Background: an optimization exercise with open tools, aiming at small area and a short achievable clock period. Do not read the settings as production practice. Where RTL was checked, it was by simulation tests only, not by an equivalence proof against the original. The series may have gaps, and a smaller design here may also do less where the tests do not look. Only the layout flow was run in runs 1 to 5 and 11; the RTL was not checked for function there. The clock port is modelled as an ideal driver, which makes a skipped or thinned clock tree look cheaper than it is; a real chip needs a root buffer or a tree. Power and IR drop assume default switching activity.

==> design.v <==
module mac5 #(parameter WIDTH=32)
   (input logic [(WIDTH/2)-1:0] a,
    input logic [(WIDTH/2)-1:0] b,
    input logic               clk, reset,
    output logic [WIDTH-1:0]  out);
   logic [15:0] ra;
   logic [7:0] bneg, bone, btwo;
   logic rb15;
   wire [16:0] bx = {b, 1'b0};
   logic f;
   logic q2_0_0;
   logic q2_1_0;
   logic q2_2_0;
   logic q2_2_1;
   logic q2_2_2;
   logic q2_3_0;
   logic q2_3_1;
   logic q2_4_0;
   logic q2_4_1;
   logic q2_5_0;
   logic q2_5_1;
   logic q2_6_0;
   logic q2_6_1;
   logic q2_7_0;
   logic q2_7_1;
   logic q2_7_2;
   logic q2_7_3;
   logic q2_8_0;
   logic q2_8_1;
   logic q2_8_2;
   logic q2_9_0;
   logic q2_9_1;
   logic q2_9_2;
   logic q2_10_0;
   logic q2_10_1;
   logic q2_10_2;
   logic q2_11_0;
   logic q2_11_1;
   logic q2_11_2;
   logic q2_11_3;
   logic q2_11_4;
   logic q2_12_0;
   logic q2_12_1;
   logic q2_12_2;
   logic q2_12_3;
   logic q2_13_0;
   logic q2_13_1;
   logic q2_13_2;
   logic q2_13_3;
   logic q2_14_0;
   logic q2_14_1;
   logic q2_14_2;
   logic q2_14_3;
   logic q2_15_0;
   logic q2_15_1;
   logic q2_15_2;
   logic q2_15_3;
   logic q2_16_0;
   logic q2_16_1;
   logic q2_16_2;
   logic q2_16_3;
   logic q2_16_4;
   logic q2_17_0;
   logic q2_17_1;
   logic q2_17_2;
   logic q2_17_3;
   logic q2_17_4;
   logic q2_18_0;
   logic q2_18_1;
   logic q2_18_2;
   logic q2_18_3;
   logic q2_18_4;
   logic q2_19_0;
   logic q2_19_1;
   logic q2_19_2;
   logic q2_19_3;
   logic q2_19_4;
   logic q2_20_0;
   logic q2_20_1;
   logic q2_20_2;
   logic q2_20_3;
   logic q2_20_4;
   logic q2_21_0;
   logic q2_21_1;
   logic q2_21_2;
   logic q2_22_0;
   logic q2_22_1;
   logic q2_22_2;
   logic q2_22_3;
   logic q2_23_0;
   logic q2_23_1;
   logic q2_23_2;
   logic q2_23_3;
   logic q2_24_0;
   logic q2_24_1;
   logic q2_24_2;
   logic q2_24_3;
   logic q2_25_0;
   logic q2_25_1;
   logic q2_25_2;
   logic q2_25_3;
   logic q2_26_0;
   logic q2_26_1;
   logic q2_27_0;
   logic q2_27_1;
   logic q2_27_2;
   logic q2_28_0;
   logic q2_28_1;
   logic q2_28_2;
   logic q2_29_0;
   logic q2_29_1;
   logic q2_29_2;
   logic q2_30_0;
   logic q2_31_0;
   logic q2_31_1;
   wire p1 = ~(((bone[0] & ra[0])) ^ bneg[0]);
   wire p2 = ~(((bone[0] & ra[1]) | (btwo[0] & ra[0])) ^ bneg[0]);
   wire p3 = ~(((bone[0] & ra[2]) | (btwo[0] & ra[1])) ^ bneg[0]);
   wire p4 = ~(((bone[0] & ra[3]) | (btwo[0] & ra[2])) ^ bneg[0]);
   wire p5 = ~(((bone[0] & ra[4]) | (btwo[0] & ra[3])) ^ bneg[0]);
   wire p6 = ~(((bone[0] & ra[5]) | (btwo[0] & ra[4])) ^ bneg[0]);
   wire p7 = ~(((bone[0] & ra[6]) | (btwo[0] & ra[5])) ^ bneg[0]);
   wire p8 = ~(((bone[0] & ra[7]) | (btwo[0] & ra[6])) ^ bneg[0]);
   wire p9 = ~(((bone[0] & ra[8]) | (btwo[0] & ra[7])) ^ bneg[0]);
   wire p10 = ~(((bone[0] & ra[9]) | (btwo[0] & ra[8])) ^ bneg[0]);
   wire p11 = ~(((bone[0] & ra[10]) | (btwo[0] & ra[9])) ^ bneg[0]);
   wire p12 = ~(((bone[0] & ra[11]) | (btwo[0] & ra[10])) ^ bneg[0]);
   wire p13 = ~(((bone[0] & ra[12]) | (btwo[0] & ra[11])) ^ bneg[0]);
   wire p14 = ~(((bone[0] & ra[13]) | (btwo[0] & ra[12])) ^ bneg[0]);
   wire p15 = ~(((bone[0] & ra[14]) | (btwo[0] & ra[13])) ^ bneg[0]);
   wire p16 = ~(((bone[0] & ra[15]) | (btwo[0] & ra[14])) ^ bneg[0]);
   wire p17 = ~(((btwo[0] & ra[15])) ^ bneg[0]);
   wire p18 = ~bneg[0];
   wire p19 = bneg[0];
   wire p20 = ~(((bone[1] & ra[0])) ^ bneg[1]);
   wire p21 = ~(((bone[1] & ra[1]) | (btwo[1] & ra[0])) ^ bneg[1]);
   wire p22 = ~(((bone[1] & ra[2]) | (btwo[1] & ra[1])) ^ bneg[1]);
   wire p23 = ~(((bone[1] & ra[3]) | (btwo[1] & ra[2])) ^ bneg[1]);
   wire p24 = ~(((bone[1] & ra[4]) | (btwo[1] & ra[3])) ^ bneg[1]);
   wire p25 = ~(((bone[1] & ra[5]) | (btwo[1] & ra[4])) ^ bneg[1]);
   wire p26 = ~(((bone[1] & ra[6]) | (btwo[1] & ra[5])) ^ bneg[1]);
   wire p27 = ~(((bone[1] & ra[7]) | (btwo[1] & ra[6])) ^ bneg[1]);
   wire p28 = ~(((bone[1] & ra[8]) | (btwo[1] & ra[7])) ^ bneg[1]);
   wire p29 = ~(((bone[1] & ra[9]) | (btwo[1] & ra[8])) ^ bneg[1]);
   wire p30 = ~(((bone[1] & ra[10]) | (btwo[1] & ra[9])) ^ bneg[1]);
   wire p31 = ~(((bone[1] & ra[11]) | (btwo[1] & ra[10])) ^ bneg[1]);
   wire p32 = ~(((bone[1] & ra[12]) | (btwo[1] & ra[11])) ^ bneg[1]);
   wire p33 = ~(((bone[1] & ra[13]) | (btwo[1] & ra[12])) ^ bneg[1]);
   wire p34 = ~(((bone[1] & ra[14]) | (btwo[1] & ra[13])) ^ bneg[1]);
   wire p35 = ~(((bone[1] & ra[15]) | (btwo[1] & ra[14])) ^ bneg[1]);
   wire p36 = ~(((btwo[1] & ra[15])) ^ bneg[1]);
   wire p37 = ~bneg[1];
   wire p38 = bneg[1];
   wire p39 = ~(((bone[2] & ra[0])) ^ bneg[2]);
   wire p40 = ~(((bone[2] & ra[1]) | (btwo[2] & ra[0])) ^ bneg[2]);
   wire p41 = ~(((bone[2] & ra[2]) | (btwo[2] & ra[1])) ^ bneg[2]);
   wire p42 = ~(((bone[2] & ra[3]) | (btwo[2] & ra[2])) ^ bneg[2]);
   wire p43 = ~(((bone[2] & ra[4]) | (btwo[2] & ra[3])) ^ bneg[2]);
   wire p44 = ~(((bone[2] & ra[5]) | (btwo[2] & ra[4])) ^ bneg[2]);
   wire p45 = ~(((bone[2] & ra[6]) | (btwo[2] & ra[5])) ^ bneg[2]);
   wire p46 = ~(((bone[2] & ra[7]) | (btwo[2] & ra[6])) ^ bneg[2]);
   wire p47 = ~(((bone[2] & ra[8]) | (btwo[2] & ra[7])) ^ bneg[2]);
   wire p48 = ~(((bone[2] & ra[9]) | (btwo[2] & ra[8])) ^ bneg[2]);
   wire p49 = ~(((bone[2] & ra[10]) | (btwo[2] & ra[9])) ^ bneg[2]);
   wire p50 = ~(((bone[2] & ra[11]) | (btwo[2] & ra[10])) ^ bneg[2]);
   wire p51 = ~(((bone[2] & ra[12]) | (btwo[2] & ra[11])) ^ bneg[2]);
   wire p52 = ~(((bone[2] & ra[13]) | (btwo[2] & ra[12])) ^ bneg[2]);
   wire p53 = ~(((bone[2] & ra[14]) | (btwo[2] & ra[13])) ^ bneg[2]);
   wire p54 = ~(((bone[2] & ra[15]) | (btwo[2] & ra[14])) ^ bneg[2]);
   wire p55 = ~(((btwo[2] & ra[15])) ^ bneg[2]);
   wire p56 = ~bneg[2];
   wire p57 = bneg[2];
   wire p58 = ~(((bone[3] & ra[0])) ^ bneg[3]);
   wire p59 = ~(((bone[3] & ra[1]) | (btwo[3] & ra[0])) ^ bneg[3]);
   wire p60 = ~(((bone[3] & ra[2]) | (btwo[3] & ra[1])) ^ bneg[3]);
   wire p61 = ~(((bone[3] & ra[3]) | (btwo[3] & ra[2])) ^ bneg[3]);
   wire p62 = ~(((bone[3] & ra[4]) | (btwo[3] & ra[3])) ^ bneg[3]);
   wire p63 = ~(((bone[3] & ra[5]) | (btwo[3] & ra[4])) ^ bneg[3]);
   wire p64 = ~(((bone[3] & ra[6]) | (btwo[3] & ra[5])) ^ bneg[3]);
   wire p65 = ~(((bone[3] & ra[7]) | (btwo[3] & ra[6])) ^ bneg[3]);
   wire p66 = ~(((bone[3] & ra[8]) | (btwo[3] & ra[7])) ^ bneg[3]);
   wire p67 = ~(((bone[3] & ra[9]) | (btwo[3] & ra[8])) ^ bneg[3]);
   wire p68 = ~(((bone[3] & ra[10]) | (btwo[3] & ra[9])) ^ bneg[3]);
   wire p69 = ~(((bone[3] & ra[11]) | (btwo[3] & ra[10])) ^ bneg[3]);
   wire p70 = ~(((bone[3] & ra[12]) | (btwo[3] & ra[11])) ^ bneg[3]);
   wire p71 = ~(((bone[3] & ra[13]) | (btwo[3] & ra[12])) ^ bneg[3]);
   wire p72 = ~(((bone[3] & ra[14]) | (btwo[3] & ra[13])) ^ bneg[3]);
   wire p73 = ~(((bone[3] & ra[15]) | (btwo[3] & ra[14])) ^ bneg[3]);
   wire p74 = ~(((btwo[3] & ra[15])) ^ bneg[3]);
   wire p75 = ~bneg[3];
   wire p76 = bneg[3];
   wire p77 = ~(((bone[4] & ra[0])) ^ bneg[4]);
   wire p78 = ~(((bone[4] & ra[1]) | (btwo[4] & ra[0])) ^ bneg[4]);
   wire p79 = ~(((bone[4] & ra[2]) | (btwo[4] & ra[1])) ^ bneg[4]);
   wire p80 = ~(((bone[4] & ra[3]) | (btwo[4] & ra[2])) ^ bneg[4]);
   wire p81 = ~(((bone[4] & ra[4]) | (btwo[4] & ra[3])) ^ bneg[4]);
   wire p82 = ~(((bone[4] & ra[5]) | (btwo[4] & ra[4])) ^ bneg[4]);
   wire p83 = ~(((bone[4] & ra[6]) | (btwo[4] & ra[5])) ^ bneg[4]);
   wire p84 = ~(((bone[4] & ra[7]) | (btwo[4] & ra[6])) ^ bneg[4]);
   wire p85 = ~(((bone[4] & ra[8]) | (btwo[4] & ra[7])) ^ bneg[4]);
   wire p86 = ~(((bone[4] & ra[9]) | (btwo[4] & ra[8])) ^ bneg[4]);
   wire p87 = ~(((bone[4] & ra[10]) | (btwo[4] & ra[9])) ^ bneg[4]);
   wire p88 = ~(((bone[4] & ra[11]) | (btwo[4] & ra[10])) ^ bneg[4]);
   wire p89 = ~(((bone[4] & ra[12]) | (btwo[4] & ra[11])) ^ bneg[4]);
   wire p90 = ~(((bone[4] & ra[13]) | (btwo[4] & ra[12])) ^ bneg[4]);
   wire p91 = ~(((bone[4] & ra[14]) | (btwo[4] & ra[13])) ^ bneg[4]);
   wire p92 = ~(((bone[4] & ra[15]) | (btwo[4] & ra[14])) ^ bneg[4]);
   wire p93 = ~(((btwo[4] & ra[15])) ^ bneg[4]);
   wire p94 = ~bneg[4];
   wire p95 = bneg[4];
   wire p96 = ~(((bone[5] & ra[0])) ^ bneg[5]);
   wire p97 = ~(((bone[5] & ra[1]) | (btwo[5] & ra[0])) ^ bneg[5]);
   wire p98 = ~(((bone[5] & ra[2]) | (btwo[5] & ra[1])) ^ bneg[5]);
   wire p99 = ~(((bone[5] & ra[3]) | (btwo[5] & ra[2])) ^ bneg[5]);
   wire p100 = ~(((bone[5] & ra[4]) | (btwo[5] & ra[3])) ^ bneg[5]);
   wire p101 = ~(((bone[5] & ra[5]) | (btwo[5] & ra[4])) ^ bneg[5]);
   wire p102 = ~(((bone[5] & ra[6]) | (btwo[5] & ra[5])) ^ bneg[5]);
   wire p103 = ~(((bone[5] & ra[7]) | (btwo[5] & ra[6])) ^ bneg[5]);
   wire p104 = ~(((bone[5] & ra[8]) | (btwo[5] & ra[7])) ^ bneg[5]);
   wire p105 = ~(((bone[5] & ra[9]) | (btwo[5] & ra[8])) ^ bneg[5]);
   wire p106 = ~(((bone[5] & ra[10]) | (btwo[5] & ra[9])) ^ bneg[5]);
   wire p107 = ~(((bone[5] & ra[11]) | (btwo[5] & ra[10])) ^ bneg[5]);
   wire p108 = ~(((bone[5] & ra[12]) | (btwo[5] & ra[11])) ^ bneg[5]);
   wire p109 = ~(((bone[5] & ra[13]) | (btwo[5] & ra[12])) ^ bneg[5]);
   wire p110 = ~(((bone[5] & ra[14]) | (btwo[5] & ra[13])) ^ bneg[5]);
   wire p111 = ~(((bone[5] & ra[15]) | (btwo[5] & ra[14])) ^ bneg[5]);
   wire p112 = ~(((btwo[5] & ra[15])) ^ bneg[5]);
   wire p113 = ~bneg[5];
   wire p114 = bneg[5];
   wire p115 = ~(((bone[6] & ra[0])) ^ bneg[6]);
   wire p116 = ~(((bone[6] & ra[1]) | (btwo[6] & ra[0])) ^ bneg[6]);
   wire p117 = ~(((bone[6] & ra[2]) | (btwo[6] & ra[1])) ^ bneg[6]);
   wire p118 = ~(((bone[6] & ra[3]) | (btwo[6] & ra[2])) ^ bneg[6]);
   wire p119 = ~(((bone[6] & ra[4]) | (btwo[6] & ra[3])) ^ bneg[6]);
   wire p120 = ~(((bone[6] & ra[5]) | (btwo[6] & ra[4])) ^ bneg[6]);
   wire p121 = ~(((bone[6] & ra[6]) | (btwo[6] & ra[5])) ^ bneg[6]);
   wire p122 = ~(((bone[6] & ra[7]) | (btwo[6] & ra[6])) ^ bneg[6]);
   wire p123 = ~(((bone[6] & ra[8]) | (btwo[6] & ra[7])) ^ bneg[6]);
   wire p124 = ~(((bone[6] & ra[9]) | (btwo[6] & ra[8])) ^ bneg[6]);
   wire p125 = ~(((bone[6] & ra[10]) | (btwo[6] & ra[9])) ^ bneg[6]);
   wire p126 = ~(((bone[6] & ra[11]) | (btwo[6] & ra[10])) ^ bneg[6]);
   wire p127 = ~(((bone[6] & ra[12]) | (btwo[6] & ra[11])) ^ bneg[6]);
   wire p128 = ~(((bone[6] & ra[13]) | (btwo[6] & ra[12])) ^ bneg[6]);
   wire p129 = ~(((bone[6] & ra[14]) | (btwo[6] & ra[13])) ^ bneg[6]);
   wire p130 = ~(((bone[6] & ra[15]) | (btwo[6] & ra[14])) ^ bneg[6]);
   wire p131 = ~(((btwo[6] & ra[15])) ^ bneg[6]);
   wire p132 = ~bneg[6];
   wire p133 = bneg[6];
   wire p134 = ~(((bone[7] & ra[0])) ^ bneg[7]);
   wire p135 = ~(((bone[7] & ra[1]) | (btwo[7] & ra[0])) ^ bneg[7]);
   wire p136 = ~(((bone[7] & ra[2]) | (btwo[7] & ra[1])) ^ bneg[7]);
   wire p137 = ~(((bone[7] & ra[3]) | (btwo[7] & ra[2])) ^ bneg[7]);
   wire p138 = ~(((bone[7] & ra[4]) | (btwo[7] & ra[3])) ^ bneg[7]);
   wire p139 = ~(((bone[7] & ra[5]) | (btwo[7] & ra[4])) ^ bneg[7]);
   wire p140 = ~(((bone[7] & ra[6]) | (btwo[7] & ra[5])) ^ bneg[7]);
   wire p141 = ~(((bone[7] & ra[7]) | (btwo[7] & ra[6])) ^ bneg[7]);
   wire p142 = ~(((bone[7] & ra[8]) | (btwo[7] & ra[7])) ^ bneg[7]);
   wire p143 = ~(((bone[7] & ra[9]) | (btwo[7] & ra[8])) ^ bneg[7]);
   wire p144 = ~(((bone[7] & ra[10]) | (btwo[7] & ra[9])) ^ bneg[7]);
   wire p145 = ~(((bone[7] & ra[11]) | (btwo[7] & ra[10])) ^ bneg[7]);
   wire p146 = ~(((bone[7] & ra[12]) | (btwo[7] & ra[11])) ^ bneg[7]);
   wire p147 = ~(((bone[7] & ra[13]) | (btwo[7] & ra[12])) ^ bneg[7]);
   wire p148 = ~(((bone[7] & ra[14]) | (btwo[7] & ra[13])) ^ bneg[7]);
   wire p149 = ~(((bone[7] & ra[15]) | (btwo[7] & ra[14])) ^ bneg[7]);
   wire p150 = ~(((btwo[7] & ra[15])) ^ bneg[7]);
   wire p151 = ~bneg[7];
   wire p152 = bneg[7];
   wire p153 = ~(ra[0] & rb15);
   wire p154 = ~(ra[1] & rb15);
   wire p155 = ~(ra[2] & rb15);
   wire p156 = ~(ra[3] & rb15);
   wire p157 = ~(ra[4] & rb15);
   wire p158 = ~(ra[5] & rb15);
   wire p159 = ~(ra[6] & rb15);
   wire p160 = ~(ra[7] & rb15);
   wire p161 = ~(ra[8] & rb15);
   wire p162 = ~(ra[9] & rb15);
   wire p163 = ~(ra[10] & rb15);
   wire p164 = ~(ra[11] & rb15);
   wire p165 = ~(ra[12] & rb15);
   wire p166 = ~(ra[13] & rb15);
   wire p167 = ~(ra[14] & rb15);
   wire p168 = ~(ra[15] & rb15);
   wire p169 = ~(out[0] & f);
   wire p170 = ~(out[1] & f);
   wire p171 = ~(out[2] & f);
   wire p172 = ~(out[3] & f);
   wire p173 = ~(out[4] & f);
   wire p174 = ~(out[5] & f);
   wire p175 = ~(out[6] & f);
   wire p176 = ~(out[7] & f);
   wire p177 = ~(out[8] & f);
   wire p178 = ~(out[9] & f);
   wire p179 = ~(out[10] & f);
   wire p180 = ~(out[11] & f);
   wire p181 = ~(out[12] & f);
   wire p182 = ~(out[13] & f);
   wire p183 = ~(out[14] & f);
   wire p184 = ~(out[15] & f);
   wire p185 = ~(out[16] & f);
   wire p186 = ~(out[17] & f);
   wire p187 = ~(out[18] & f);
   wire p188 = ~(out[19] & f);
   wire p189 = ~(out[20] & f);
   wire p190 = ~(out[21] & f);
   wire p191 = ~(out[22] & f);
   wire p192 = ~(out[23] & f);
   wire p193 = ~(out[24] & f);
   wire p194 = ~(out[25] & f);
   wire p195 = ~(out[26] & f);
   wire p196 = ~(out[27] & f);
   wire p197 = ~(out[28] & f);
   wire p198 = ~(out[29] & f);
   wire p199 = ~(out[30] & f);
   wire p200 = ~(out[31] & f);
   wire p201 = ~p19;
   wire p202 = ~p19;
   wire p203 = ~p189;
   wire p204 = ~p191;
   wire p205 = ~p193;
   wire p206 = ~p195;
   wire p207 = ~p197;
   wire p208 = ~p199;
   wire s209, c210;
   mac5_fa u_s209 (.a(p18), .b(p169), .c(p1), .s(s209), .co(c210));
   wire s211, c212;
   mac5_fa u_s211 (.a(p170), .b(p2), .c(c210), .s(s211), .co(c212));
   wire s213, c214;
   mac5_fa u_s213 (.a(p37), .b(p171), .c(p3), .s(s213), .co(c214));
   wire s215, c216;
   mac5_fa u_s215 (.a(p172), .b(p4), .c(p21), .s(s215), .co(c216));
   wire s217, c218;
   mac5_fa u_s217 (.a(p56), .b(p173), .c(p5), .s(s217), .co(c218));
   wire s219, c220;
   mac5_fa u_s219 (.a(p174), .b(p6), .c(p23), .s(s219), .co(c220));
   wire s221, c222;
   mac5_fa u_s221 (.a(p75), .b(p175), .c(p7), .s(s221), .co(c222));
   wire s223, c224;
   mac5_fa u_s223 (.a(p176), .b(p8), .c(p25), .s(s223), .co(c224));
   wire s225, c226;
   mac5_fa u_s225 (.a(p94), .b(p177), .c(p9), .s(s225), .co(c226));
   wire s227, c228;
   mac5_fa u_s227 (.a(p178), .b(p10), .c(p27), .s(s227), .co(c228));
   wire s229, c230;
   mac5_fa u_s229 (.a(p113), .b(p179), .c(p11), .s(s229), .co(c230));
   wire s231, c232;
   mac5_fa u_s231 (.a(p180), .b(p12), .c(p29), .s(s231), .co(c232));
   wire s233, c234;
   mac5_fa u_s233 (.a(p132), .b(p181), .c(p13), .s(s233), .co(c234));
   wire s235, c236;
   mac5_fa u_s235 (.a(p182), .b(p14), .c(p31), .s(s235), .co(c236));
   wire s237, c238;
   mac5_fa u_s237 (.a(p151), .b(p183), .c(p15), .s(s237), .co(c238));
   wire s239, c240;
   mac5_fa u_s239 (.a(p184), .b(p16), .c(p33), .s(s239), .co(c240));
   wire s241, c242;
   mac5_fa u_s241 (.a(p185), .b(p153), .c(p17), .s(s241), .co(c242));
   wire s243, c244;
   mac5_fa u_s243 (.a(p201), .b(p186), .c(p154), .s(s243), .co(c244));
   wire s245, c246;
   mac5_fa u_s245 (.a(p202), .b(p187), .c(p155), .s(s245), .co(c246));
   wire s247, c248;
   mac5_fa u_s247 (.a(p38), .b(p19), .c(p188), .s(s247), .co(c248));
   wire s249, c250;
   mac5_fa u_s249 (.a(p203), .b(p157), .c(c248), .s(s249), .co(c250));
   wire s251, c252;
   mac5_fa u_s251 (.a(p57), .b(p190), .c(p189), .s(s251), .co(c252));
   wire s253, c254;
   mac5_fa u_s253 (.a(p204), .b(p159), .c(c252), .s(s253), .co(c254));
   wire s255, c256;
   mac5_fa u_s255 (.a(p76), .b(p192), .c(p191), .s(s255), .co(c256));
   wire s257, c258;
   mac5_fa u_s257 (.a(p205), .b(p161), .c(c256), .s(s257), .co(c258));
   wire s259, c260;
   mac5_fa u_s259 (.a(p95), .b(p194), .c(p193), .s(s259), .co(c260));
   wire s261, c262;
   mac5_fa u_s261 (.a(p206), .b(p163), .c(c260), .s(s261), .co(c262));
   wire s263, c264;
   mac5_fa u_s263 (.a(p114), .b(p196), .c(p195), .s(s263), .co(c264));
   wire s265, c266;
   mac5_fa u_s265 (.a(p207), .b(p165), .c(c264), .s(s265), .co(c266));
   wire s267, c268;
   mac5_fa u_s267 (.a(p133), .b(p198), .c(p197), .s(s267), .co(c268));
   wire s269, c270;
   mac5_fa u_s269 (.a(p208), .b(p167), .c(c268), .s(s269), .co(c270));
   wire s271, c272;
   mac5_fa u_s271 (.a(p152), .b(p200), .c(p199), .s(s271), .co(c272));
   wire s273, c274;
   mac5_fa u_s273 (.a(p22), .b(p39), .c(c216), .s(s273), .co(c274));
   wire s275, c276;
   mac5_fa u_s275 (.a(p40), .b(c218), .c(s219), .s(s275), .co(c276));
   wire s277, c278;
   mac5_fa u_s277 (.a(p24), .b(p41), .c(p58), .s(s277), .co(c278));
   wire s279, c280;
   mac5_fa u_s279 (.a(p42), .b(p59), .c(c222), .s(s279), .co(c280));
   wire s281, c282;
   mac5_fa u_s281 (.a(p26), .b(p43), .c(p60), .s(s281), .co(c282));
   wire s283, c284;
   mac5_fa u_s283 (.a(p44), .b(p61), .c(p78), .s(s283), .co(c284));
   wire s285, c286;
   mac5_fa u_s285 (.a(p28), .b(p45), .c(p62), .s(s285), .co(c286));
   wire s287, c288;
   mac5_fa u_s287 (.a(p46), .b(p63), .c(p80), .s(s287), .co(c288));
   wire s289, c290;
   mac5_fa u_s289 (.a(p30), .b(p47), .c(p64), .s(s289), .co(c290));
   wire s291, c292;
   mac5_fa u_s291 (.a(p48), .b(p65), .c(p82), .s(s291), .co(c292));
   wire s293, c294;
   mac5_fa u_s293 (.a(p32), .b(p49), .c(p66), .s(s293), .co(c294));
   wire s295, c296;
   mac5_fa u_s295 (.a(p50), .b(p67), .c(p84), .s(s295), .co(c296));
   wire s297, c298;
   mac5_fa u_s297 (.a(p34), .b(p51), .c(p68), .s(s297), .co(c298));
   wire s299, c300;
   mac5_fa u_s299 (.a(p35), .b(p52), .c(p69), .s(s299), .co(c300));
   wire s301, c302;
   mac5_fa u_s301 (.a(p36), .b(p53), .c(p70), .s(s301), .co(c302));
   wire s303, c304;
   mac5_fa u_s303 (.a(p156), .b(p54), .c(p71), .s(s303), .co(c304));
   wire s305, c306;
   mac5_fa u_s305 (.a(p55), .b(p72), .c(p89), .s(s305), .co(c306));
   wire s307, c308;
   mac5_fa u_s307 (.a(p158), .b(p73), .c(p90), .s(s307), .co(c308));
   wire s309, c310;
   mac5_fa u_s309 (.a(p74), .b(p91), .c(p108), .s(s309), .co(c310));
   wire s311, c312;
   mac5_fa u_s311 (.a(p160), .b(p92), .c(p109), .s(s311), .co(c312));
   wire s313, c314;
   mac5_fa u_s313 (.a(p93), .b(p110), .c(p127), .s(s313), .co(c314));
   wire s315, c316;
   mac5_fa u_s315 (.a(p162), .b(p111), .c(p128), .s(s315), .co(c316));
   wire s317, c318;
   mac5_fa u_s317 (.a(p112), .b(p129), .c(p146), .s(s317), .co(c318));
   wire s319, c320;
   mac5_fa u_s319 (.a(p164), .b(p130), .c(p147), .s(s319), .co(c320));
   wire s321, c322;
   mac5_fa u_s321 (.a(p131), .b(p148), .c(c320), .s(s321), .co(c322));
   wire s323, c324;
   mac5_fa u_s323 (.a(p166), .b(p149), .c(s267), .s(s323), .co(c324));
   wire s325, c326;
   mac5_fa u_s325 (.a(p150), .b(s269), .c(c324), .s(s325), .co(c326));
   wire s327, c328;
   mac5_fa u_s327 (.a(p168), .b(s271), .c(c270), .s(s327), .co(c328));
   wire s329, c330;
   mac5_fa u_s329 (.a(c220), .b(s277), .c(s221), .s(s329), .co(c330));
   wire s331, c332;
   mac5_fa u_s331 (.a(p77), .b(c224), .c(s281), .s(s331), .co(c332));
   wire s333, c334;
   mac5_fa u_s333 (.a(c226), .b(c282), .c(s283), .s(s333), .co(c334));
   wire s335, c336;
   mac5_fa u_s335 (.a(p79), .b(p96), .c(c228), .s(s335), .co(c336));
   wire s337, c338;
   mac5_fa u_s337 (.a(p97), .b(c230), .c(c286), .s(s337), .co(c338));
   wire s339, c340;
   mac5_fa u_s339 (.a(p81), .b(p98), .c(p115), .s(s339), .co(c340));
   wire s341, c342;
   mac5_fa u_s341 (.a(p99), .b(p116), .c(c234), .s(s341), .co(c342));
   wire s343, c344;
   mac5_fa u_s343 (.a(p83), .b(p100), .c(p117), .s(s343), .co(c344));
   wire s345, c346;
   mac5_fa u_s345 (.a(p101), .b(p118), .c(p135), .s(s345), .co(c346));
   wire s347, c348;
   mac5_fa u_s347 (.a(p85), .b(p102), .c(p119), .s(s347), .co(c348));
   wire s349, c350;
   mac5_fa u_s349 (.a(p86), .b(p103), .c(p120), .s(s349), .co(c350));
   wire s351, c352;
   mac5_fa u_s351 (.a(p87), .b(p104), .c(p121), .s(s351), .co(c352));
   wire s353, c354;
   mac5_fa u_s353 (.a(p88), .b(p105), .c(p122), .s(s353), .co(c354));
   wire s355, c356;
   mac5_fa u_s355 (.a(p106), .b(p123), .c(p140), .s(s355), .co(c356));
   wire s357, c358;
   mac5_fa u_s357 (.a(p107), .b(p124), .c(p141), .s(s357), .co(c358));
   wire s359, c360;
   mac5_fa u_s359 (.a(p125), .b(p142), .c(c308), .s(s359), .co(c360));
   wire s361, c362;
   mac5_fa u_s361 (.a(p126), .b(p143), .c(s255), .s(s361), .co(c362));
   wire s363, c364;
   mac5_fa u_s363 (.a(p144), .b(c312), .c(s257), .s(s363), .co(c364));
   wire s365, c366;
   mac5_fa u_s365 (.a(p145), .b(s259), .c(c258), .s(s365), .co(c366));
   wire s367, c368;
   mac5_fa u_s367 (.a(c316), .b(s261), .c(s317), .s(s367), .co(c368));
   wire s369, c370;
   mac5_fa u_s369 (.a(s263), .b(c262), .c(c318), .s(s369), .co(c370));
   wire s371, c372;
   mac5_fa u_s371 (.a(c284), .b(s285), .c(s229), .s(s371), .co(c372));
   wire s373, c374;
   mac5_fa u_s373 (.a(c232), .b(c288), .c(s339), .s(s373), .co(c374));
   wire s375, c376;
   mac5_fa u_s375 (.a(c290), .b(c340), .c(s291), .s(s375), .co(c376));
   wire s377, c378;
   mac5_fa u_s377 (.a(p134), .b(c236), .c(c292), .s(s377), .co(c378));
   wire s379, c380;
   mac5_fa u_s379 (.a(c238), .b(c294), .c(c344), .s(s379), .co(c380));
   wire s381, c382;
   mac5_fa u_s381 (.a(p136), .b(c240), .c(c296), .s(s381), .co(c382));
   wire s383, c384;
   mac5_fa u_s383 (.a(p137), .b(s243), .c(c242), .s(s383), .co(c384));
   wire s385, c386;
   mac5_fa u_s385 (.a(p138), .b(c244), .c(s245), .s(s385), .co(c386));
   wire s387, c388;
   mac5_fa u_s387 (.a(p139), .b(s247), .c(c246), .s(s387), .co(c388));
   wire s389, c390;
   mac5_fa u_s389 (.a(c304), .b(c354), .c(s249), .s(s389), .co(c390));
   wire s391, c392;
   mac5_fa u_s391 (.a(s251), .b(c250), .c(c306), .s(s391), .co(c392));
   wire s393, c394;
   mac5_fa u_s393 (.a(c358), .b(s253), .c(s309), .s(s393), .co(c394));
   wire s395, c396;
   mac5_fa u_s395 (.a(c254), .b(c310), .c(s311), .s(s395), .co(c396));
   wire s397, c398;
   mac5_fa u_s397 (.a(s343), .b(s293), .c(s237), .s(s397), .co(c398));
   wire s399, c400;
   mac5_fa u_s399 (.a(s345), .b(s295), .c(s239), .s(s399), .co(c400));
   wire s401, c402;
   mac5_fa u_s401 (.a(c346), .b(s347), .c(s297), .s(s401), .co(c402));
   wire s403, c404;
   mac5_fa u_s403 (.a(c298), .b(c348), .c(s349), .s(s403), .co(c404));
   wire s405, c406;
   mac5_fa u_s405 (.a(c300), .b(c350), .c(s351), .s(s405), .co(c406));
   wire s407, c408;
   mac5_fa u_s407 (.a(c302), .b(c352), .c(s353), .s(s407), .co(c408));
   wire s409, c410;
   mac5_fa u_s409 (.a(c356), .b(s357), .c(s307), .s(s409), .co(c410));
   wire s411, c412;
   mac5_xn u_s411 (.a(q2_11_0), .b(q2_11_1), .y(s411));
   mac5_or u_c412 (.a(q2_11_0), .b(q2_11_1), .y(c412));
   wire s413, c414;
   mac5_xn u_s413 (.a(q2_12_0), .b(q2_12_1), .y(s413));
   mac5_or u_c414 (.a(q2_12_0), .b(q2_12_1), .y(c414));
   wire s415, c416;
   mac5_xn u_s415 (.a(q2_13_0), .b(q2_13_1), .y(s415));
   mac5_or u_c416 (.a(q2_13_0), .b(q2_13_1), .y(c416));
   wire s417, c418;
   mac5_xn u_s417 (.a(q2_14_0), .b(q2_14_1), .y(s417));
   mac5_or u_c418 (.a(q2_14_0), .b(q2_14_1), .y(c418));
   wire s419, c420;
   mac5_xn u_s419 (.a(q2_15_0), .b(q2_15_1), .y(s419));
   mac5_or u_c420 (.a(q2_15_0), .b(q2_15_1), .y(c420));
   wire s421, c422;
   mac5_fa u_s421 (.a(q2_16_0), .b(q2_16_1), .c(q2_16_2), .s(s421), .co(c422));
   wire s423, c424;
   mac5_fa u_s423 (.a(q2_17_0), .b(q2_17_1), .c(q2_17_2), .s(s423), .co(c424));
   wire s425, c426;
   mac5_fa u_s425 (.a(q2_18_0), .b(q2_18_1), .c(q2_18_2), .s(s425), .co(c426));
   wire s427, c428;
   mac5_fa u_s427 (.a(q2_19_0), .b(q2_19_1), .c(q2_19_2), .s(s427), .co(c428));
   wire s429, c430;
   mac5_fa u_s429 (.a(q2_20_0), .b(q2_20_1), .c(q2_20_2), .s(s429), .co(c430));
   wire s431, c432;
   mac5_xn u_s431 (.a(q2_7_0), .b(q2_7_1), .y(s431));
   mac5_or u_c432 (.a(q2_7_0), .b(q2_7_1), .y(c432));
   wire s433, c434;
   mac5_xn u_s433 (.a(q2_8_0), .b(q2_8_1), .y(s433));
   mac5_or u_c434 (.a(q2_8_0), .b(q2_8_1), .y(c434));
   wire s435, c436;
   mac5_xn u_s435 (.a(q2_9_0), .b(q2_9_1), .y(s435));
   mac5_or u_c436 (.a(q2_9_0), .b(q2_9_1), .y(c436));
   wire s437, c438;
   mac5_xn u_s437 (.a(q2_10_0), .b(q2_10_1), .y(s437));
   mac5_or u_c438 (.a(q2_10_0), .b(q2_10_1), .y(c438));
   wire s439, c440;
   mac5_fa u_s439 (.a(q2_11_2), .b(q2_11_3), .c(s411), .s(s439), .co(c440));
   wire s441, c442;
   mac5_fa u_s441 (.a(q2_12_2), .b(q2_12_3), .c(s413), .s(s441), .co(c442));
   wire s443, c444;
   mac5_fa u_s443 (.a(q2_13_2), .b(q2_13_3), .c(s415), .s(s443), .co(c444));
   wire s445, c446;
   mac5_fa u_s445 (.a(q2_14_2), .b(q2_14_3), .c(s417), .s(s445), .co(c446));
   wire s447, c448;
   mac5_fa u_s447 (.a(q2_15_2), .b(q2_15_3), .c(s419), .s(s447), .co(c448));
   wire s449, c450;
   mac5_fa u_s449 (.a(q2_16_3), .b(q2_16_4), .c(s421), .s(s449), .co(c450));
   wire s451, c452;
   mac5_fa u_s451 (.a(q2_17_3), .b(q2_17_4), .c(s423), .s(s451), .co(c452));
   wire s453, c454;
   mac5_fa u_s453 (.a(q2_18_3), .b(q2_18_4), .c(s425), .s(s453), .co(c454));
   wire s455, c456;
   mac5_fa u_s455 (.a(q2_19_3), .b(q2_19_4), .c(s427), .s(s455), .co(c456));
   wire s457, c458;
   mac5_fa u_s457 (.a(q2_20_3), .b(q2_20_4), .c(s429), .s(s457), .co(c458));
   wire s459, c460;
   mac5_fa u_s459 (.a(q2_21_0), .b(q2_21_1), .c(q2_21_2), .s(s459), .co(c460));
   wire s461, c462;
   mac5_fa u_s461 (.a(q2_22_0), .b(q2_22_1), .c(q2_22_2), .s(s461), .co(c462));
   wire s463, c464;
   mac5_fa u_s463 (.a(q2_23_0), .b(q2_23_1), .c(q2_23_2), .s(s463), .co(c464));
   wire s465, c466;
   mac5_fa u_s465 (.a(q2_24_0), .b(q2_24_1), .c(q2_24_2), .s(s465), .co(c466));
   wire s467, c468;
   mac5_fa u_s467 (.a(q2_25_0), .b(q2_25_1), .c(q2_25_2), .s(s467), .co(c468));
   wire s469, c470;
   mac5_xn u_s469 (.a(q2_2_0), .b(q2_2_1), .y(s469));
   mac5_or u_c470 (.a(q2_2_0), .b(q2_2_1), .y(c470));
   wire s471, c472;
   mac5_xn u_s471 (.a(q2_3_0), .b(q2_3_1), .y(s471));
   mac5_or u_c472 (.a(q2_3_0), .b(q2_3_1), .y(c472));
   wire s473, c474;
   mac5_xn u_s473 (.a(q2_4_0), .b(q2_4_1), .y(s473));
   mac5_or u_c474 (.a(q2_4_0), .b(q2_4_1), .y(c474));
   wire s475, c476;
   mac5_xn u_s475 (.a(q2_5_0), .b(q2_5_1), .y(s475));
   mac5_or u_c476 (.a(q2_5_0), .b(q2_5_1), .y(c476));
   wire s477, c478;
   mac5_xn u_s477 (.a(q2_6_0), .b(q2_6_1), .y(s477));
   mac5_or u_c478 (.a(q2_6_0), .b(q2_6_1), .y(c478));
   wire s479, c480;
   mac5_fa u_s479 (.a(q2_7_2), .b(q2_7_3), .c(s431), .s(s479), .co(c480));
   wire s481, c482;
   mac5_fa u_s481 (.a(q2_8_2), .b(s433), .c(c432), .s(s481), .co(c482));
   wire s483, c484;
   mac5_fa u_s483 (.a(q2_9_2), .b(s435), .c(c434), .s(s483), .co(c484));
   wire s485, c486;
   mac5_fa u_s485 (.a(q2_10_2), .b(s437), .c(c436), .s(s485), .co(c486));
   wire s487, c488;
   mac5_fa u_s487 (.a(q2_11_4), .b(c438), .c(s439), .s(s487), .co(c488));
   wire s489, c490;
   mac5_fa u_s489 (.a(c412), .b(c440), .c(s441), .s(s489), .co(c490));
   wire s491, c492;
   mac5_fa u_s491 (.a(c414), .b(c442), .c(s443), .s(s491), .co(c492));
   wire s493, c494;
   mac5_fa u_s493 (.a(c416), .b(c444), .c(s445), .s(s493), .co(c494));
   wire s495, c496;
   mac5_fa u_s495 (.a(c418), .b(c446), .c(s447), .s(s495), .co(c496));
   wire s497, c498;
   mac5_fa u_s497 (.a(c420), .b(c448), .c(s449), .s(s497), .co(c498));
   wire s499, c500;
   mac5_fa u_s499 (.a(c422), .b(c450), .c(s451), .s(s499), .co(c500));
   wire s501, c502;
   mac5_fa u_s501 (.a(c424), .b(c452), .c(s453), .s(s501), .co(c502));
   wire s503, c504;
   mac5_fa u_s503 (.a(c426), .b(c454), .c(s455), .s(s503), .co(c504));
   wire s505, c506;
   mac5_fa u_s505 (.a(c428), .b(c456), .c(s457), .s(s505), .co(c506));
   wire s507, c508;
   mac5_fa u_s507 (.a(c430), .b(s459), .c(c458), .s(s507), .co(c508));
   wire s509, c510;
   mac5_fa u_s509 (.a(q2_22_3), .b(c460), .c(s461), .s(s509), .co(c510));
   wire s511, c512;
   mac5_fa u_s511 (.a(q2_23_3), .b(c462), .c(s463), .s(s511), .co(c512));
   wire s513, c514;
   mac5_fa u_s513 (.a(q2_24_3), .b(c464), .c(s465), .s(s513), .co(c514));
   wire s515, c516;
   mac5_fa u_s515 (.a(q2_25_3), .b(c466), .c(s467), .s(s515), .co(c516));
   wire s517, c518;
   mac5_fa u_s517 (.a(q2_26_0), .b(q2_26_1), .c(c468), .s(s517), .co(c518));
   wire s519, c520;
   mac5_fa u_s519 (.a(q2_27_0), .b(q2_27_1), .c(q2_27_2), .s(s519), .co(c520));
   wire s521, c522;
   mac5_fa u_s521 (.a(q2_28_0), .b(q2_28_1), .c(q2_28_2), .s(s521), .co(c522));
   wire s523, c524;
   mac5_fa u_s523 (.a(q2_29_0), .b(q2_29_1), .c(q2_29_2), .s(s523), .co(c524));
   wire [31:0] sx = {q2_31_0, q2_30_0, s523, s521, s519, s517, s515, s513, s511, s509, s507, s505, s503, s501, s499, s497, s495, s493, s491, s489, s487, s485, s483, s481, s479, s477, s475, s473, s471, s469, q2_1_0, q2_0_0};
   wire [31:0] sy = {q2_31_1, c524, c522, c520, c518, c516, c514, c512, c510, c508, c506, c504, c502, c500, c498, c496, c494, c492, c490, c488, c486, c484, c482, c480, c478, c476, c474, c472, c470, q2_2_2, 1'b1, 1'b1};
   wire [31:0] sp = sx ^ sy, sg = sx & sy;
   wire lG1 = sg[0] | (sp[0] & 1'b1);
   wire lG2 = sg[2] | (sp[2] & sg[1]);
   wire lP2 = sp[2] & sp[1];
   wire lG3 = sg[4] | (sp[4] & sg[3]);
   wire lP3 = sp[4] & sp[3];
   wire lG4 = sg[6] | (sp[6] & sg[5]);
   wire lP4 = sp[6] & sp[5];
   wire lG5 = sg[1] | (sp[1] & lG1);
   wire lG6 = lG2 | (lP2 & lG1);
   wire lG7 = sg[5] | (sp[5] & lG3);
   wire lP7 = sp[5] & lP3;
   wire lG8 = lG4 | (lP4 & lG3);
   wire lP8 = lP4 & lP3;
   wire lG9 = sg[3] | (sp[3] & lG6);
   wire lG10 = lG3 | (lP3 & lG6);
   wire lG11 = lG7 | (lP7 & lG6);
   wire lG12 = lG8 | (lP8 & lG6);
   wire lG13 = sg[7] | (sp[7] & lG12);
   logic q3_lo0;
   logic q3_lo1;
   logic q3_lo2;
   logic q3_lo3;
   logic q3_lo4;
   logic q3_lo5;
   logic q3_lo6;
   logic q3_lo7;
   logic q3_ck;
   logic [31:8] q3_p, q3_g;
   wire hG1 = q3_g[8] | (q3_p[8] & q3_ck);
   wire hG2 = q3_g[10] | (q3_p[10] & q3_g[9]);
   wire hP2 = q3_p[10] & q3_p[9];
   wire hG3 = q3_g[12] | (q3_p[12] & q3_g[11]);
   wire hP3 = q3_p[12] & q3_p[11];
   wire hG4 = q3_g[14] | (q3_p[14] & q3_g[13]);
   wire hP4 = q3_p[14] & q3_p[13];
   wire hG5 = q3_g[16] | (q3_p[16] & q3_g[15]);
   wire hP5 = q3_p[16] & q3_p[15];
   wire hG6 = q3_g[18] | (q3_p[18] & q3_g[17]);
   wire hP6 = q3_p[18] & q3_p[17];
   wire hG7 = q3_g[20] | (q3_p[20] & q3_g[19]);
   wire hP7 = q3_p[20] & q3_p[19];
   wire hG8 = q3_g[22] | (q3_p[22] & q3_g[21]);
   wire hP8 = q3_p[22] & q3_p[21];
   wire hG9 = q3_g[24] | (q3_p[24] & q3_g[23]);
   wire hP9 = q3_p[24] & q3_p[23];
   wire hG10 = q3_g[26] | (q3_p[26] & q3_g[25]);
   wire hP10 = q3_p[26] & q3_p[25];
   wire hG11 = q3_g[28] | (q3_p[28] & q3_g[27]);
   wire hP11 = q3_p[28] & q3_p[27];
   wire hG12 = q3_g[30] | (q3_p[30] & q3_g[29]);
   wire hP12 = q3_p[30] & q3_p[29];
   wire hG13 = q3_g[9] | (q3_p[9] & hG1);
   wire hG14 = hG2 | (hP2 & hG1);
   wire hG15 = q3_g[13] | (q3_p[13] & hG3);
   wire hP15 = q3_p[13] & hP3;
   wire hG16 = hG4 | (hP4 & hG3);
   wire hP16 = hP4 & hP3;
   wire hG17 = q3_g[17] | (q3_p[17] & hG5);
   wire hP17 = q3_p[17] & hP5;
   wire hG18 = hG6 | (hP6 & hG5);
   wire hP18 = hP6 & hP5;
   wire hG19 = q3_g[21] | (q3_p[21] & hG7);
   wire hP19 = q3_p[21] & hP7;
   wire hG20 = hG8 | (hP8 & hG7);
   wire hP20 = hP8 & hP7;
   wire hG21 = q3_g[25] | (q3_p[25] & hG9);
   wire hP21 = q3_p[25] & hP9;
   wire hG22 = hG10 | (hP10 & hG9);
   wire hP22 = hP10 & hP9;
   wire hG23 = q3_g[29] | (q3_p[29] & hG11);
   wire hP23 = q3_p[29] & hP11;
   wire hG24 = hG12 | (hP12 & hG11);
   wire hP24 = hP12 & hP11;
   wire hG25 = q3_g[11] | (q3_p[11] & hG14);
   wire hG26 = hG3 | (hP3 & hG14);
   wire hG27 = hG15 | (hP15 & hG14);
   wire hG28 = hG16 | (hP16 & hG14);
   wire hG29 = q3_g[19] | (q3_p[19] & hG18);
   wire hP29 = q3_p[19] & hP18;
   wire hG30 = hG7 | (hP7 & hG18);
   wire hP30 = hP7 & hP18;
   wire hG31 = hG19 | (hP19 & hG18);
   wire hP31 = hP19 & hP18;
   wire hG32 = hG20 | (hP20 & hG18);
   wire hP32 = hP20 & hP18;
   wire hG33 = q3_g[27] | (q3_p[27] & hG22);
   wire hP33 = q3_p[27] & hP22;
   wire hG34 = hG11 | (hP11 & hG22);
   wire hP34 = hP11 & hP22;
   wire hG35 = hG23 | (hP23 & hG22);
   wire hP35 = hP23 & hP22;
   wire hG36 = hG24 | (hP24 & hG22);
   wire hP36 = hP24 & hP22;
   wire hG37 = q3_g[15] | (q3_p[15] & hG28);
   wire hG38 = hG5 | (hP5 & hG28);
   wire hG39 = hG17 | (hP17 & hG28);
   wire hG40 = hG18 | (hP18 & hG28);
   wire hG41 = hG29 | (hP29 & hG28);
   wire hG42 = hG30 | (hP30 & hG28);
   wire hG43 = hG31 | (hP31 & hG28);
   wire hG44 = hG32 | (hP32 & hG28);
   wire hG45 = q3_g[31] | (q3_p[31] & hG36);
   wire hP45 = q3_p[31] & hP36;
   wire hG46 = q3_g[23] | (q3_p[23] & hG44);
   wire hG47 = hG9 | (hP9 & hG44);
   wire hG48 = hG21 | (hP21 & hG44);
   wire hG49 = hG22 | (hP22 & hG44);
   wire hG50 = hG33 | (hP33 & hG44);
   wire hG51 = hG34 | (hP34 & hG44);
   wire hG52 = hG35 | (hP35 & hG44);
   wire hG53 = hG36 | (hP36 & hG44);
   wire hG54 = hG45 | (hP45 & hG44);
   wire [31:0] nsum = {~(q3_p[31] ^ hG53), ~(q3_p[30] ^ hG52), ~(q3_p[29] ^ hG51), ~(q3_p[28] ^ hG50), ~(q3_p[27] ^ hG49), ~(q3_p[26] ^ hG48), ~(q3_p[25] ^ hG47), ~(q3_p[24] ^ hG46), ~(q3_p[23] ^ hG44), ~(q3_p[22] ^ hG43), ~(q3_p[21] ^ hG42), ~(q3_p[20] ^ hG41), ~(q3_p[19] ^ hG40), ~(q3_p[18] ^ hG39), ~(q3_p[17] ^ hG38), ~(q3_p[16] ^ hG37), ~(q3_p[15] ^ hG28), ~(q3_p[14] ^ hG27), ~(q3_p[13] ^ hG26), ~(q3_p[12] ^ hG25), ~(q3_p[11] ^ hG14), ~(q3_p[10] ^ hG13), ~(q3_p[9] ^ hG1), ~(q3_p[8] ^ q3_ck), q3_lo7, q3_lo6, q3_lo5, q3_lo4, q3_lo3, q3_lo2, q3_lo1, q3_lo0};
   always @(posedge clk) begin
      q3_lo0 <= ~(sp[0] ^ 1'b1);
      q3_lo1 <= ~(sp[1] ^ lG1);
      q3_lo2 <= ~(sp[2] ^ lG5);
      q3_lo3 <= ~(sp[3] ^ lG6);
      q3_lo4 <= ~(sp[4] ^ lG9);
      q3_lo5 <= ~(sp[5] ^ lG10);
      q3_lo6 <= ~(sp[6] ^ lG11);
      q3_lo7 <= ~(sp[7] ^ lG12);
      q3_ck <= lG13;
      q3_p <= sp[31:8];
      q3_g <= sg[31:8];
   end
   always @(posedge clk or negedge reset)
     if (!reset) f <= 1'b0;
     else f <= 1'b1;
   always @(posedge clk) begin
      ra <= a;
      bneg[0] <= bx[2];
      bone[0] <= bx[1] ^ bx[0];
      btwo[0] <= (bx[2] & ~bx[1] & ~bx[0]) | (~bx[2] & bx[1] & bx[0]);
      bneg[1] <= bx[4];
      bone[1] <= bx[3] ^ bx[2];
      btwo[1] <= (bx[4] & ~bx[3] & ~bx[2]) | (~bx[4] & bx[3] & bx[2]);
      bneg[2] <= bx[6];
      bone[2] <= bx[5] ^ bx[4];
      btwo[2] <= (bx[6] & ~bx[5] & ~bx[4]) | (~bx[6] & bx[5] & bx[4]);
      bneg[3] <= bx[8];
      bone[3] <= bx[7] ^ bx[6];
      btwo[3] <= (bx[8] & ~bx[7] & ~bx[6]) | (~bx[8] & bx[7] & bx[6]);
      bneg[4] <= bx[10];
      bone[4] <= bx[9] ^ bx[8];
      btwo[4] <= (bx[10] & ~bx[9] & ~bx[8]) | (~bx[10] & bx[9] & bx[8]);
      bneg[5] <= bx[12];
      bone[5] <= bx[11] ^ bx[10];
      btwo[5] <= (bx[12] & ~bx[11] & ~bx[10]) | (~bx[12] & bx[11] & bx[10]);
      bneg[6] <= bx[14];
      bone[6] <= bx[13] ^ bx[12];
      btwo[6] <= (bx[14] & ~bx[13] & ~bx[12]) | (~bx[14] & bx[13] & bx[12]);
      bneg[7] <= bx[16];
      bone[7] <= bx[15] ^ bx[14];
      btwo[7] <= (bx[16] & ~bx[15] & ~bx[14]) | (~bx[16] & bx[15] & bx[14]);
      rb15 <= b[15];
      q2_0_0 <= s209;
      q2_1_0 <= s211;
      q2_2_0 <= s213;
      q2_2_1 <= p20;
      q2_2_2 <= c212;
      q2_3_0 <= s215;
      q2_3_1 <= c214;
      q2_4_0 <= s273;
      q2_4_1 <= s217;
      q2_5_0 <= s275;
      q2_5_1 <= c274;
      q2_6_0 <= s329;
      q2_6_1 <= c276;
      q2_7_0 <= s279;
      q2_7_1 <= c278;
      q2_7_2 <= s223;
      q2_7_3 <= c330;
      q2_8_0 <= s331;
      q2_8_1 <= s225;
      q2_8_2 <= c280;
      q2_9_0 <= s333;
      q2_9_1 <= s227;
      q2_9_2 <= c332;
      q2_10_0 <= s371;
      q2_10_1 <= s335;
      q2_10_2 <= c334;
      q2_11_0 <= s337;
      q2_11_1 <= s287;
      q2_11_2 <= s231;
      q2_11_3 <= c336;
      q2_11_4 <= c372;
      q2_12_0 <= s373;
      q2_12_1 <= s289;
      q2_12_2 <= s233;
      q2_12_3 <= c338;
      q2_13_0 <= s375;
      q2_13_1 <= s235;
      q2_13_2 <= s341;
      q2_13_3 <= c374;
      q2_14_0 <= s397;
      q2_14_1 <= c342;
      q2_14_2 <= s377;
      q2_14_3 <= c376;
      q2_15_0 <= s399;
      q2_15_1 <= c378;
      q2_15_2 <= s379;
      q2_15_3 <= c398;
      q2_16_0 <= s401;
      q2_16_1 <= s241;
      q2_16_2 <= c380;
      q2_16_3 <= s381;
      q2_16_4 <= c400;
      q2_17_0 <= s403;
      q2_17_1 <= s299;
      q2_17_2 <= c382;
      q2_17_3 <= s383;
      q2_17_4 <= c402;
      q2_18_0 <= s405;
      q2_18_1 <= s301;
      q2_18_2 <= s385;
      q2_18_3 <= c384;
      q2_18_4 <= c404;
      q2_19_0 <= s407;
      q2_19_1 <= s303;
      q2_19_2 <= c386;
      q2_19_3 <= s387;
      q2_19_4 <= c406;
      q2_20_0 <= s389;
      q2_20_1 <= s355;
      q2_20_2 <= s305;
      q2_20_3 <= c388;
      q2_20_4 <= c408;
      q2_21_0 <= s409;
      q2_21_1 <= c390;
      q2_21_2 <= s391;
      q2_22_0 <= s393;
      q2_22_1 <= c392;
      q2_22_2 <= s359;
      q2_22_3 <= c410;
      q2_23_0 <= s395;
      q2_23_1 <= s361;
      q2_23_2 <= c360;
      q2_23_3 <= c394;
      q2_24_0 <= s363;
      q2_24_1 <= c362;
      q2_24_2 <= s313;
      q2_24_3 <= c396;
      q2_25_0 <= s365;
      q2_25_1 <= c314;
      q2_25_2 <= s315;
      q2_25_3 <= c364;
      q2_26_0 <= s367;
      q2_26_1 <= c366;
      q2_27_0 <= s369;
      q2_27_1 <= s319;
      q2_27_2 <= c368;
      q2_28_0 <= s321;
      q2_28_1 <= s265;
      q2_28_2 <= c370;
      q2_29_0 <= s323;
      q2_29_1 <= c266;
      q2_29_2 <= c322;
      q2_30_0 <= s325;
      q2_31_0 <= s327;
      q2_31_1 <= c326;
      out <= nsum;
   end
endmodule
module mac5_fa (input logic a, b, c, output logic s, co);
   assign s = a ^ b ^ c;
   assign co = (a & b) | (a & c) | (b & c);
endmodule
module mac5_xn (input logic a, b, output logic y);
   assign y = ~(a ^ b);
endmodule
module mac5_or (input logic a, b, output logic y);
   assign y = a | b;
endmodule
==> flow/run.sh <==
#!/bin/bash
# Standard layout (bash standard.sh) with: port buffers of a plain buffer cell;
# sizing not held to the cells' footprints; larger drive strengths for a few
# registers and the output buffers before CTS (size.tcl); a clock tree without
# dummy loads; and the root clock buffer removed after CTS (clock_root.tcl),
# so that the clock port drives the two buffers below it. Each tool's output
# goes to its own log here and under orfs/logs.
set -e
ARGS=(MATCH_CELL_FOOTPRINT=0
  BUFFER_PORTS_ARGS="-buffer_cell sky130_fd_sc_hd__buf_1"
  PRE_CTS_TCL=$PWD/flow/size.tcl
  CTS_ARGS="-sink_clustering_enable -repair_clock_nets -dont_use_dummy_load -sink_clustering_size 30 -sink_clustering_max_diameter 60")
bash standard.sh "${ARGS[@]}" cts > standard_cts.log 2>&1
CTS_DB=$PWD/orfs/results/sky130hd/mac5/base/4_cts.odb openroad -no_init -exit flow/clock_root.tcl > clock_root.log 2>&1
bash standard.sh "${ARGS[@]}" finish > standard.log 2>&1
==> flow/clock_root.tcl <==
set db_file $::env(CTS_DB)
read_db $db_file
set block [ord::get_db_block]
set clk_net [$block findNet clk]
set roots {}
foreach it [$clk_net getITerms] { lappend roots [$it getInst] }
foreach root $roots {
  set rout [[$root findITerm X] getNet]
  set sinks {}
  foreach it [$rout getITerms] { if {[$it getInst] ne $root} { lappend sinks $it } }
  puts "removing root [$root getName] ([llength $sinks] sinks)"
  foreach it $sinks { $it disconnect; $it connect $clk_net }
  [$root findITerm A] disconnect
  [$root findITerm X] disconnect
  odb::dbInst_destroy $root
  odb::dbNet_destroy $rout
}
set n 0
foreach it [$clk_net getITerms] { incr n }
puts "clock port now drives $n cell pins"
write_db $db_file
==> flow/size.tcl <==
# Sourced at the start of ORFS's CTS step (before clock_tree_synthesis, whose
# detailed placement then legalizes): sets the drive strength of the registers
# on the critical paths - the operand and Booth-digit registers, which each
# drive 17 gates, and the output registers - and of the output port buffers.
foreach inst [get_cells *] {
  set n [get_full_name $inst]
  set ref [get_property $inst ref_name]
  if {[regexp {^(ra|bone|btwo|bneg)\[} $n] && [string match sky130_fd_sc_hd__dfxtp_* $ref]} {
    replace_cell $inst sky130_fd_sc_hd__dfxtp_4
  } elseif {[regexp {^out\[} $n] && [string match sky130_fd_sc_hd__dfxtp_* $ref]} {
    replace_cell $inst sky130_fd_sc_hd__dfxtp_2
  } elseif {[string match output* $n] && [string match sky130_fd_sc_hd__buf_* $ref]} {
    replace_cell $inst sky130_fd_sc_hd__buf_2
  }
}
==> standard.sh <==
#!/bin/bash
# synth_recipe.tcl (not shown) runs the flow's synth.tcl, then flattens the netlist and writes it again
# the make line also repeats each setting of config.mk as NAME=value (left out here)
make -C /OpenROAD-flow-scripts/flow DESIGN_CONFIG=/design/flow/config.mk WORK_HOME=/design/flow/orfs CLKGATE_MAP_FILE= SYNTH_SCRIPT=/design/flow/synth_recipe.tcl "${@:-finish}"
==> config.mk <==
export PLATFORM = sky130hd
export DESIGN_NAME = mac5
export DESIGN_NICKNAME = mac5
export VERILOG_FILES = /design/flow/design.v
export SDC_FILE = /design/flow/constraint.sdc
export NUM_CORES = 4
export LEC_CHECK = 0
export ABC_CLOCK_PERIOD_IN_PS = 1000
export CAP_MARGIN = 20
export CORE_MARGIN = 2
export CORE_UTILIZATION = 40
export SETUP_SLACK_MARGIN = 4.5
export SLEW_MARGIN = 20
export SYNTH_HIERARCHICAL = 1
export SYNTH_MINIMUM_KEEP_SIZE = 0
==> constraint.sdc <==
create_clock -name core_clock -period 7.0 [get_ports {clk}]
set_input_delay 1.4000 -clock core_clock [delete_from_list [all_inputs] [get_ports {clk}]]
set_output_delay 1.4000 -clock core_clock [all_outputs]
set_load 0.01 [all_outputs]
==> run summary, run 1 <==
YS warnings=7; # resized after CTS=0; # hold bufs at CTS=0; CP cell instances=buf_4 > nand2_1 > fa_1 > fa_1 > fa_1; Post-synth ARST share=0.427%; R2R cell count=5; postcts setup bufs=0; Antenna Violating Nets Remaining=0; Worst-Margin Slew=0.654 ns; worst reg2reg endpoint=q2_22_0$_DFF_P_; largest family of logic cells by synthesized area=adder cells; ratio of cells with drive above 1 in the final layout=13.7%; drt drc=0; Starting DRT DRC Count=434; crit path launch=f$_DFF_PN0_; Critical Path Start Type=flop; number of synthesized flops with an enable pin=0; WHS Path Cells=0; clock power share=14.5%; cell taking the most area after synthesis=dfxtp_1; Net Sw Frac=36.8%; PortBufs=65; number of synthesized register bits=234; combinational share of power=43.7%; CP bufs+invs=1; Post-synth top flop=dfxtp_1; clock skew=0.0493 ns; Post-Synth XOR/XNOR Area=12.9%; GP Congestion=0.816; area share of and/or/nand/nor cells after synthesis=5.72%; final core occ=44.1%; core area=29,500 µm²; Vias/cell=5.11; number of global-route vias before repair=7,576; Initial Utilization=40.3%; post-place setup slack=4.46 ns; die height=176 µm; Syn Inst Count=1,005; Tmin final=2.40 ns; Die Width=176 µm; Setup Viol. Count Final=0; post-synthesis compound-gate area fraction=10.2%; crit-path max FO=32; hpwl dp=18,800 µm; CP most frequent cell=fa_1; Worst VDD drop=0.310 mV; Final period util=34.2%; Power per Cell Area=453 nW/µm²; Yosys top cell area share=39.3%; Seq pwr share=41.8%; Layout area overhead=9.30%; arrival time worst endpoint=2.62 ns; final setup margin=4.60 ns; synthesized area=11,900 µm²; Post-synth top cells=dfxtp_1 (233), xnor2_1 (157), fa_1 (146); Leak=0.00491 µW; worst-case hold path end point=out[1]$_DFF_P_; WL per Instance=18.4 µm; initial antenna violation count=0; critical path data required time=7.22 ns; Slowest-stage cell, CP=fa_1; Worst Hold Class=flop to flop; Psw=2170 µW; delay-heaviest family, CP=adder cells; pin count of the biggest net entering global routing=33; top post-synthesis cells by area=dfxtp_1 (39%), fa_1 (25%), xnor2_1 (12%), a22oi_1 (7.6%), ha_1 (3.5%); I/O Pins=66; Worst R2R Setup Slack=4.60 ns; total gr overflow=0; crit path kind=flop to flop; internal power=3720 µW; Final #Nets=1,226; antenna cells=0; Slew Viols, Final=0; fmax=417 MHz; run status=finished clean; RSZ-0062 raised after global routing=no; most frequent cells in the layout=dfxtp_1 (161), xnor2_1 (157), fa_1 (146), a22oi_1 (120), nand2_1 (69); multiplexer area fraction after synthesis=0.179%; Crit. End Element=flop; Rows=63; post-synthesis sequential area ratio=39.5%; synth unique cells=48; final hold vios=0; Slew HR=56.3%; Mean Syn Cell Area=11.8 µm²; hold_sp=q3_lo1$_DFF_P_; first-pass GRT wire length=42,100 µm; CP peak stage delay=0.52 ns; most common cell after layout, fill and taps aside=dfxtp_1; clock sinks=234; Global Route Usage Sum=17.2%; Post-Synth Adder-Cell Area=28.1%; drt first pass iters=5; worst reg2reg startpoint=f$_DFF_PN0_; Clock Latency Late Sink=0.37 ns; Worst-path clk slew=0.09 ns; max-cap viol count=0; Setup TNS Final=0 ns; count leader, synth=dfxtp_1; die area=31,100 µm²
-- run 1: worst reg2reg max path, delay by kind of cell, from the launching register on --
| family | cells | cell delay (ns) |
|---|---|---|
| buffers and inverters | 1 | 0.36 |
| DFF | 1 | 0.33 |
| and+or+nand+nor | 1 | 0.21 |
| adders and majority gates | 3 | 1.36 |
-- run 1: metal layers --
| layer | wire [µm] | global-route usage, % | vias to the layer above |
|---|---|---|---|
| li1 | - | - | 3304 |
| met1 | 11800 | 24.7 | 3576 |
| met2 | 12000 | 27.7 | 247 |
| met3 | 1640 | 2.69 | 30 |
| met4 | 347 | 3.34 | 0 |
| met5 | 0 | 0 | - |
-- run 1: cell type report --
cell class | count | area, µm²
repair buffers | 66 | 292
clock buffers | 17 | 425
inverters | 31 | 116
multi-input cells | 663 | 6790
fillers | 2818 | 16500
flip-flops and latches | 234 | 4880
well taps | 390 | 488
-- run 1: power groups by stage --
| stage | Combinational (µW) | Sequential, µW | Clock (µW) |
|---|---|---|---|
| after floorplan | 1900 | 2340 | 0 |
| after global placement | 2480 | 2480 | 0 |
| after detailed placement | 2610 | 2480 | 0 |
| after CTS | 2660 | 2470 | 923 |
| after global routing | 3120 | 2540 | 938 |
| final | 2570 | 2460 | 853 |
-- run 1: modules after synthesis (local to each module, per instance) --
module,flip-flops and latches,area (µm²),cells
mac5,234,8790,833
mac5_or,0,6.26,1
mac5_fa,0,20.0,1
mac5_xn,0,8.76,1
-- run 1: per-stage QoR --
step,hold slack (ns),instances,area [µm²],power (µW)
after floorplan,0.310,1005,11900,4240
after global placement,0.311,1384,12300,4960
after detailed placement,0.314,1384,12300,5090
after CTS,0.310,1402,13000,6050
after global routing,0.310,1401,13000,6590
final,0.307,1401,13000,5890
-- run 1: state kept, by name, summed over array words and instances, names as in the netlist, 8 cells and up --
name	cells
out	32
q3_p	24
q3_g	23
ra	16
bneg	8
bone	8
btwo	8
-- run 1: worst max-delay path by stage --
stage | end | slack, ns | cells after the start
floorplan | q2_5_0$_DFF_P_ | 4.69 | 5
global placement | q2_15_0$_DFF_P_ | 4.54 | 4
detailed placement | q2_15_0$_DFF_P_ | 4.46 | 4
CTS | out[21] | 4.57 | 1
global route | q2_30_0$_DFF_P_ | 4.51 | 5
finish | q2_22_0$_DFF_P_ | 4.60 | 5
run_1/m1.png
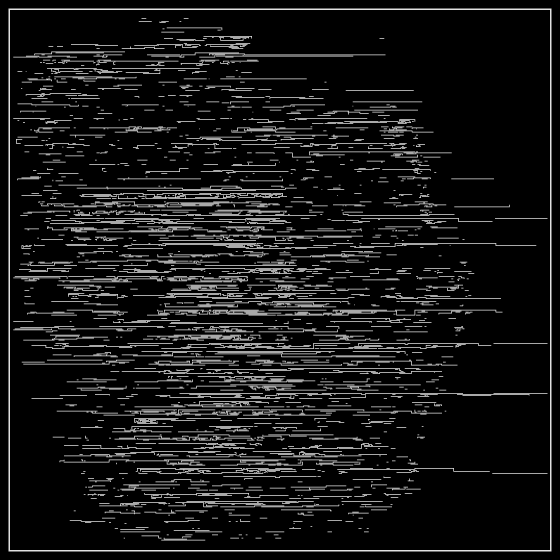
nets with wire on the layer = 1,085
main direction = horizontal
wire length on this layer = 11,800 µm
longest straight run = 46.0 µm
met1 Usage GRT: 24.7%
routed via count: 7,157
final wirelength: 25,800 µm

run_1/m2.png
Scale bar: 50 µm.
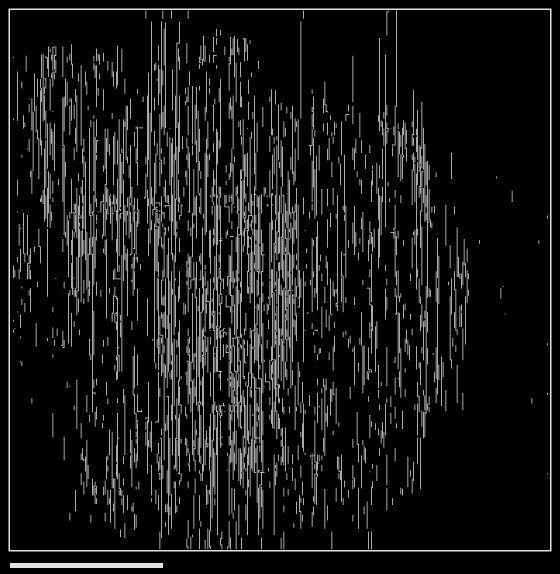
share of all routed wire = 47%
longest straight run = 56.1 µm
nets with wire on the layer = 1,020
M2 GR Usage: 27.7%

run_1/m3.png
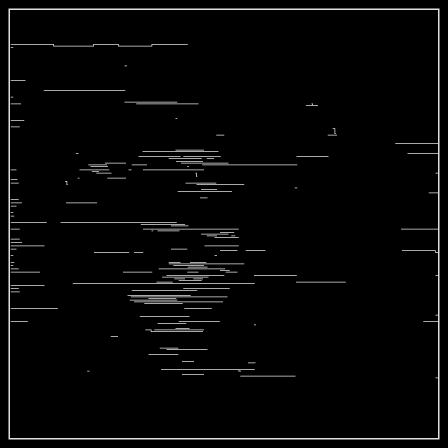
main direction = horizontal
nets with wire on the layer = 98
share of all routed wire = 6.4%
longest straight run = 74.8 µm

==> inputs of run 2 (changes only) <==
==> flow/run.sh (replaced) <==
#!/bin/bash
# Standard layout (bash standard.sh) with: port buffers of a plain buffer cell;
# sizing not held to the cells' footprints; a fanout limit of 9 for the
# placement repair step (fanout.tcl); a clock tree without dummy loads; and
# the root clock buffer removed after CTS (clock_root.tcl), so that the clock
# port drives the two buffers below it. Each tool's output goes to its own log
# here and under orfs/logs.
set -e
ARGS=(MATCH_CELL_FOOTPRINT=0
  BUFFER_PORTS_ARGS="-buffer_cell sky130_fd_sc_hd__buf_1"
  PRE_RESIZE_TCL=$PWD/flow/fanout.tcl
  CTS_ARGS="-sink_clustering_enable -repair_clock_nets -dont_use_dummy_load -sink_clustering_size 30 -sink_clustering_max_diameter 60")
bash standard.sh "${ARGS[@]}" cts > standard_cts.log 2>&1
CTS_DB=$PWD/orfs/results/sky130hd/mac5/base/4_cts.odb openroad -no_init -exit flow/clock_root.tcl > clock_root.log 2>&1
bash standard.sh "${ARGS[@]}" finish > standard.log 2>&1
==> flow/fanout.tcl (new file) <==
set_max_fanout 9 [current_design]
--- a/config.mk
+++ b/config.mk
@@ -9,7 +9,7 @@
 export CAP_MARGIN = 20
 export CORE_MARGIN = 2
 export CORE_UTILIZATION = 40
-export SETUP_SLACK_MARGIN = 4.5
+export SETUP_SLACK_MARGIN = 4.6
 export SLEW_MARGIN = 20
 export SYNTH_HIERARCHICAL = 1
 export SYNTH_MINIMUM_KEEP_SIZE = 0
removed: flow/size.tcl
run_2/m3.png
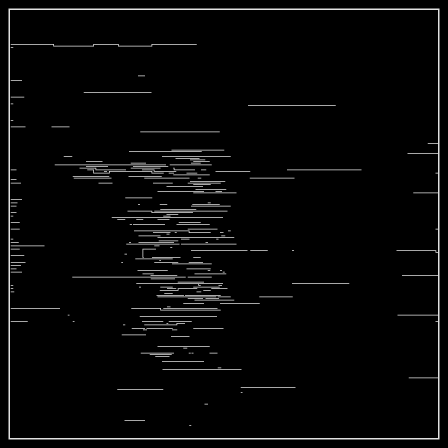
wire length on this layer = 2,120 µm
longest straight run = 46.4 µm
share of all routed wire = 7.4%

run_2/clock_nets.png
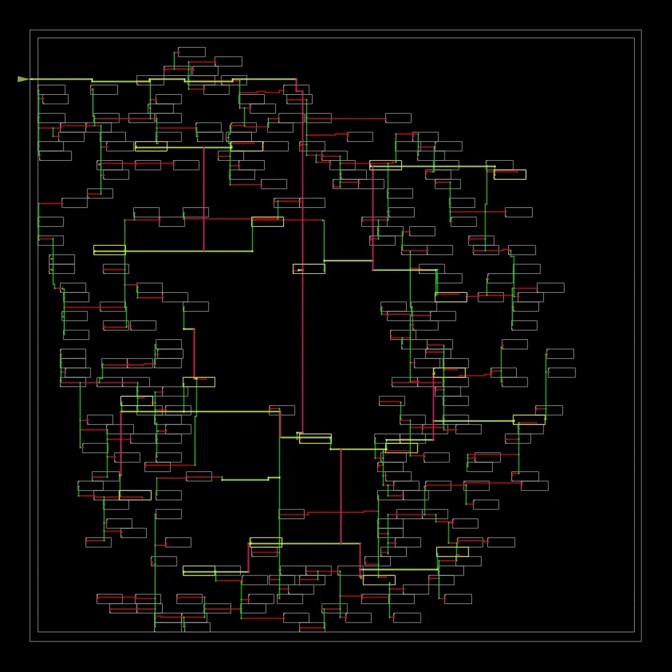
clock sinks: 234
Clock Latency Late Sink: 0.39 ns
clock skew: 0.0758 ns
num sequential: 234
# clk buffers: 19

==> run 2 against run 1 <==
  * Register-to-register slack better by 0.02 ns
  * Global-route usage is 1.6 points higher
  * Cell area is 6.1% higher
  * Fmax grew 0.82%
  * Sequential cell count did not move
  * Hold slack got worse by 0.034 ns
  * Critical path type unchanged
  * Wire length rose by 11%
  * Clock skew increased by 0.027 ns
  * Still clean on timing, DRC and antenna
  * First-iteration DRC count rose by 18%
==> run summary, run 2 <==
Crit. End Element=flop; post-route insts no fill=1,500 (+7.1%); pin count of the biggest net entering global routing=26 (-21%); postcts setup bufs=7 (+7); final hold vios=0 (unchanged); initial antenna violation count=0 (unchanged); Rows=63 (unchanged); Area after DPL=13,200 µm² (+7.3%); Syn Inst Count=1,005 (unchanged); Post-Synth XOR/XNOR Area=12.9% (unchanged); run status=finished clean; Slowest-stage cell, CP=fa_1; Layout area overhead=15.9%; Worst VDD drop=0.227 mV (-27%); YS warnings=7 (unchanged); synthesized area=11,900 µm² (unchanged); crit-path max FO=9 (-72%); Post-synth top cells=dfxtp_1 (233), xnor2_1 (157), fa_1 (146); Tmin final=2.38 ns (-0.0195 ns); Die Width=176 µm (unchanged); final wirelength=28,600 µm (+11%); Setup TNS Final=0 ns (unchanged); first-pass GRT wire length=45,500 µm (+8.0%); uppermost layer routed=met4; hpwl dp=22,500 µm (+20%); Global Route Usage Sum=18.8% (+1.6 points); Top Registers=out (32), q3_p (24), q3_g (23); crit path kind=flop to flop; CP peak stage delay=0.47 ns (-0.05 ns); number of synthesized register bits=234 (unchanged); die area=31,100 µm² (unchanged); Initial Utilization=40.3% (unchanged); antenna cells=0 (unchanged); count leader, synth=dfxtp_1; Post-Synth Adder-Cell Area=28.1% (unchanged); Post-synth ARST share=0.427% (unchanged); hold_ws=0.273 ns (-0.0340 ns); drt first pass iters=5 (unchanged); WL per Instance=19.1 µm (+3.4%); number of global-route vias before repair=8,232 (+8.7%); core area=29,500 µm² (unchanged); # hold bufs at CTS=0 (unchanged); ratio of cells with drive above 1 in the final layout=15.0% (+1.3 points); final core occ=46.7% (+2.7 points); synth unique cells=48 (unchanged); Leak=0.00573 µW (+17%); CP most frequent cell=fa_1; total gr overflow=0 (unchanged); max FFs per register=32 (unchanged); post-place setup slack=3.27 ns (-1.19 ns); routed via count=7,654 (+6.9%); Yosys top cell area share=39.3% (unchanged); Post-synth top flop=dfxtp_1; Vias/cell=5.10 (-0.11%); Reg with most FFs=out; most frequent cells in the layout=dfxtp_1 (199), xnor2_1 (155), fa_1 (146), a22oi_1 (120), nand2_1 (68); post-synthesis sequential area ratio=39.5% (unchanged); arrival time worst endpoint=2.57 ns (-0.05 ns); number of synthesized flops with an enable pin=0 (unchanged); Final Power=6080 µW (+3.3%); Worst Hold Class=flop to flop; Fillers=2,751 (-2.4%); max-cap viol count=0 (unchanged); multiplexer area fraction after synthesis=0.179% (unchanged); PortBufs=65 (unchanged); Final Cell Area=13,800 µm² (+6.1%); # resized after CTS=241 (+241); post-synthesis compound-gate area fraction=10.2% (unchanged); area share of and/or/nand/nor cells after synthesis=5.72% (unchanged); fmax=421 MHz (+0.82%); drt drc=0 (unchanged); WL met1=12,300 µm (+3.9%); I/O Pins=66 (unchanged); Setup Viol. Count Final=0 (unchanged); most common cell after layout, fill and taps aside=dfxtp_1; CP cell instances=clkbuf_2 > buf_2 > a22oi_1 > xnor2_1 > fa_1 > fa_1
run_2/m2.png
Scale bar: 50 µm.
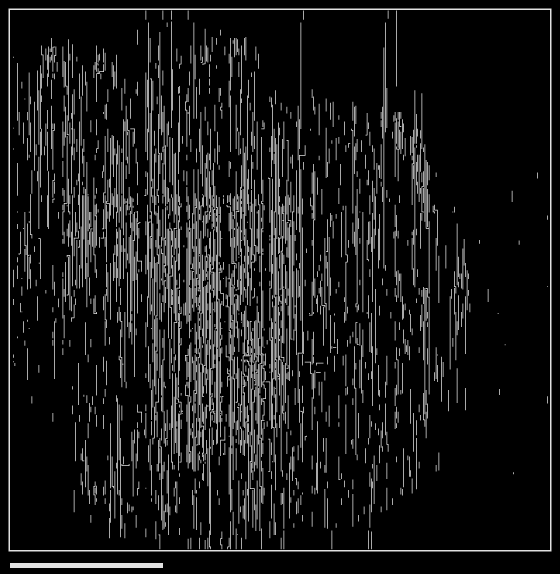
share of all routed wire = 46%
main direction = vertical

run_2/m4.png
Scale bar: 50 µm. Cells faint in the background.
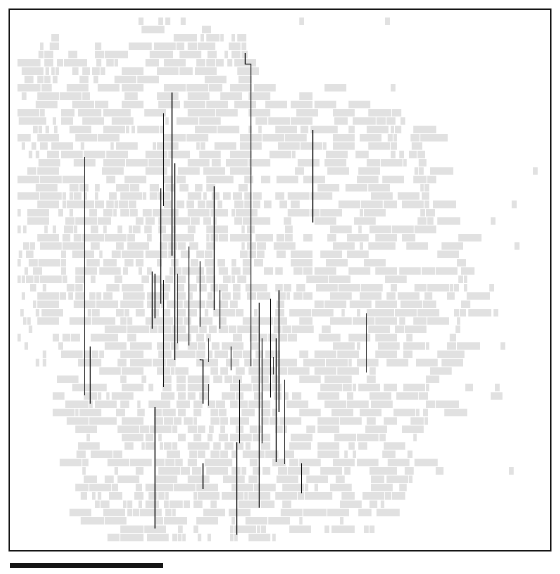
share of all routed wire = 3.6%
nets with wire on the layer = 27
wire length on this layer = 1,020 µm

[run 2: cell types whose count changed in the layout (fill, tap and decap cells not counted), moves of 2 or more]
cell and delta:
clkbuf_2 +46, buf_2 -19, clkbuf_4 +17, buf_6 +7, xnor2_1 -2, dfxtp_4 -40, dlymetal6s2s_1 +36, buf_4 +10
xnor2_2 +2, dfxtp_1 +38, clkbuf_16 +2, dfxtp_2 +2
[run 2: critical path: cells and delay by family (launching register included)]
kind,cells,cell delay [ns]
AOI/OAI and AO/OA,1,0.15
xor gates and xnor gates,1,0.21
DFF,1,0.32
buffers and inverters,2,0.58
adders and majority gates,2,0.92
[run 2: cell families (layout without fill, tap and decap cells)]
| group | count (synthesis) | count (layout) |
|---|---|---|
| flops | 234 | 234 |
| fa+ha+maj | 179 | 179 |
| xor+xnor | 175 | 175 |
| compound gates | 166 | 166 |
| simple gates | 140 | 140 |
| buf+inv | 108 | 213 |
| mux | 2 | 2 |
| other cells | 1 | 1 |
[run 2: worst paths after layout]
kind                                startpoint              end  slack [ns]  depth (start not counted)
worst max-delay path             ra[9]$_DFF_P_  q2_21_0$_DFF_P_        4.62                          6
worst min-delay path            q3_lo1$_DFF_P_   out[1]$_DFF_P_        0.27                          0
worst max register to register   ra[9]$_DFF_P_  q2_21_0$_DFF_P_        4.62                          6
worst min register to register  q3_lo1$_DFF_P_   out[1]$_DFF_P_        0.27                          0
max in group asynchronous                reset      f$_DFF_PN0_        6.12                          1
min in group asynchronous                reset      f$_DFF_PN0_        0.78                          1
[run 2: modules after synthesis (local to each module, per instance)]
module / area, µm² / flops+latches / cells / times used
mac5: 8790 / 234 / 833 / 1
mac5_fa: 20.0 / 0 / 1 / 144
mac5_or: 6.26 / 0 / 1 / 14
mac5_xn: 8.76 / 0 / 1 / 14
[run 2: layout make-up]
cell class / count / area (µm²) / area share (%)
clock buffers: 19 / 475 / 3.45
multi-input cells: 663 / 6810 / 49.4
inverters: 31 / 116 / 0.845
well taps: 390 / 488 / 3.54
flip-flops and latches: 234 / 4730 / 34.4
repair buffers: 163 / 1160 / 8.41
[run 2: where the power goes]
part	internal (µW)	switching [µW]
registers	2030	368
clock network	477	438
logic	1350	1420
[run 2: metal layers]
metal  vias to the layer above  global-route usage (%)
li1                       3504                       -
met1                      3737                    25.6
met2                       342                    30.8
met3                        71                    2.80
met4                         0                    6.65
met5                         -                       0
==> inputs of run 3 (changes only) <==
==> flow/run.sh (replaced) <==
#!/bin/bash
# Standard layout (bash standard.sh) with: port buffers of a plain buffer cell,
# sizing not held to the cells' footprints, a clock tree without dummy loads,
# and the root clock buffer removed after CTS, so that the clock port drives the two buffers below it (clock_root.tcl).
# Each tool's output goes to its own log here and under orfs/logs.
set -e
ARGS=(MATCH_CELL_FOOTPRINT=0
  BUFFER_PORTS_ARGS="-buffer_cell sky130_fd_sc_hd__buf_1"
  CTS_ARGS="-sink_clustering_enable -repair_clock_nets -dont_use_dummy_load -sink_clustering_size 30 -sink_clustering_max_diameter 60")
bash standard.sh "${ARGS[@]}" cts > standard_cts.log 2>&1
CTS_DB=$PWD/orfs/results/sky130hd/mac5/base/4_cts.odb openroad -no_init -exit flow/clock_root.tcl > flatten_clock.log 2>&1
bash standard.sh "${ARGS[@]}" finish > standard.log 2>&1
--- a/config.mk
+++ b/config.mk
@@ -9,7 +9,7 @@
 export CAP_MARGIN = 20
 export CORE_MARGIN = 2
 export CORE_UTILIZATION = 40
-export SETUP_SLACK_MARGIN = 4.6
+export SETUP_SLACK_MARGIN = 4.5
 export SLEW_MARGIN = 20
 export SYNTH_HIERARCHICAL = 1
 export SYNTH_MINIMUM_KEEP_SIZE = 0
removed: flow/fanout.tcl
run_3/clock_nets.png
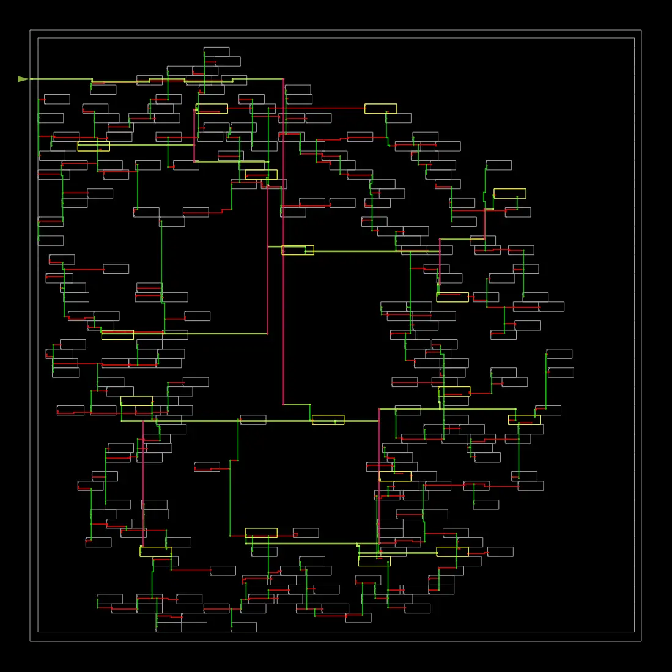
# clk buffers: 17
clock skew: 0.0514 ns
Clock group: 852 µW
Clock Latency Late Sink: 0.38 ns

run_3/m2.png
Scale bar: 50 µm.
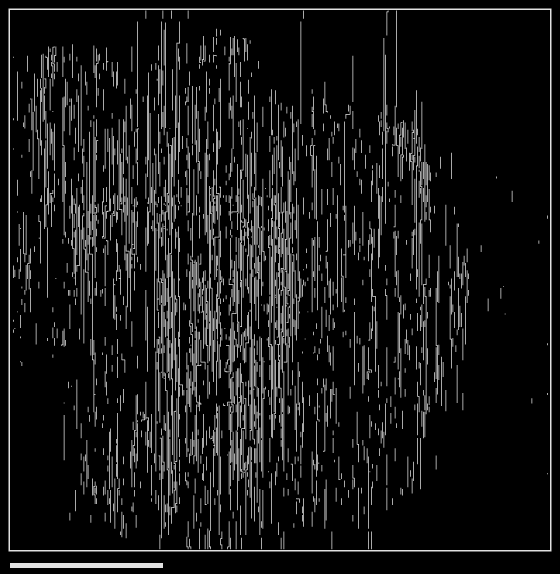
wire length on this layer = 11,900 µm
longest straight run = 62.2 µm
main direction = vertical
share of all routed wire = 46%

==> run 3 against run 2 <==
  * Still clean on timing, DRC and antenna
  * Count of clock-buffer cells in the layout down 2
  * Global-route usage shrank 1.7 points
  * Fmax is 2.1% lower
  * Core utilization fell by 3.4 points
  * Highest routed layer unchanged
==> run summary, run 3 <==
drt first pass iters=5 (unchanged); max FFs per register=32 (unchanged); Post-synth top flop=dfxtp_1; Worst Hold Class=flop to flop; die area=31,100 µm² (unchanged); postcts setup bufs=0 (-7); synthesized area=11,900 µm² (unchanged); most common cell after layout, fill and taps aside=dfxtp_1; area of the multi-input gates=6790 µm² (-0.26%); Crit. End Element=flop; worst reg2reg startpoint=ra[2]$_DFF_P_; max-cap viol count=0 (unchanged); pin count of the biggest net entering global routing=33 (+27%); area share of and/or/nand/nor cells after synthesis=5.72% (unchanged); WHS Path Cells=0 (unchanged); Reg with most FFs=out; Setup Viol. Count Final=0 (unchanged); CP peak stage delay=0.86 ns (+0.39 ns); number of synthesized flops with an enable pin=0 (unchanged); arrival time worst endpoint=2.66 ns (+0.09 ns); multiplexer area fraction after synthesis=0.179% (unchanged); CP most frequent cell=fa_1; Setup TNS Final=0 ns (unchanged); R2R cell count=4 (-2); most frequent cells in the layout=dfxtp_1 (220), xnor2_1 (157), fa_1 (146), a22oi_1 (120), nand2_1 (69); crit-path max FO=17 (+8); post-synthesis compound-gate area fraction=10.2% (unchanged); worst-case hold path end point=out[1]$_DFF_P_; Rows=63 (unchanged); Post-Synth XOR/XNOR Area=12.9% (unchanged); run status=finished clean; hpwl dp=18,800 µm (-17%); Layout area overhead=7.50%; worst reg2reg endpoint=q2_12_0$_DFF_P_; final core occ=43.3% (-3.4 points); crit path kind=flop to flop; antenna cells=0 (unchanged); initial antenna violation count=0 (unchanged); Initial Utilization=40.3% (unchanged); PortBufs=65 (unchanged); Tmin final=2.43 ns (+0.0505 ns); Global Route Usage Sum=17.1% (-1.7 points); Yosys top cell area share=39.3% (unchanged); YS warnings=7 (unchanged); Slowest-stage cell, CP=dfxtp_1; first-pass GRT wire length=42,000 µm (-7.7%); Vias/cell=5.08 (-0.53%); Fillers=2,831 (+2.9%); post-place setup slack=4.46 ns (+1.19 ns); post-synthesis sequential area ratio=39.5% (unchanged); number of synthesized register bits=234 (unchanged); ratio of cells with drive above 1 in the final layout=4.75% (-10 points); Top Registers=out (32), q3_p (24), q3_g (23); hold_ws=0.311 ns (+0.0383 ns); clock sinks=234 (unchanged); Syn Inst Count=1,005 (unchanged); WL per Instance=18.4 µm (-3.5%); Worst VDD drop=0.301 mV (+33%); Die Width=176 µm (unchanged); synth unique cells=48 (unchanged)
run_3/m3.png
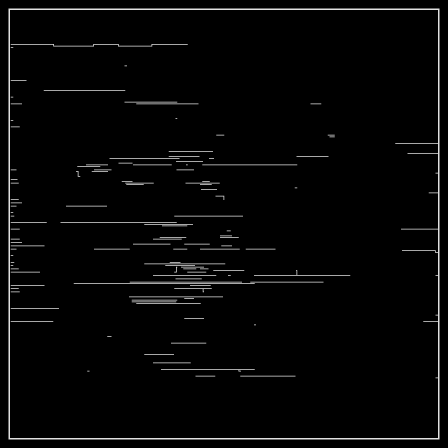
wire length on this layer = 1,440 µm
nets with wire on the layer = 87
share of all routed wire = 5.6%
longest straight run = 74.3 µm
final wirelength: 25,800 µm
routed via count: 7,111
GR Util met3: 2.37%

run_3/m4.png
Scale bar: 50 µm. Cells faint in the background.
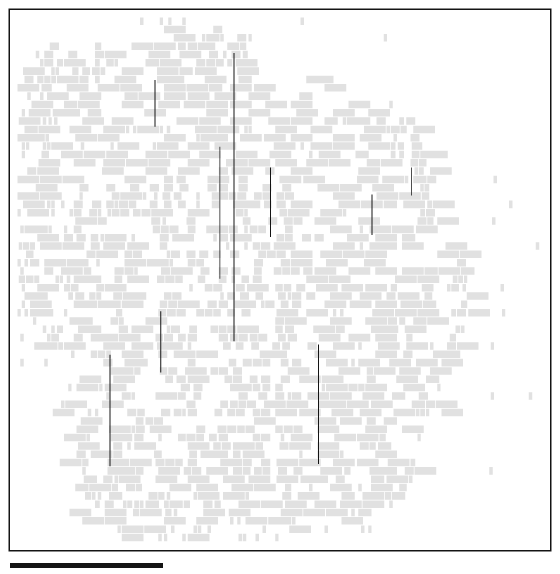
wire length on this layer = 290 µm
main direction = vertical
nets with wire on the layer = 5
share of all routed wire = 1.1%
longest straight run = 93.8 µm

## run 3: final cells by class
| type | instances | share of cell area [%] |
|---|---|---|
| clock buffer | 17 | 3.33 |
| inverter | 31 | 0.911 |
| multi-input combinational | 663 | 53.1 |
| sequential | 234 | 36.8 |
| tap | 390 | 3.82 |
| timing repair buffer | 66 | 1.97 |
## run 3: worst max-delay path by stage
stage | cells past startpoint | to | slack, ns | start
2_1_floorplan | 5 | q2_5_0$_DFF_P_ | 4.69 | bneg[0]$_DFF_P_
3_3_place_gp | 4 | q2_15_0$_DFF_P_ | 4.54 | bneg[7]$_DFF_P_
3_5_place_dp | 4 | q2_15_0$_DFF_P_ | 4.46 | bneg[7]$_DFF_P_
4_1_cts | 1 | out[10] | 4.51 | out[10]$_DFF_P_
5_1_grt | 4 | q2_15_0$_DFF_P_ | 4.50 | bone[2]$_DFF_P_
6_report | 4 | q2_12_0$_DFF_P_ | 4.57 | ra[2]$_DFF_P_
## run 3: per-layer routing
layer	part of all wire [%]	vias up	GRT usage (%)
li1	-	3300	-
met1	47	3583	24.8
met2	46	204	27.7
met3	5.6	24	2.37
met4	1.1	0	3.13
met5	0	-	0
## run 3: per-stage QoR
stage	power [µW]	area, µm²
global route	6550	12800
finish	5850	12800
floorplan	4240	11900
detailed placement	5090	12300
CTS	6010	12800
global placement	4960	12300
## run 3: what timing repair did
item	4_1_cts	5_1_grt
gates resized for setup	2	12
hold buffers	0	0
endpoints found under the setup margin	4	13
## run 3: logic make-up (layout without fill, tap and decap cells)
kind of cell / Yosys count / in the layout
other: 1 / 1
buffers and inverters: 108 / 114
AOI/OAI and AO/OA: 166 / 166
DFF: 234 / 234
adders and majority gates: 179 / 179
muxes: 2 / 2
xor gates and xnor gates: 175 / 175
and+or+nand+nor: 140 / 140
## run 3: power breakdown
part,internal (µW),leakage [µW],switching (µW)
Combinational,1240,0.00262,1310
Sequential,2010,0.00198,439
Clock,430,0.000209,422
Total,3680,0.00480,2170
## run 3: Yosys stat by module, one instance, submodules excluded
module | flops+latches | times used | cell area (µm²) | cells inside
mac5_fa | 0 | 144 | 20.0 | 1
mac5_xn | 0 | 14 | 8.76 | 1
mac5_or | 0 | 14 | 6.26 | 1
mac5 | 234 | 1 | 8790 | 833
==> inputs of run 4 (changes only) <==
--- a/config.mk
+++ b/config.mk
@@ -9,7 +9,7 @@
 export CAP_MARGIN = 20
 export CORE_MARGIN = 2
 export CORE_UTILIZATION = 40
-export SETUP_SLACK_MARGIN = 4.5
+export SETUP_SLACK_MARGIN = 4.7
 export SLEW_MARGIN = 20
 export SYNTH_HIERARCHICAL = 1
 export SYNTH_MINIMUM_KEEP_SIZE = 0
run_4/m4.png
Scale bar: 50 µm. Cells faint in the background.
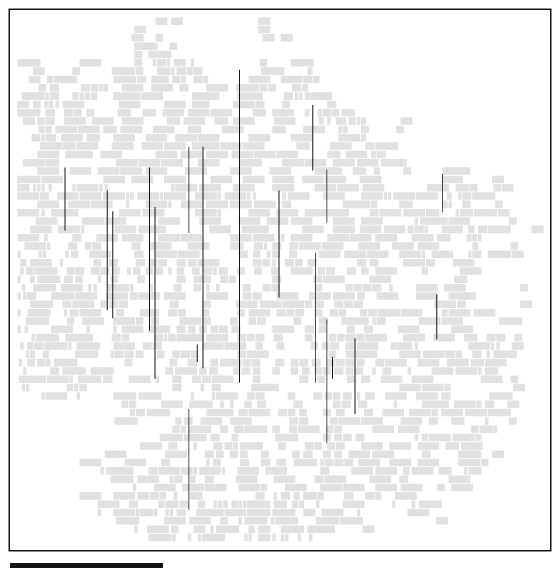
wire length on this layer = 656 µm
main direction = vertical
share of all routed wire = 2.5%
final wirelength: 26,200 µm
routed via count: 7,278

run_4/critical_path.png
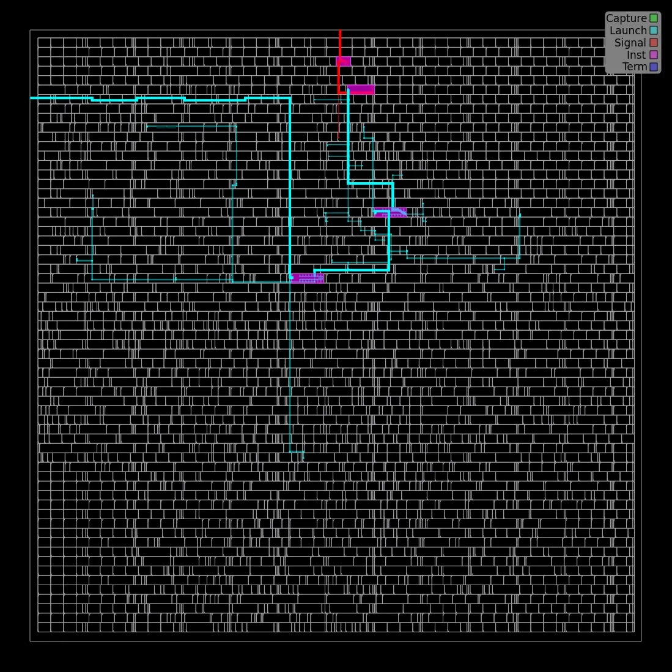
final setup margin: 4.76 ns
post-route insts no fill: 1,432
final core occ: 45.6%
Tmin final: 2.24 ns
Setup TNS Final: 0 ns

==> run 4 against run 3 <==
  * Still clean on timing, DRC and antenna
  * Via count up 2.3%
  * Synthesized cell count unchanged
  * Critical path depth down 3
  * Power up 7.7%
  * Fmax up 8.4%
  * First-iteration DRC count up 54%
  * Sequential power about the same
  * Die area unchanged
  * Critical endpoint is now out[19]
==> run summary, run 4 <==
total gr overflow=0; I/O Pins=66; drt first pass iters=5 (unchanged); Final #Nets=1,257; ratio of cells with drive above 1 in the final layout=15.9% (+11 points); critical path depth=1 (-3); Leak=0.00515 µW; PortBufs=65 (unchanged); Crit. End Element=output pin; Initial Utilization=40.3% (unchanged); core area=29,500 µm²; CP cell instances=buf_6; Worst VDD drop=0.259 mV (-14%); run status=finished clean; crit-path max FO=2 (-15); multiplexer area fraction after synthesis=0.179% (unchanged); final hold vios=0; most frequent cells in the layout=dfxtp_1 (168), xnor2_1 (157), fa_1 (146), a22oi_1 (120), nand2_1 (69); Antenna Violating Nets Remaining=0; hpwl dp=19,100 µm (+1.7%); critical path data required time=5.60 ns; Final period util=32.0%; worst reg2reg startpoint=f$_DFF_PN0_; Worst R2R Setup Slack=4.79 ns; Mean Syn Cell Area=11.8 µm²; synthesized area=11,900 µm² (unchanged); WL per Instance=18.3 µm (-0.33%); number of global-route vias before repair=7,716; hold_ws=0.326 ns (+0.0147 ns); die area=31,100 µm² (unchanged); Critical Path End=out[19]; # hold bufs at CTS=0 (unchanged); worst reg2reg endpoint=q2_22_0$_DFF_P_; CP peak stage delay=0.35 ns (-0.51 ns); fmax=447 MHz; Syn Inst Count=1,005 (unchanged); Critical Path Start Type=flop; Power per Cell Area=468 nW/µm²; pin count of the biggest net entering global routing=33 (unchanged); Rows=63 (unchanged); Worst-Margin Slew=0.662 ns; top post-synthesis cells by area=dfxtp_1 (39%), fa_1 (25%), xnor2_1 (12%), a22oi_1 (7.6%), ha_1 (3.5%); post-synthesis compound-gate area fraction=10.2% (unchanged); RSZ-0062 raised after global routing=no; area share of and/or/nand/nor cells after synthesis=5.72% (unchanged); synth unique cells=48 (unchanged); antenna cells=0 (unchanged); area of the multi-input gates=6800 µm² (+0.24%); Setup Viol. Count Final=0 (unchanged); first-pass GRT wire length=42,500 µm (+1.2%); initial antenna violation count=0 (unchanged); arrival time worst endpoint=0.84 ns (-1.82 ns); number of synthesized register bits=234 (unchanged); Post-synth top flop=dfxtp_1; Fillers=2,759 (-2.5%); Area after DPL=12,300 µm² (unchanged); Post-Synth XOR/XNOR Area=12.9% (unchanged); Slowest-stage cell, CP=dfxtp_2; Die Width=176 µm (unchanged); Global Route Usage Sum=17.6% (+0.50 points); cell taking the most area after synthesis=dfxtp_1; count leader, synth=dfxtp_1; delay-heaviest family, CP=flip-flops; Starting DRT DRC Count=649; crit path launch=out[19]$_DFF_P_; Worst Hold Class=flop to flop; YS warnings=7 (unchanged); crit path kind=flop to output pin; die height=176 µm; CP bufs+invs=1; clock sinks=234 (unchanged); Post-synth ARST share=0.427%; Worst-path clk slew=0.08 ns; Final Cell Area=13,400 µm² (+5.2%); Slew HR=55.8%; largest family of logic cells by synthesized area=adder cells; Reg with most FFs=out; Top Registers=out (32), q3_p (24), q3_g (23); Post-Synth Adder-Cell Area=28.1%; GP Congestion=0.836; most common cell after layout, fill and taps aside=dfxtp_1; max FFs per register=32 (unchanged); post-synthesis sequential area ratio=39.5% (unchanged); R2R cell count=5 (+1); Slew Viols, Final=0; Vias/cell=5.08 (+0.13%); Post-synth top cells=dfxtp_1 (233), xnor2_1 (157), fa_1 (146); number of synthesized flops with an enable pin=0 (unchanged); drt drc=0; FF/Latch Area=4780 µm²; max-cap viol count=0 (unchanged); Layout area overhead=13.1%; Yosys top cell area share=39.3% (unchanged)
run_4/m2.png
Scale bar: 50 µm.
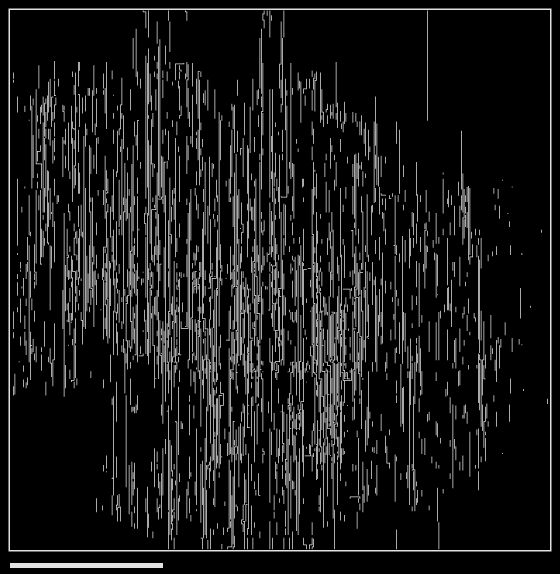
share of all routed wire = 50%
wire length on this layer = 13,100 µm
M2 GR Usage: 30.3%

run_4/clock_nets.png
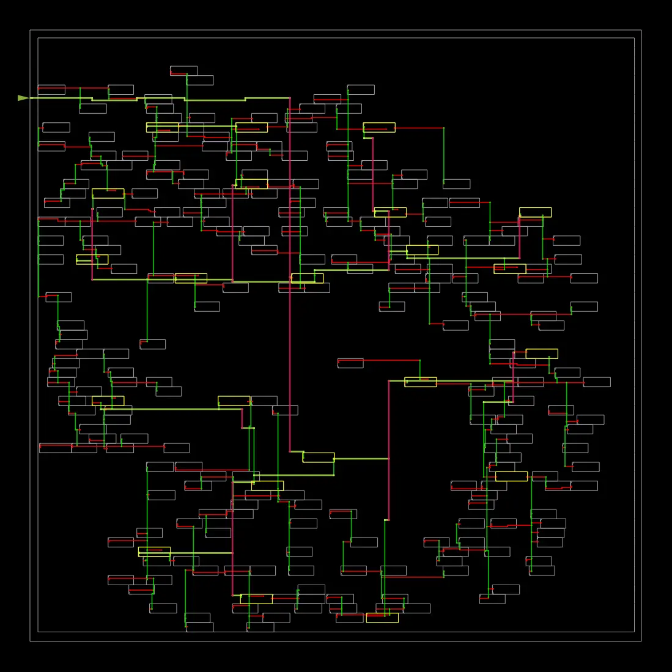
Clock group: 1010 µW
clock skew: 0.0502 ns
Clock Latency Late Sink: 0.39 ns
# clk buffers: 22

run 4: cell counts after synthesis:
Identical to the previous run, type by type.
run 4: worst min path at each step:
stage | from | end | slack, ns | cells after the start
final | q3_lo5$_DFF_P_ | out[5]$_DFF_P_ | 0.33 | 0
after CTS | q3_lo5$_DFF_P_ | out[5]$_DFF_P_ | 0.33 | 0
after floorplan | q3_lo0$_DFF_P_ | out[0]$_DFF_P_ | 0.31 | 0
after global routing | q3_lo5$_DFF_P_ | out[5]$_DFF_P_ | 0.33 | 0
after detailed placement | q3_lo5$_DFF_P_ | out[5]$_DFF_P_ | 0.31 | 0
after global placement | q3_lo2$_DFF_P_ | out[2]$_DFF_P_ | 0.31 | 0
run 4: Yosys stat by module (local to each module, per instance):
| module | times used | cells inside | area (µm²) |
|---|---|---|---|
| mac5 | 1 | 833 | 8790 |
| mac5_fa | 144 | 1 | 20.0 |
| mac5_or | 14 | 1 | 6.26 |
| mac5_xn | 14 | 1 | 8.76 |
run 4: timing repair:
| action | CTS | global route |
|---|---|---|
| setup buffers | 26 | 0 |
| setup endpoints to repair | 69 | 46 |
| hold endpoints to repair | 0 | 0 |
| resized for setup | 148 | 28 |
run 4: cell families after synthesis:
kind of cell    Yosys count
compound gates          166
fa+ha+maj               179
simple gates            140
mux                       2
xor+xnor                175
other cells               1
flops                   234
buf+inv                 108
run 4: layout make-up:
| class | instances | share of cell area, % |
|---|---|---|
| clock buffer | 22 | 4.10 |
| inverter | 31 | 0.885 |
| multi-input combinational | 663 | 50.6 |
| sequential | 234 | 35.5 |
| tap | 390 | 3.63 |
| timing repair buffer | 92 | 5.21 |
run 4: metal layers:
metal	vias to the layer above	part of all wire [%]	track usage, %
li1	3360	-	-
met1	3662	43	23.3
met2	212	50	30.3
met3	44	4.9	2.30
met4	0	2.5	5.23
met5	-	0	0
run 4: power breakdown:
part | switching (µW) | internal [µW]
registers | 430 | 2030
logic | 1360 | 1460
clock network | 460 | 550
run 4: metrics by stage:
step / util [%] / std cells / setup slack (ns) / total power, µW
finish: 45.6 / 1432 / 4.76 / 6300
global route: 45.6 / 1432 / 4.70 / 6990
CTS: 45.5 / 1433 / 4.61 / 6440
detailed placement: 41.8 / 1384 / 4.43 / 5090
global placement: 41.8 / 1384 / 4.52 / 4980
floorplan: - / 1005 / 4.75 / 4240
==> inputs of run 5 (changes only) <==
==> flow/run.sh (replaced) <==
#!/bin/bash
# Standard layout (bash standard.sh) with: port buffers of a plain buffer cell,
# sizing not held to the cells' footprints, a clock tree without dummy loads,
# and the clock tree's middle level removed after CTS (flatten_clock.tcl).
# Each tool's output goes to its own log here and under orfs/logs.
set -e
ARGS=(MATCH_CELL_FOOTPRINT=0
  BUFFER_PORTS_ARGS="-buffer_cell sky130_fd_sc_hd__buf_1"
  CTS_ARGS="-sink_clustering_enable -repair_clock_nets -dont_use_dummy_load -sink_clustering_size 30 -sink_clustering_max_diameter 60")
bash standard.sh "${ARGS[@]}" cts > standard_cts.log 2>&1
CTS_DB=$PWD/orfs/results/sky130hd/mac5/base/4_cts.odb openroad -no_init -exit flow/flatten_clock.tcl > flatten_clock.log 2>&1
bash standard.sh "${ARGS[@]}" finish > standard.log 2>&1
==> flow/flatten_clock.tcl (new file) <==
# Removes the middle level of the clock tree that CTS built (the buffers the
# root clock buffer drives), so the root drives the leaf buffers directly.
# Every register keeps the same number of buffers (two) on its clock path.
set db_file $::env(CTS_DB)
read_db $db_file
set block [ord::get_db_block]
set clk_net [$block findNet clk]
set roots {}
foreach it [$clk_net getITerms] { lappend roots [$it getInst] }
foreach root $roots {
  set rout [[$root findITerm X] getNet]
  set mids {}
  foreach it [$rout getITerms] {
    if {[$it isInputSignal] || [[$it getMTerm] getName] eq "A"} {
      set inst [$it getInst]
      if {$inst ne $root && [string match "*clkbuf*" [[$inst getMaster] getName]]} { lappend mids $inst }
    }
  }
  puts "root [$root getName] drives [llength $mids] buffers"
  foreach m $mids {
    set mout [[$m findITerm X] getNet]
    set sinks {}
    foreach it [$mout getITerms] { if {[$it getInst] ne $m} { lappend sinks $it } }
    puts "  removing [$m getName] ([llength $sinks] sinks)"
    foreach it $sinks { $it disconnect; $it connect $rout }
    [$m findITerm A] disconnect
    [$m findITerm X] disconnect
    odb::dbInst_destroy $m
    odb::dbNet_destroy $mout
  }
}
write_db $db_file
removed: flow/clock_root.tcl
run_5/m1.png
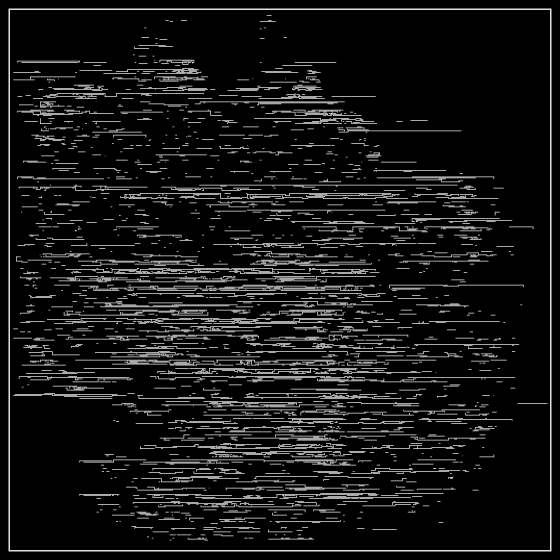
longest straight run = 84.2 µm
main direction = horizontal
share of all routed wire = 42%
wire length on this layer = 11,100 µm
nets with wire on the layer = 1,106

run_5/clock_nets.png
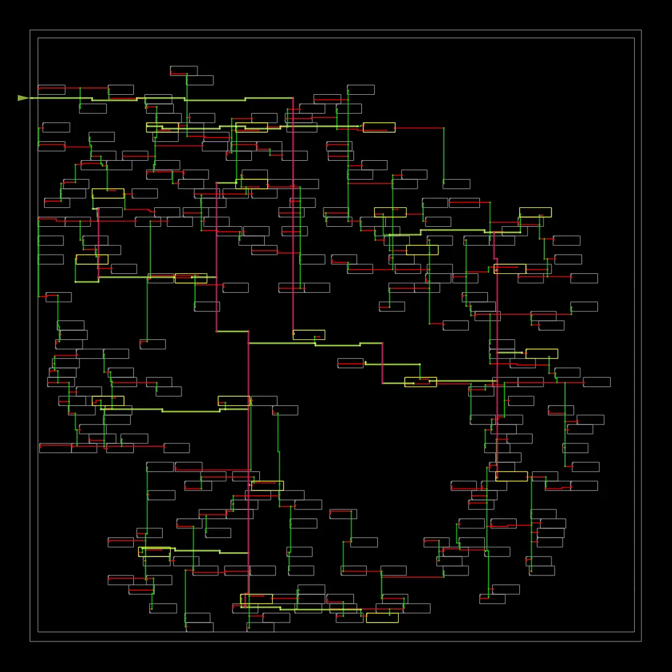
clock skew: 0.0529 ns
Clock group: 976 µW
Clock Latency Late Sink: 0.52 ns
# clk buffers: 21

==> run 5 against run 4 <==
  * Critical path depth stayed put
  * Power is 0.17% lower
  * First-iteration DRC count is 2.2% lower
  * Via count is 0.85% higher
  * Wire length is 0.30% higher
  * Die area stayed put
==> run summary, run 5 <==
Global Route Usage Sum=18.4% (+0.78 points); ratio of cells with drive above 1 in the final layout=16.3% (+0.32 points); final hold vios=0 (unchanged); synthesized area=11,900 µm² (unchanged); Slew HR=56.7% (+0.89 points); Worst R2R Setup Slack=4.78 ns (about the same); Slew Viols, Final=0 (unchanged); Reg with most FFs=out; total gr overflow=0 (unchanged); Final Power=6280 µW (-0.17%); Final #Nets=1,261 (+0.32%); worst reg2reg startpoint=f$_DFF_PN0_; Antenna Violating Nets Remaining=0 (unchanged); Power per Cell Area=467 nW/µm² (-0.27%); post-synthesis sequential area ratio=39.5% (unchanged); Area after DPL=12,300 µm² (unchanged); Final Cell Area=13,400 µm² (about the same); number of global-route vias before repair=7,682 (-0.44%); cell taking the most area after synthesis=dfxtp_1; Leak=0.00516 µW (+0.23%); drt first pass iters=6 (+1); Worst VDD drop=0.258 mV (-0.21%); Syn Inst Count=1,005 (unchanged); critical path data required time=5.60 ns (about the same); Setup TNS Final=0 ns (unchanged); Slowest-stage cell, CP=dfxtp_2; FF/Latch Area=4780 µm² (unchanged); core area=29,500 µm² (unchanged); Yosys top cell area share=39.3% (unchanged); die area=31,100 µm² (unchanged); arrival time worst endpoint=0.97 ns (+0.13 ns); Worst-Margin Slew=0.649 ns (-0.0134 ns); hpwl dp=19,100 µm (unchanged); Fillers=2,758 (-0.036%); clock sinks=234 (unchanged); Setup Viol. Count Final=0 (unchanged); CP peak stage delay=0.33 ns (-0.02 ns); Final period util=33.8% (+1.8 points); Critical Path Start Type=flop; crit-path max FO=2 (unchanged); Mean Syn Cell Area=11.8 µm² (unchanged); GP Congestion=0.836 (unchanged); cell count after placement=1,384 (unchanged); WHS Path Cells=0 (unchanged); first-pass GRT wire length=42,500 µm (-0.13%); delay-heaviest family, CP=flip-flops; worst reg2reg endpoint=q2_22_0$_DFF_P_; max FFs per register=32 (unchanged); area of the multi-input gates=6800 µm² (unchanged); worst-case hold path end point=out[5]$_DFF_P_; Die Width=176 µm (unchanged); crit path kind=flop to output pin; I/O Pins=66 (unchanged); number of synthesized register bits=234 (unchanged); Vias/cell=5.11 (+0.57%); Top Registers=out (32), q3_p (24), q3_g (23); count leader, synth=dfxtp_1; final wirelength=26,300 µm (+0.30%); CP cell instances=buf_6; final core occ=45.6% (about the same); PortBufs=65 (unchanged); pin count of the biggest net entering global routing=33 (unchanged); Initial Utilization=40.3% (unchanged); Rows=63 (unchanged); R2R cell count=5 (unchanged); most frequent cells in the layout=dfxtp_1 (168), xnor2_1 (157), fa_1 (146), a22oi_1 (120), nand2_1 (69); routed via count=7,340 (+0.85%); drt drc=0 (unchanged); Worst Hold Class=flop to flop; max-cap viol count=0 (unchanged); crit path launch=out[7]$_DFF_P_; RSZ-0062 raised after global routing=yes; post-route insts no fill=1,436 (+0.28%); Starting DRT DRC Count=635 (-2.2%); Layout area overhead=13.2% (about the same); Post-synth ARST share=0.427% (unchanged); CP bufs+invs=1 (unchanged); Post-synth top flop=dfxtp_1; die height=176 µm (unchanged); hold_sp=q3_lo5$_DFF_P_; initial antenna violation count=0 (unchanged); synth unique cells=48 (unchanged); WL per Instance=18.3 µm (about the same); fmax=422 MHz (-5.4%); most common cell after layout, fill and taps aside=dfxtp_1; # hold bufs at CTS=0 (unchanged); Post-synth top cells=dfxtp_1 (233), xnor2_1 (157), fa_1 (146); Worst-path clk slew=0.09 ns (about the same); YS warnings=7 (unchanged); antenna cells=0 (unchanged); Crit. End Element=output pin; run status=finished clean; number of synthesized flops with an enable pin=0 (unchanged); top post-synthesis cells by area=dfxtp_1 (39%), fa_1 (25%), xnor2_1 (12%), a22oi_1 (7.6%), ha_1 (3.5%)
run_5/m4.png
Scale bar: 50 µm. Cells faint in the background.
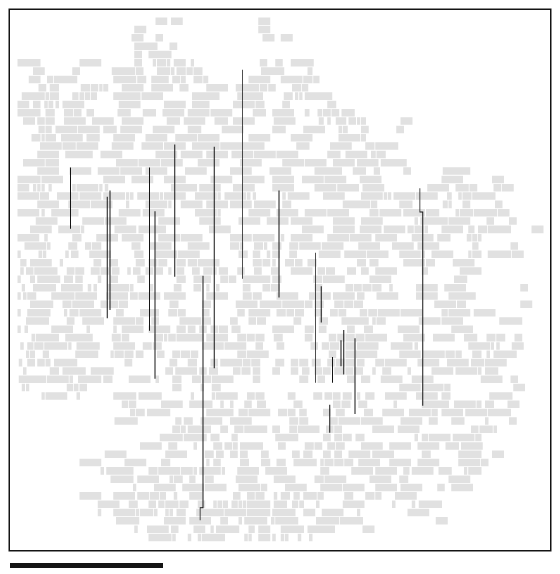
longest straight run = 75.6 µm
nets with wire on the layer = 14
share of all routed wire = 2.6%
main direction = vertical
wire length on this layer = 693 µm

run_5/critical_path.png
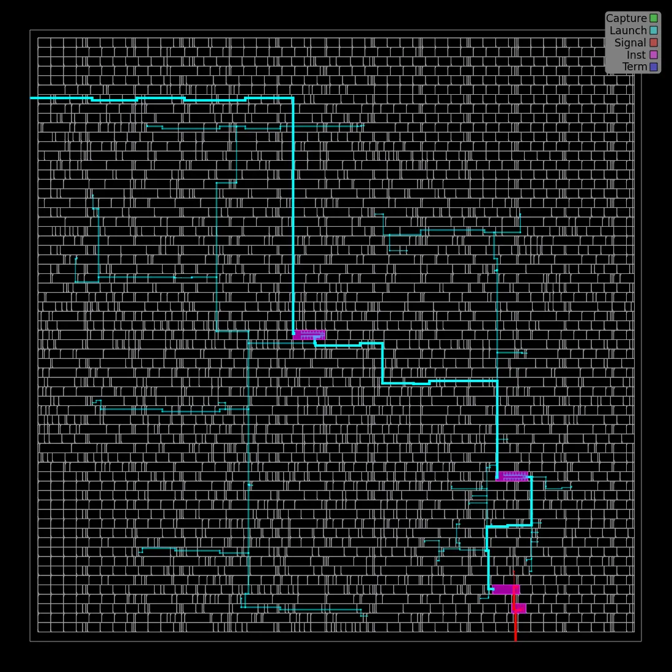
Tmin final: 2.37 ns
final setup margin: 4.63 ns

==> run 5: cell counts after synthesis <==
No cell type changed its count.
==> run 5: per-layer routing <==
metal / track usage [%] / part of all wire (%)
met5: 0 / 0
met4: 7.27 / 2.6
met3: 4.63 / 5.5
met2: 30.3 / 50
met1: 23.3 / 42
==> run 5: final cells by class <==
type	instances	area share (%)
clock buffer	21	3.91
tap	390	3.63
timing repair buffer	97	5.48
sequential	234	35.5
inverter	31	0.884
multi-input combinational	663	50.6
==> run 5: worst reg2reg max path, delay by kind of cell, from the launching register on <==
family	cells	cell delay, ns
adders and majority gates	3	1.38
DFF	1	0.38
buffers and inverters	1	0.21
and+or+nand+nor	1	0.13
==> run 5: kinds of logic after synthesis <==
group	Yosys count	synth area share [%]
DFF	234	39.5
adders and majority gates	179	28.1
xor gates and xnor gates	175	12.9
AOI/OAI and AO/OA	166	10.2
and+or+nand+nor	140	5.72
buffers and inverters	108	3.42
muxes	2	0.179
other	1	0.0316
==> run 5: stage by stage <==
step / setup slack (ns) / hold slack, ns
2_1_floorplan: 4.75 / 0.310
4_1_cts: 4.61 / 0.327
3_5_place_dp: 4.43 / 0.313
5_1_grt: 4.58 / 0.333
3_3_place_gp: 4.52 / 0.310
6_report: 4.63 / 0.326
==> run 5: worst max-delay path by stage <==
stage | end | slack (ns) | depth (start not counted)
finish | out[7] | 4.63 | 1
global route | out[19] | 4.58 | 1
CTS | out[19] | 4.61 | 1
detailed placement | q2_15_0$_DFF_P_ | 4.43 | 4
global placement | q2_15_0$_DFF_P_ | 4.52 | 4
floorplan | q2_14_0$_DFF_P_ | 4.75 | 5
==> run 5: what timing repair did <==
action | CTS | global route
pin swaps | 0 | 1
gates resized for setup | 148 | 28
setup buffers | 26 | 5
setup endpoints to repair | 69 | 82
==> run 5: where the power goes <==
group	internal (µW)	switching [µW]
clock network	516	460
registers	2030	430
logic	1480	1370
==> run 5: modules after synthesis, one instance, submodules excluded <==
module | cell area [µm²] | copies in the design | cells
mac5_fa | 20.0 | 144 | 1
mac5_or | 6.26 | 14 | 1
mac5_xn | 8.76 | 14 | 1
mac5 | 8790 | 1 | 833
==> run 6: a larger rewrite; changed files in full <==
removed: flow/flatten_clock.tcl
==> design.v <==
module mac5 #(parameter WIDTH=32)
   (input logic [(WIDTH/2)-1:0] a,
    input logic [(WIDTH/2)-1:0] b,
    input logic               clk, reset,
    output logic [WIDTH-1:0]  out);
   logic [15:0] ra;
   logic [7:0] bneg, bone, btwo;
   logic rb15;
   wire [16:0] bx = {b, 1'b0};
   logic f;
   logic q2_0_0;
   logic q2_1_0;
   logic q2_2_0;
   logic q2_3_0;
   logic q2_3_1;
   logic q2_3_2;
   logic q2_4_0;
   logic q2_4_1;
   logic q2_5_0;
   logic q2_5_1;
   logic q2_6_0;
   logic q2_6_1;
   logic q2_7_0;
   logic q2_7_1;
   logic q2_8_0;
   logic q2_8_1;
   logic q2_9_0;
   logic q2_9_1;
   logic q2_10_0;
   logic q2_10_1;
   logic q2_11_0;
   logic q2_11_1;
   logic q2_11_2;
   logic q2_11_3;
   logic q2_12_0;
   logic q2_12_1;
   logic q2_12_2;
   logic q2_13_0;
   logic q2_13_1;
   logic q2_13_2;
   logic q2_14_0;
   logic q2_14_1;
   logic q2_14_2;
   logic q2_15_0;
   logic q2_15_1;
   logic q2_15_2;
   logic q2_16_0;
   logic q2_16_1;
   logic q2_16_2;
   logic q2_16_3;
   logic q2_17_0;
   logic q2_17_1;
   logic q2_17_2;
   logic q2_17_3;
   logic q2_18_0;
   logic q2_18_1;
   logic q2_18_2;
   logic q2_18_3;
   logic q2_19_0;
   logic q2_19_1;
   logic q2_19_2;
   logic q2_19_3;
   logic q2_20_0;
   logic q2_20_1;
   logic q2_20_2;
   logic q2_20_3;
   logic q2_21_0;
   logic q2_21_1;
   logic q2_21_2;
   logic q2_21_3;
   logic q2_22_0;
   logic q2_22_1;
   logic q2_23_0;
   logic q2_23_1;
   logic q2_23_2;
   logic q2_24_0;
   logic q2_24_1;
   logic q2_24_2;
   logic q2_25_0;
   logic q2_25_1;
   logic q2_25_2;
   logic q2_26_0;
   logic q2_26_1;
   logic q2_26_2;
   logic q2_27_0;
   logic q2_27_1;
   logic q2_27_2;
   logic q2_28_0;
   logic q2_29_0;
   logic q2_29_1;
   logic q2_30_0;
   logic q2_30_1;
   logic q2_31_0;
   logic q2_31_1;
   wire p1 = ~(((bone[0] & ra[0])) ^ bneg[0]);
   wire p2 = ~(((bone[0] & ra[1]) | (btwo[0] & ra[0])) ^ bneg[0]);
   wire p3 = ~(((bone[0] & ra[2]) | (btwo[0] & ra[1])) ^ bneg[0]);
   wire p4 = ~(((bone[0] & ra[3]) | (btwo[0] & ra[2])) ^ bneg[0]);
   wire p5 = ~(((bone[0] & ra[4]) | (btwo[0] & ra[3])) ^ bneg[0]);
   wire p6 = ~(((bone[0] & ra[5]) | (btwo[0] & ra[4])) ^ bneg[0]);
   wire p7 = ~(((bone[0] & ra[6]) | (btwo[0] & ra[5])) ^ bneg[0]);
   wire p8 = ~(((bone[0] & ra[7]) | (btwo[0] & ra[6])) ^ bneg[0]);
   wire p9 = ~(((bone[0] & ra[8]) | (btwo[0] & ra[7])) ^ bneg[0]);
   wire p10 = ~(((bone[0] & ra[9]) | (btwo[0] & ra[8])) ^ bneg[0]);
   wire p11 = ~(((bone[0] & ra[10]) | (btwo[0] & ra[9])) ^ bneg[0]);
   wire p12 = ~(((bone[0] & ra[11]) | (btwo[0] & ra[10])) ^ bneg[0]);
   wire p13 = ~(((bone[0] & ra[12]) | (btwo[0] & ra[11])) ^ bneg[0]);
   wire p14 = ~(((bone[0] & ra[13]) | (btwo[0] & ra[12])) ^ bneg[0]);
   wire p15 = ~(((bone[0] & ra[14]) | (btwo[0] & ra[13])) ^ bneg[0]);
   wire p16 = ~(((bone[0] & ra[15]) | (btwo[0] & ra[14])) ^ bneg[0]);
   wire p17 = ~(((btwo[0] & ra[15])) ^ bneg[0]);
   wire p18 = ~bneg[0];
   wire p19 = bneg[0];
   wire p20 = ~(((bone[1] & ra[0])) ^ bneg[1]);
   wire p21 = ~(((bone[1] & ra[1]) | (btwo[1] & ra[0])) ^ bneg[1]);
   wire p22 = ~(((bone[1] & ra[2]) | (btwo[1] & ra[1])) ^ bneg[1]);
   wire p23 = ~(((bone[1] & ra[3]) | (btwo[1] & ra[2])) ^ bneg[1]);
   wire p24 = ~(((bone[1] & ra[4]) | (btwo[1] & ra[3])) ^ bneg[1]);
   wire p25 = ~(((bone[1] & ra[5]) | (btwo[1] & ra[4])) ^ bneg[1]);
   wire p26 = ~(((bone[1] & ra[6]) | (btwo[1] & ra[5])) ^ bneg[1]);
   wire p27 = ~(((bone[1] & ra[7]) | (btwo[1] & ra[6])) ^ bneg[1]);
   wire p28 = ~(((bone[1] & ra[8]) | (btwo[1] & ra[7])) ^ bneg[1]);
   wire p29 = ~(((bone[1] & ra[9]) | (btwo[1] & ra[8])) ^ bneg[1]);
   wire p30 = ~(((bone[1] & ra[10]) | (btwo[1] & ra[9])) ^ bneg[1]);
   wire p31 = ~(((bone[1] & ra[11]) | (btwo[1] & ra[10])) ^ bneg[1]);
   wire p32 = ~(((bone[1] & ra[12]) | (btwo[1] & ra[11])) ^ bneg[1]);
   wire p33 = ~(((bone[1] & ra[13]) | (btwo[1] & ra[12])) ^ bneg[1]);
   wire p34 = ~(((bone[1] & ra[14]) | (btwo[1] & ra[13])) ^ bneg[1]);
   wire p35 = ~(((bone[1] & ra[15]) | (btwo[1] & ra[14])) ^ bneg[1]);
   wire p36 = ~(((btwo[1] & ra[15])) ^ bneg[1]);
   wire p37 = ~bneg[1];
   wire p38 = bneg[1];
   wire p39 = ~(((bone[2] & ra[0])) ^ bneg[2]);
   wire p40 = ~(((bone[2] & ra[1]) | (btwo[2] & ra[0])) ^ bneg[2]);
   wire p41 = ~(((bone[2] & ra[2]) | (btwo[2] & ra[1])) ^ bneg[2]);
   wire p42 = ~(((bone[2] & ra[3]) | (btwo[2] & ra[2])) ^ bneg[2]);
   wire p43 = ~(((bone[2] & ra[4]) | (btwo[2] & ra[3])) ^ bneg[2]);
   wire p44 = ~(((bone[2] & ra[5]) | (btwo[2] & ra[4])) ^ bneg[2]);
   wire p45 = ~(((bone[2] & ra[6]) | (btwo[2] & ra[5])) ^ bneg[2]);
   wire p46 = ~(((bone[2] & ra[7]) | (btwo[2] & ra[6])) ^ bneg[2]);
   wire p47 = ~(((bone[2] & ra[8]) | (btwo[2] & ra[7])) ^ bneg[2]);
   wire p48 = ~(((bone[2] & ra[9]) | (btwo[2] & ra[8])) ^ bneg[2]);
   wire p49 = ~(((bone[2] & ra[10]) | (btwo[2] & ra[9])) ^ bneg[2]);
   wire p50 = ~(((bone[2] & ra[11]) | (btwo[2] & ra[10])) ^ bneg[2]);
   wire p51 = ~(((bone[2] & ra[12]) | (btwo[2] & ra[11])) ^ bneg[2]);
   wire p52 = ~(((bone[2] & ra[13]) | (btwo[2] & ra[12])) ^ bneg[2]);
   wire p53 = ~(((bone[2] & ra[14]) | (btwo[2] & ra[13])) ^ bneg[2]);
   wire p54 = ~(((bone[2] & ra[15]) | (btwo[2] & ra[14])) ^ bneg[2]);
   wire p55 = ~(((btwo[2] & ra[15])) ^ bneg[2]);
   wire p56 = ~bneg[2];
   wire p57 = bneg[2];
   wire p58 = ~(((bone[3] & ra[0])) ^ bneg[3]);
   wire p59 = ~(((bone[3] & ra[1]) | (btwo[3] & ra[0])) ^ bneg[3]);
   wire p60 = ~(((bone[3] & ra[2]) | (btwo[3] & ra[1])) ^ bneg[3]);
   wire p61 = ~(((bone[3] & ra[3]) | (btwo[3] & ra[2])) ^ bneg[3]);
   wire p62 = ~(((bone[3] & ra[4]) | (btwo[3] & ra[3])) ^ bneg[3]);
   wire p63 = ~(((bone[3] & ra[5]) | (btwo[3] & ra[4])) ^ bneg[3]);
   wire p64 = ~(((bone[3] & ra[6]) | (btwo[3] & ra[5])) ^ bneg[3]);
   wire p65 = ~(((bone[3] & ra[7]) | (btwo[3] & ra[6])) ^ bneg[3]);
   wire p66 = ~(((bone[3] & ra[8]) | (btwo[3] & ra[7])) ^ bneg[3]);
   wire p67 = ~(((bone[3] & ra[9]) | (btwo[3] & ra[8])) ^ bneg[3]);
   wire p68 = ~(((bone[3] & ra[10]) | (btwo[3] & ra[9])) ^ bneg[3]);
   wire p69 = ~(((bone[3] & ra[11]) | (btwo[3] & ra[10])) ^ bneg[3]);
   wire p70 = ~(((bone[3] & ra[12]) | (btwo[3] & ra[11])) ^ bneg[3]);
   wire p71 = ~(((bone[3] & ra[13]) | (btwo[3] & ra[12])) ^ bneg[3]);
   wire p72 = ~(((bone[3] & ra[14]) | (btwo[3] & ra[13])) ^ bneg[3]);
   wire p73 = ~(((bone[3] & ra[15]) | (btwo[3] & ra[14])) ^ bneg[3]);
   wire p74 = ~(((btwo[3] & ra[15])) ^ bneg[3]);
   wire p75 = ~bneg[3];
   wire p76 = bneg[3];
   wire p77 = ~(((bone[4] & ra[0])) ^ bneg[4]);
   wire p78 = ~(((bone[4] & ra[1]) | (btwo[4] & ra[0])) ^ bneg[4]);
   wire p79 = ~(((bone[4] & ra[2]) | (btwo[4] & ra[1])) ^ bneg[4]);
   wire p80 = ~(((bone[4] & ra[3]) | (btwo[4] & ra[2])) ^ bneg[4]);
   wire p81 = ~(((bone[4] & ra[4]) | (btwo[4] & ra[3])) ^ bneg[4]);
   wire p82 = ~(((bone[4] & ra[5]) | (btwo[4] & ra[4])) ^ bneg[4]);
   wire p83 = ~(((bone[4] & ra[6]) | (btwo[4] & ra[5])) ^ bneg[4]);
   wire p84 = ~(((bone[4] & ra[7]) | (btwo[4] & ra[6])) ^ bneg[4]);
   wire p85 = ~(((bone[4] & ra[8]) | (btwo[4] & ra[7])) ^ bneg[4]);
   wire p86 = ~(((bone[4] & ra[9]) | (btwo[4] & ra[8])) ^ bneg[4]);
   wire p87 = ~(((bone[4] & ra[10]) | (btwo[4] & ra[9])) ^ bneg[4]);
   wire p88 = ~(((bone[4] & ra[11]) | (btwo[4] & ra[10])) ^ bneg[4]);
   wire p89 = ~(((bone[4] & ra[12]) | (btwo[4] & ra[11])) ^ bneg[4]);
   wire p90 = ~(((bone[4] & ra[13]) | (btwo[4] & ra[12])) ^ bneg[4]);
   wire p91 = ~(((bone[4] & ra[14]) | (btwo[4] & ra[13])) ^ bneg[4]);
   wire p92 = ~(((bone[4] & ra[15]) | (btwo[4] & ra[14])) ^ bneg[4]);
   wire p93 = ~(((btwo[4] & ra[15])) ^ bneg[4]);
   wire p94 = ~bneg[4];
   wire p95 = bneg[4];
   wire p96 = ~(((bone[5] & ra[0])) ^ bneg[5]);
   wire p97 = ~(((bone[5] & ra[1]) | (btwo[5] & ra[0])) ^ bneg[5]);
   wire p98 = ~(((bone[5] & ra[2]) | (btwo[5] & ra[1])) ^ bneg[5]);
   wire p99 = ~(((bone[5] & ra[3]) | (btwo[5] & ra[2])) ^ bneg[5]);
   wire p100 = ~(((bone[5] & ra[4]) | (btwo[5] & ra[3])) ^ bneg[5]);
   wire p101 = ~(((bone[5] & ra[5]) | (btwo[5] & ra[4])) ^ bneg[5]);
   wire p102 = ~(((bone[5] & ra[6]) | (btwo[5] & ra[5])) ^ bneg[5]);
   wire p103 = ~(((bone[5] & ra[7]) | (btwo[5] & ra[6])) ^ bneg[5]);
   wire p104 = ~(((bone[5] & ra[8]) | (btwo[5] & ra[7])) ^ bneg[5]);
   wire p105 = ~(((bone[5] & ra[9]) | (btwo[5] & ra[8])) ^ bneg[5]);
   wire p106 = ~(((bone[5] & ra[10]) | (btwo[5] & ra[9])) ^ bneg[5]);
   wire p107 = ~(((bone[5] & ra[11]) | (btwo[5] & ra[10])) ^ bneg[5]);
   wire p108 = ~(((bone[5] & ra[12]) | (btwo[5] & ra[11])) ^ bneg[5]);
   wire p109 = ~(((bone[5] & ra[13]) | (btwo[5] & ra[12])) ^ bneg[5]);
   wire p110 = ~(((bone[5] & ra[14]) | (btwo[5] & ra[13])) ^ bneg[5]);
   wire p111 = ~(((bone[5] & ra[15]) | (btwo[5] & ra[14])) ^ bneg[5]);
   wire p112 = ~(((btwo[5] & ra[15])) ^ bneg[5]);
   wire p113 = ~bneg[5];
   wire p114 = bneg[5];
   wire p115 = ~(((bone[6] & ra[0])) ^ bneg[6]);
   wire p116 = ~(((bone[6] & ra[1]) | (btwo[6] & ra[0])) ^ bneg[6]);
   wire p117 = ~(((bone[6] & ra[2]) | (btwo[6] & ra[1])) ^ bneg[6]);
   wire p118 = ~(((bone[6] & ra[3]) | (btwo[6] & ra[2])) ^ bneg[6]);
   wire p119 = ~(((bone[6] & ra[4]) | (btwo[6] & ra[3])) ^ bneg[6]);
   wire p120 = ~(((bone[6] & ra[5]) | (btwo[6] & ra[4])) ^ bneg[6]);
   wire p121 = ~(((bone[6] & ra[6]) | (btwo[6] & ra[5])) ^ bneg[6]);
   wire p122 = ~(((bone[6] & ra[7]) | (btwo[6] & ra[6])) ^ bneg[6]);
   wire p123 = ~(((bone[6] & ra[8]) | (btwo[6] & ra[7])) ^ bneg[6]);
   wire p124 = ~(((bone[6] & ra[9]) | (btwo[6] & ra[8])) ^ bneg[6]);
   wire p125 = ~(((bone[6] & ra[10]) | (btwo[6] & ra[9])) ^ bneg[6]);
   wire p126 = ~(((bone[6] & ra[11]) | (btwo[6] & ra[10])) ^ bneg[6]);
   wire p127 = ~(((bone[6] & ra[12]) | (btwo[6] & ra[11])) ^ bneg[6]);
   wire p128 = ~(((bone[6] & ra[13]) | (btwo[6] & ra[12])) ^ bneg[6]);
   wire p129 = ~(((bone[6] & ra[14]) | (btwo[6] & ra[13])) ^ bneg[6]);
   wire p130 = ~(((bone[6] & ra[15]) | (btwo[6] & ra[14])) ^ bneg[6]);
   wire p131 = ~(((btwo[6] & ra[15])) ^ bneg[6]);
   wire p132 = ~bneg[6];
   wire p133 = bneg[6];
   wire p134 = ~(((bone[7] & ra[0])) ^ bneg[7]);
   wire p135 = ~(((bone[7] & ra[1]) | (btwo[7] & ra[0])) ^ bneg[7]);
   wire p136 = ~(((bone[7] & ra[2]) | (btwo[7] & ra[1])) ^ bneg[7]);
   wire p137 = ~(((bone[7] & ra[3]) | (btwo[7] & ra[2])) ^ bneg[7]);
   wire p138 = ~(((bone[7] & ra[4]) | (btwo[7] & ra[3])) ^ bneg[7]);
   wire p139 = ~(((bone[7] & ra[5]) | (btwo[7] & ra[4])) ^ bneg[7]);
   wire p140 = ~(((bone[7] & ra[6]) | (btwo[7] & ra[5])) ^ bneg[7]);
   wire p141 = ~(((bone[7] & ra[7]) | (btwo[7] & ra[6])) ^ bneg[7]);
   wire p142 = ~(((bone[7] & ra[8]) | (btwo[7] & ra[7])) ^ bneg[7]);
   wire p143 = ~(((bone[7] & ra[9]) | (btwo[7] & ra[8])) ^ bneg[7]);
   wire p144 = ~(((bone[7] & ra[10]) | (btwo[7] & ra[9])) ^ bneg[7]);
   wire p145 = ~(((bone[7] & ra[11]) | (btwo[7] & ra[10])) ^ bneg[7]);
   wire p146 = ~(((bone[7] & ra[12]) | (btwo[7] & ra[11])) ^ bneg[7]);
   wire p147 = ~(((bone[7] & ra[13]) | (btwo[7] & ra[12])) ^ bneg[7]);
   wire p148 = ~(((bone[7] & ra[14]) | (btwo[7] & ra[13])) ^ bneg[7]);
   wire p149 = ~(((bone[7] & ra[15]) | (btwo[7] & ra[14])) ^ bneg[7]);
   wire p150 = ~(((btwo[7] & ra[15])) ^ bneg[7]);
   wire p151 = ~bneg[7];
   wire p152 = bneg[7];
   wire p153 = ~(ra[0] & rb15);
   wire p154 = ~(ra[1] & rb15);
   wire p155 = ~(ra[2] & rb15);
   wire p156 = ~(ra[3] & rb15);
   wire p157 = ~(ra[4] & rb15);
   wire p158 = ~(ra[5] & rb15);
   wire p159 = ~(ra[6] & rb15);
   wire p160 = ~(ra[7] & rb15);
   wire p161 = ~(ra[8] & rb15);
   wire p162 = ~(ra[9] & rb15);
   wire p163 = ~(ra[10] & rb15);
   wire p164 = ~(ra[11] & rb15);
   wire p165 = ~(ra[12] & rb15);
   wire p166 = ~(ra[13] & rb15);
   wire p167 = ~(ra[14] & rb15);
   wire p168 = ~(ra[15] & rb15);
   wire p169 = ~(out[0] & f);
   wire p170 = ~(out[1] & f);
   wire p171 = ~(out[2] & f);
   wire p172 = ~(out[3] & f);
   wire p173 = ~(out[4] & f);
   wire p174 = ~(out[5] & f);
   wire p175 = ~(out[6] & f);
   wire p176 = ~(out[7] & f);
   wire p177 = ~(out[8] & f);
   wire p178 = ~(out[9] & f);
   wire p179 = ~(out[10] & f);
   wire p180 = ~(out[11] & f);
   wire p181 = ~(out[12] & f);
   wire p182 = ~(out[13] & f);
   wire p183 = ~(out[14] & f);
   wire p184 = ~(out[15] & f);
   wire p185 = ~(out[16] & f);
   wire p186 = ~(out[17] & f);
   wire p187 = ~(out[18] & f);
   wire p188 = ~(out[19] & f);
   wire p189 = ~(out[20] & f);
   wire p190 = ~(out[21] & f);
   wire p191 = ~(out[22] & f);
   wire p192 = ~(out[23] & f);
   wire p193 = ~(out[24] & f);
   wire p194 = ~(out[25] & f);
   wire p195 = ~(out[26] & f);
   wire p196 = ~(out[27] & f);
   wire p197 = ~(out[28] & f);
   wire p198 = ~(out[29] & f);
   wire p199 = ~(out[30] & f);
   wire p200 = ~(out[31] & f);
   wire p201 = ~p19;
   wire p202 = ~p36;
   wire p203 = ~p55;
   wire p204 = ~p74;
   wire p205 = ~p93;
   wire p206 = ~p112;
   wire p207 = ~p131;
   wire p208 = ~p150;
   wire s209, c210;
   mac5_fa u_s209 (.a(p18), .b(p169), .c(p1), .s(s209), .co(c210));
   wire s211, c212;
   mac5_fa u_s211 (.a(p37), .b(p171), .c(p3), .s(s211), .co(c212));
   wire s213, c214;
   mac5_fa u_s213 (.a(p172), .b(p4), .c(p21), .s(s213), .co(c214));
   wire s215, c216;
   mac5_fa u_s215 (.a(p56), .b(p173), .c(p5), .s(s215), .co(c216));
   wire s217, c218;
   mac5_fa u_s217 (.a(p174), .b(p6), .c(p23), .s(s217), .co(c218));
   wire s219, c220;
   mac5_fa u_s219 (.a(p75), .b(p175), .c(p7), .s(s219), .co(c220));
   wire s221, c222;
   mac5_fa u_s221 (.a(p24), .b(p41), .c(p58), .s(s221), .co(c222));
   wire s223, c224;
   mac5_fa u_s223 (.a(p176), .b(p8), .c(p25), .s(s223), .co(c224));
   wire s225, c226;
   mac5_fa u_s225 (.a(p94), .b(p177), .c(p9), .s(s225), .co(c226));
   wire s227, c228;
   mac5_fa u_s227 (.a(p26), .b(p43), .c(p60), .s(s227), .co(c228));
   wire s229, c230;
   mac5_fa u_s229 (.a(p178), .b(p10), .c(p27), .s(s229), .co(c230));
   wire s231, c232;
   mac5_fa u_s231 (.a(p44), .b(p61), .c(p78), .s(s231), .co(c232));
   wire s233, c234;
   mac5_fa u_s233 (.a(p113), .b(p179), .c(p11), .s(s233), .co(c234));
   wire s235, c236;
   mac5_fa u_s235 (.a(p28), .b(p45), .c(p62), .s(s235), .co(c236));
   wire s237, c238;
   mac5_fa u_s237 (.a(p180), .b(p12), .c(p29), .s(s237), .co(c238));
   wire s239, c240;
   mac5_fa u_s239 (.a(p46), .b(p63), .c(p80), .s(s239), .co(c240));
   wire s241, c242;
   mac5_fa u_s241 (.a(p132), .b(p181), .c(p13), .s(s241), .co(c242));
   wire s243, c244;
   mac5_fa u_s243 (.a(p30), .b(p47), .c(p64), .s(s243), .co(c244));
   wire s245, c246;
   mac5_fa u_s245 (.a(p81), .b(p98), .c(p115), .s(s245), .co(c246));
   wire s247, c248;
   mac5_fa u_s247 (.a(p182), .b(p14), .c(p31), .s(s247), .co(c248));
   wire s249, c250;
   mac5_fa u_s249 (.a(p48), .b(p65), .c(p82), .s(s249), .co(c250));
   wire s251, c252;
   mac5_fa u_s251 (.a(p151), .b(p183), .c(p15), .s(s251), .co(c252));
   wire s253, c254;
   mac5_fa u_s253 (.a(p32), .b(p49), .c(p66), .s(s253), .co(c254));
   wire s255, c256;
   mac5_fa u_s255 (.a(p83), .b(p100), .c(p117), .s(s255), .co(c256));
   wire s257, c258;
   mac5_fa u_s257 (.a(p184), .b(p16), .c(p33), .s(s257), .co(c258));
   wire s259, c260;
   mac5_fa u_s259 (.a(p50), .b(p67), .c(p84), .s(s259), .co(c260));
   wire s261, c262;
   mac5_fa u_s261 (.a(p101), .b(p118), .c(p135), .s(s261), .co(c262));
   wire s263, c264;
   mac5_fa u_s263 (.a(p153), .b(p185), .c(p17), .s(s263), .co(c264));
   wire s265, c266;
   mac5_fa u_s265 (.a(p34), .b(p51), .c(p68), .s(s265), .co(c266));
   wire s267, c268;
   mac5_fa u_s267 (.a(p85), .b(p102), .c(p119), .s(s267), .co(c268));
   wire s269, c270;
   mac5_fa u_s269 (.a(p201), .b(p154), .c(p186), .s(s269), .co(c270));
   wire s271, c272;
   mac5_fa u_s271 (.a(p35), .b(p52), .c(p69), .s(s271), .co(c272));
   wire s273, c274;
   mac5_fa u_s273 (.a(p86), .b(p103), .c(p120), .s(s273), .co(c274));
   wire s275, c276;
   mac5_fa u_s275 (.a(p155), .b(p187), .c(p19), .s(s275), .co(c276));
   wire s277, c278;
   mac5_fa u_s277 (.a(p202), .b(p53), .c(p70), .s(s277), .co(c278));
   wire s279, c280;
   mac5_fa u_s279 (.a(p87), .b(p104), .c(p121), .s(s279), .co(c280));
   wire s281, c282;
   mac5_fa u_s281 (.a(p38), .b(p156), .c(p188), .s(s281), .co(c282));
   wire s283, c284;
   mac5_fa u_s283 (.a(p54), .b(p71), .c(p88), .s(s283), .co(c284));
   wire s285, c286;
   mac5_fa u_s285 (.a(p105), .b(p122), .c(p139), .s(s285), .co(c286));
   wire s287, c288;
   mac5_fa u_s287 (.a(p157), .b(p189), .c(p203), .s(s287), .co(c288));
   wire s289, c290;
   mac5_fa u_s289 (.a(p72), .b(p89), .c(p106), .s(s289), .co(c290));
   wire s291, c292;
   mac5_fa u_s291 (.a(p57), .b(p158), .c(p190), .s(s291), .co(c292));
   wire s293, c294;
   mac5_fa u_s293 (.a(p73), .b(p90), .c(p107), .s(s293), .co(c294));
   wire s295, c296;
   mac5_fa u_s295 (.a(p124), .b(p141), .c(p55), .s(s295), .co(c296));
   wire s297, c298;
   mac5_fa u_s297 (.a(p159), .b(p191), .c(p204), .s(s297), .co(c298));
   wire s299, c300;
   mac5_fa u_s299 (.a(p91), .b(p108), .c(p125), .s(s299), .co(c300));
   wire s301, c302;
   mac5_fa u_s301 (.a(p76), .b(p160), .c(p192), .s(s301), .co(c302));
   wire s303, c304;
   mac5_fa u_s303 (.a(p92), .b(p109), .c(p126), .s(s303), .co(c304));
   wire s305, c306;
   mac5_fa u_s305 (.a(p161), .b(p193), .c(p205), .s(s305), .co(c306));
   wire s307, c308;
   mac5_fa u_s307 (.a(p110), .b(p127), .c(p144), .s(s307), .co(c308));
   wire s309, c310;
   mac5_fa u_s309 (.a(p95), .b(p162), .c(p194), .s(s309), .co(c310));
   wire s311, c312;
   mac5_fa u_s311 (.a(p111), .b(p128), .c(p145), .s(s311), .co(c312));
   wire s313, c314;
   mac5_fa u_s313 (.a(p163), .b(p195), .c(p206), .s(s313), .co(c314));
   wire s315, c316;
   mac5_fa u_s315 (.a(p114), .b(p164), .c(p196), .s(s315), .co(c316));
   wire s317, c318;
   mac5_fa u_s317 (.a(p130), .b(p147), .c(p112), .s(s317), .co(c318));
   wire s319, c320;
   mac5_fa u_s319 (.a(p165), .b(p197), .c(p207), .s(s319), .co(c320));
   wire s321, c322;
   mac5_fa u_s321 (.a(p133), .b(p166), .c(p198), .s(s321), .co(c322));
   wire s323, c324;
   mac5_fa u_s323 (.a(p167), .b(p199), .c(p208), .s(s323), .co(c324));
   wire s325, c326;
   mac5_fa u_s325 (.a(p152), .b(p168), .c(p200), .s(s325), .co(c326));
   wire s327, c328;
   mac5_fa u_s327 (.a(p170), .b(p2), .c(c210), .s(s327), .co(c328));
   wire s329, c330;
   mac5_fa u_s329 (.a(p22), .b(p39), .c(c214), .s(s329), .co(c330));
   wire s331, c332;
   mac5_fa u_s331 (.a(p40), .b(c216), .c(s217), .s(s331), .co(c332));
   wire s333, c334;
   mac5_fa u_s333 (.a(c218), .b(s219), .c(s221), .s(s333), .co(c334));
   wire s335, c336;
   mac5_fa u_s335 (.a(p42), .b(p59), .c(c220), .s(s335), .co(c336));
   wire s337, c338;
   mac5_fa u_s337 (.a(p77), .b(c224), .c(s225), .s(s337), .co(c338));
   wire s339, c340;
   mac5_fa u_s339 (.a(c226), .b(c228), .c(s229), .s(s339), .co(c340));
   wire s341, c342;
   mac5_fa u_s341 (.a(p79), .b(p96), .c(c230), .s(s341), .co(c342));
   wire s343, c344;
   mac5_fa u_s343 (.a(c232), .b(s233), .c(s235), .s(s343), .co(c344));
   wire s345, c346;
   mac5_fa u_s345 (.a(p97), .b(c234), .c(c236), .s(s345), .co(c346));
   wire s347, c348;
   mac5_fa u_s347 (.a(c238), .b(c240), .c(s241), .s(s347), .co(c348));
   wire s349, c350;
   mac5_fa u_s349 (.a(p99), .b(p116), .c(c242), .s(s349), .co(c350));
   wire s351, c352;
   mac5_fa u_s351 (.a(c244), .b(c246), .c(s247), .s(s351), .co(c352));
   wire s353, c354;
   mac5_fa u_s353 (.a(p134), .b(c248), .c(c250), .s(s353), .co(c354));
   wire s355, c356;
   mac5_fa u_s355 (.a(s251), .b(s253), .c(s255), .s(s355), .co(c356));
   wire s357, c358;
   mac5_fa u_s357 (.a(c252), .b(c254), .c(c256), .s(s357), .co(c358));
   wire s359, c360;
   mac5_fa u_s359 (.a(s257), .b(s259), .c(s261), .s(s359), .co(c360));
   wire s361, c362;
   mac5_fa u_s361 (.a(p136), .b(c258), .c(c260), .s(s361), .co(c362));
   wire s363, c364;
   mac5_fa u_s363 (.a(c262), .b(s263), .c(s265), .s(s363), .co(c364));
   wire s365, c366;
   mac5_fa u_s365 (.a(p137), .b(s269), .c(c264), .s(s365), .co(c366));
   wire s367, c368;
   mac5_fa u_s367 (.a(c266), .b(c268), .c(s271), .s(s367), .co(c368));
   wire s369, c370;
   mac5_fa u_s369 (.a(c270), .b(p138), .c(s275), .s(s369), .co(c370));
   wire s371, c372;
   mac5_fa u_s371 (.a(c272), .b(c274), .c(s277), .s(s371), .co(c372));
   wire s373, c374;
   mac5_fa u_s373 (.a(c276), .b(p36), .c(s281), .s(s373), .co(c374));
   wire s375, c376;
   mac5_fa u_s375 (.a(c278), .b(c280), .c(s283), .s(s375), .co(c376));
   wire s377, c378;
   mac5_fa u_s377 (.a(c282), .b(p123), .c(p140), .s(s377), .co(c378));
   wire s379, c380;
   mac5_fa u_s379 (.a(c284), .b(c286), .c(s287), .s(s379), .co(c380));
   wire s381, c382;
   mac5_fa u_s381 (.a(s291), .b(c288), .c(c290), .s(s381), .co(c382));
   wire s383, c384;
   mac5_fa u_s383 (.a(c292), .b(p142), .c(c294), .s(s383), .co(c384));
   wire s385, c386;
   mac5_fa u_s385 (.a(c296), .b(s297), .c(s299), .s(s385), .co(c386));
   wire s387, c388;
   mac5_fa u_s387 (.a(p143), .b(p74), .c(s301), .s(s387), .co(c388));
   wire s389, c390;
   mac5_fa u_s389 (.a(c298), .b(c300), .c(s303), .s(s389), .co(c390));
   wire s391, c392;
   mac5_fa u_s391 (.a(c302), .b(c304), .c(s305), .s(s391), .co(c392));
   wire s393, c394;
   mac5_fa u_s393 (.a(p93), .b(s309), .c(c306), .s(s393), .co(c394));
   wire s395, c396;
   mac5_fa u_s395 (.a(c310), .b(p129), .c(p146), .s(s395), .co(c396));
   wire s397, c398;
   mac5_fa u_s397 (.a(s315), .b(c314), .c(s317), .s(s397), .co(c398));
   wire s399, c400;
   mac5_fa u_s399 (.a(c316), .b(p148), .c(c318), .s(s399), .co(c400));
   wire s401, c402;
   mac5_fa u_s401 (.a(p149), .b(p131), .c(s321), .s(s401), .co(c402));
   wire s403, c404;
   mac5_fa u_s403 (.a(p150), .b(s325), .c(c324), .s(s403), .co(c404));
   wire s405, c406;
   mac5_fa u_s405 (.a(p20), .b(s211), .c(c328), .s(s405), .co(c406));
   wire s407, c408;
   mac5_fa u_s407 (.a(c222), .b(s223), .c(s335), .s(s407), .co(c408));
   wire s409, c410;
   mac5_fa u_s409 (.a(s227), .b(c336), .c(s337), .s(s409), .co(c410));
   wire s411, c412;
   mac5_fa u_s411 (.a(s231), .b(c338), .c(s339), .s(s411), .co(c412));
   wire s413, c414;
   mac5_fa u_s413 (.a(s341), .b(c340), .c(s343), .s(s413), .co(c414));
   wire s415, c416;
   mac5_fa u_s415 (.a(s237), .b(s239), .c(c342), .s(s415), .co(c416));
   wire s417, c418;
   mac5_fa u_s417 (.a(s243), .b(s245), .c(c346), .s(s417), .co(c418));
   wire s419, c420;
   mac5_fa u_s419 (.a(s249), .b(s349), .c(c348), .s(s419), .co(c420));
   wire s421, c422;
   mac5_fa u_s421 (.a(c350), .b(s353), .c(c352), .s(s421), .co(c422));
   wire s423, c424;
   mac5_fa u_s423 (.a(c354), .b(s357), .c(c356), .s(s423), .co(c424));
   wire s425, c426;
   mac5_fa u_s425 (.a(s267), .b(c358), .c(s361), .s(s425), .co(c426));
   wire s427, c428;
   mac5_fa u_s427 (.a(s273), .b(c362), .c(s365), .s(s427), .co(c428));
   wire s429, c430;
   mac5_fa u_s429 (.a(s279), .b(s369), .c(c366), .s(s429), .co(c430));
   wire s431, c432;
   mac5_fa u_s431 (.a(c370), .b(s285), .c(s373), .s(s431), .co(c432));
   wire s433, c434;
   mac5_fa u_s433 (.a(c374), .b(s377), .c(s289), .s(s433), .co(c434));
   wire s435, c436;
   mac5_fa u_s435 (.a(c378), .b(s293), .c(s295), .s(s435), .co(c436));
   wire s437, c438;
   mac5_fa u_s437 (.a(c382), .b(s383), .c(s385), .s(s437), .co(c438));
   wire s439, c440;
   mac5_fa u_s439 (.a(s387), .b(c384), .c(c386), .s(s439), .co(c440));
   wire s441, c442;
   mac5_fa u_s441 (.a(c388), .b(s307), .c(c390), .s(s441), .co(c442));
   wire s443, c444;
   mac5_fa u_s443 (.a(c308), .b(s311), .c(s393), .s(s443), .co(c444));
   wire s445, c446;
   mac5_fa u_s445 (.a(c312), .b(s395), .c(s313), .s(s445), .co(c446));
   wire s447, c448;
   mac5_fa u_s447 (.a(s319), .b(s399), .c(c398), .s(s447), .co(c448));
   wire s449, c450;
   mac5_fa u_s449 (.a(c320), .b(s401), .c(c400), .s(s449), .co(c450));
   wire s451, c452;
   mac5_fa u_s451 (.a(c322), .b(c402), .c(s323), .s(s451), .co(c452));
   wire s453, c454;
   mac5_fa u_s453 (.a(1'b1), .b(q2_11_0), .c(q2_11_1), .s(s453), .co(c454));
   wire s455, c456;
   mac5_fa u_s455 (.a(1'b1), .b(q2_12_0), .c(q2_12_1), .s(s455), .co(c456));
   wire s457, c458;
   mac5_fa u_s457 (.a(1'b1), .b(q2_13_0), .c(q2_13_1), .s(s457), .co(c458));
   wire s459, c460;
   mac5_fa u_s459 (.a(1'b1), .b(q2_14_0), .c(q2_14_1), .s(s459), .co(c460));
   wire s461, c462;
   mac5_fa u_s461 (.a(1'b1), .b(q2_15_0), .c(q2_15_1), .s(s461), .co(c462));
   wire s463, c464;
   mac5_fa u_s463 (.a(q2_16_0), .b(q2_16_1), .c(q2_16_2), .s(s463), .co(c464));
   wire s465, c466;
   mac5_fa u_s465 (.a(q2_17_0), .b(q2_17_1), .c(q2_17_2), .s(s465), .co(c466));
   wire s467, c468;
   mac5_fa u_s467 (.a(q2_18_0), .b(q2_18_1), .c(q2_18_2), .s(s467), .co(c468));
   wire s469, c470;
   mac5_fa u_s469 (.a(q2_19_0), .b(q2_19_1), .c(q2_19_2), .s(s469), .co(c470));
   wire s471, c472;
   mac5_fa u_s471 (.a(q2_20_0), .b(q2_20_1), .c(q2_20_2), .s(s471), .co(c472));
   wire s473, c474;
   mac5_fa u_s473 (.a(q2_21_0), .b(q2_21_1), .c(q2_21_2), .s(s473), .co(c474));
   wire s475, c476;
   mac5_fa u_s475 (.a(1'b1), .b(q2_3_0), .c(q2_3_1), .s(s475), .co(c476));
   wire s477, c478;
   mac5_fa u_s477 (.a(1'b1), .b(q2_4_0), .c(q2_4_1), .s(s477), .co(c478));
   wire s479, c480;
   mac5_fa u_s479 (.a(1'b1), .b(q2_5_0), .c(q2_5_1), .s(s479), .co(c480));
   wire s481, c482;
   mac5_fa u_s481 (.a(1'b1), .b(q2_6_0), .c(q2_6_1), .s(s481), .co(c482));
   wire s483, c484;
   mac5_fa u_s483 (.a(1'b1), .b(q2_7_0), .c(q2_7_1), .s(s483), .co(c484));
   wire s485, c486;
   mac5_fa u_s485 (.a(1'b1), .b(q2_8_0), .c(q2_8_1), .s(s485), .co(c486));
   wire s487, c488;
   mac5_fa u_s487 (.a(1'b1), .b(q2_9_0), .c(q2_9_1), .s(s487), .co(c488));
   wire s489, c490;
   mac5_fa u_s489 (.a(1'b1), .b(q2_10_0), .c(q2_10_1), .s(s489), .co(c490));
   wire s491, c492;
   mac5_fa u_s491 (.a(q2_11_2), .b(q2_11_3), .c(s453), .s(s491), .co(c492));
   wire s493, c494;
   mac5_fa u_s493 (.a(q2_12_2), .b(c454), .c(s455), .s(s493), .co(c494));
   wire s495, c496;
   mac5_fa u_s495 (.a(q2_13_2), .b(c456), .c(s457), .s(s495), .co(c496));
   wire s497, c498;
   mac5_fa u_s497 (.a(q2_14_2), .b(c458), .c(s459), .s(s497), .co(c498));
   wire s499, c500;
   mac5_fa u_s499 (.a(q2_15_2), .b(c460), .c(s461), .s(s499), .co(c500));
   wire s501, c502;
   mac5_fa u_s501 (.a(q2_16_3), .b(c462), .c(s463), .s(s501), .co(c502));
   wire s503, c504;
   mac5_fa u_s503 (.a(q2_17_3), .b(c464), .c(s465), .s(s503), .co(c504));
   wire s505, c506;
   mac5_fa u_s505 (.a(q2_18_3), .b(c466), .c(s467), .s(s505), .co(c506));
   wire s507, c508;
   mac5_fa u_s507 (.a(q2_19_3), .b(c468), .c(s469), .s(s507), .co(c508));
   wire s509, c510;
   mac5_fa u_s509 (.a(q2_20_3), .b(c470), .c(s471), .s(s509), .co(c510));
   wire s511, c512;
   mac5_fa u_s511 (.a(q2_21_3), .b(c472), .c(s473), .s(s511), .co(c512));
   wire s513, c514;
   mac5_fa u_s513 (.a(q2_22_0), .b(q2_22_1), .c(c474), .s(s513), .co(c514));
   wire s515, c516;
   mac5_fa u_s515 (.a(q2_23_0), .b(q2_23_1), .c(q2_23_2), .s(s515), .co(c516));
   wire s517, c518;
   mac5_fa u_s517 (.a(q2_24_0), .b(q2_24_1), .c(q2_24_2), .s(s517), .co(c518));
   wire s519, c520;
   mac5_fa u_s519 (.a(q2_25_0), .b(q2_25_1), .c(q2_25_2), .s(s519), .co(c520));
   wire s521, c522;
   mac5_fa u_s521 (.a(q2_26_0), .b(q2_26_1), .c(q2_26_2), .s(s521), .co(c522));
   wire s523, c524;
   mac5_fa u_s523 (.a(q2_27_0), .b(q2_27_1), .c(q2_27_2), .s(s523), .co(c524));
   wire [31:0] sx = {q2_31_0, q2_30_0, q2_29_0, q2_28_0, s523, s521, s519, s517, s515, s513, s511, s509, s507, s505, s503, s501, s499, s497, s495, s493, s491, s489, s487, s485, s483, s481, s479, s477, s475, q2_2_0, q2_1_0, q2_0_0};
   wire [31:0] sy = {q2_31_1, q2_30_1, q2_29_1, c524, c522, c520, c518, c516, c514, c512, c510, c508, c506, c504, c502, c500, c498, c496, c494, c492, c490, c488, c486, c484, c482, c480, c478, c476, q2_3_2, 1'b1, 1'b1, 1'b1};
   wire [31:0] sp = sx ^ sy, sg = sx & sy;
   wire lG1 = sg[0] | (sp[0] & 1'b1);
   wire lG2 = sg[2] | (sp[2] & sg[1]);
   wire lP2 = sp[2] & sp[1];
   wire lG3 = sg[1] | (sp[1] & lG1);
   wire lG4 = lG2 | (lP2 & lG1);
   wire lG5 = sg[3] | (sp[3] & lG4);
   logic q3_lo0;
   logic q3_lo1;
   logic q3_lo2;
   logic q3_lo3;
   logic q3_ck;
   logic [31:4] q3_p, q3_g;
   wire hG1 = q3_g[4] | (q3_p[4] & q3_ck);
   wire hG2 = q3_g[6] | (q3_p[6] & q3_g[5]);
   wire hP2 = q3_p[6] & q3_p[5];
   wire hG3 = q3_g[8] | (q3_p[8] & q3_g[7]);
   wire hP3 = q3_p[8] & q3_p[7];
   wire hG4 = q3_g[10] | (q3_p[10] & q3_g[9]);
   wire hP4 = q3_p[10] & q3_p[9];
   wire hG5 = q3_g[12] | (q3_p[12] & q3_g[11]);
   wire hP5 = q3_p[12] & q3_p[11];
   wire hG6 = q3_g[14] | (q3_p[14] & q3_g[13]);
   wire hP6 = q3_p[14] & q3_p[13];
   wire hG7 = q3_g[16] | (q3_p[16] & q3_g[15]);
   wire hP7 = q3_p[16] & q3_p[15];
   wire hG8 = q3_g[18] | (q3_p[18] & q3_g[17]);
   wire hP8 = q3_p[18] & q3_p[17];
   wire hG9 = q3_g[20] | (q3_p[20] & q3_g[19]);
   wire hP9 = q3_p[20] & q3_p[19];
   wire hG10 = q3_g[22] | (q3_p[22] & q3_g[21]);
   wire hP10 = q3_p[22] & q3_p[21];
   wire hG11 = q3_g[24] | (q3_p[24] & q3_g[23]);
   wire hP11 = q3_p[24] & q3_p[23];
   wire hG12 = q3_g[26] | (q3_p[26] & q3_g[25]);
   wire hP12 = q3_p[26] & q3_p[25];
   wire hG13 = q3_g[28] | (q3_p[28] & q3_g[27]);
   wire hP13 = q3_p[28] & q3_p[27];
   wire hG14 = q3_g[30] | (q3_p[30] & q3_g[29]);
   wire hP14 = q3_p[30] & q3_p[29];
   wire hG15 = q3_g[5] | (q3_p[5] & hG1);
   wire hG16 = hG2 | (hP2 & hG1);
   wire hG17 = q3_g[9] | (q3_p[9] & hG3);
   wire hP17 = q3_p[9] & hP3;
   wire hG18 = hG4 | (hP4 & hG3);
   wire hP18 = hP4 & hP3;
   wire hG19 = q3_g[13] | (q3_p[13] & hG5);
   wire hP19 = q3_p[13] & hP5;
   wire hG20 = hG6 | (hP6 & hG5);
   wire hP20 = hP6 & hP5;
   wire hG21 = q3_g[17] | (q3_p[17] & hG7);
   wire hP21 = q3_p[17] & hP7;
   wire hG22 = hG8 | (hP8 & hG7);
   wire hP22 = hP8 & hP7;
   wire hG23 = q3_g[21] | (q3_p[21] & hG9);
   wire hP23 = q3_p[21] & hP9;
   wire hG24 = hG10 | (hP10 & hG9);
   wire hP24 = hP10 & hP9;
   wire hG25 = q3_g[25] | (q3_p[25] & hG11);
   wire hP25 = q3_p[25] & hP11;
   wire hG26 = hG12 | (hP12 & hG11);
   wire hP26 = hP12 & hP11;
   wire hG27 = q3_g[29] | (q3_p[29] & hG13);
   wire hP27 = q3_p[29] & hP13;
   wire hG28 = hG14 | (hP14 & hG13);
   wire hP28 = hP14 & hP13;
   wire hG29 = q3_g[7] | (q3_p[7] & hG16);
   wire hG30 = hG3 | (hP3 & hG16);
   wire hG31 = hG17 | (hP17 & hG16);
   wire hG32 = hG18 | (hP18 & hG16);
   wire hG33 = q3_g[15] | (q3_p[15] & hG20);
   wire hP33 = q3_p[15] & hP20;
   wire hG34 = hG7 | (hP7 & hG20);
   wire hP34 = hP7 & hP20;
   wire hG35 = hG21 | (hP21 & hG20);
   wire hP35 = hP21 & hP20;
   wire hG36 = hG22 | (hP22 & hG20);
   wire hP36 = hP22 & hP20;
   wire hG37 = q3_g[23] | (q3_p[23] & hG24);
   wire hP37 = q3_p[23] & hP24;
   wire hG38 = hG11 | (hP11 & hG24);
   wire hP38 = hP11 & hP24;
   wire hG39 = hG25 | (hP25 & hG24);
   wire hP39 = hP25 & hP24;
   wire hG40 = hG26 | (hP26 & hG24);
   wire hP40 = hP26 & hP24;
   wire hG41 = q3_g[31] | (q3_p[31] & hG28);
   wire hP41 = q3_p[31] & hP28;
   wire hG42 = q3_g[11] | (q3_p[11] & hG32);
   wire hG43 = hG5 | (hP5 & hG32);
   wire hG44 = hG19 | (hP19 & hG32);
   wire hG45 = hG20 | (hP20 & hG32);
   wire hG46 = hG33 | (hP33 & hG32);
   wire hG47 = hG34 | (hP34 & hG32);
   wire hG48 = hG35 | (hP35 & hG32);
   wire hG49 = hG36 | (hP36 & hG32);
   wire hG50 = q3_g[27] | (q3_p[27] & hG40);
   wire hP50 = q3_p[27] & hP40;
   wire hG51 = hG13 | (hP13 & hG40);
   wire hP51 = hP13 & hP40;
   wire hG52 = hG27 | (hP27 & hG40);
   wire hP52 = hP27 & hP40;
   wire hG53 = hG28 | (hP28 & hG40);
   wire hP53 = hP28 & hP40;
   wire hG54 = hG41 | (hP41 & hG40);
   wire hP54 = hP41 & hP40;
   wire hG55 = q3_g[19] | (q3_p[19] & hG49);
   wire hG56 = hG9 | (hP9 & hG49);
   wire hG57 = hG23 | (hP23 & hG49);
   wire hG58 = hG24 | (hP24 & hG49);
   wire hG59 = hG37 | (hP37 & hG49);
   wire hG60 = hG38 | (hP38 & hG49);
   wire hG61 = hG39 | (hP39 & hG49);
   wire hG62 = hG40 | (hP40 & hG49);
   wire hG63 = hG50 | (hP50 & hG49);
   wire hG64 = hG51 | (hP51 & hG49);
   wire hG65 = hG52 | (hP52 & hG49);
   wire hG66 = hG53 | (hP53 & hG49);
   wire hG67 = hG54 | (hP54 & hG49);
   wire [31:0] nsum = {~(q3_p[31] ^ hG66), ~(q3_p[30] ^ hG65), ~(q3_p[29] ^ hG64), ~(q3_p[28] ^ hG63), ~(q3_p[27] ^ hG62), ~(q3_p[26] ^ hG61), ~(q3_p[25] ^ hG60), ~(q3_p[24] ^ hG59), ~(q3_p[23] ^ hG58), ~(q3_p[22] ^ hG57), ~(q3_p[21] ^ hG56), ~(q3_p[20] ^ hG55), ~(q3_p[19] ^ hG49), ~(q3_p[18] ^ hG48), ~(q3_p[17] ^ hG47), ~(q3_p[16] ^ hG46), ~(q3_p[15] ^ hG45), ~(q3_p[14] ^ hG44), ~(q3_p[13] ^ hG43), ~(q3_p[12] ^ hG42), ~(q3_p[11] ^ hG32), ~(q3_p[10] ^ hG31), ~(q3_p[9] ^ hG30), ~(q3_p[8] ^ hG29), ~(q3_p[7] ^ hG16), ~(q3_p[6] ^ hG15), ~(q3_p[5] ^ hG1), ~(q3_p[4] ^ q3_ck), q3_lo3, q3_lo2, q3_lo1, q3_lo0};
   always @(posedge clk) begin
      q3_lo0 <= ~(sp[0] ^ 1'b1);
      q3_lo1 <= ~(sp[1] ^ lG1);
      q3_lo2 <= ~(sp[2] ^ lG3);
      q3_lo3 <= ~(sp[3] ^ lG4);
      q3_ck <= lG5;
      q3_p <= sp[31:4];
      q3_g <= sg[31:4];
   end
   always @(posedge clk or negedge reset)
     if (!reset) f <= 1'b0;
     else f <= 1'b1;
   always @(posedge clk) begin
      ra <= a;
      bneg[0] <= bx[2];
      bone[0] <= bx[1] ^ bx[0];
      btwo[0] <= (bx[2] & ~bx[1] & ~bx[0]) | (~bx[2] & bx[1] & bx[0]);
      bneg[1] <= bx[4];
      bone[1] <= bx[3] ^ bx[2];
      btwo[1] <= (bx[4] & ~bx[3] & ~bx[2]) | (~bx[4] & bx[3] & bx[2]);
      bneg[2] <= bx[6];
      bone[2] <= bx[5] ^ bx[4];
      btwo[2] <= (bx[6] & ~bx[5] & ~bx[4]) | (~bx[6] & bx[5] & bx[4]);
      bneg[3] <= bx[8];
      bone[3] <= bx[7] ^ bx[6];
      btwo[3] <= (bx[8] & ~bx[7] & ~bx[6]) | (~bx[8] & bx[7] & bx[6]);
      bneg[4] <= bx[10];
      bone[4] <= bx[9] ^ bx[8];
      btwo[4] <= (bx[10] & ~bx[9] & ~bx[8]) | (~bx[10] & bx[9] & bx[8]);
      bneg[5] <= bx[12];
      bone[5] <= bx[11] ^ bx[10];
      btwo[5] <= (bx[12] & ~bx[11] & ~bx[10]) | (~bx[12] & bx[11] & bx[10]);
      bneg[6] <= bx[14];
      bone[6] <= bx[13] ^ bx[12];
      btwo[6] <= (bx[14] & ~bx[13] & ~bx[12]) | (~bx[14] & bx[13] & bx[12]);
      bneg[7] <= bx[16];
      bone[7] <= bx[15] ^ bx[14];
      btwo[7] <= (bx[16] & ~bx[15] & ~bx[14]) | (~bx[16] & bx[15] & bx[14]);
      rb15 <= b[15];
      q2_0_0 <= s209;
      q2_1_0 <= s327;
      q2_2_0 <= s405;
      q2_3_0 <= c212;
      q2_3_1 <= s213;
      q2_3_2 <= c406;
      q2_4_0 <= s215;
      q2_4_1 <= s329;
      q2_5_0 <= c330;
      q2_5_1 <= s331;
      q2_6_0 <= c332;
      q2_6_1 <= s333;
      q2_7_0 <= s407;
      q2_7_1 <= c334;
      q2_8_0 <= s409;
      q2_8_1 <= c408;
      q2_9_0 <= s411;
      q2_9_1 <= c410;
      q2_10_0 <= s413;
      q2_10_1 <= c412;
      q2_11_0 <= s415;
      q2_11_1 <= s345;
      q2_11_2 <= c344;
      q2_11_3 <= c414;
      q2_12_0 <= s417;
      q2_12_1 <= s347;
      q2_12_2 <= c416;
      q2_13_0 <= s419;
      q2_13_1 <= s351;
      q2_13_2 <= c418;
      q2_14_0 <= s421;
      q2_14_1 <= s355;
      q2_14_2 <= c420;
      q2_15_0 <= s423;
      q2_15_1 <= s359;
      q2_15_2 <= c422;
      q2_16_0 <= s425;
      q2_16_1 <= c360;
      q2_16_2 <= s363;
      q2_16_3 <= c424;
      q2_17_0 <= s427;
      q2_17_1 <= c364;
      q2_17_2 <= s367;
      q2_17_3 <= c426;
      q2_18_0 <= s429;
      q2_18_1 <= c368;
      q2_18_2 <= s371;
      q2_18_3 <= c428;
      q2_19_0 <= s431;
      q2_19_1 <= c372;
      q2_19_2 <= s375;
      q2_19_3 <= c430;
      q2_20_0 <= s433;
      q2_20_1 <= c376;
      q2_20_2 <= s379;
      q2_20_3 <= c432;
      q2_21_0 <= s435;
      q2_21_1 <= s381;
      q2_21_2 <= c380;
      q2_21_3 <= c434;
      q2_22_0 <= s437;
      q2_22_1 <= c436;
      q2_23_0 <= s439;
      q2_23_1 <= s389;
      q2_23_2 <= c438;
      q2_24_0 <= s441;
      q2_24_1 <= s391;
      q2_24_2 <= c440;
      q2_25_0 <= s443;
      q2_25_1 <= c392;
      q2_25_2 <= c442;
      q2_26_0 <= s445;
      q2_26_1 <= c394;
      q2_26_2 <= c444;
      q2_27_0 <= c396;
      q2_27_1 <= s397;
      q2_27_2 <= c446;
      q2_28_0 <= s447;
      q2_29_0 <= s449;
      q2_29_1 <= c448;
      q2_30_0 <= s451;
      q2_30_1 <= c450;
      q2_31_0 <= s403;
      q2_31_1 <= c452;
      out <= nsum;
   end
endmodule
module mac5_fa (input logic a, b, c, output logic s, co);
   assign s = a ^ b ^ c;
   assign co = (a & b) | (a & c) | (b & c);
endmodule
==> flow/run.sh <==
#!/bin/bash
# Standard layout, with port buffers of a plain buffer cell, sizing not held to
# the cells' footprints, and a clock tree without dummy loads.
bash standard.sh MATCH_CELL_FOOTPRINT=0 \
  BUFFER_PORTS_ARGS="-buffer_cell sky130_fd_sc_hd__buf_2" \
  CTS_ARGS="-sink_clustering_enable -repair_clock_nets -dont_use_dummy_load -sink_clustering_size 30 -sink_clustering_max_diameter 60" \
  finish > standard.log 2>&1
==> config.mk <==
export PLATFORM = sky130hd
export DESIGN_NAME = mac5
export DESIGN_NICKNAME = mac5
export VERILOG_FILES = /design/flow/design.v
export SDC_FILE = /design/flow/constraint.sdc
export NUM_CORES = 4
export LEC_CHECK = 0
export ABC_CLOCK_PERIOD_IN_PS = 1000
export CAP_MARGIN = 20
export CORE_MARGIN = 2
export CORE_UTILIZATION = 70
export SETUP_SLACK_MARGIN = 4.5
export SLEW_MARGIN = 20
export SYNTH_HIERARCHICAL = 1
export SYNTH_MINIMUM_KEEP_SIZE = 0
run_6/m2.png
Scale bar: 50 µm.
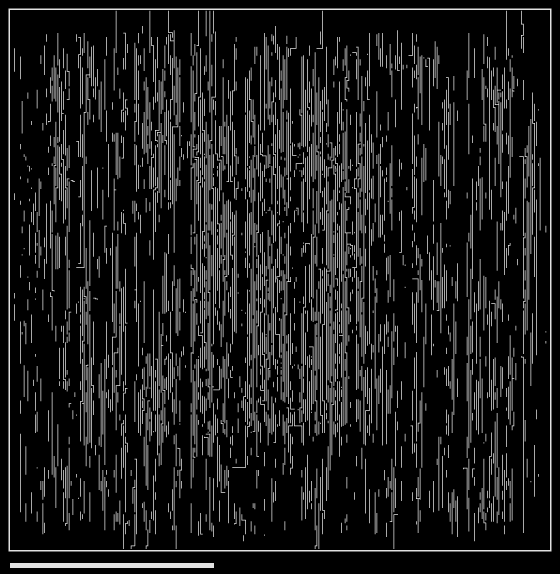
nets with wire on the layer = 1,085
wire length on this layer = 11,600 µm
longest straight run = 43.2 µm
share of all routed wire = 46%
main direction = vertical
routed via count: 7,301
M2 GR Usage: 45.0%

run_6/m1.png
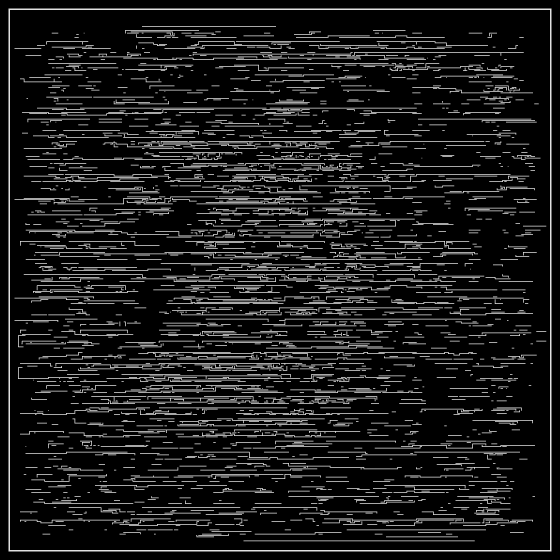
main direction = horizontal
longest straight run = 56.6 µm
met1 Usage GRT: 41.3%
final wirelength: 25,000 µm

==> run 6 against run 5 <==
  * Cell area shrank 6.3%
  * Die area shrank 44%
  * Power shrank 16%
  * Setup slack lost 0.093 ns
  * Largest cell class unchanged
  * Critical path type is now flop to flop
==> run summary, run 6 <==
cell taking the most area after synthesis=dfxtp_1; GP Congestion=0.905 (+8.2%); WL per Instance=20.6 µm (+12%); Post-synth top flop=dfxtp_1; Leak=0.00495 µW (-4.0%); drt drc=0 (unchanged); number of synthesized flops with an enable pin=0 (unchanged); Area after DPL=11,900 µm² (-3.6%); synth unique cells=37 (-23%); R2R cell count=5 (unchanged); Antenna Violating Nets Remaining=0 (unchanged); combinational share of power=44.2% (-1.1 points); count leader, synth=dfxtp_1; Rows=46 (-27%); Global Route Usage Sum=28.7% (+10 points); I/O Pins=66 (unchanged); drt first pass iters=6 (unchanged); Psw=1970 µW (-13%); worst-case hold path end point=out[3]$_DFF_P_; fmax=406 MHz (-3.8%); Top Registers=out (32), q3_p (28), q3_g (27); Clock Latency Late Sink=0.47 ns (-0.05 ns); GR Util met3=5.84% (+1.2 points); Final period util=35.2% (+1.3 points); RSZ-0062 raised after global routing=yes; Setup Viol. Count Final=0 (unchanged); WHS Path Cells=0 (unchanged); internal power=3300 µW (-18%); # resized after CTS=55 (-63%); FF/Latch Area=4470 µm² (-6.4%); most common cell after layout, fill and taps aside=dfxtp_1; worst reg2reg startpoint=bone[6]$_DFF_P_; Die Width=132 µm (-25%); run status=finished clean; clock power share=13.2% (-2.3 points); Starting DRT DRC Count=791 (+25%); Layout area overhead=9.25%; number of synthesized register bits=217 (-7.3%); most frequent cells in the layout=dfxtp_1 (178), fa_1 (158), xnor2_1 (142), a22oi_1 (120), nand2_1 (73); area of the multi-input gates=6890 µm² (+1.3%); Net Sw Frac=37.3% (+1.4 points); top post-synthesis cells by area=dfxtp_1 (38%), fa_1 (27%), xnor2_1 (11%), a22oi_1 (7.8%), ha_1 (3.6%); # hold bufs at CTS=0 (unchanged); Worst R2R Setup Slack=4.54 ns (-0.24 ns); max-cap viol count=0 (unchanged); hpwl dp=18,000 µm (-5.7%); die height=132 µm (-25%); YS warnings=7 (unchanged); clock skew=0.0323 ns (-0.0206 ns); die area=17,500 µm² (-44%); number of global-route vias before repair=7,666 (-0.21%); Initial Utilization=72.1% (+32 points); Slew Viols, Final=0 (unchanged); Worst-path clk slew=0.10 ns (about the same); Vias/cell=6.02 (+18%); crit path kind=flop to flop; postcts setup bufs=0 (-100%); Fillers=1,050 (-62%); total gr overflow=0 (unchanged); Power per Cell Area=418 nW/µm² (-10%); synthesized area=11,500 µm² (-3.0%); Reg with most FFs=out; crit-path max FO=16 (+14); Yosys top cell area share=37.5% (-1.7 points); Seq pwr share=42.7% (+3.5 points); critical path data required time=7.34 ns (+1.74 ns); Final Power=5270 µW (-16%); Worst VDD drop=0.373 mV (+44%); initial antenna violation count=0 (unchanged); first-pass GRT wire length=39,800 µm (-6.3%); Post-synth top cells=dfxtp_1 (216), fa_1 (158), xnor2_1 (145)
run_6/m3.png
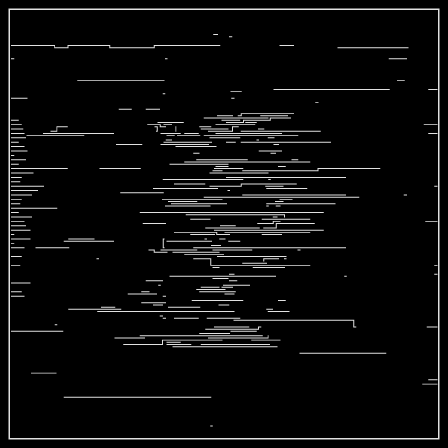
main direction = horizontal
share of all routed wire = 9.2%

run_6/critical_path.png
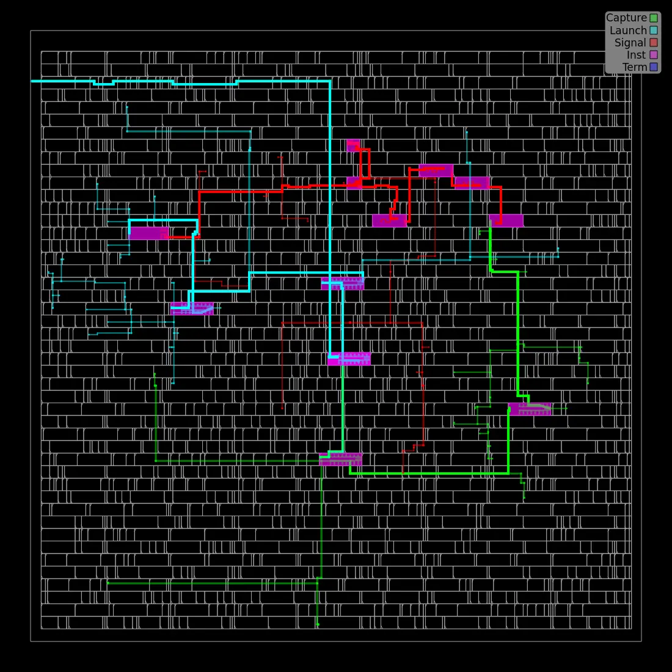
final core occ: 78.7%
Tmin final: 2.46 ns
post-route insts no fill: 1,212
final setup margin: 4.54 ns

-- run 6: cell count changes after synthesis, sizes merged, moves of 4 or more --
| cell | change |
|---|---|
| a21oi | +5 |
| nand2 | +4 |
| nor2 | -5 |
| xor2 | +4 |
| fa | +12 |
| xnor2 | -12 |
| or2 | -16 |
| dfxtp | -17 |
-- run 6: final cells by class --
| cell class | instances | area share, % |
|---|---|---|
| multi-input combinational | 654 | 54.7 |
| tap | 216 | 2.15 |
| timing repair buffer | 84 | 4.07 |
| inverter | 28 | 0.993 |
| clock buffer | 13 | 2.58 |
| sequential | 217 | 35.5 |
-- run 6: worst max-delay path: stages (launching register included) --
cell	delay [ns]
dfxtp_4	0.52
a22oi_1	0.16
xnor2_1	0.23
fa_1	0.48
fa_1	0.52
fa_1	0.41
-- run 6: per-stage QoR --
step	hold slack (ns)	instances
floorplan	0.310	976
global placement	0.314	1181
detailed placement	0.314	1181
CTS	0.342	1194
global route	0.350	1212
finish	0.340	1212
-- run 6: cells by family after synthesis --
group,share of synthesized area [%]
xor gates and xnor gates,12.7
buffers and inverters,3.42
and+or+nand+nor,4.41
other,0.0325
adders and majority gates,31.0
DFF,37.7
AOI/OAI and AO/OA,10.7
-- run 6: power by group through the flow --
| stage | registers (µW) | clock network (µW) | logic [µW] |
|---|---|---|---|
| 4_1_cts | 2250 | 713 | 2330 |
| 3_3_place_gp | 2240 | 0 | 2150 |
| 3_5_place_dp | 2270 | 0 | 2290 |
| 6_report | 2250 | 695 | 2330 |
| 2_1_floorplan | 2170 | 0 | 1580 |
| 5_1_grt | 2310 | 754 | 2680 |
-- run 6: worst max-delay path by stage --
stage                 endpoint  slack (ns)  cells past startpoint             start
3_3_place_gp   q2_22_0$_DFF_P_        4.06                      5   bneg[7]$_DFF_P_
4_1_cts        q2_22_0$_DFF_P_        4.45                      5   bone[4]$_DFF_P_
3_5_place_dp   q2_22_0$_DFF_P_        3.98                      5   bneg[7]$_DFF_P_
6_report       q2_22_0$_DFF_P_        4.54                      5   bone[6]$_DFF_P_
2_1_floorplan  q2_22_0$_DFF_P_        4.50                      7   bneg[7]$_DFF_P_
5_1_grt        out[31]$_DFF_P_        4.47                      8  q3_p[22]$_DFF_P_
-- run 6: metal layers --
metal | vias to the layer above | part of all wire (%)
met2 | 391 | 46
met4 | 0 | 2.1
met3 | 56 | 9.2
li1 | 3196 | -
met1 | 3658 | 42
met5 | - | 0
==> inputs of run 7 (changes only) <==
--- a/config.mk
+++ b/config.mk
@@ -8,8 +8,8 @@
 export ABC_CLOCK_PERIOD_IN_PS = 1000
 export CAP_MARGIN = 20
 export CORE_MARGIN = 2
-export CORE_UTILIZATION = 70
-export SETUP_SLACK_MARGIN = 4.5
+export CORE_UTILIZATION = 40
+export SETUP_SLACK_MARGIN = 4.6
 export SLEW_MARGIN = 20
 export SYNTH_HIERARCHICAL = 1
 export SYNTH_MINIMUM_KEEP_SIZE = 0
run_7/m1.png
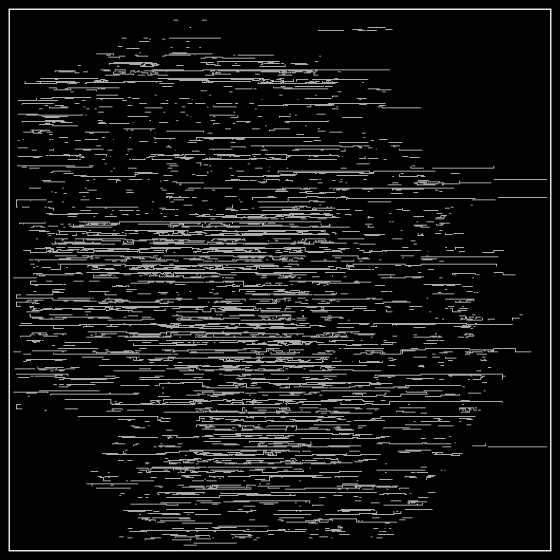
share of all routed wire = 43%
wire length on this layer = 11,600 µm
routed via count: 7,358
final wirelength: 26,700 µm
met1 Usage GRT: 24.1%

run_7/m2.png
Scale bar: 50 µm.
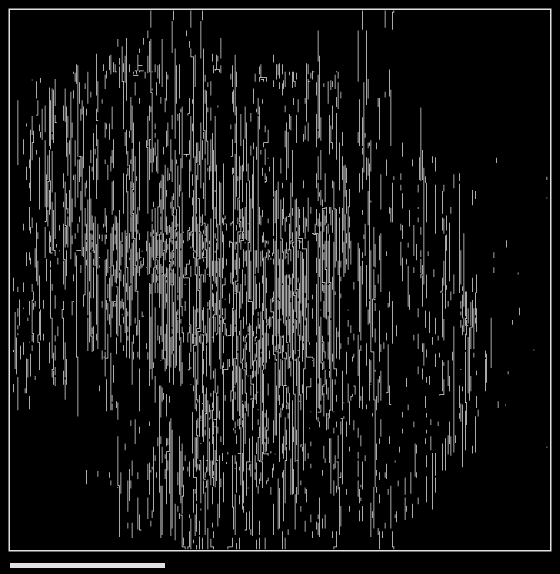
share of all routed wire = 48%
nets with wire on the layer = 1,116
wire length on this layer = 12,800 µm
longest straight run = 53.7 µm
main direction = vertical
M2 GR Usage: 29.4%

==> run 7 against run 6 <==
  * Core utilization fell by 30 points
  * Power rose by 6.7%
  * Highest routed layer unchanged
  * Setup slack improved by 0.054 ns
  * Hold slack got worse by 0.015 ns
==> run summary, run 7 <==
clock sinks=217; synth unique cells=37 (unchanged); first-pass GRT wire length=41,900 µm (+5.3%); drt drc=0 (unchanged); Worst-path clk slew=0.06 ns (-0.04 ns); CTS Root Cell=clkbuf_16; pin count of the biggest net entering global routing=33; WL met2=12,800 µm (+10%); Final Power=5620 µW (+6.7%); hold_sp=q3_lo1$_DFF_P_; largest family of logic cells by synthesized area=adder cells; number of global-route vias before repair=7,529 (-1.8%); arrival time worst endpoint=2.72 ns; Global Route Usage Sum=17.6% (-11 points); drt first pass iters=5 (-1); post-synthesis sequential area ratio=37.7%; internal power=3600 µW (+9.0%); uppermost layer routed=met4; CP most frequent cell=fa_1; ratio of cells with drive above 1 in the final layout=28.3%; CP cell instances=buf_12 > a22oi_2 > xnor2_2 > fa_2 > fa_1 > fa_1; Post-Synth Adder-Cell Area=31.0% (unchanged); area share of and/or/nand/nor cells after synthesis=4.41% (unchanged); synthesized area=11,500 µm² (unchanged); CP peak stage delay=0.52 ns (about the same); Top Registers=out (32), q3_p (28), q3_g (27); R2R cell count=6 (+1); core area=28,500 µm²; most frequent cells in the layout=fa_1 (147), dfxtp_1 (147), xnor2_1 (132), a22oi_1 (100), buf_4 (75); Final #Nets=1,295; Slew Viols, Final=0 (unchanged); worst reg2reg endpoint=q2_15_0$_DFF_P_; multiplexer area fraction after synthesis=0% (unchanged); Crit. End Element=flop; clock skew=0.0651 ns (+0.0327 ns); Seq pwr share=40.2% (-2.5 points); number of synthesized register bits=217 (unchanged); YS warnings=7 (unchanged); Setup TNS Final=0 ns; crit path kind=flop to flop; WL met1=11,600 µm (+9.1%); combinational share of power=43.4% (-0.8 points); Yosys top cell area share=37.5% (unchanged); RSZ-0062 raised after global routing=yes; Die Width=174 µm (+31%); crit path launch=btwo[2]$_DFF_P_; Worst Hold Class=flop to flop; cell taking the most area after synthesis=dfxtp_1; hpwl dp=18,500 µm (+2.7%); Worst VDD drop=0.257 mV (-31%); hold_ws=0.325 ns (-0.0147 ns); Antenna Violating Nets Remaining=0 (unchanged); run status=finished clean; H-tree Lvls=1; Final period util=34.4% (-0.78 points); Slowest-stage cell, CP=fa_1; Reg with most FFs=out; clock power share=16.3% (+3.1 points); Psw=2020 µW (+2.7%); final hold vios=0; Power per Cell Area=405 nW/µm² (-3.1%); number of synthesized flops with an enable pin=0 (unchanged); Syn Inst Count=963; Mean Syn Cell Area=12.0 µm²; count leader, synth=dfxtp_1; Vias/cell=5.07 (-16%); antenna cells=0; die area=30,200 µm² (+72%); crit-path max FO=5 (-11); CTS tree=yes; Starting DRT DRC Count=464 (-41%); I/O Pins=66 (unchanged); Fillers=2,630 (+150%); max-cap viol count=0 (unchanged); Post-synth top cells=dfxtp_1 (216), fa_1 (158), xnor2_1 (145); worst reg2reg startpoint=btwo[2]$_DFF_P_; total gr overflow=0 (unchanged); Net Sw Frac=36.0% (-1.4 points); post-place setup slack=4.05 ns; Post-Synth XOR/XNOR Area=12.7% (unchanged); max FFs per register=32; post-synthesis compound-gate area fraction=10.7% (unchanged); critical path data required time=7.31 ns (-0.03 ns); Setup Viol. Count Final=0 (unchanged); maximum buffer depth of the clock tree=3; initial antenna violation count=0 (unchanged); PortBufs=65; Rows=62 (+35%); GP Congestion=0.847 (-6.4%); Post-synth top flop=dfxtp_1; Layout area overhead=20.2%; Critical Path Start Type=flop; WHS Path Cells=0 (unchanged); Worst R2R Setup Slack=4.59 ns (+0.05 ns); top post-synthesis cells by area=dfxtp_1 (38%), fa_1 (27%), xnor2_1 (11%), a22oi_1 (7.8%), ha_1 (3.6%); worst-case hold path end point=out[1]$_DFF_P_; WL per Instance=18.4 µm (-11%); Leak=0.00545 µW (+10%); met3 routed WL=1640 µm (-29%); fmax=416 MHz (+2.3%); Initial Utilization=40.4% (-32 points); Post-synth ARST share=0.461%; die height=174 µm (+31%)
run_7/critical_path.png
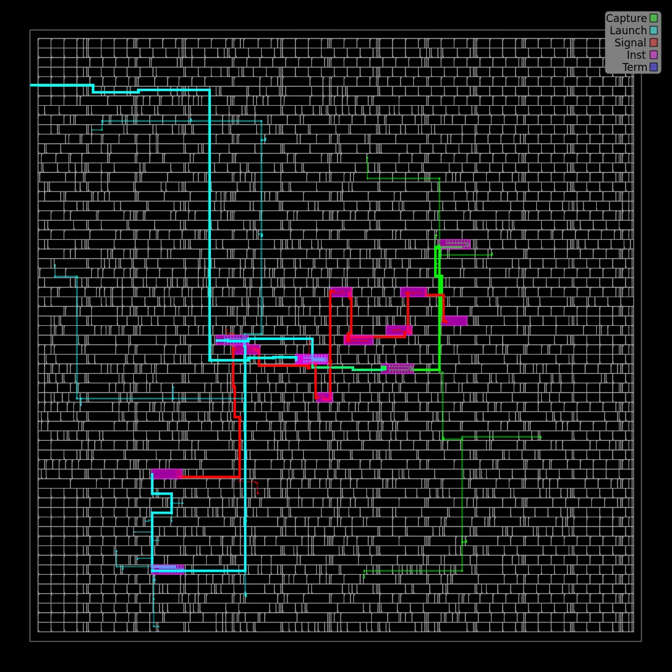
Tmin final: 2.41 ns
final setup margin: 4.59 ns
post-route insts no fill: 1,452
final core occ: 48.6%

run_7/clock_nets.png
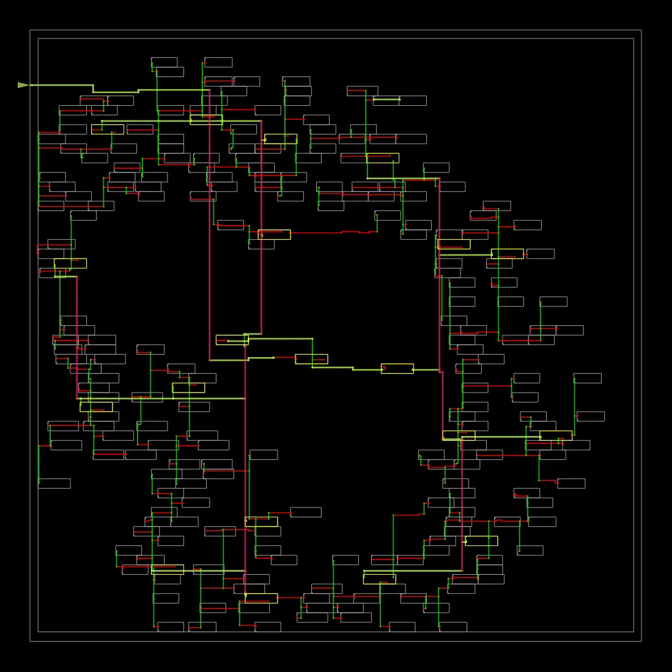
Clock group: 918 µW
num sequential: 217
# clk buffers: 20
TritonCTS buffer count: 20
Clock Latency Late Sink: 0.50 ns

==> run 7: timing repair <==
action | in CTS | in global routing
pin swaps | 1 | 12
gates resized for setup | 120 | 73
buffers inserted | 31 | 52
hold buffers | 0 | 0
endpoints found under the setup margin | 82 | 47
==> run 7: worst max path at each step <==
stage,depth (start not counted),endpoint
after floorplan,7,q2_22_0$_DFF_P_
after global placement,5,q2_22_0$_DFF_P_
after detailed placement,5,q2_22_0$_DFF_P_
after CTS,6,q2_22_0$_DFF_P_
after global routing,6,q2_22_0$_DFF_P_
final,6,q2_15_0$_DFF_P_
==> run 7: cells by family (layout without fill, tap and decap cells) <==
logic type,count (synthesis),after routing
xor+xnor,167,167
flops,217,217
buf+inv,105,197
other cells,1,14
fa+ha+maj,191,191
simple gates,113,113
compound gates,169,169
==> run 7: through the flow <==
step | std cells | area (µm²) | utilization (%)
floorplan | 976 | 11700 | -
global placement | 1349 | 12100 | 42.5
detailed placement | 1349 | 12100 | 42.5
CTS | 1400 | 13100 | 45.9
global route | 1452 | 13900 | 48.6
finish | 1452 | 13900 | 48.6
==> run 7: layer usage <==
layer / global-route usage (%) / vias to the layer above
li1: - / 3352
met1: 24.1 / 3690
met2: 29.4 / 265
met3: 2.76 / 51
met4: 4.59 / 0
met5: 0 / -
==> run 7: area by class of cell <==
cell class,count,area [µm²],area share (%)
multi-input cells,654,7120,51.4
flip-flops and latches,217,4530,32.7
inverters,28,143,1.03
clock buffers,20,500,3.61
repair buffers,149,1090,7.85
well taps,384,480,3.47
==> run 7: critical path, delay by kind of cell, from the launching register on <==
family	cells	cell delay [ns]
XOR/XNOR	1	0.11
AO/OA/AOI/OAI	1	0.22
adder cells (fa/ha/maj)	3	1.36
flip-flops	1	0.38
buffers and inverters	1	0.14
==> run 7: power groups by stage <==
| stage | Clock [µW] | Sequential (µW) | Combinational (µW) |
|---|---|---|---|
| after floorplan | 0 | 2170 | 1590 |
| after global placement | 0 | 2290 | 2150 |
| after detailed placement | 0 | 2300 | 2230 |
| after CTS | 950 | 2270 | 2350 |
| after global routing | 994 | 2330 | 2880 |
| final | 918 | 2260 | 2440 |
==> run 7: per-module statistics from Yosys, one instance, submodules excluded <==
| module | cell area [µm²] | flip-flops and latches |
|---|---|---|
| mac5_fa | 20.0 | 0 |
| mac5 | 8370 | 217 |
==> inputs of run 8 (changes only) <==
--- a/config.mk
+++ b/config.mk
@@ -9,7 +9,7 @@
 export CAP_MARGIN = 20
 export CORE_MARGIN = 2
 export CORE_UTILIZATION = 40
-export SETUP_SLACK_MARGIN = 4.6
+export SETUP_SLACK_MARGIN = 4.7
 export SLEW_MARGIN = 20
 export SYNTH_HIERARCHICAL = 1
 export SYNTH_MINIMUM_KEEP_SIZE = 0
run_8/m2.png
Scale bar: 50 µm.
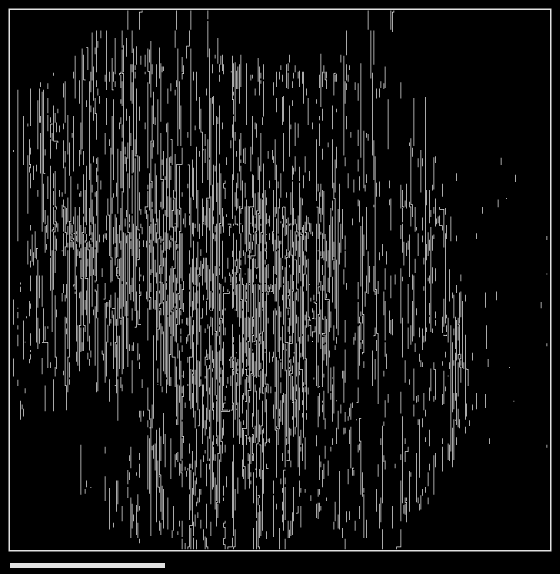
share of all routed wire = 49%
main direction = vertical
nets with wire on the layer = 1,158
longest straight run = 78.5 µm
wire length on this layer = 13,500 µm

run_8/m1.png
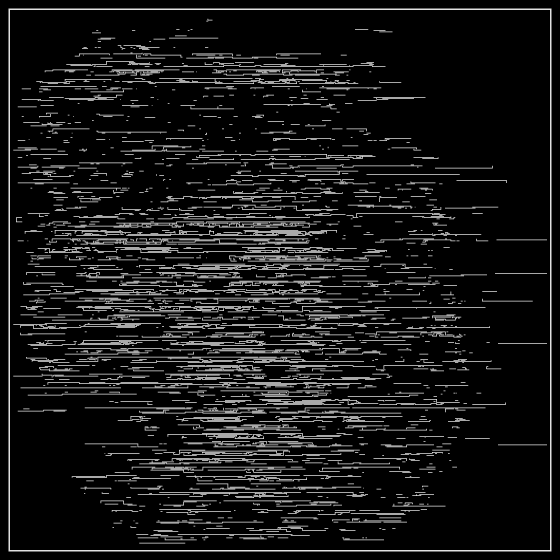
share of all routed wire = 43%
nets with wire on the layer = 1,174
longest straight run = 53.4 µm
met1 Usage GRT: 24.8%
routed via count: 7,508

==> run 8 against run 7 <==
  * Still clean
  * Sequential power barely moved
  * Global-route usage rose by 0.86 points
  * Synthesized cell count did not move
  * Critical endpoint is now q2_8_0$_DFF_P_
==> run summary, run 8 <==
run status=finished clean; cell taking the most area after synthesis=dfxtp_1; clock sinks=217 (unchanged); count leader, synth=dfxtp_1; first-pass GRT wire length=44,200 µm (+5.5%); Power per Cell Area=401 nW/µm² (-0.96%); Leak=0.00565 µW (+3.7%); Worst R2R Setup Slack=4.61 ns (+0.02 ns); Initial Utilization=40.4% (unchanged); Starting DRT DRC Count=552 (+19%); Critical Path End=q2_8_0$_DFF_P_; crit path kind=flop to flop; WL per Instance=18.7 µm (+1.7%); worst reg2reg endpoint=q2_8_0$_DFF_P_; Setup Viol. Count Final=0 (unchanged); area of the multi-input gates=7240 µm² (+1.6%); Antenna Violating Nets Remaining=0 (unchanged); Post-synth top flop=dfxtp_1; Reg with most FFs=out; Final period util=34.2% (-0.22 points); Worst Hold Class=flop to flop; die height=174 µm (unchanged); # hold bufs at CTS=0 (unchanged); GP Congestion=0.853 (+0.72%); core area=28,500 µm² (unchanged); total gr overflow=0 (unchanged); Mean Syn Cell Area=12.0 µm² (unchanged); Syn Inst Count=963 (unchanged); hpwl dp=18,600 µm (+0.79%); Worst VDD drop=0.273 mV (+6.4%); number of synthesized flops with an enable pin=0 (unchanged); final hold vios=0 (unchanged); Layout area overhead=24.5%; multiplexer area fraction after synthesis=0% (unchanged); YS warnings=7 (unchanged); number of synthesized register bits=217 (unchanged); RSZ-0062 raised after global routing=yes; number of global-route vias before repair=8,134 (+8.0%); largest family of logic cells by synthesized area=adder cells; Yosys top cell area share=37.5% (unchanged); Setup TNS Final=0 ns (unchanged); Final Power=5760 µW (+2.5%); antenna cells=0 (unchanged); Fillers=2,579 (-1.9%); Post-synth top cells=dfxtp_1 (216), fa_1 (158), xnor2_1 (145); Crit. End Element=flop; initial antenna violation count=0 (unchanged); hold_sp=q3_lo2$_DFF_P_; Vias/cell=5.07 (about the same); H-tree Lvls=1 (unchanged); area share of and/or/nand/nor cells after synthesis=4.41% (unchanged); Slowest-stage cell, CP=fa_2; delay-heaviest family, CP=adder cells; post-synthesis sequential area ratio=37.7% (unchanged); CP peak stage delay=0.54 ns (+0.02 ns); drt drc=0 (unchanged); CTS Root Cell=clkbuf_16; pin count of the biggest net entering global routing=33 (unchanged); CTS tree=yes; Die Width=174 µm (unchanged); ratio of cells with drive above 1 in the final layout=33.3% (+5.1 points); critical path depth=6 (unchanged); Critical Path Start Type=flop; worst reg2reg startpoint=ra[7]$_DFF_P_; max-cap viol count=0 (unchanged); drt first pass iters=5 (unchanged); synthesized area=11,500 µm² (unchanged); most common cell after layout, fill and taps aside=dfxtp_1; Rows=62 (unchanged); Final Cell Area=14,400 µm² (+3.5%); Final #Nets=1,325 (+2.3%); arrival time worst endpoint=2.78 ns (+0.06 ns); CP cell instances=buf_12 > a22oi_2 > xnor2_2 > fa_2 > fa_2 > fa_1; critical path data required time=7.39 ns (+0.08 ns); Global Route Usage Sum=18.5% (+0.86 points); maximum buffer depth of the clock tree=3 (unchanged); crit path launch=ra[7]$_DFF_P_; final wirelength=27,700 µm (+3.8%); crit-path max FO=10 (+5); die area=30,200 µm² (unchanged); CP bufs+invs=1 (unchanged); Top Registers=out (32), q3_p (28), q3_g (27); Worst-path clk slew=0.09 ns (+0.03 ns); Post-synth ARST share=0.461% (unchanged); CP most frequent cell=fa_2; Post-Synth XOR/XNOR Area=12.7% (unchanged); top post-synthesis cells by area=dfxtp_1 (38%), fa_1 (27%), xnor2_1 (11%), a22oi_1 (7.8%), ha_1 (3.6%); Slew Viols, Final=0 (unchanged); max FFs per register=32 (unchanged); most frequent cells in the layout=dfxtp_1 (145), fa_1 (131), xnor2_1 (130), buf_4 (100), a22oi_1 (89); post-synthesis compound-gate area fraction=10.7% (unchanged); Post-Synth Adder-Cell Area=31.0% (unchanged); fmax=418 MHz (+0.64%); Area after DPL=12,200 µm² (+0.61%); I/O Pins=66 (unchanged); PortBufs=65 (unchanged); synth unique cells=37 (unchanged); R2R cell count=6 (unchanged); FF/Latch Area=4520 µm² (about the same)
run_8/clock_nets.png
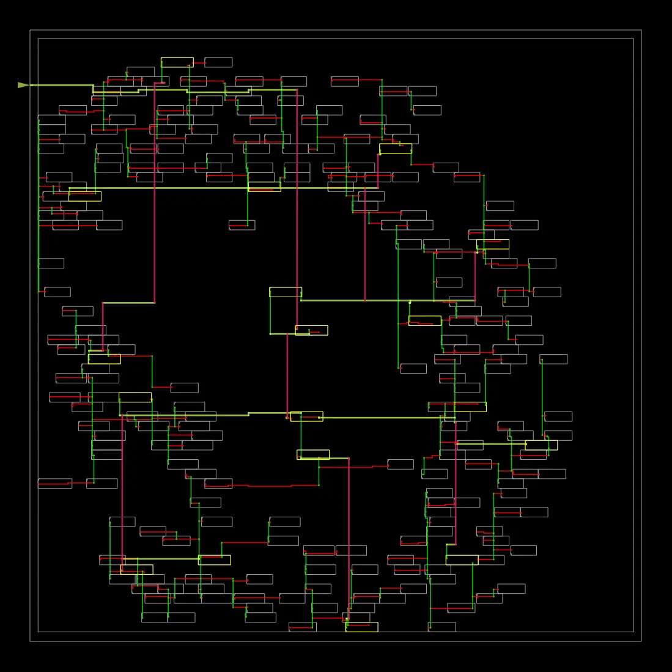
clock skew: 0.0501 ns
Clock Latency Late Sink: 0.51 ns
TritonCTS buffer count: 18
Clock group: 874 µW

run_8/critical_path.png
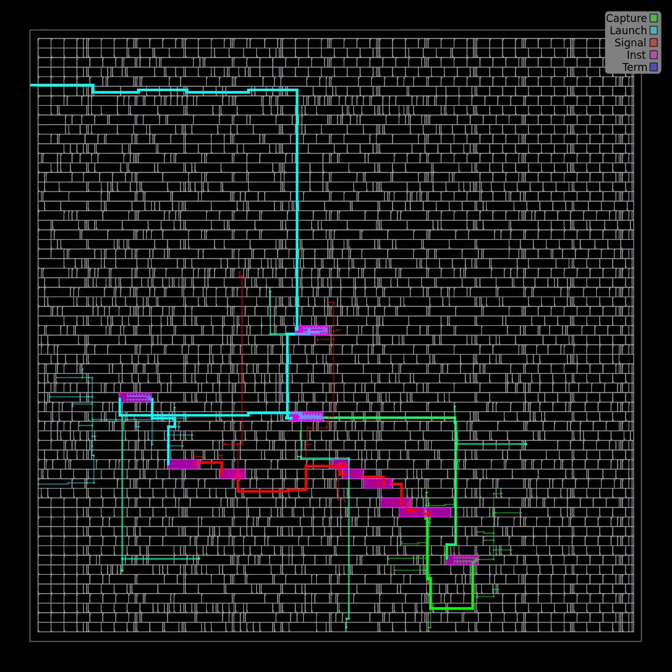
post-route insts no fill: 1,482
Tmin final: 2.39 ns
final core occ: 50.3%

-- run 8: cell counts after synthesis --
Identical to the previous run, type by type.
-- run 8: how the worst min path moves through the flow --
stage                                end  depth (start not counted)  slack, ns
after global routing      out[1]$_DFF_P_                          0       0.25
after CTS                 out[2]$_DFF_P_                          0       0.26
after detailed placement  out[2]$_DFF_P_                          0       0.31
after floorplan           out[0]$_DFF_P_                          0       0.31
after global placement    out[0]$_DFF_P_                          0       0.31
final                     out[2]$_DFF_P_                          0       0.26
-- run 8: layout make-up --
class                      count  share of cell area, %
clock buffer                  18                   3.14
inverter                      28                  0.976
multi-input combinational    654                   50.4
sequential                   217                   31.5
tap                          384                   3.35
timing repair buffer         181                   10.6
-- run 8: Yosys stat by module (local to each module, per instance) --
| module | flops+latches | cell area [µm²] | cells | times used |
|---|---|---|---|---|
| mac5 | 217 | 8370 | 805 | 1 |
| mac5_fa | 0 | 20.0 | 1 | 158 |
-- run 8: what timing repair did --
| item | in CTS | in global routing |
|---|---|---|
| endpoints found under the setup margin | 107 | 76 |
| gates resized for setup | 201 | 45 |
| buffers inserted | 81 | 32 |
| cloned | 0 | 1 |
| pin swaps | 20 | 28 |
-- run 8: worst register-to-register path, stage by stage, from the launching register on --
cell and delay (ns):
dfxtp_4 0.37, buf_12 0.15, a22oi_2 0.22, xnor2_2 0.14
fa_2 0.47, fa_2 0.54, fa_1 0.39
-- run 8: logic make-up after synthesis --
family	count (synthesis)
AO/OA/AOI/OAI	169
XOR/XNOR	167
adder cells (fa/ha/maj)	191
buffers and inverters	105
flip-flops	217
other	1
AND/OR/NAND/NOR	113
-- run 8: through the flow --
step                      util (%)  instances  hold slack [ns]  setup WS, ns
final                         50.3       1482            0.261          4.61
after global routing          50.3       1482            0.252          4.55
after CTS                     48.7       1449            0.261          4.59
after detailed placement      42.7       1350            0.312          4.11
after global placement        42.7       1350            0.311          4.15
after floorplan                  -        976            0.310          4.61
-- run 8: where the power goes --
group	leakage (µW)	switching, µW	internal (µW)
Combinational	0.00359	1260	1370
Sequential	0.00184	383	1880
Clock	0.000222	421	453
-- run 8: per-layer routing --
layer / GRT usage, % / vias to the layer above / share of wire [%]
li1: - / 3409 / -
met1: 24.8 / 3795 / 43
met2: 31.4 / 253 / 49
met3: 2.89 / 51 / 5.5
met4: 4.66 / 0 / 2.5
met5: 0 / - / 0
==> inputs of run 9 (changes only) <==
--- a/config.mk
+++ b/config.mk
@@ -9,7 +9,7 @@
 export CAP_MARGIN = 20
 export CORE_MARGIN = 2
 export CORE_UTILIZATION = 40
-export SETUP_SLACK_MARGIN = 4.7
+export SETUP_SLACK_MARGIN = 4.4
 export SLEW_MARGIN = 20
 export SYNTH_HIERARCHICAL = 1
 export SYNTH_MINIMUM_KEEP_SIZE = 0
run_9/m4.png
Scale bar: 50 µm. Cells faint in the background.
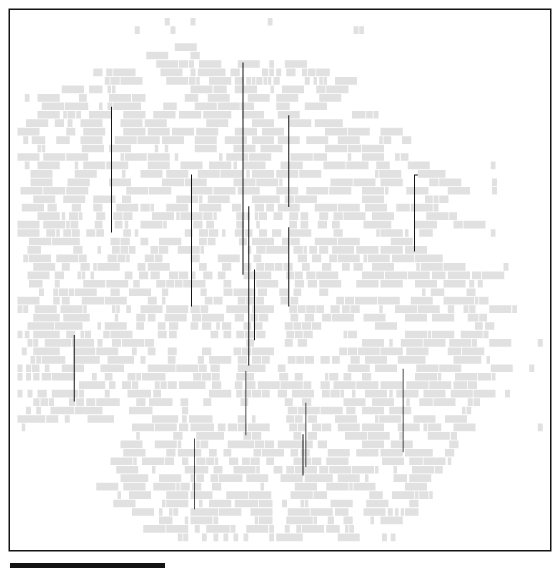
main direction = vertical
share of all routed wire = 1.7%
routed via count: 6,941
final wirelength: 25,300 µm

run_9/m3.png
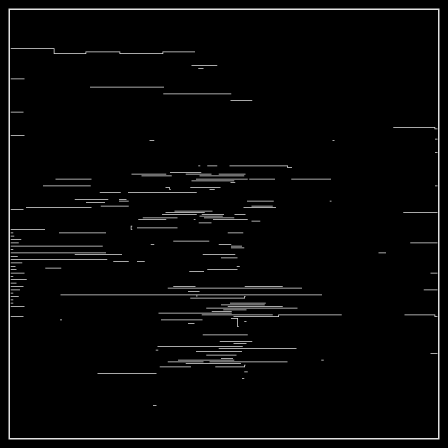
wire length on this layer = 1,790 µm
nets with wire on the layer = 95
GR Util met3: 3.05%

==> run 9 against run 8 <==
  * Sequential power barely moved
  * Global-route usage fell by 0.95 points
  * Via count fell by 7.6%
  * Highest routed layer unchanged
==> run summary, run 9 <==
run status=finished clean; Clock Latency Late Sink=0.51 ns (about the same); max FFs per register=32 (unchanged); die area=30,200 µm² (unchanged); Leak=0.00492 µW (-13%); crit-path max FO=16 (+6); Top Registers=out (32), q3_p (28), q3_g (27); maximum buffer depth of the clock tree=3 (unchanged); delay-heaviest family, CP=adder cells; critical path data required time=7.37 ns (-0.02 ns); Antenna Violating Nets Remaining=0 (unchanged); H-tree Lvls=1 (unchanged); Post-synth top flop=dfxtp_1; Critical Path Start Type=flop; Tmin final=2.52 ns (+0.132 ns); most common cell after layout, fill and taps aside=dfxtp_1; Vias/cell=5.06 (about the same); drt drc=0 (unchanged); number of synthesized register bits=217 (unchanged); CP bufs+invs=0 (-1); Initial Utilization=40.4% (unchanged); YS warnings=7 (unchanged); Global Route Usage Sum=17.5% (-0.95 points); met1 Usage GRT=24.6% (-0.18 points); initial antenna violation count=1 (+1); Slew Viols, Final=0 (unchanged); CP most frequent cell=fa_1; RSZ-0062 raised after global routing=yes; Worst-path clk slew=0.06 ns (-0.03 ns); fmax=396 MHz (-5.2%); number of synthesized flops with an enable pin=0 (unchanged); CP cell instances=a22oi_1 > xnor2_1 > fa_1 > fa_1 > fa_1; most frequent cells in the layout=dfxtp_1 (183), fa_1 (158), xnor2_1 (145), a22oi_1 (120), nand2_1 (73); CTS tree=yes; Setup Viol. Count Final=0 (unchanged); hpwl dp=18,400 µm (-1.3%); Post-synth top cells=dfxtp_1 (216), fa_1 (158), xnor2_1 (145); Final Cell Area=12,700 µm² (-11%); Worst VDD drop=0.220 mV (-19%); post-synthesis sequential area ratio=37.7% (unchanged); CP peak stage delay=0.55 ns (about the same); top post-synthesis cells by area=dfxtp_1 (38%), fa_1 (27%), xnor2_1 (11%), a22oi_1 (7.8%), ha_1 (3.6%); cell count after placement=1,349 (-0.074%); Slowest-stage cell, CP=dfxtp_2; Layout area overhead=10.6%; cell taking the most area after synthesis=dfxtp_1; Worst Hold Class=flop to flop; Final #Nets=1,213 (-8.5%); GP Congestion=0.846 (-0.79%); pin count of the biggest net entering global routing=33 (unchanged); synth unique cells=37 (unchanged); Setup TNS Final=0 ns (unchanged); Power per Cell Area=424 nW/µm² (+5.5%); Reg with most FFs=out; Area after DPL=12,100 µm² (-0.79%); final hold vios=0 (unchanged); arrival time worst endpoint=2.89 ns (+0.11 ns); total gr overflow=0 (unchanged); Mean Syn Cell Area=12.0 µm² (unchanged); max-cap viol count=0 (unchanged); Starting DRT DRC Count=559 (+1.3%); GR peak layer=met2; post-route insts no fill=1,371 (-7.5%); PortBufs=65 (unchanged); Post-synth ARST share=0.461% (unchanged); synthesized area=11,500 µm² (unchanged); crit path kind=flop to flop; die height=174 µm (unchanged); drt first pass iters=5 (unchanged); Final period util=36.0% (+1.9 points); Die Width=174 µm (unchanged); I/O Pins=66 (unchanged); Fillers=2,697 (+4.6%); # hold bufs at CTS=0 (unchanged); Yosys top cell area share=37.5% (unchanged); ratio of cells with drive above 1 in the final layout=13.7% (-20 points); WL per Instance=18.5 µm (-1.2%); Syn Inst Count=963 (unchanged); count leader, synth=dfxtp_1; core area=28,500 µm² (unchanged); number of global-route vias before repair=7,462 (-8.3%); Crit. End Element=flop; first-pass GRT wire length=41,800 µm (-5.3%); Rows=62 (unchanged); CTS Root Cell=clkbuf_16
run_9/clock_nets.png
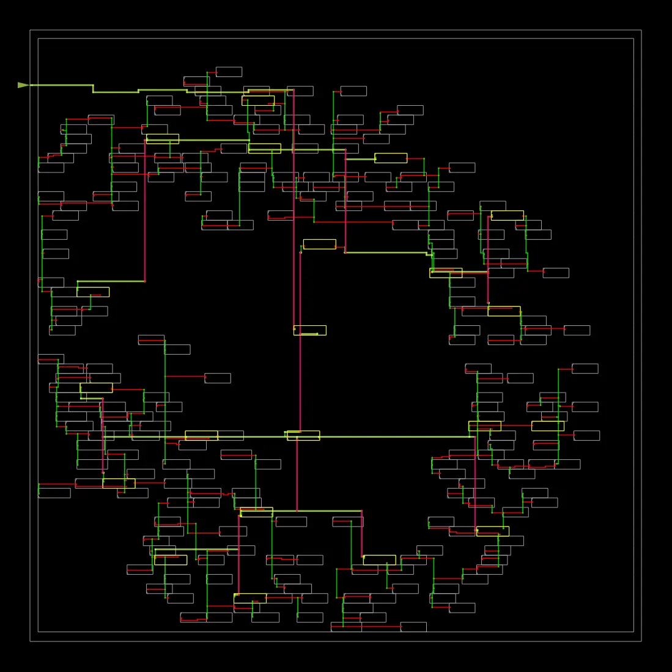
clock skew: 0.0662 ns
TritonCTS buffer count: 21
# clk buffers: 21
clock sinks: 217

run_9/m2.png
Scale bar: 50 µm.
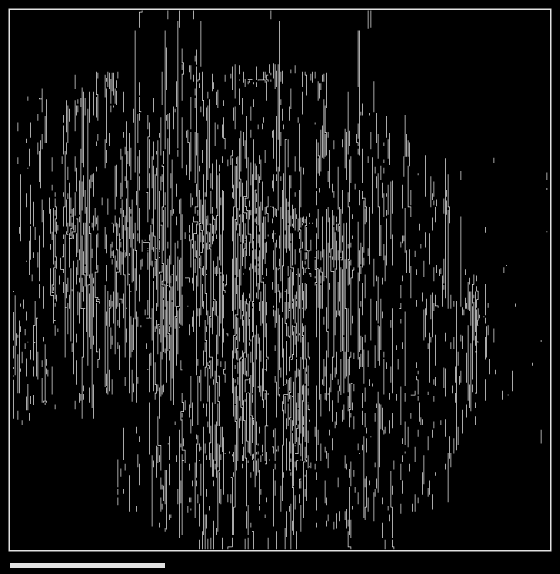
share of all routed wire = 48%
wire length on this layer = 12,100 µm
nets with wire on the layer = 1,026
longest straight run = 53.7 µm
M2 GR Usage: 28.7%

## run 9: cell types whose count changed in the layout (fill, tap and decap cells not counted), sizes merged
cell / previous run / this run
diode: 0 / 1
buf: 178 / 66
## run 9: stage by stage
stage	power, µW	utilization (%)	worst slack (ns)	hold WS (ns)
floorplan	3750	-	4.39	0.310
global placement	4420	42.4	4.06	0.310
detailed placement	4520	42.4	3.90	0.312
CTS	5520	44.4	4.39	0.307
global route	5990	44.6	4.38	0.312
finish	5400	44.7	4.48	0.306
## run 9: worst paths after layout
path / startpoint / to / slack, ns / cells past startpoint
setup reg to reg: bone[3]$_DFF_P_ / q2_10_0$_DFF_P_ / 4.48 / 5
min in group asynchronous: reset / f$_DFF_PN0_ / 0.67 / 1
hold reg to reg: q3_lo0$_DFF_P_ / out[0]$_DFF_P_ / 0.31 / 0
hold / removal: q3_lo0$_DFF_P_ / out[0]$_DFF_P_ / 0.31 / 0
setup / recovery: bone[3]$_DFF_P_ / q2_10_0$_DFF_P_ / 4.48 / 5
max in group asynchronous: reset / f$_DFF_PN0_ / 6.24 / 1
## run 9: kinds of logic (layout without fill, tap and decap cells)
group / count (synthesis) / count (layout) / synth area share, %
AO/OA/AOI/OAI: 169 / 169 / 10.7
XOR/XNOR: 167 / 167 / 12.7
adder cells (fa/ha/maj): 191 / 191 / 31.0
buffers and inverters: 105 / 115 / 3.42
flip-flops: 217 / 217 / 37.7
other: 1 / 15 / 0.0325
AND/OR/NAND/NOR: 113 / 113 / 4.41
## run 9: repair_timing
action                                 CTS  global route
setup endpoints to repair               51            11
resized for setup                       39            29
gates cloned                             0             0
endpoints found under the hold margin    0             0
setup buffers                            0             0
pin swaps                                1             0
## run 9: final cells by class
| class | count | area (µm²) | area share, % |
|---|---|---|---|
| Timing Repair Buffer | 66 | 337 | 2.64 |
| Inverter | 28 | 125 | 0.982 |
| Multi-Input combinational cell | 654 | 6840 | 53.7 |
| Sequential cell | 217 | 4430 | 34.8 |
| Clock buffer | 21 | 526 | 4.12 |
| Antenna cell | 1 | 2.50 | 0.0196 |
| Tap cell | 384 | 480 | 3.77 |
## run 9: per-layer routing
layer  vias to the layer above  wire length, µm
li1                       3186                -
met1                      3459            11000
met2                       263            12100
met3                        33             1790
met4                         0              427
met5                         -                0
## run 9: report_power, final
| group | switching (µW) | internal (µW) |
|---|---|---|
| clock | 421 | 525 |
| sequential | 396 | 1860 |
| combinational | 1130 | 1060 |
==> inputs of run 10 (changes only) <==
--- a/config.mk
+++ b/config.mk
@@ -9,7 +9,7 @@
 export CAP_MARGIN = 20
 export CORE_MARGIN = 2
 export CORE_UTILIZATION = 40
-export SETUP_SLACK_MARGIN = 4.4
+export SETUP_SLACK_MARGIN = 4.5
 export SLEW_MARGIN = 20
 export SYNTH_HIERARCHICAL = 1
 export SYNTH_MINIMUM_KEEP_SIZE = 0
run_10/m4.png
Scale bar: 50 µm. Cells faint in the background.
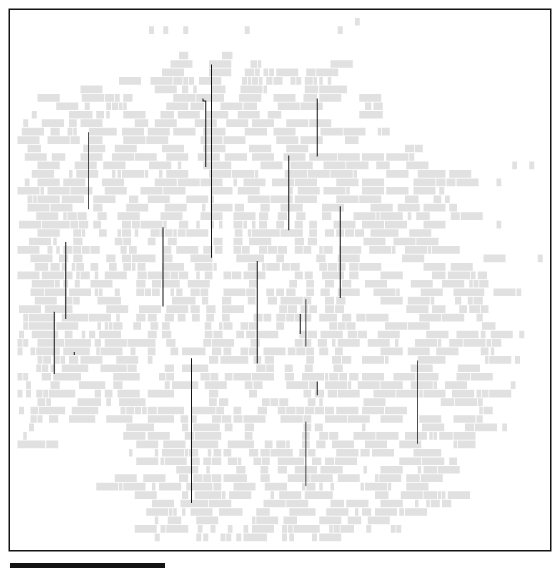
wire length on this layer = 401 µm
share of all routed wire = 1.6%
nets with wire on the layer = 12

run_10/m2.png
Scale bar: 50 µm.
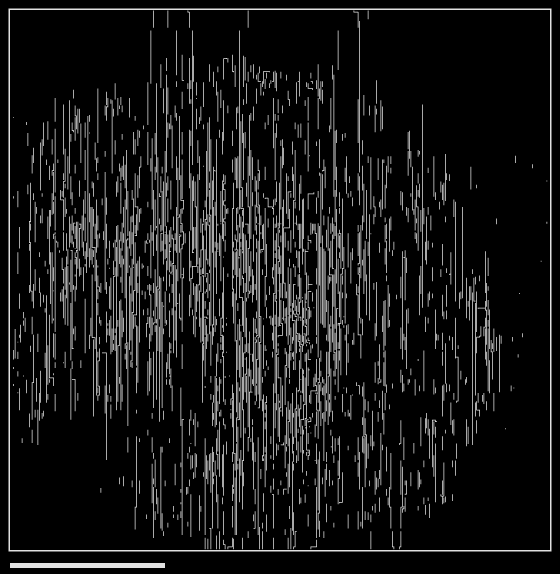
longest straight run = 65.3 µm
wire length on this layer = 12,000 µm
main direction = vertical
share of all routed wire = 47%

==> run 10 against run 9 <==
  * Clock power is 0.5% lower
  * Combinational power hardly changed
  * Sequential power hardly changed
  * Critical endpoint is now out[17]
  * Highest routed layer is now met5
==> run summary, run 10 <==
run status=finished clean; max FFs per register=32 (unchanged); Tmin final=2.45 ns (-0.0733 ns); Reg with most FFs=out; arrival time worst endpoint=1.05 ns (-1.84 ns); PortBufs=65 (unchanged); Power per Cell Area=419 nW/µm² (-0.98%); number of synthesized flops with an enable pin=0 (unchanged); Slowest-stage cell, CP=dfxtp_1; Rows=62 (unchanged); R2R cell count=5 (unchanged); CP peak stage delay=0.41 ns (-0.14 ns); delay-heaviest family, CP=flip-flops; CP cell instances=buf_2; die height=174 µm (unchanged); Vias/cell=5.07 (+0.18%); CTS Root Cell=clkbuf_16; hold_sp=q3_lo0$_DFF_P_; WL per Instance=18.4 µm (-0.22%); WHS Path Cells=0 (unchanged); drt first pass iters=6 (+1); post-synthesis sequential area ratio=37.7% (unchanged); uppermost layer routed=met5; antenna cells=0 (-1); hold_ws=0.313 ns (+0.00692 ns); area of the multi-input gates=6900 µm² (+0.82%); Setup TNS Final=0 ns (unchanged); ratio of cells with drive above 1 in the final layout=15.4% (+1.7 points); Global Route Usage Sum=17.3% (-0.21 points); worst reg2reg endpoint=q2_10_0$_DFF_P_; Final Power=5400 µW (about the same); worst-case hold path end point=out[0]$_DFF_P_; maximum buffer depth of the clock tree=3 (unchanged); Crit. End Element=output pin; Antenna Violating Nets Remaining=0 (unchanged); Critical Path Start Type=flop; first-pass GRT wire length=41,400 µm (-1.1%); die area=30,200 µm² (unchanged); core area=28,500 µm² (unchanged); worst reg2reg startpoint=ra[2]$_DFF_P_; Die Width=174 µm (unchanged); final hold vios=0 (unchanged); Mean Syn Cell Area=12.0 µm² (unchanged); crit path kind=flop to output pin; count leader, synth=dfxtp_1; total gr overflow=0 (unchanged); critical path data required time=5.60 ns (-1.77 ns); WL met1=11,000 µm (-0.48%); Worst R2R Setup Slack=4.56 ns (+0.08 ns); Syn Inst Count=963 (unchanged); crit-path max FO=2 (-14); number of synthesized register bits=217 (unchanged); Initial Utilization=40.4% (unchanged); Layout area overhead=11.7%; clock sinks=217 (unchanged); synth unique cells=37 (unchanged); Final period util=35.0% (-1.0 points); drt drc=0 (unchanged); pin count of the biggest net entering global routing=33 (unchanged); Post-synth top flop=dfxtp_1; most common cell after layout, fill and taps aside=dfxtp_1; fmax=408 MHz (+3.0%); synthesized area=11,500 µm² (unchanged); Setup Viol. Count Final=0 (unchanged); Post-synth top cells=dfxtp_1 (216), fa_1 (158), xnor2_1 (145); GP Congestion=0.838 (-0.98%); TritonCTS buffer count=21 (unchanged); Fillers=2,701 (+0.15%); number of global-route vias before repair=7,454 (-0.11%); Worst Hold Class=flop to flop; WL met2=12,000 µm (-0.40%); Leak=0.00498 µW (+1.2%); YS warnings=7 (unchanged); CP bufs+invs=1 (+1); RSZ-0062 raised after global routing=no; cell taking the most area after synthesis=dfxtp_1; initial antenna violation count=1 (unchanged); most frequent cells in the layout=dfxtp_1 (176), fa_1 (158), xnor2_1 (141), a22oi_1 (119), nand2_1 (73); max-cap viol count=0 (unchanged); Worst-path clk slew=0.05 ns (about the same); Post-synth ARST share=0.461% (unchanged); Final #Nets=1,218 (+0.41%); Starting DRT DRC Count=613 (+9.7%); Slew Viols, Final=0 (unchanged); H-tree Lvls=1 (unchanged); I/O Pins=66 (unchanged); CTS tree=yes; Yosys top cell area share=37.5% (unchanged); top post-synthesis cells by area=dfxtp_1 (38%), fa_1 (27%), xnor2_1 (11%), a22oi_1 (7.8%), ha_1 (3.6%); met3 routed WL=1920 µm (+7.6%); FF/Latch Area=4470 µm² (+0.93%); Top Registers=out (32), q3_p (28), q3_g (27); Worst VDD drop=0.228 mV (+3.5%); hpwl dp=18,400 µm (about the same)
run_10/clock_nets.png
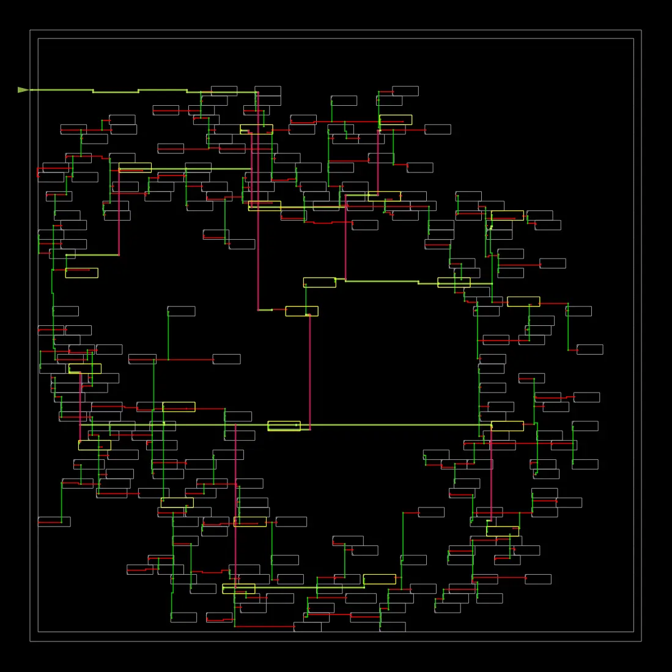
Clock Latency Late Sink: 0.50 ns
Clock group: 942 µW
clock skew: 0.0428 ns

run_10/m1.png
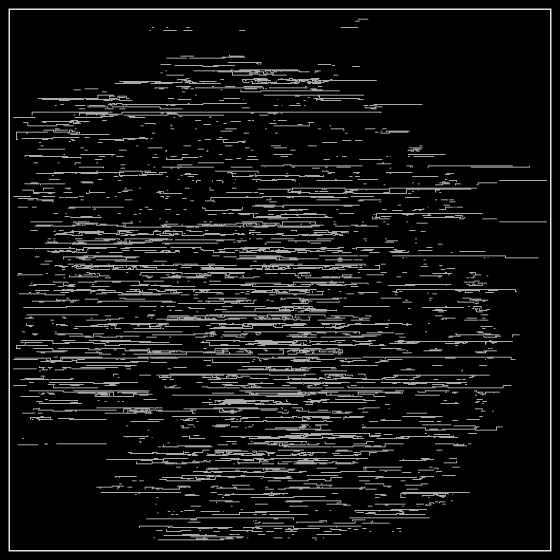
wire length on this layer = 11,000 µm
share of all routed wire = 43%
nets with wire on the layer = 1,081
final wirelength: 25,300 µm
routed via count: 6,974

run 10: cell counts after synthesis:
Identical to the previous run, type by type.
run 10: worst max-delay path by stage:
stage	cells past startpoint	from	to
floorplan	7	bneg[7]$_DFF_P_	q2_22_0$_DFF_P_
global placement	5	bneg[7]$_DFF_P_	q2_22_0$_DFF_P_
detailed placement	5	bneg[7]$_DFF_P_	q2_22_0$_DFF_P_
CTS	5	btwo[4]$_DFF_P_	q2_22_0$_DFF_P_
global route	8	q3_p[22]$_DFF_P_	out[31]$_DFF_P_
finish	1	out[17]$_DFF_P_	out[17]
run 10: area by class of cell:
type	count	area share (%)
inverter	28	0.991
tap	384	3.73
clock buffer	21	4.08
sequential	217	34.7
multi-input combinational	654	53.6
timing repair buffer	71	2.90
run 10: per-stage QoR:
step	area [µm²]	cells	util, %	setup slack [ns]
2_1_floorplan	11600	976	-	4.50
3_3_place_gp	12100	1349	42.4	4.07
3_5_place_dp	12100	1349	42.4	3.93
4_1_cts	12700	1371	44.6	4.49
5_1_grt	12900	1375	45.1	4.41
6_report	12900	1375	45.1	4.55
run 10: repair_timing:
action | CTS | global route
pin swaps | 1 | 1
endpoints found under the setup margin | 54 | 28
hold buffers | 0 | 0
setup buffers | 1 | 4
gates cloned | 0 | 0
resized for setup | 61 | 39
endpoints found under the hold margin | 0 | 0
run 10: cell families (layout without fill, tap and decap cells):
family                   after synthesis  in the layout  synth area share [%]
adder cells (fa/ha/maj)              191            191                  31.0
flip-flops                           217            217                  37.7
buffers and inverters                105            120                  3.42
other                                  1             14                0.0325
AO/OA/AOI/OAI                        169            169                  10.7
XOR/XNOR                             167            167                  12.7
AND/OR/NAND/NOR                      113            113                  4.41
run 10: Yosys stat by module (local to each module, per instance):
module,flip-flops and latches,area [µm²]
mac5,217,8370
mac5_fa,0,20.0
run 10: per-layer routing:
| metal | up-vias | GRT usage, % |
|---|---|---|
| met4 | 2 | 3.99 |
| met3 | 38 | 3.46 |
| met1 | 3461 | 23.7 |
| met2 | 275 | 28.5 |
| met5 | - | 0 |
| li1 | 3198 | - |
run 10: power by group:
group	switching (µW)	internal, µW
Clock	417	525
Combinational	1130	1060
Sequential	406	1860
Total	1960	3450
==> inputs of run 11 (changes only) <==
--- a/design.v
+++ b/design.v
@@ -622,130 +622,130 @@
    wire lG1 = sg[0] | (sp[0] & 1'b1);
    wire lG2 = sg[2] | (sp[2] & sg[1]);
    wire lP2 = sp[2] & sp[1];
-   wire lG3 = sg[1] | (sp[1] & lG1);
-   wire lG4 = lG2 | (lP2 & lG1);
-   wire lG5 = sg[3] | (sp[3] & lG4);
+   wire lG3 = sg[4] | (sp[4] & sg[3]);
+   wire lP3 = sp[4] & sp[3];
+   wire lG4 = sg[6] | (sp[6] & sg[5]);
+   wire lP4 = sp[6] & sp[5];
+   wire lG5 = sg[8] | (sp[8] & sg[7]);
+   wire lP5 = sp[8] & sp[7];
+   wire lG6 = sg[10] | (sp[10] & sg[9]);
+   wire lP6 = sp[10] & sp[9];
+   wire lG7 = sg[1] | (sp[1] & lG1);
+   wire lG8 = lG2 | (lP2 & lG1);
+   wire lG9 = sg[5] | (sp[5] & lG3);
+   wire lP9 = sp[5] & lP3;
+   wire lG10 = lG4 | (lP4 & lG3);
+   wire lP10 = lP4 & lP3;
+   wire lG11 = sg[9] | (sp[9] & lG5);
+   wire lP11 = sp[9] & lP5;
+   wire lG12 = lG6 | (lP6 & lG5);
+   wire lP12 = lP6 & lP5;
+   wire lG13 = sg[3] | (sp[3] & lG8);
+   wire lG14 = lG3 | (lP3 & lG8);
+   wire lG15 = lG9 | (lP9 & lG8);
+   wire lG16 = lG10 | (lP10 & lG8);
+   wire lG17 = sg[11] | (sp[11] & lG12);
+   wire lP17 = sp[11] & lP12;
+   wire lG18 = sg[7] | (sp[7] & lG16);
+   wire lG19 = lG5 | (lP5 & lG16);
+   wire lG20 = lG11 | (lP11 & lG16);
+   wire lG21 = lG12 | (lP12 & lG16);
+   wire lG22 = lG17 | (lP17 & lG16);
    logic q3_lo0;
    logic q3_lo1;
    logic q3_lo2;
    logic q3_lo3;
+   logic q3_lo4;
+   logic q3_lo5;
+   logic q3_lo6;
+   logic q3_lo7;
+   logic q3_lo8;
+   logic q3_lo9;
+   logic q3_lo10;
+   logic q3_lo11;
    logic q3_ck;
-   logic [31:4] q3_p, q3_g;
-   wire hG1 = q3_g[4] | (q3_p[4] & q3_ck);
-   wire hG2 = q3_g[6] | (q3_p[6] & q3_g[5]);
-   wire hP2 = q3_p[6] & q3_p[5];
-   wire hG3 = q3_g[8] | (q3_p[8] & q3_g[7]);
-   wire hP3 = q3_p[8] & q3_p[7];
-   wire hG4 = q3_g[10] | (q3_p[10] & q3_g[9]);
-   wire hP4 = q3_p[10] & q3_p[9];
-   wire hG5 = q3_g[12] | (q3_p[12] & q3_g[11]);
-   wire hP5 = q3_p[12] & q3_p[11];
-   wire hG6 = q3_g[14] | (q3_p[14] & q3_g[13]);
-   wire hP6 = q3_p[14] & q3_p[13];
-   wire hG7 = q3_g[16] | (q3_p[16] & q3_g[15]);
-   wire hP7 = q3_p[16] & q3_p[15];
-   wire hG8 = q3_g[18] | (q3_p[18] & q3_g[17]);
-   wire hP8 = q3_p[18] & q3_p[17];
-   wire hG9 = q3_g[20] | (q3_p[20] & q3_g[19]);
-   wire hP9 = q3_p[20] & q3_p[19];
-   wire hG10 = q3_g[22] | (q3_p[22] & q3_g[21]);
-   wire hP10 = q3_p[22] & q3_p[21];
-   wire hG11 = q3_g[24] | (q3_p[24] & q3_g[23]);
-   wire hP11 = q3_p[24] & q3_p[23];
-   wire hG12 = q3_g[26] | (q3_p[26] & q3_g[25]);
-   wire hP12 = q3_p[26] & q3_p[25];
-   wire hG13 = q3_g[28] | (q3_p[28] & q3_g[27]);
-   wire hP13 = q3_p[28] & q3_p[27];
-   wire hG14 = q3_g[30] | (q3_p[30] & q3_g[29]);
-   wire hP14 = q3_p[30] & q3_p[29];
-   wire hG15 = q3_g[5] | (q3_p[5] & hG1);
-   wire hG16 = hG2 | (hP2 & hG1);
-   wire hG17 = q3_g[9] | (q3_p[9] & hG3);
-   wire hP17 = q3_p[9] & hP3;
-   wire hG18 = hG4 | (hP4 & hG3);
-   wire hP18 = hP4 & hP3;
-   wire hG19 = q3_g[13] | (q3_p[13] & hG5);
-   wire hP19 = q3_p[13] & hP5;
-   wire hG20 = hG6 | (hP6 & hG5);
-   wire hP20 = hP6 & hP5;
-   wire hG21 = q3_g[17] | (q3_p[17] & hG7);
-   wire hP21 = q3_p[17] & hP7;
-   wire hG22 = hG8 | (hP8 & hG7);
-   wire hP22 = hP8 & hP7;
-   wire hG23 = q3_g[21] | (q3_p[21] & hG9);
-   wire hP23 = q3_p[21] & hP9;
-   wire hG24 = hG10 | (hP10 & hG9);
-   wire hP24 = hP10 & hP9;
-   wire hG25 = q3_g[25] | (q3_p[25] & hG11);
-   wire hP25 = q3_p[25] & hP11;
-   wire hG26 = hG12 | (hP12 & hG11);
-   wire hP26 = hP12 & hP11;
-   wire hG27 = q3_g[29] | (q3_p[29] & hG13);
-   wire hP27 = q3_p[29] & hP13;
-   wire hG28 = hG14 | (hP14 & hG13);
-   wire hP28 = hP14 & hP13;
-   wire hG29 = q3_g[7] | (q3_p[7] & hG16);
-   wire hG30 = hG3 | (hP3 & hG16);
-   wire hG31 = hG17 | (hP17 & hG16);
-   wire hG32 = hG18 | (hP18 & hG16);
-   wire hG33 = q3_g[15] | (q3_p[15] & hG20);
-   wire hP33 = q3_p[15] & hP20;
-   wire hG34 = hG7 | (hP7 & hG20);
-   wire hP34 = hP7 & hP20;
-   wire hG35 = hG21 | (hP21 & hG20);
-   wire hP35 = hP21 & hP20;
-   wire hG36 = hG22 | (hP22 & hG20);
-   wire hP36 = hP22 & hP20;
-   wire hG37 = q3_g[23] | (q3_p[23] & hG24);
-   wire hP37 = q3_p[23] & hP24;
-   wire hG38 = hG11 | (hP11 & hG24);
-   wire hP38 = hP11 & hP24;
-   wire hG39 = hG25 | (hP25 & hG24);
-   wire hP39 = hP25 & hP24;
-   wire hG40 = hG26 | (hP26 & hG24);
-   wire hP40 = hP26 & hP24;
-   wire hG41 = q3_g[31] | (q3_p[31] & hG28);
-   wire hP41 = q3_p[31] & hP28;
-   wire hG42 = q3_g[11] | (q3_p[11] & hG32);
-   wire hG43 = hG5 | (hP5 & hG32);
-   wire hG44 = hG19 | (hP19 & hG32);
-   wire hG45 = hG20 | (hP20 & hG32);
-   wire hG46 = hG33 | (hP33 & hG32);
-   wire hG47 = hG34 | (hP34 & hG32);
-   wire hG48 = hG35 | (hP35 & hG32);
-   wire hG49 = hG36 | (hP36 & hG32);
-   wire hG50 = q3_g[27] | (q3_p[27] & hG40);
-   wire hP50 = q3_p[27] & hP40;
-   wire hG51 = hG13 | (hP13 & hG40);
-   wire hP51 = hP13 & hP40;
-   wire hG52 = hG27 | (hP27 & hG40);
-   wire hP52 = hP27 & hP40;
-   wire hG53 = hG28 | (hP28 & hG40);
-   wire hP53 = hP28 & hP40;
-   wire hG54 = hG41 | (hP41 & hG40);
-   wire hP54 = hP41 & hP40;
-   wire hG55 = q3_g[19] | (q3_p[19] & hG49);
-   wire hG56 = hG9 | (hP9 & hG49);
-   wire hG57 = hG23 | (hP23 & hG49);
-   wire hG58 = hG24 | (hP24 & hG49);
-   wire hG59 = hG37 | (hP37 & hG49);
-   wire hG60 = hG38 | (hP38 & hG49);
-   wire hG61 = hG39 | (hP39 & hG49);
-   wire hG62 = hG40 | (hP40 & hG49);
-   wire hG63 = hG50 | (hP50 & hG49);
-   wire hG64 = hG51 | (hP51 & hG49);
-   wire hG65 = hG52 | (hP52 & hG49);
-   wire hG66 = hG53 | (hP53 & hG49);
-   wire hG67 = hG54 | (hP54 & hG49);
-   wire [31:0] nsum = {~(q3_p[31] ^ hG66), ~(q3_p[30] ^ hG65), ~(q3_p[29] ^ hG64), ~(q3_p[28] ^ hG63), ~(q3_p[27] ^ hG62), ~(q3_p[26] ^ hG61), ~(q3_p[25] ^ hG60), ~(q3_p[24] ^ hG59), ~(q3_p[23] ^ hG58), ~(q3_p[22] ^ hG57), ~(q3_p[21] ^ hG56), ~(q3_p[20] ^ hG55), ~(q3_p[19] ^ hG49), ~(q3_p[18] ^ hG48), ~(q3_p[17] ^ hG47), ~(q3_p[16] ^ hG46), ~(q3_p[15] ^ hG45), ~(q3_p[14] ^ hG44), ~(q3_p[13] ^ hG43), ~(q3_p[12] ^ hG42), ~(q3_p[11] ^ hG32), ~(q3_p[10] ^ hG31), ~(q3_p[9] ^ hG30), ~(q3_p[8] ^ hG29), ~(q3_p[7] ^ hG16), ~(q3_p[6] ^ hG15), ~(q3_p[5] ^ hG1), ~(q3_p[4] ^ q3_ck), q3_lo3, q3_lo2, q3_lo1, q3_lo0};
+   logic [31:12] q3_p, q3_g;
+   wire hG1 = q3_g[12] | (q3_p[12] & q3_ck);
+   wire hG2 = q3_g[14] | (q3_p[14] & q3_g[13]);
+   wire hP2 = q3_p[14] & q3_p[13];
+   wire hG3 = q3_g[16] | (q3_p[16] & q3_g[15]);
+   wire hP3 = q3_p[16] & q3_p[15];
+   wire hG4 = q3_g[18] | (q3_p[18] & q3_g[17]);
+   wire hP4 = q3_p[18] & q3_p[17];
+   wire hG5 = q3_g[20] | (q3_p[20] & q3_g[19]);
+   wire hP5 = q3_p[20] & q3_p[19];
+   wire hG6 = q3_g[22] | (q3_p[22] & q3_g[21]);
+   wire hP6 = q3_p[22] & q3_p[21];
+   wire hG7 = q3_g[24] | (q3_p[24] & q3_g[23]);
+   wire hP7 = q3_p[24] & q3_p[23];
+   wire hG8 = q3_g[26] | (q3_p[26] & q3_g[25]);
+   wire hP8 = q3_p[26] & q3_p[25];
+   wire hG9 = q3_g[28] | (q3_p[28] & q3_g[27]);
+   wire hP9 = q3_p[28] & q3_p[27];
+   wire hG10 = q3_g[30] | (q3_p[30] & q3_g[29]);
+   wire hP10 = q3_p[30] & q3_p[29];
+   wire hG11 = q3_g[13] | (q3_p[13] & hG1);
+   wire hG12 = hG2 | (hP2 & hG1);
+   wire hG13 = q3_g[17] | (q3_p[17] & hG3);
+   wire hP13 = q3_p[17] & hP3;
+   wire hG14 = hG4 | (hP4 & hG3);
+   wire hP14 = hP4 & hP3;
+   wire hG15 = q3_g[21] | (q3_p[21] & hG5);
+   wire hP15 = q3_p[21] & hP5;
+   wire hG16 = hG6 | (hP6 & hG5);
+   wire hP16 = hP6 & hP5;
+   wire hG17 = q3_g[25] | (q3_p[25] & hG7);
+   wire hP17 = q3_p[25] & hP7;
+   wire hG18 = hG8 | (hP8 & hG7);
+   wire hP18 = hP8 & hP7;
+   wire hG19 = q3_g[29] | (q3_p[29] & hG9);
+   wire hP19 = q3_p[29] & hP9;
+   wire hG20 = hG10 | (hP10 & hG9);
+   wire hP20 = hP10 & hP9;
+   wire hG21 = q3_g[15] | (q3_p[15] & hG12);
+   wire hG22 = hG3 | (hP3 & hG12);
+   wire hG23 = hG13 | (hP13 & hG12);
+   wire hG24 = hG14 | (hP14 & hG12);
+   wire hG25 = q3_g[23] | (q3_p[23] & hG16);
+   wire hP25 = q3_p[23] & hP16;
+   wire hG26 = hG7 | (hP7 & hG16);
+   wire hP26 = hP7 & hP16;
+   wire hG27 = hG17 | (hP17 & hG16);
+   wire hP27 = hP17 & hP16;
+   wire hG28 = hG18 | (hP18 & hG16);
+   wire hP28 = hP18 & hP16;
+   wire hG29 = q3_g[31] | (q3_p[31] & hG20);
+   wire hP29 = q3_p[31] & hP20;
+   wire hG30 = q3_g[19] | (q3_p[19] & hG24);
+   wire hG31 = hG5 | (hP5 & hG24);
+   wire hG32 = hG15 | (hP15 & hG24);
+   wire hG33 = hG16 | (hP16 & hG24);
+   wire hG34 = hG25 | (hP25 & hG24);
+   wire hG35 = hG26 | (hP26 & hG24);
+   wire hG36 = hG27 | (hP27 & hG24);
+   wire hG37 = hG28 | (hP28 & hG24);
+   wire hG38 = q3_g[27] | (q3_p[27] & hG37);
+   wire hG39 = hG9 | (hP9 & hG37);
+   wire hG40 = hG19 | (hP19 & hG37);
+   wire hG41 = hG20 | (hP20 & hG37);
+   wire hG42 = hG29 | (hP29 & hG37);
+   wire [31:0] nsum = {~(q3_p[31] ^ hG41), ~(q3_p[30] ^ hG40), ~(q3_p[29] ^ hG39), ~(q3_p[28] ^ hG38), ~(q3_p[27] ^ hG37), ~(q3_p[26] ^ hG36), ~(q3_p[25] ^ hG35), ~(q3_p[24] ^ hG34), ~(q3_p[23] ^ hG33), ~(q3_p[22] ^ hG32), ~(q3_p[21] ^ hG31), ~(q3_p[20] ^ hG30), ~(q3_p[19] ^ hG24), ~(q3_p[18] ^ hG23), ~(q3_p[17] ^ hG22), ~(q3_p[16] ^ hG21), ~(q3_p[15] ^ hG12), ~(q3_p[14] ^ hG11), ~(q3_p[13] ^ hG1), ~(q3_p[12] ^ q3_ck), q3_lo11, q3_lo10, q3_lo9, q3_lo8, q3_lo7, q3_lo6, q3_lo5, q3_lo4, q3_lo3, q3_lo2, q3_lo1, q3_lo0};
    always @(posedge clk) begin
       q3_lo0 <= ~(sp[0] ^ 1'b1);
       q3_lo1 <= ~(sp[1] ^ lG1);
-      q3_lo2 <= ~(sp[2] ^ lG3);
-      q3_lo3 <= ~(sp[3] ^ lG4);
-      q3_ck <= lG5;
-      q3_p <= sp[31:4];
-      q3_g <= sg[31:4];
+      q3_lo2 <= ~(sp[2] ^ lG7);
+      q3_lo3 <= ~(sp[3] ^ lG8);
+      q3_lo4 <= ~(sp[4] ^ lG13);
+      q3_lo5 <= ~(sp[5] ^ lG14);
+      q3_lo6 <= ~(sp[6] ^ lG15);
+      q3_lo7 <= ~(sp[7] ^ lG16);
+      q3_lo8 <= ~(sp[8] ^ lG18);
+      q3_lo9 <= ~(sp[9] ^ lG19);
+      q3_lo10 <= ~(sp[10] ^ lG20);
+      q3_lo11 <= ~(sp[11] ^ lG21);
+      q3_ck <= lG22;
+      q3_p <= sp[31:12];
+      q3_g <= sg[31:12];
    end
    always @(posedge clk or negedge reset)
      if (!reset) f <= 1'b0;
run_11/m3.png
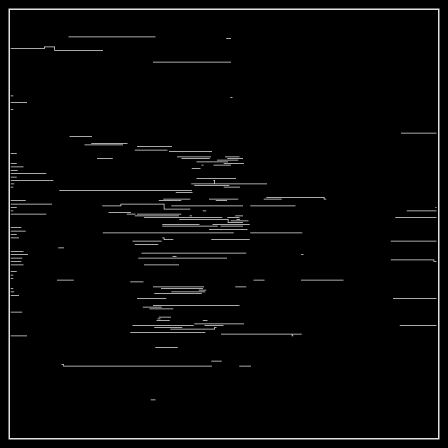
share of all routed wire = 6.7%
main direction = horizontal
longest straight run = 59.6 µm
nets with wire on the layer = 98
wire length on this layer = 1,620 µm
routed via count: 6,807
GR Util met3: 2.43%
final wirelength: 24,300 µm

run_11/clock_nets.png
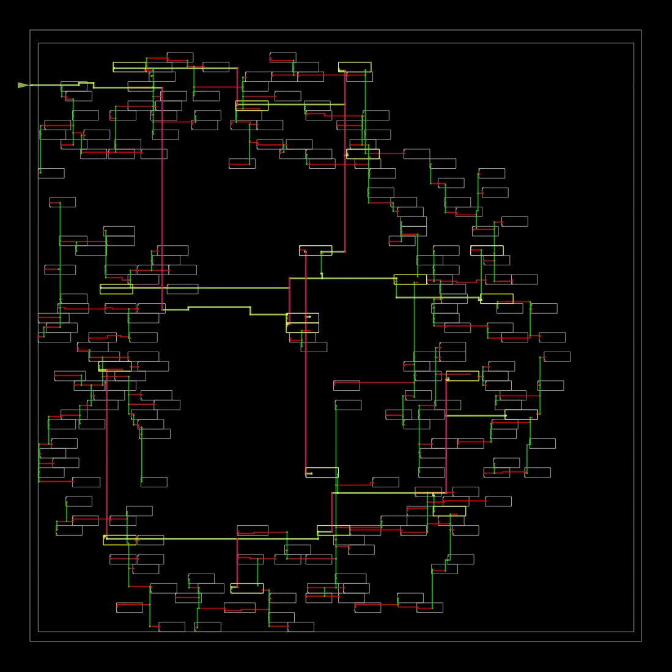
clock skew: 0.0586 ns
clock sinks: 209

==> run 11 against run 10 <==
  * Sequential share of layout area down 1.1 points
  * Global-route usage up 0.056 points
  * Still clean
  * Synthesized cell count down 2.0%
  * Cell count down 1.0%
  * Critical path depth up 9
  * Register-to-register slack worse by 0.17 ns
  * Critical path type is now flop to flop
  * Fmax down 6.2%
  * First-iteration DRC count down 27%
==> run summary, run 11 <==
Layout area overhead=13.2%; run status=finished clean; RSZ-0062 raised after global routing=yes; crit-path max FO=3 (+1); Final period util=37.3% (+2.3 points); Yosys top cell area share=36.7% (-0.76 points); I/O Pins=66 (unchanged); post-route insts no fill=1,361 (-1.0%); count leader, synth=dfxtp_1; Worst VDD drop=0.187 mV (-18%); ratio of cells with drive above 1 in the final layout=17.4% (+2.0 points); total gr overflow=0 (unchanged); drt drc=0 (unchanged); Post-synth top cells=dfxtp_1 (208), fa_1 (159), xnor2_1 (145); Leak=0.00497 µW (-0.29%); WL per Instance=17.8 µm (-3.3%); Psw=2030 µW (+3.7%); CP cell instances=fa_1 > buf_4 > ha_4 > o21a_1 > o21a_1 > o21ai_2 > nand2b_4 > a31o_4 > a311oi_4 > o21bai_1; Vias/cell=5.00 (-1.4%); YS warnings=7 (unchanged); initial antenna violation count=0 (-1); Seq. pwr=2160 µW (-4%); CP bufs+invs=1 (unchanged); Critical Path Start Type=flop; Post-synth ARST share=0.478% (+0.018 points); synthesized area=11,300 µm² (-1.7%); Clock Latency Late Sink=0.52 ns (+0.02 ns); PortBufs=65 (unchanged); CTS Root Cell=clkbuf_16; TritonCTS buffer count=19 (-9.5%); drt first pass iters=5 (-1); max-cap viol count=0 (unchanged); Seq pwr share=38.9% (-3.0 points); internal power=3530 µW (+2.5%); H-tree Lvls=1 (unchanged); Clock group=875 µW (-7.1%); Global Route Usage Sum=17.4% (+0.056 points); Setup Viol. Count Final=0 (unchanged); antenna cells=0 (unchanged); fmax=383 MHz (-6.2%); Slew Viols, Final=0 (unchanged); top post-synthesis cells by area=dfxtp_1 (37%), fa_1 (28%), xnor2_1 (11%), a22oi_1 (8.0%), ha_1 (3.8%); crit path kind=flop to flop; post-synthesis sequential area ratio=37.0% (-0.76 points); number of synthesized flops with an enable pin=0 (unchanged); top power group=combinational logic; Rows=61 (-1.6%); cell count after placement=1,325 (-1.8%); synth unique cells=40 (+8.1%); most common cell after layout, fill and taps aside=dfxtp_1; combinational gate power=2530 µW (+15%); number of synthesized register bits=209 (-3.7%); Top Registers=out (32), q3_p (20), q3_g (19); Worst-path clk slew=0.09 ns (+0.04 ns); number of global-route vias before repair=7,393 (-0.82%); die area=29,700 µm² (-1.7%); pin count of the biggest net entering global routing=33 (unchanged); Die Width=172 µm (-0.84%); cell taking the most area after synthesis=dfxtp_1; first-pass GRT wire length=40,000 µm (-3.2%); GP Congestion=0.843 (+0.57%); Net Sw Frac=36.5% (+0.27 points); core area=27,900 µm² (-2.4%); die height=172 µm (-0.84%); hold_ws=0.324 ns (+0.0112 ns); most frequent cells in the layout=dfxtp_1 (168), fa_1 (157), xnor2_1 (141), a22oi_1 (120), nand2_1 (70); clock power share=15.7% (-1.7 points); Initial Utilization=40.7% (+0.29 points); delay-heaviest family, CP=compound AO/OA/AOI/OAI gates; Mean Syn Cell Area=12.0 µm² (+0.26%); Crit. End Element=flop; Reg with most FFs=out; Tmin final=2.61 ns (+0.162 ns); critical path data required time=7.36 ns (+1.76 ns); maximum buffer depth of the clock tree=3 (unchanged); Starting DRT DRC Count=450 (-27%); Slew HR=53.8%; Slowest-stage cell, CP=fa_1; CTS tree=yes; CP peak stage delay=0.49 ns (+0.08 ns); Power per Cell Area=434 nW/µm² (+3.4%); Setup TNS Final=0 ns (unchanged); arrival time worst endpoint=2.97 ns (+1.92 ns); Post-synth top flop=dfxtp_1; Antenna Violating Nets Remaining=0 (unchanged); CP most frequent cell=o21a_1; Worst-Margin Slew=0.688 ns; Worst Hold Class=flop to flop; hpwl dp=17,400 µm (-5.3%); Syn Inst Count=944 (-2.0%); final hold vios=0 (unchanged); max FFs per register=32 (unchanged); Final #Nets=1,212 (-0.49%); combinational share of power=45.4% (+4.7 points)
run_11/m2.png
Scale bar: 50 µm.
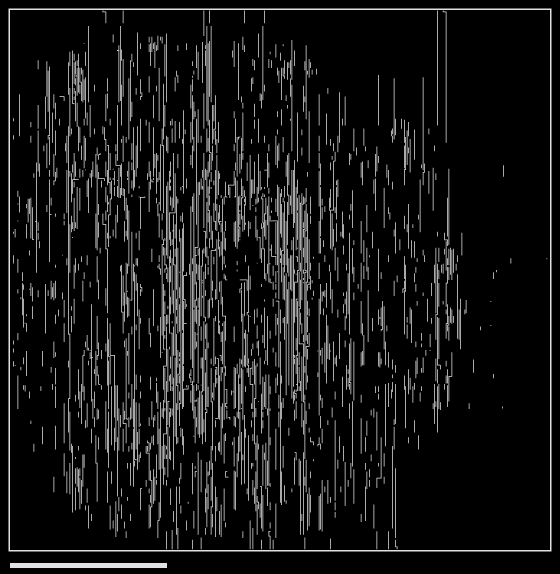
wire length on this layer = 10,800 µm
share of all routed wire = 44%
longest straight run = 66.3 µm

run_11/m1.png
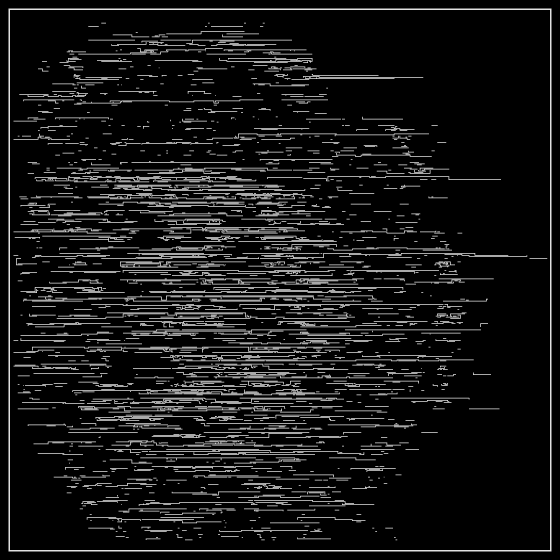
share of all routed wire = 47%
main direction = horizontal
wire length on this layer = 11,500 µm
met1 Usage GRT: 25.6%

==> run 11: cell types whose count changed after synthesis, moves of 3 or more <==
cell,change
o21bai_1,+3
xor2_1,-4
a21oi_1,-5
dfxtp_1,-8
nor2_1,-3
nand2_1,-3
==> run 11: worst paths after layout <==
check / start / to / slack [ns] / cells after the start
max: q2_3_0$_DFF_P_ / q3_ck$_DFF_P_ / 4.39 / 10
min: q3_lo7$_DFF_P_ / out[7]$_DFF_P_ / 0.32 / 0
max reg2reg: q2_3_0$_DFF_P_ / q3_ck$_DFF_P_ / 4.39 / 10
min reg2reg: q3_lo7$_DFF_P_ / out[7]$_DFF_P_ / 0.32 / 0
max in group asynchronous: reset / f$_DFF_PN0_ / 6.28 / 1
min in group asynchronous: reset / f$_DFF_PN0_ / 0.64 / 1
==> run 11: final cells by class <==
cell class / instances / area, µm²
clock buffer: 19 / 475
fill: 2556 / 15000
inverter: 29 / 134
multi-input combinational: 642 / 6880
sequential: 209 / 4320
tap: 378 / 473
timing repair buffer: 84 / 551
==> run 11: repair_timing <==
item,4_1_cts,5_1_grt
resized for setup,62,47
endpoints found under the setup margin,59,28
hold buffers,0,0
pin swaps,8,8
buffers inserted,2,15
==> run 11: logic make-up after synthesis <==
family | count (synthesis) | synth area share [%]
AO/OA/AOI/OAI | 164 | 10.7
XOR/XNOR | 163 | 12.6
adder cells (fa/ha/maj) | 193 | 31.8
buffers and inverters | 106 | 3.52
flip-flops | 209 | 37.0
other | 1 | 0.0331
AND/OR/NAND/NOR | 108 | 4.37
==> run 11: metal layers <==
metal | GRT usage, % | vias up | part of all wire [%]
li1 | - | 3143 | -
met1 | 25.6 | 3414 | 47
met2 | 27.4 | 224 | 44
met3 | 2.43 | 26 | 6.7
met4 | 3.80 | 0 | 1.5
met5 | 0 | - | 0
==> run 11: per-module statistics from Yosys (local to each module, per instance) <==
module | cell area (µm²) | flip-flops and latches | copies in the design
mac5 | 8170 | 209 | 1
mac5_fa | 20.0 | 0 | 158
==> run 11: per-stage QoR <==
step	cell area [µm²]	power, µW	utilization [%]	worst slack (ns)
3_3_place_gp	11900	4560	42.7	3.99
2_1_floorplan	11400	3870	-	4.50
6_report	12800	5560	46.0	4.39
5_1_grt	12800	6200	46.0	4.24
4_1_cts	12500	5610	44.9	4.33
3_5_place_dp	11900	4630	42.7	3.94
==> inputs of run 12 (changes only) <==
--- a/design.v
+++ b/design.v
@@ -626,31 +626,17 @@
    wire lP3 = sp[4] & sp[3];
    wire lG4 = sg[6] | (sp[6] & sg[5]);
    wire lP4 = sp[6] & sp[5];
-   wire lG5 = sg[8] | (sp[8] & sg[7]);
-   wire lP5 = sp[8] & sp[7];
-   wire lG6 = sg[10] | (sp[10] & sg[9]);
-   wire lP6 = sp[10] & sp[9];
-   wire lG7 = sg[1] | (sp[1] & lG1);
-   wire lG8 = lG2 | (lP2 & lG1);
-   wire lG9 = sg[5] | (sp[5] & lG3);
-   wire lP9 = sp[5] & lP3;
-   wire lG10 = lG4 | (lP4 & lG3);
-   wire lP10 = lP4 & lP3;
-   wire lG11 = sg[9] | (sp[9] & lG5);
-   wire lP11 = sp[9] & lP5;
-   wire lG12 = lG6 | (lP6 & lG5);
-   wire lP12 = lP6 & lP5;
-   wire lG13 = sg[3] | (sp[3] & lG8);
-   wire lG14 = lG3 | (lP3 & lG8);
-   wire lG15 = lG9 | (lP9 & lG8);
-   wire lG16 = lG10 | (lP10 & lG8);
-   wire lG17 = sg[11] | (sp[11] & lG12);
-   wire lP17 = sp[11] & lP12;
-   wire lG18 = sg[7] | (sp[7] & lG16);
-   wire lG19 = lG5 | (lP5 & lG16);
-   wire lG20 = lG11 | (lP11 & lG16);
-   wire lG21 = lG12 | (lP12 & lG16);
-   wire lG22 = lG17 | (lP17 & lG16);
+   wire lG5 = sg[1] | (sp[1] & lG1);
+   wire lG6 = lG2 | (lP2 & lG1);
+   wire lG7 = sg[5] | (sp[5] & lG3);
+   wire lP7 = sp[5] & lP3;
+   wire lG8 = lG4 | (lP4 & lG3);
+   wire lP8 = lP4 & lP3;
+   wire lG9 = sg[3] | (sp[3] & lG6);
+   wire lG10 = lG3 | (lP3 & lG6);
+   wire lG11 = lG7 | (lP7 & lG6);
+   wire lG12 = lG8 | (lP8 & lG6);
+   wire lG13 = sg[7] | (sp[7] & lG12);
    logic q3_lo0;
    logic q3_lo1;
    logic q3_lo2;
@@ -659,93 +645,105 @@
    logic q3_lo5;
    logic q3_lo6;
    logic q3_lo7;
-   logic q3_lo8;
-   logic q3_lo9;
-   logic q3_lo10;
-   logic q3_lo11;
    logic q3_ck;
-   logic [31:12] q3_p, q3_g;
-   wire hG1 = q3_g[12] | (q3_p[12] & q3_ck);
-   wire hG2 = q3_g[14] | (q3_p[14] & q3_g[13]);
-   wire hP2 = q3_p[14] & q3_p[13];
-   wire hG3 = q3_g[16] | (q3_p[16] & q3_g[15]);
-   wire hP3 = q3_p[16] & q3_p[15];
-   wire hG4 = q3_g[18] | (q3_p[18] & q3_g[17]);
-   wire hP4 = q3_p[18] & q3_p[17];
-   wire hG5 = q3_g[20] | (q3_p[20] & q3_g[19]);
-   wire hP5 = q3_p[20] & q3_p[19];
-   wire hG6 = q3_g[22] | (q3_p[22] & q3_g[21]);
-   wire hP6 = q3_p[22] & q3_p[21];
-   wire hG7 = q3_g[24] | (q3_p[24] & q3_g[23]);
-   wire hP7 = q3_p[24] & q3_p[23];
-   wire hG8 = q3_g[26] | (q3_p[26] & q3_g[25]);
-   wire hP8 = q3_p[26] & q3_p[25];
-   wire hG9 = q3_g[28] | (q3_p[28] & q3_g[27]);
-   wire hP9 = q3_p[28] & q3_p[27];
-   wire hG10 = q3_g[30] | (q3_p[30] & q3_g[29]);
-   wire hP10 = q3_p[30] & q3_p[29];
-   wire hG11 = q3_g[13] | (q3_p[13] & hG1);
-   wire hG12 = hG2 | (hP2 & hG1);
-   wire hG13 = q3_g[17] | (q3_p[17] & hG3);
-   wire hP13 = q3_p[17] & hP3;
-   wire hG14 = hG4 | (hP4 & hG3);
-   wire hP14 = hP4 & hP3;
-   wire hG15 = q3_g[21] | (q3_p[21] & hG5);
-   wire hP15 = q3_p[21] & hP5;
-   wire hG16 = hG6 | (hP6 & hG5);
-   wire hP16 = hP6 & hP5;
-   wire hG17 = q3_g[25] | (q3_p[25] & hG7);
-   wire hP17 = q3_p[25] & hP7;
-   wire hG18 = hG8 | (hP8 & hG7);
-   wire hP18 = hP8 & hP7;
-   wire hG19 = q3_g[29] | (q3_p[29] & hG9);
-   wire hP19 = q3_p[29] & hP9;
-   wire hG20 = hG10 | (hP10 & hG9);
-   wire hP20 = hP10 & hP9;
-   wire hG21 = q3_g[15] | (q3_p[15] & hG12);
-   wire hG22 = hG3 | (hP3 & hG12);
-   wire hG23 = hG13 | (hP13 & hG12);
-   wire hG24 = hG14 | (hP14 & hG12);
-   wire hG25 = q3_g[23] | (q3_p[23] & hG16);
-   wire hP25 = q3_p[23] & hP16;
-   wire hG26 = hG7 | (hP7 & hG16);
-   wire hP26 = hP7 & hP16;
-   wire hG27 = hG17 | (hP17 & hG16);
-   wire hP27 = hP17 & hP16;
-   wire hG28 = hG18 | (hP18 & hG16);
-   wire hP28 = hP18 & hP16;
-   wire hG29 = q3_g[31] | (q3_p[31] & hG20);
-   wire hP29 = q3_p[31] & hP20;
-   wire hG30 = q3_g[19] | (q3_p[19] & hG24);
-   wire hG31 = hG5 | (hP5 & hG24);
-   wire hG32 = hG15 | (hP15 & hG24);
-   wire hG33 = hG16 | (hP16 & hG24);
-   wire hG34 = hG25 | (hP25 & hG24);
-   wire hG35 = hG26 | (hP26 & hG24);
-   wire hG36 = hG27 | (hP27 & hG24);
-   wire hG37 = hG28 | (hP28 & hG24);
-   wire hG38 = q3_g[27] | (q3_p[27] & hG37);
-   wire hG39 = hG9 | (hP9 & hG37);
-   wire hG40 = hG19 | (hP19 & hG37);
-   wire hG41 = hG20 | (hP20 & hG37);
-   wire hG42 = hG29 | (hP29 & hG37);
-   wire [31:0] nsum = {~(q3_p[31] ^ hG41), ~(q3_p[30] ^ hG40), ~(q3_p[29] ^ hG39), ~(q3_p[28] ^ hG38), ~(q3_p[27] ^ hG37), ~(q3_p[26] ^ hG36), ~(q3_p[25] ^ hG35), ~(q3_p[24] ^ hG34), ~(q3_p[23] ^ hG33), ~(q3_p[22] ^ hG32), ~(q3_p[21] ^ hG31), ~(q3_p[20] ^ hG30), ~(q3_p[19] ^ hG24), ~(q3_p[18] ^ hG23), ~(q3_p[17] ^ hG22), ~(q3_p[16] ^ hG21), ~(q3_p[15] ^ hG12), ~(q3_p[14] ^ hG11), ~(q3_p[13] ^ hG1), ~(q3_p[12] ^ q3_ck), q3_lo11, q3_lo10, q3_lo9, q3_lo8, q3_lo7, q3_lo6, q3_lo5, q3_lo4, q3_lo3, q3_lo2, q3_lo1, q3_lo0};
+   logic [31:8] q3_p, q3_g;
+   wire hG1 = q3_g[8] | (q3_p[8] & q3_ck);
+   wire hG2 = q3_g[10] | (q3_p[10] & q3_g[9]);
+   wire hP2 = q3_p[10] & q3_p[9];
+   wire hG3 = q3_g[12] | (q3_p[12] & q3_g[11]);
+   wire hP3 = q3_p[12] & q3_p[11];
+   wire hG4 = q3_g[14] | (q3_p[14] & q3_g[13]);
+   wire hP4 = q3_p[14] & q3_p[13];
+   wire hG5 = q3_g[16] | (q3_p[16] & q3_g[15]);
+   wire hP5 = q3_p[16] & q3_p[15];
+   wire hG6 = q3_g[18] | (q3_p[18] & q3_g[17]);
+   wire hP6 = q3_p[18] & q3_p[17];
+   wire hG7 = q3_g[20] | (q3_p[20] & q3_g[19]);
+   wire hP7 = q3_p[20] & q3_p[19];
+   wire hG8 = q3_g[22] | (q3_p[22] & q3_g[21]);
+   wire hP8 = q3_p[22] & q3_p[21];
+   wire hG9 = q3_g[24] | (q3_p[24] & q3_g[23]);
+   wire hP9 = q3_p[24] & q3_p[23];
+   wire hG10 = q3_g[26] | (q3_p[26] & q3_g[25]);
+   wire hP10 = q3_p[26] & q3_p[25];
+   wire hG11 = q3_g[28] | (q3_p[28] & q3_g[27]);
+   wire hP11 = q3_p[28] & q3_p[27];
+   wire hG12 = q3_g[30] | (q3_p[30] & q3_g[29]);
+   wire hP12 = q3_p[30] & q3_p[29];
+   wire hG13 = q3_g[9] | (q3_p[9] & hG1);
+   wire hG14 = hG2 | (hP2 & hG1);
+   wire hG15 = q3_g[13] | (q3_p[13] & hG3);
+   wire hP15 = q3_p[13] & hP3;
+   wire hG16 = hG4 | (hP4 & hG3);
+   wire hP16 = hP4 & hP3;
+   wire hG17 = q3_g[17] | (q3_p[17] & hG5);
+   wire hP17 = q3_p[17] & hP5;
+   wire hG18 = hG6 | (hP6 & hG5);
+   wire hP18 = hP6 & hP5;
+   wire hG19 = q3_g[21] | (q3_p[21] & hG7);
+   wire hP19 = q3_p[21] & hP7;
+   wire hG20 = hG8 | (hP8 & hG7);
+   wire hP20 = hP8 & hP7;
+   wire hG21 = q3_g[25] | (q3_p[25] & hG9);
+   wire hP21 = q3_p[25] & hP9;
+   wire hG22 = hG10 | (hP10 & hG9);
+   wire hP22 = hP10 & hP9;
+   wire hG23 = q3_g[29] | (q3_p[29] & hG11);
+   wire hP23 = q3_p[29] & hP11;
+   wire hG24 = hG12 | (hP12 & hG11);
+   wire hP24 = hP12 & hP11;
+   wire hG25 = q3_g[11] | (q3_p[11] & hG14);
+   wire hG26 = hG3 | (hP3 & hG14);
+   wire hG27 = hG15 | (hP15 & hG14);
+   wire hG28 = hG16 | (hP16 & hG14);
+   wire hG29 = q3_g[19] | (q3_p[19] & hG18);
+   wire hP29 = q3_p[19] & hP18;
+   wire hG30 = hG7 | (hP7 & hG18);
+   wire hP30 = hP7 & hP18;
+   wire hG31 = hG19 | (hP19 & hG18);
+   wire hP31 = hP19 & hP18;
+   wire hG32 = hG20 | (hP20 & hG18);
+   wire hP32 = hP20 & hP18;
+   wire hG33 = q3_g[27] | (q3_p[27] & hG22);
+   wire hP33 = q3_p[27] & hP22;
+   wire hG34 = hG11 | (hP11 & hG22);
+   wire hP34 = hP11 & hP22;
+   wire hG35 = hG23 | (hP23 & hG22);
+   wire hP35 = hP23 & hP22;
+   wire hG36 = hG24 | (hP24 & hG22);
+   wire hP36 = hP24 & hP22;
+   wire hG37 = q3_g[15] | (q3_p[15] & hG28);
+   wire hG38 = hG5 | (hP5 & hG28);
+   wire hG39 = hG17 | (hP17 & hG28);
+   wire hG40 = hG18 | (hP18 & hG28);
+   wire hG41 = hG29 | (hP29 & hG28);
+   wire hG42 = hG30 | (hP30 & hG28);
+   wire hG43 = hG31 | (hP31 & hG28);
+   wire hG44 = hG32 | (hP32 & hG28);
+   wire hG45 = q3_g[31] | (q3_p[31] & hG36);
+   wire hP45 = q3_p[31] & hP36;
+   wire hG46 = q3_g[23] | (q3_p[23] & hG44);
+   wire hG47 = hG9 | (hP9 & hG44);
+   wire hG48 = hG21 | (hP21 & hG44);
+   wire hG49 = hG22 | (hP22 & hG44);
+   wire hG50 = hG33 | (hP33 & hG44);
+   wire hG51 = hG34 | (hP34 & hG44);
+   wire hG52 = hG35 | (hP35 & hG44);
+   wire hG53 = hG36 | (hP36 & hG44);
+   wire hG54 = hG45 | (hP45 & hG44);
+   wire [31:0] nsum = {~(q3_p[31] ^ hG53), ~(q3_p[30] ^ hG52), ~(q3_p[29] ^ hG51), ~(q3_p[28] ^ hG50), ~(q3_p[27] ^ hG49), ~(q3_p[26] ^ hG48), ~(q3_p[25] ^ hG47), ~(q3_p[24] ^ hG46), ~(q3_p[23] ^ hG44), ~(q3_p[22] ^ hG43), ~(q3_p[21] ^ hG42), ~(q3_p[20] ^ hG41), ~(q3_p[19] ^ hG40), ~(q3_p[18] ^ hG39), ~(q3_p[17] ^ hG38), ~(q3_p[16] ^ hG37), ~(q3_p[15] ^ hG28), ~(q3_p[14] ^ hG27), ~(q3_p[13] ^ hG26), ~(q3_p[12] ^ hG25), ~(q3_p[11] ^ hG14), ~(q3_p[10] ^ hG13), ~(q3_p[9] ^ hG1), ~(q3_p[8] ^ q3_ck), q3_lo7, q3_lo6, q3_lo5, q3_lo4, q3_lo3, q3_lo2, q3_lo1, q3_lo0};
    always @(posedge clk) begin
       q3_lo0 <= ~(sp[0] ^ 1'b1);
       q3_lo1 <= ~(sp[1] ^ lG1);
-      q3_lo2 <= ~(sp[2] ^ lG7);
-      q3_lo3 <= ~(sp[3] ^ lG8);
-      q3_lo4 <= ~(sp[4] ^ lG13);
-      q3_lo5 <= ~(sp[5] ^ lG14);
-      q3_lo6 <= ~(sp[6] ^ lG15);
-      q3_lo7 <= ~(sp[7] ^ lG16);
-      q3_lo8 <= ~(sp[8] ^ lG18);
-      q3_lo9 <= ~(sp[9] ^ lG19);
-      q3_lo10 <= ~(sp[10] ^ lG20);
-      q3_lo11 <= ~(sp[11] ^ lG21);
-      q3_ck <= lG22;
-      q3_p <= sp[31:12];
-      q3_g <= sg[31:12];
+      q3_lo2 <= ~(sp[2] ^ lG5);
+      q3_lo3 <= ~(sp[3] ^ lG6);
+      q3_lo4 <= ~(sp[4] ^ lG9);
+      q3_lo5 <= ~(sp[5] ^ lG10);
+      q3_lo6 <= ~(sp[6] ^ lG11);
+      q3_lo7 <= ~(sp[7] ^ lG12);
+      q3_ck <= lG13;
+      q3_p <= sp[31:8];
+      q3_g <= sg[31:8];
    end
    always @(posedge clk or negedge reset)
      if (!reset) f <= 1'b0;
run_12/clock_nets.png
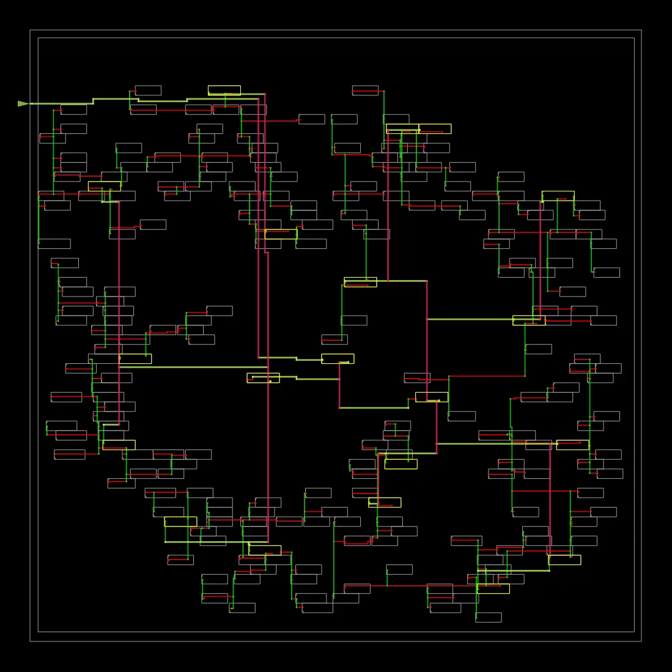
clock sinks: 213
Clock Latency Late Sink: 0.51 ns
num sequential: 213
Clock group: 919 µW
# clk buffers: 20

run_12/m2.png
Scale bar: 50 µm.
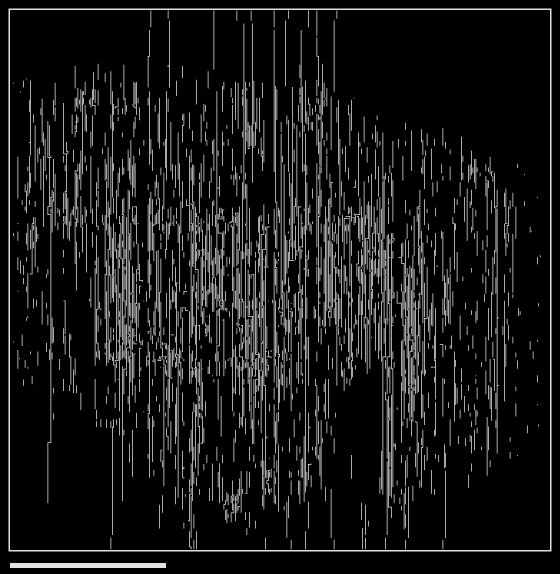
longest straight run = 115 µm
wire length on this layer = 12,200 µm
share of all routed wire = 47%
final wirelength: 25,900 µm
M2 GR Usage: 28.7%
routed via count: 7,100

==> run 12 against run 11 <==
  * Clock power up 5.0%
  * Non-clock buffer count shrank 8
  * Global-route usage grew 0.33 points
  * Sequential power rose by 2%
  * Cell count is 1.5% higher
  * Cell area fell by 0.13%
  * First-iteration DRC count is 12% higher
  * Critical path depth fell by 5
  * Register-to-register slack improved by 0.17 ns
  * Area after synthesis is 1.5% higher
  * Critical endpoint is now q2_10_0$_DFF_P_
  * Highest routed layer unchanged
==> run summary, run 12 <==
Area after DPL=12,100 µm² (+1.5%); number of synthesized flops with an enable pin=0 (unchanged); FF/Latch Area=4390 µm² (+1.7%); max FFs per register=32 (unchanged); max-cap viol count=0 (unchanged); Rows=62 (+1.6%); GP Congestion=0.873 (+3.6%); number of non-clock buffers=76 (-9.5%); ratio of cells with drive above 1 in the final layout=15.1% (-2.3 points); PortBufs=65 (unchanged); CP cell instances=a22oi_1 > xnor2_1 > fa_1 > fa_1 > fa_1; drt drc=0 (unchanged); # hold bufs at CTS=0 (unchanged); hpwl dp=18,400 µm (+5.8%); total gr overflow=0 (unchanged); Slowest-stage cell, CP=dfxtp_2; Top Registers=out (32), q3_p (24), q3_g (23); Slew HR=61.4% (+7.6 points); Worst VDD drop=0.220 mV (+18%); Starting DRT DRC Count=502 (+12%); maximum buffer depth of the clock tree=3 (unchanged); run status=finished clean; Worst-Margin Slew=0.575 ns (-0.112 ns); core area=28,500 µm² (+2.5%); Layout area overhead=11.4%; combinational share of power=42.3% (-3.1 points); synth unique cells=47 (+18%); Psw=1980 µW (-2.6%); Seq pwr share=40.7% (+1.8 points); number of global-route vias before repair=7,525 (+1.8%); WHS Path Cells=0 (unchanged); TritonCTS buffer count=20 (+1); Antenna Violating Nets Remaining=0 (unchanged); hold_ws=0.305 ns (-0.0182 ns); CP most frequent cell=fa_1; Post-synth top flop=dfxtp_1; Worst-path clk slew=0.07 ns (-0.02 ns); Initial Utilization=40.3% (-0.38 points); Vias/cell=5.14 (+2.7%); Syn Inst Count=966 (+2.3%); Power per Cell Area=422 nW/µm² (-2.6%); Yosys top cell area share=36.9% (+0.14 points); Post-synth ARST share=0.469% (-0.0090 points); die height=174 µm (+0.74%); CTS Root Cell=clkbuf_16; WL per Instance=18.8 µm (+5.2%); R2R cell count=5 (-5); ClkCell Share=3.91% (+0.20 points); n_taps=384 (+1.6%); Reg with most FFs=out; area of the multi-input gates=6890 µm² (+0.11%); Final period util=34.9% (-2.4 points); Mean Syn Cell Area=11.9 µm² (-0.79%); most common cell after layout, fill and taps aside=dfxtp_1; internal power=3440 µW (-2.7%); synthesized area=11,500 µm² (+1.5%); Non-CTS inverters=29 (unchanged); I/O Pins=66 (unchanged); CP peak stage delay=0.56 ns (+0.07 ns); Net Sw Frac=36.5% (about the same); antenna cells=0 (unchanged); Top class by area=multi-input combinational cells; Setup TNS Final=0 ns (unchanged); first-pass GRT wire length=41,600 µm (+4.0%); final hold vios=0 (unchanged); CTS tree=yes; Post-synth top cells=dfxtp_1 (212), fa_1 (159), xnor2_1 (143); Critical Path Start Type=flop; Final #Nets=1,226 (+1.2%); critical path data required time=7.39 ns (+0.03 ns); Seq area share=34.3% (+0.60 points); die area=30,100 µm² (+1.5%); Fillers=2,710 (+6.0%); Crit. End Element=flop; Die Width=174 µm (+0.74%); clock skew=0.0589 ns (+0.000277 ns); Slew Viols, Final=0 (unchanged); critical path depth=5 (-5); Final Cell Area=12,800 µm² (-0.13%); RSZ-0062 raised after global routing=yes; CP bufs+invs=0 (-1); cell taking the most area after synthesis=dfxtp_1; fraction of area in multi-input gates=53.7% (+0.13 points); crit-path max FO=17 (+14); fmax=409 MHz (+6.9%); count leader, synth=dfxtp_1; YS warnings=7 (unchanged); most frequent cells in the layout=dfxtp_1 (175), fa_1 (159), xnor2_1 (143), a22oi_1 (120), nand2_1 (69); crit path kind=flop to flop; post-synthesis sequential area ratio=37.1% (+0.14 points); Setup Viol. Count Final=0 (unchanged); Global Route Usage Sum=17.7% (+0.33 points); top post-synthesis cells by area=dfxtp_1 (37%), fa_1 (28%), xnor2_1 (11%), a22oi_1 (7.8%), ha_1 (3.6%); H-tree Lvls=1 (unchanged); delay-heaviest family, CP=adder cells; Worst Hold Class=flop to flop; drt first pass iters=8 (+3); clock power share=17.0% (+1.3 points); initial antenna violation count=0 (unchanged); multi-input gates=660 (+2.8%); NonClk Buf Share=3.34% (-0.95 points); Leak=0.00496 µW (about the same); pin count of the biggest net entering global routing=33 (unchanged); arrival time worst endpoint=2.83 ns (-0.14 ns); number of synthesized register bits=213 (+1.9%)
run_12/m3.png
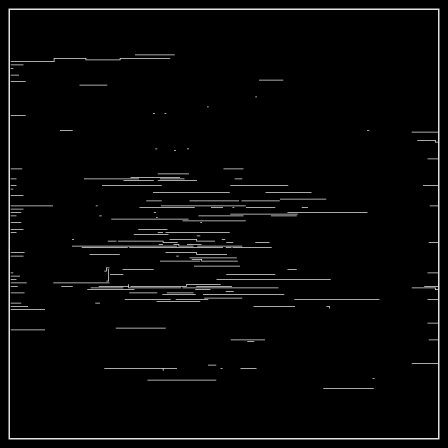
share of all routed wire = 6.8%
wire length on this layer = 1,770 µm
GR Util met3: 3.51%

run_12/critical_path.png
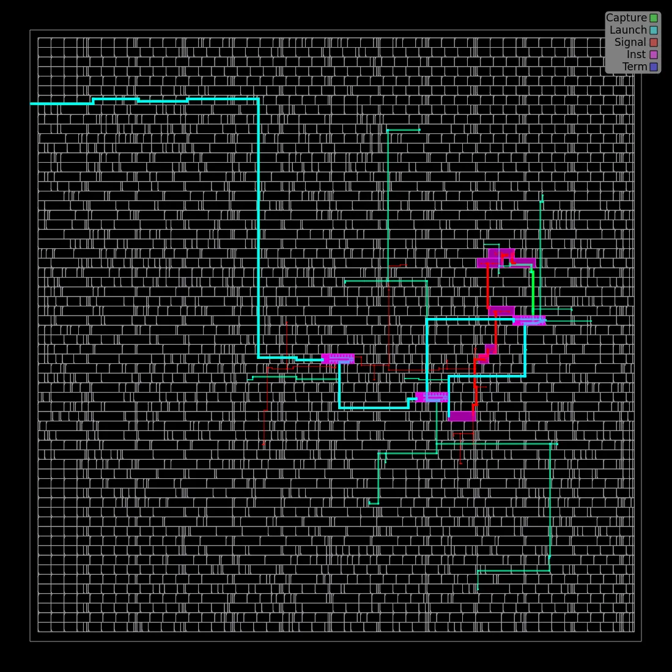
Tmin final: 2.44 ns
final setup margin: 4.56 ns
final core occ: 44.9%
post-route insts no fill: 1,382

==> run 12: cell types whose count changed after synthesis, moves of 2 or more <==
cell,delta
nor3_1,+2
nand3_1,+2
nor4b_1,+2
and2_1,-3
o211ai_1,+3
nand2b_1,+4
nor2_1,+8
o21ai_0,-4
xnor2_1,-2
a311oi_1,+2
dfxtp_1,+4
o21bai_1,-3
==> run 12: routing by layer <==
layer  GRT usage [%]  vias to the layer above  routed length (µm)
met3            3.51                       56                1770
met1            23.6                     3575               10900
met4            6.79                        0                1100
met2            28.7                      247               12200
met5               0                        -                   0
li1                -                     3222                   -
==> run 12: through the flow <==
step / setup slack [ns] / total power [µW] / instances
after global routing: 4.49 / 6010 / 1382
after floorplan: 4.50 / 3800 / 979
after CTS: 4.49 / 5530 / 1373
after global placement: 3.92 / 4490 / 1353
after detailed placement: 3.85 / 4580 / 1353
final: 4.56 / 5410 / 1382
==> run 12: power groups by stage <==
stage	clock (µW)	sequential, µW	combinational [µW]
floorplan	0	2130	1670
global placement	0	2230	2270
detailed placement	0	2240	2340
CTS	953	2220	2360
global route	998	2270	2740
finish	919	2200	2290
==> run 12: logic make-up (layout without fill, tap and decap cells) <==
family / Yosys count / in the layout / share of synthesized area [%]
AO/OA/AOI/OAI: 166 / 166 / 10.6
buffers and inverters: 106 / 125 / 3.47
flip-flops: 213 / 213 / 37.1
other: 1 / 14 / 0.0326
multiplexers: 2 / 2 / 0.185
AND/OR/NAND/NOR: 125 / 125 / 5.09
XOR/XNOR: 161 / 161 / 12.3
adder cells (fa/ha/maj): 192 / 192 / 31.3
==> run 12: Yosys stat by module (local to each module, per instance) <==
module / flops+latches / cells inside
mac5: 213 / 808
mac5_fa: 0 / 1
==> run 12: path summary, 6_finish.rpt <==
path	slack [ns]	startpoint	to
worst min register to register	0.31	q3_lo4$_DFF_P_	out[4]$_DFF_P_
worst min-delay path	0.31	q3_lo4$_DFF_P_	out[4]$_DFF_P_
max in group asynchronous	6.25	reset	f$_DFF_PN0_
worst max-delay path	4.56	ra[3]$_DFF_P_	q2_10_0$_DFF_P_
worst max register to register	4.56	ra[3]$_DFF_P_	q2_10_0$_DFF_P_
min in group asynchronous	0.67	reset	f$_DFF_PN0_
==> run 12: repair_timing <==
item / in CTS / in global routing
endpoints found under the setup margin: 56 / 16
resized for setup: 58 / 28
buffers inserted: 0 / 9

==> afterwards: timing with drivers on the ports <==
The results above use ideal ports. As a check the final layouts listed here were re-extracted and re-timed, cells and wires unchanged. Step 1 (the two cells are an assumption about what drives the block):
set clk [get_ports {clk}]
set_driving_cell -lib_cell sky130_fd_sc_hd__clkbuf_16 $clk
set_driving_cell -lib_cell sky130_fd_sc_hd__buf_2 [delete_from_list [all_inputs] $clk]
Step 2 moves the port delays by t, midway between the first and last clock arrival at a register: inputs arrive t later, outputs are due t later. That takes back most of the time a late clock gives input paths. Slacks: ideal ports / drivers / drivers and shift; pairs: ideal ports / drivers.
run | shift t [ns] | setup slack, ns | worst setup path at the end
run 1 | 0.412 | 4.605 / 4.605 / 4.605 | register to register
run 2 | 0.420 | 4.624 / 4.624 / 4.624 | register to register
run 3 | 0.417 | 4.574 / 4.574 / 4.574 | register to register
run 4 | 0.433 | 4.761 / 4.696 / 4.786 | register to register
run 5 | 0.544 | 4.632 / 4.584 / 4.777 | register to register
run 6 | 0.505 | 4.539 / 4.510 / 4.539 | register to register
run 7 | 0.527 | 4.594 / 4.582 / 4.594 | register to register
run 8 | 0.534 | 4.609 / 4.581 / 4.609 | register to register
run 9 | 0.529 | 4.477 / 4.477 / 4.477 | register to register
run 10 | 0.526 | 4.550 / 4.505 / 4.560 | register to register
run 11 | 0.533 | 4.388 / 4.388 / 4.388 | register to register
run 12 | 0.533 | 4.558 / 4.528 / 4.558 | register to register
After both steps setup and hold are still met in every run listed.
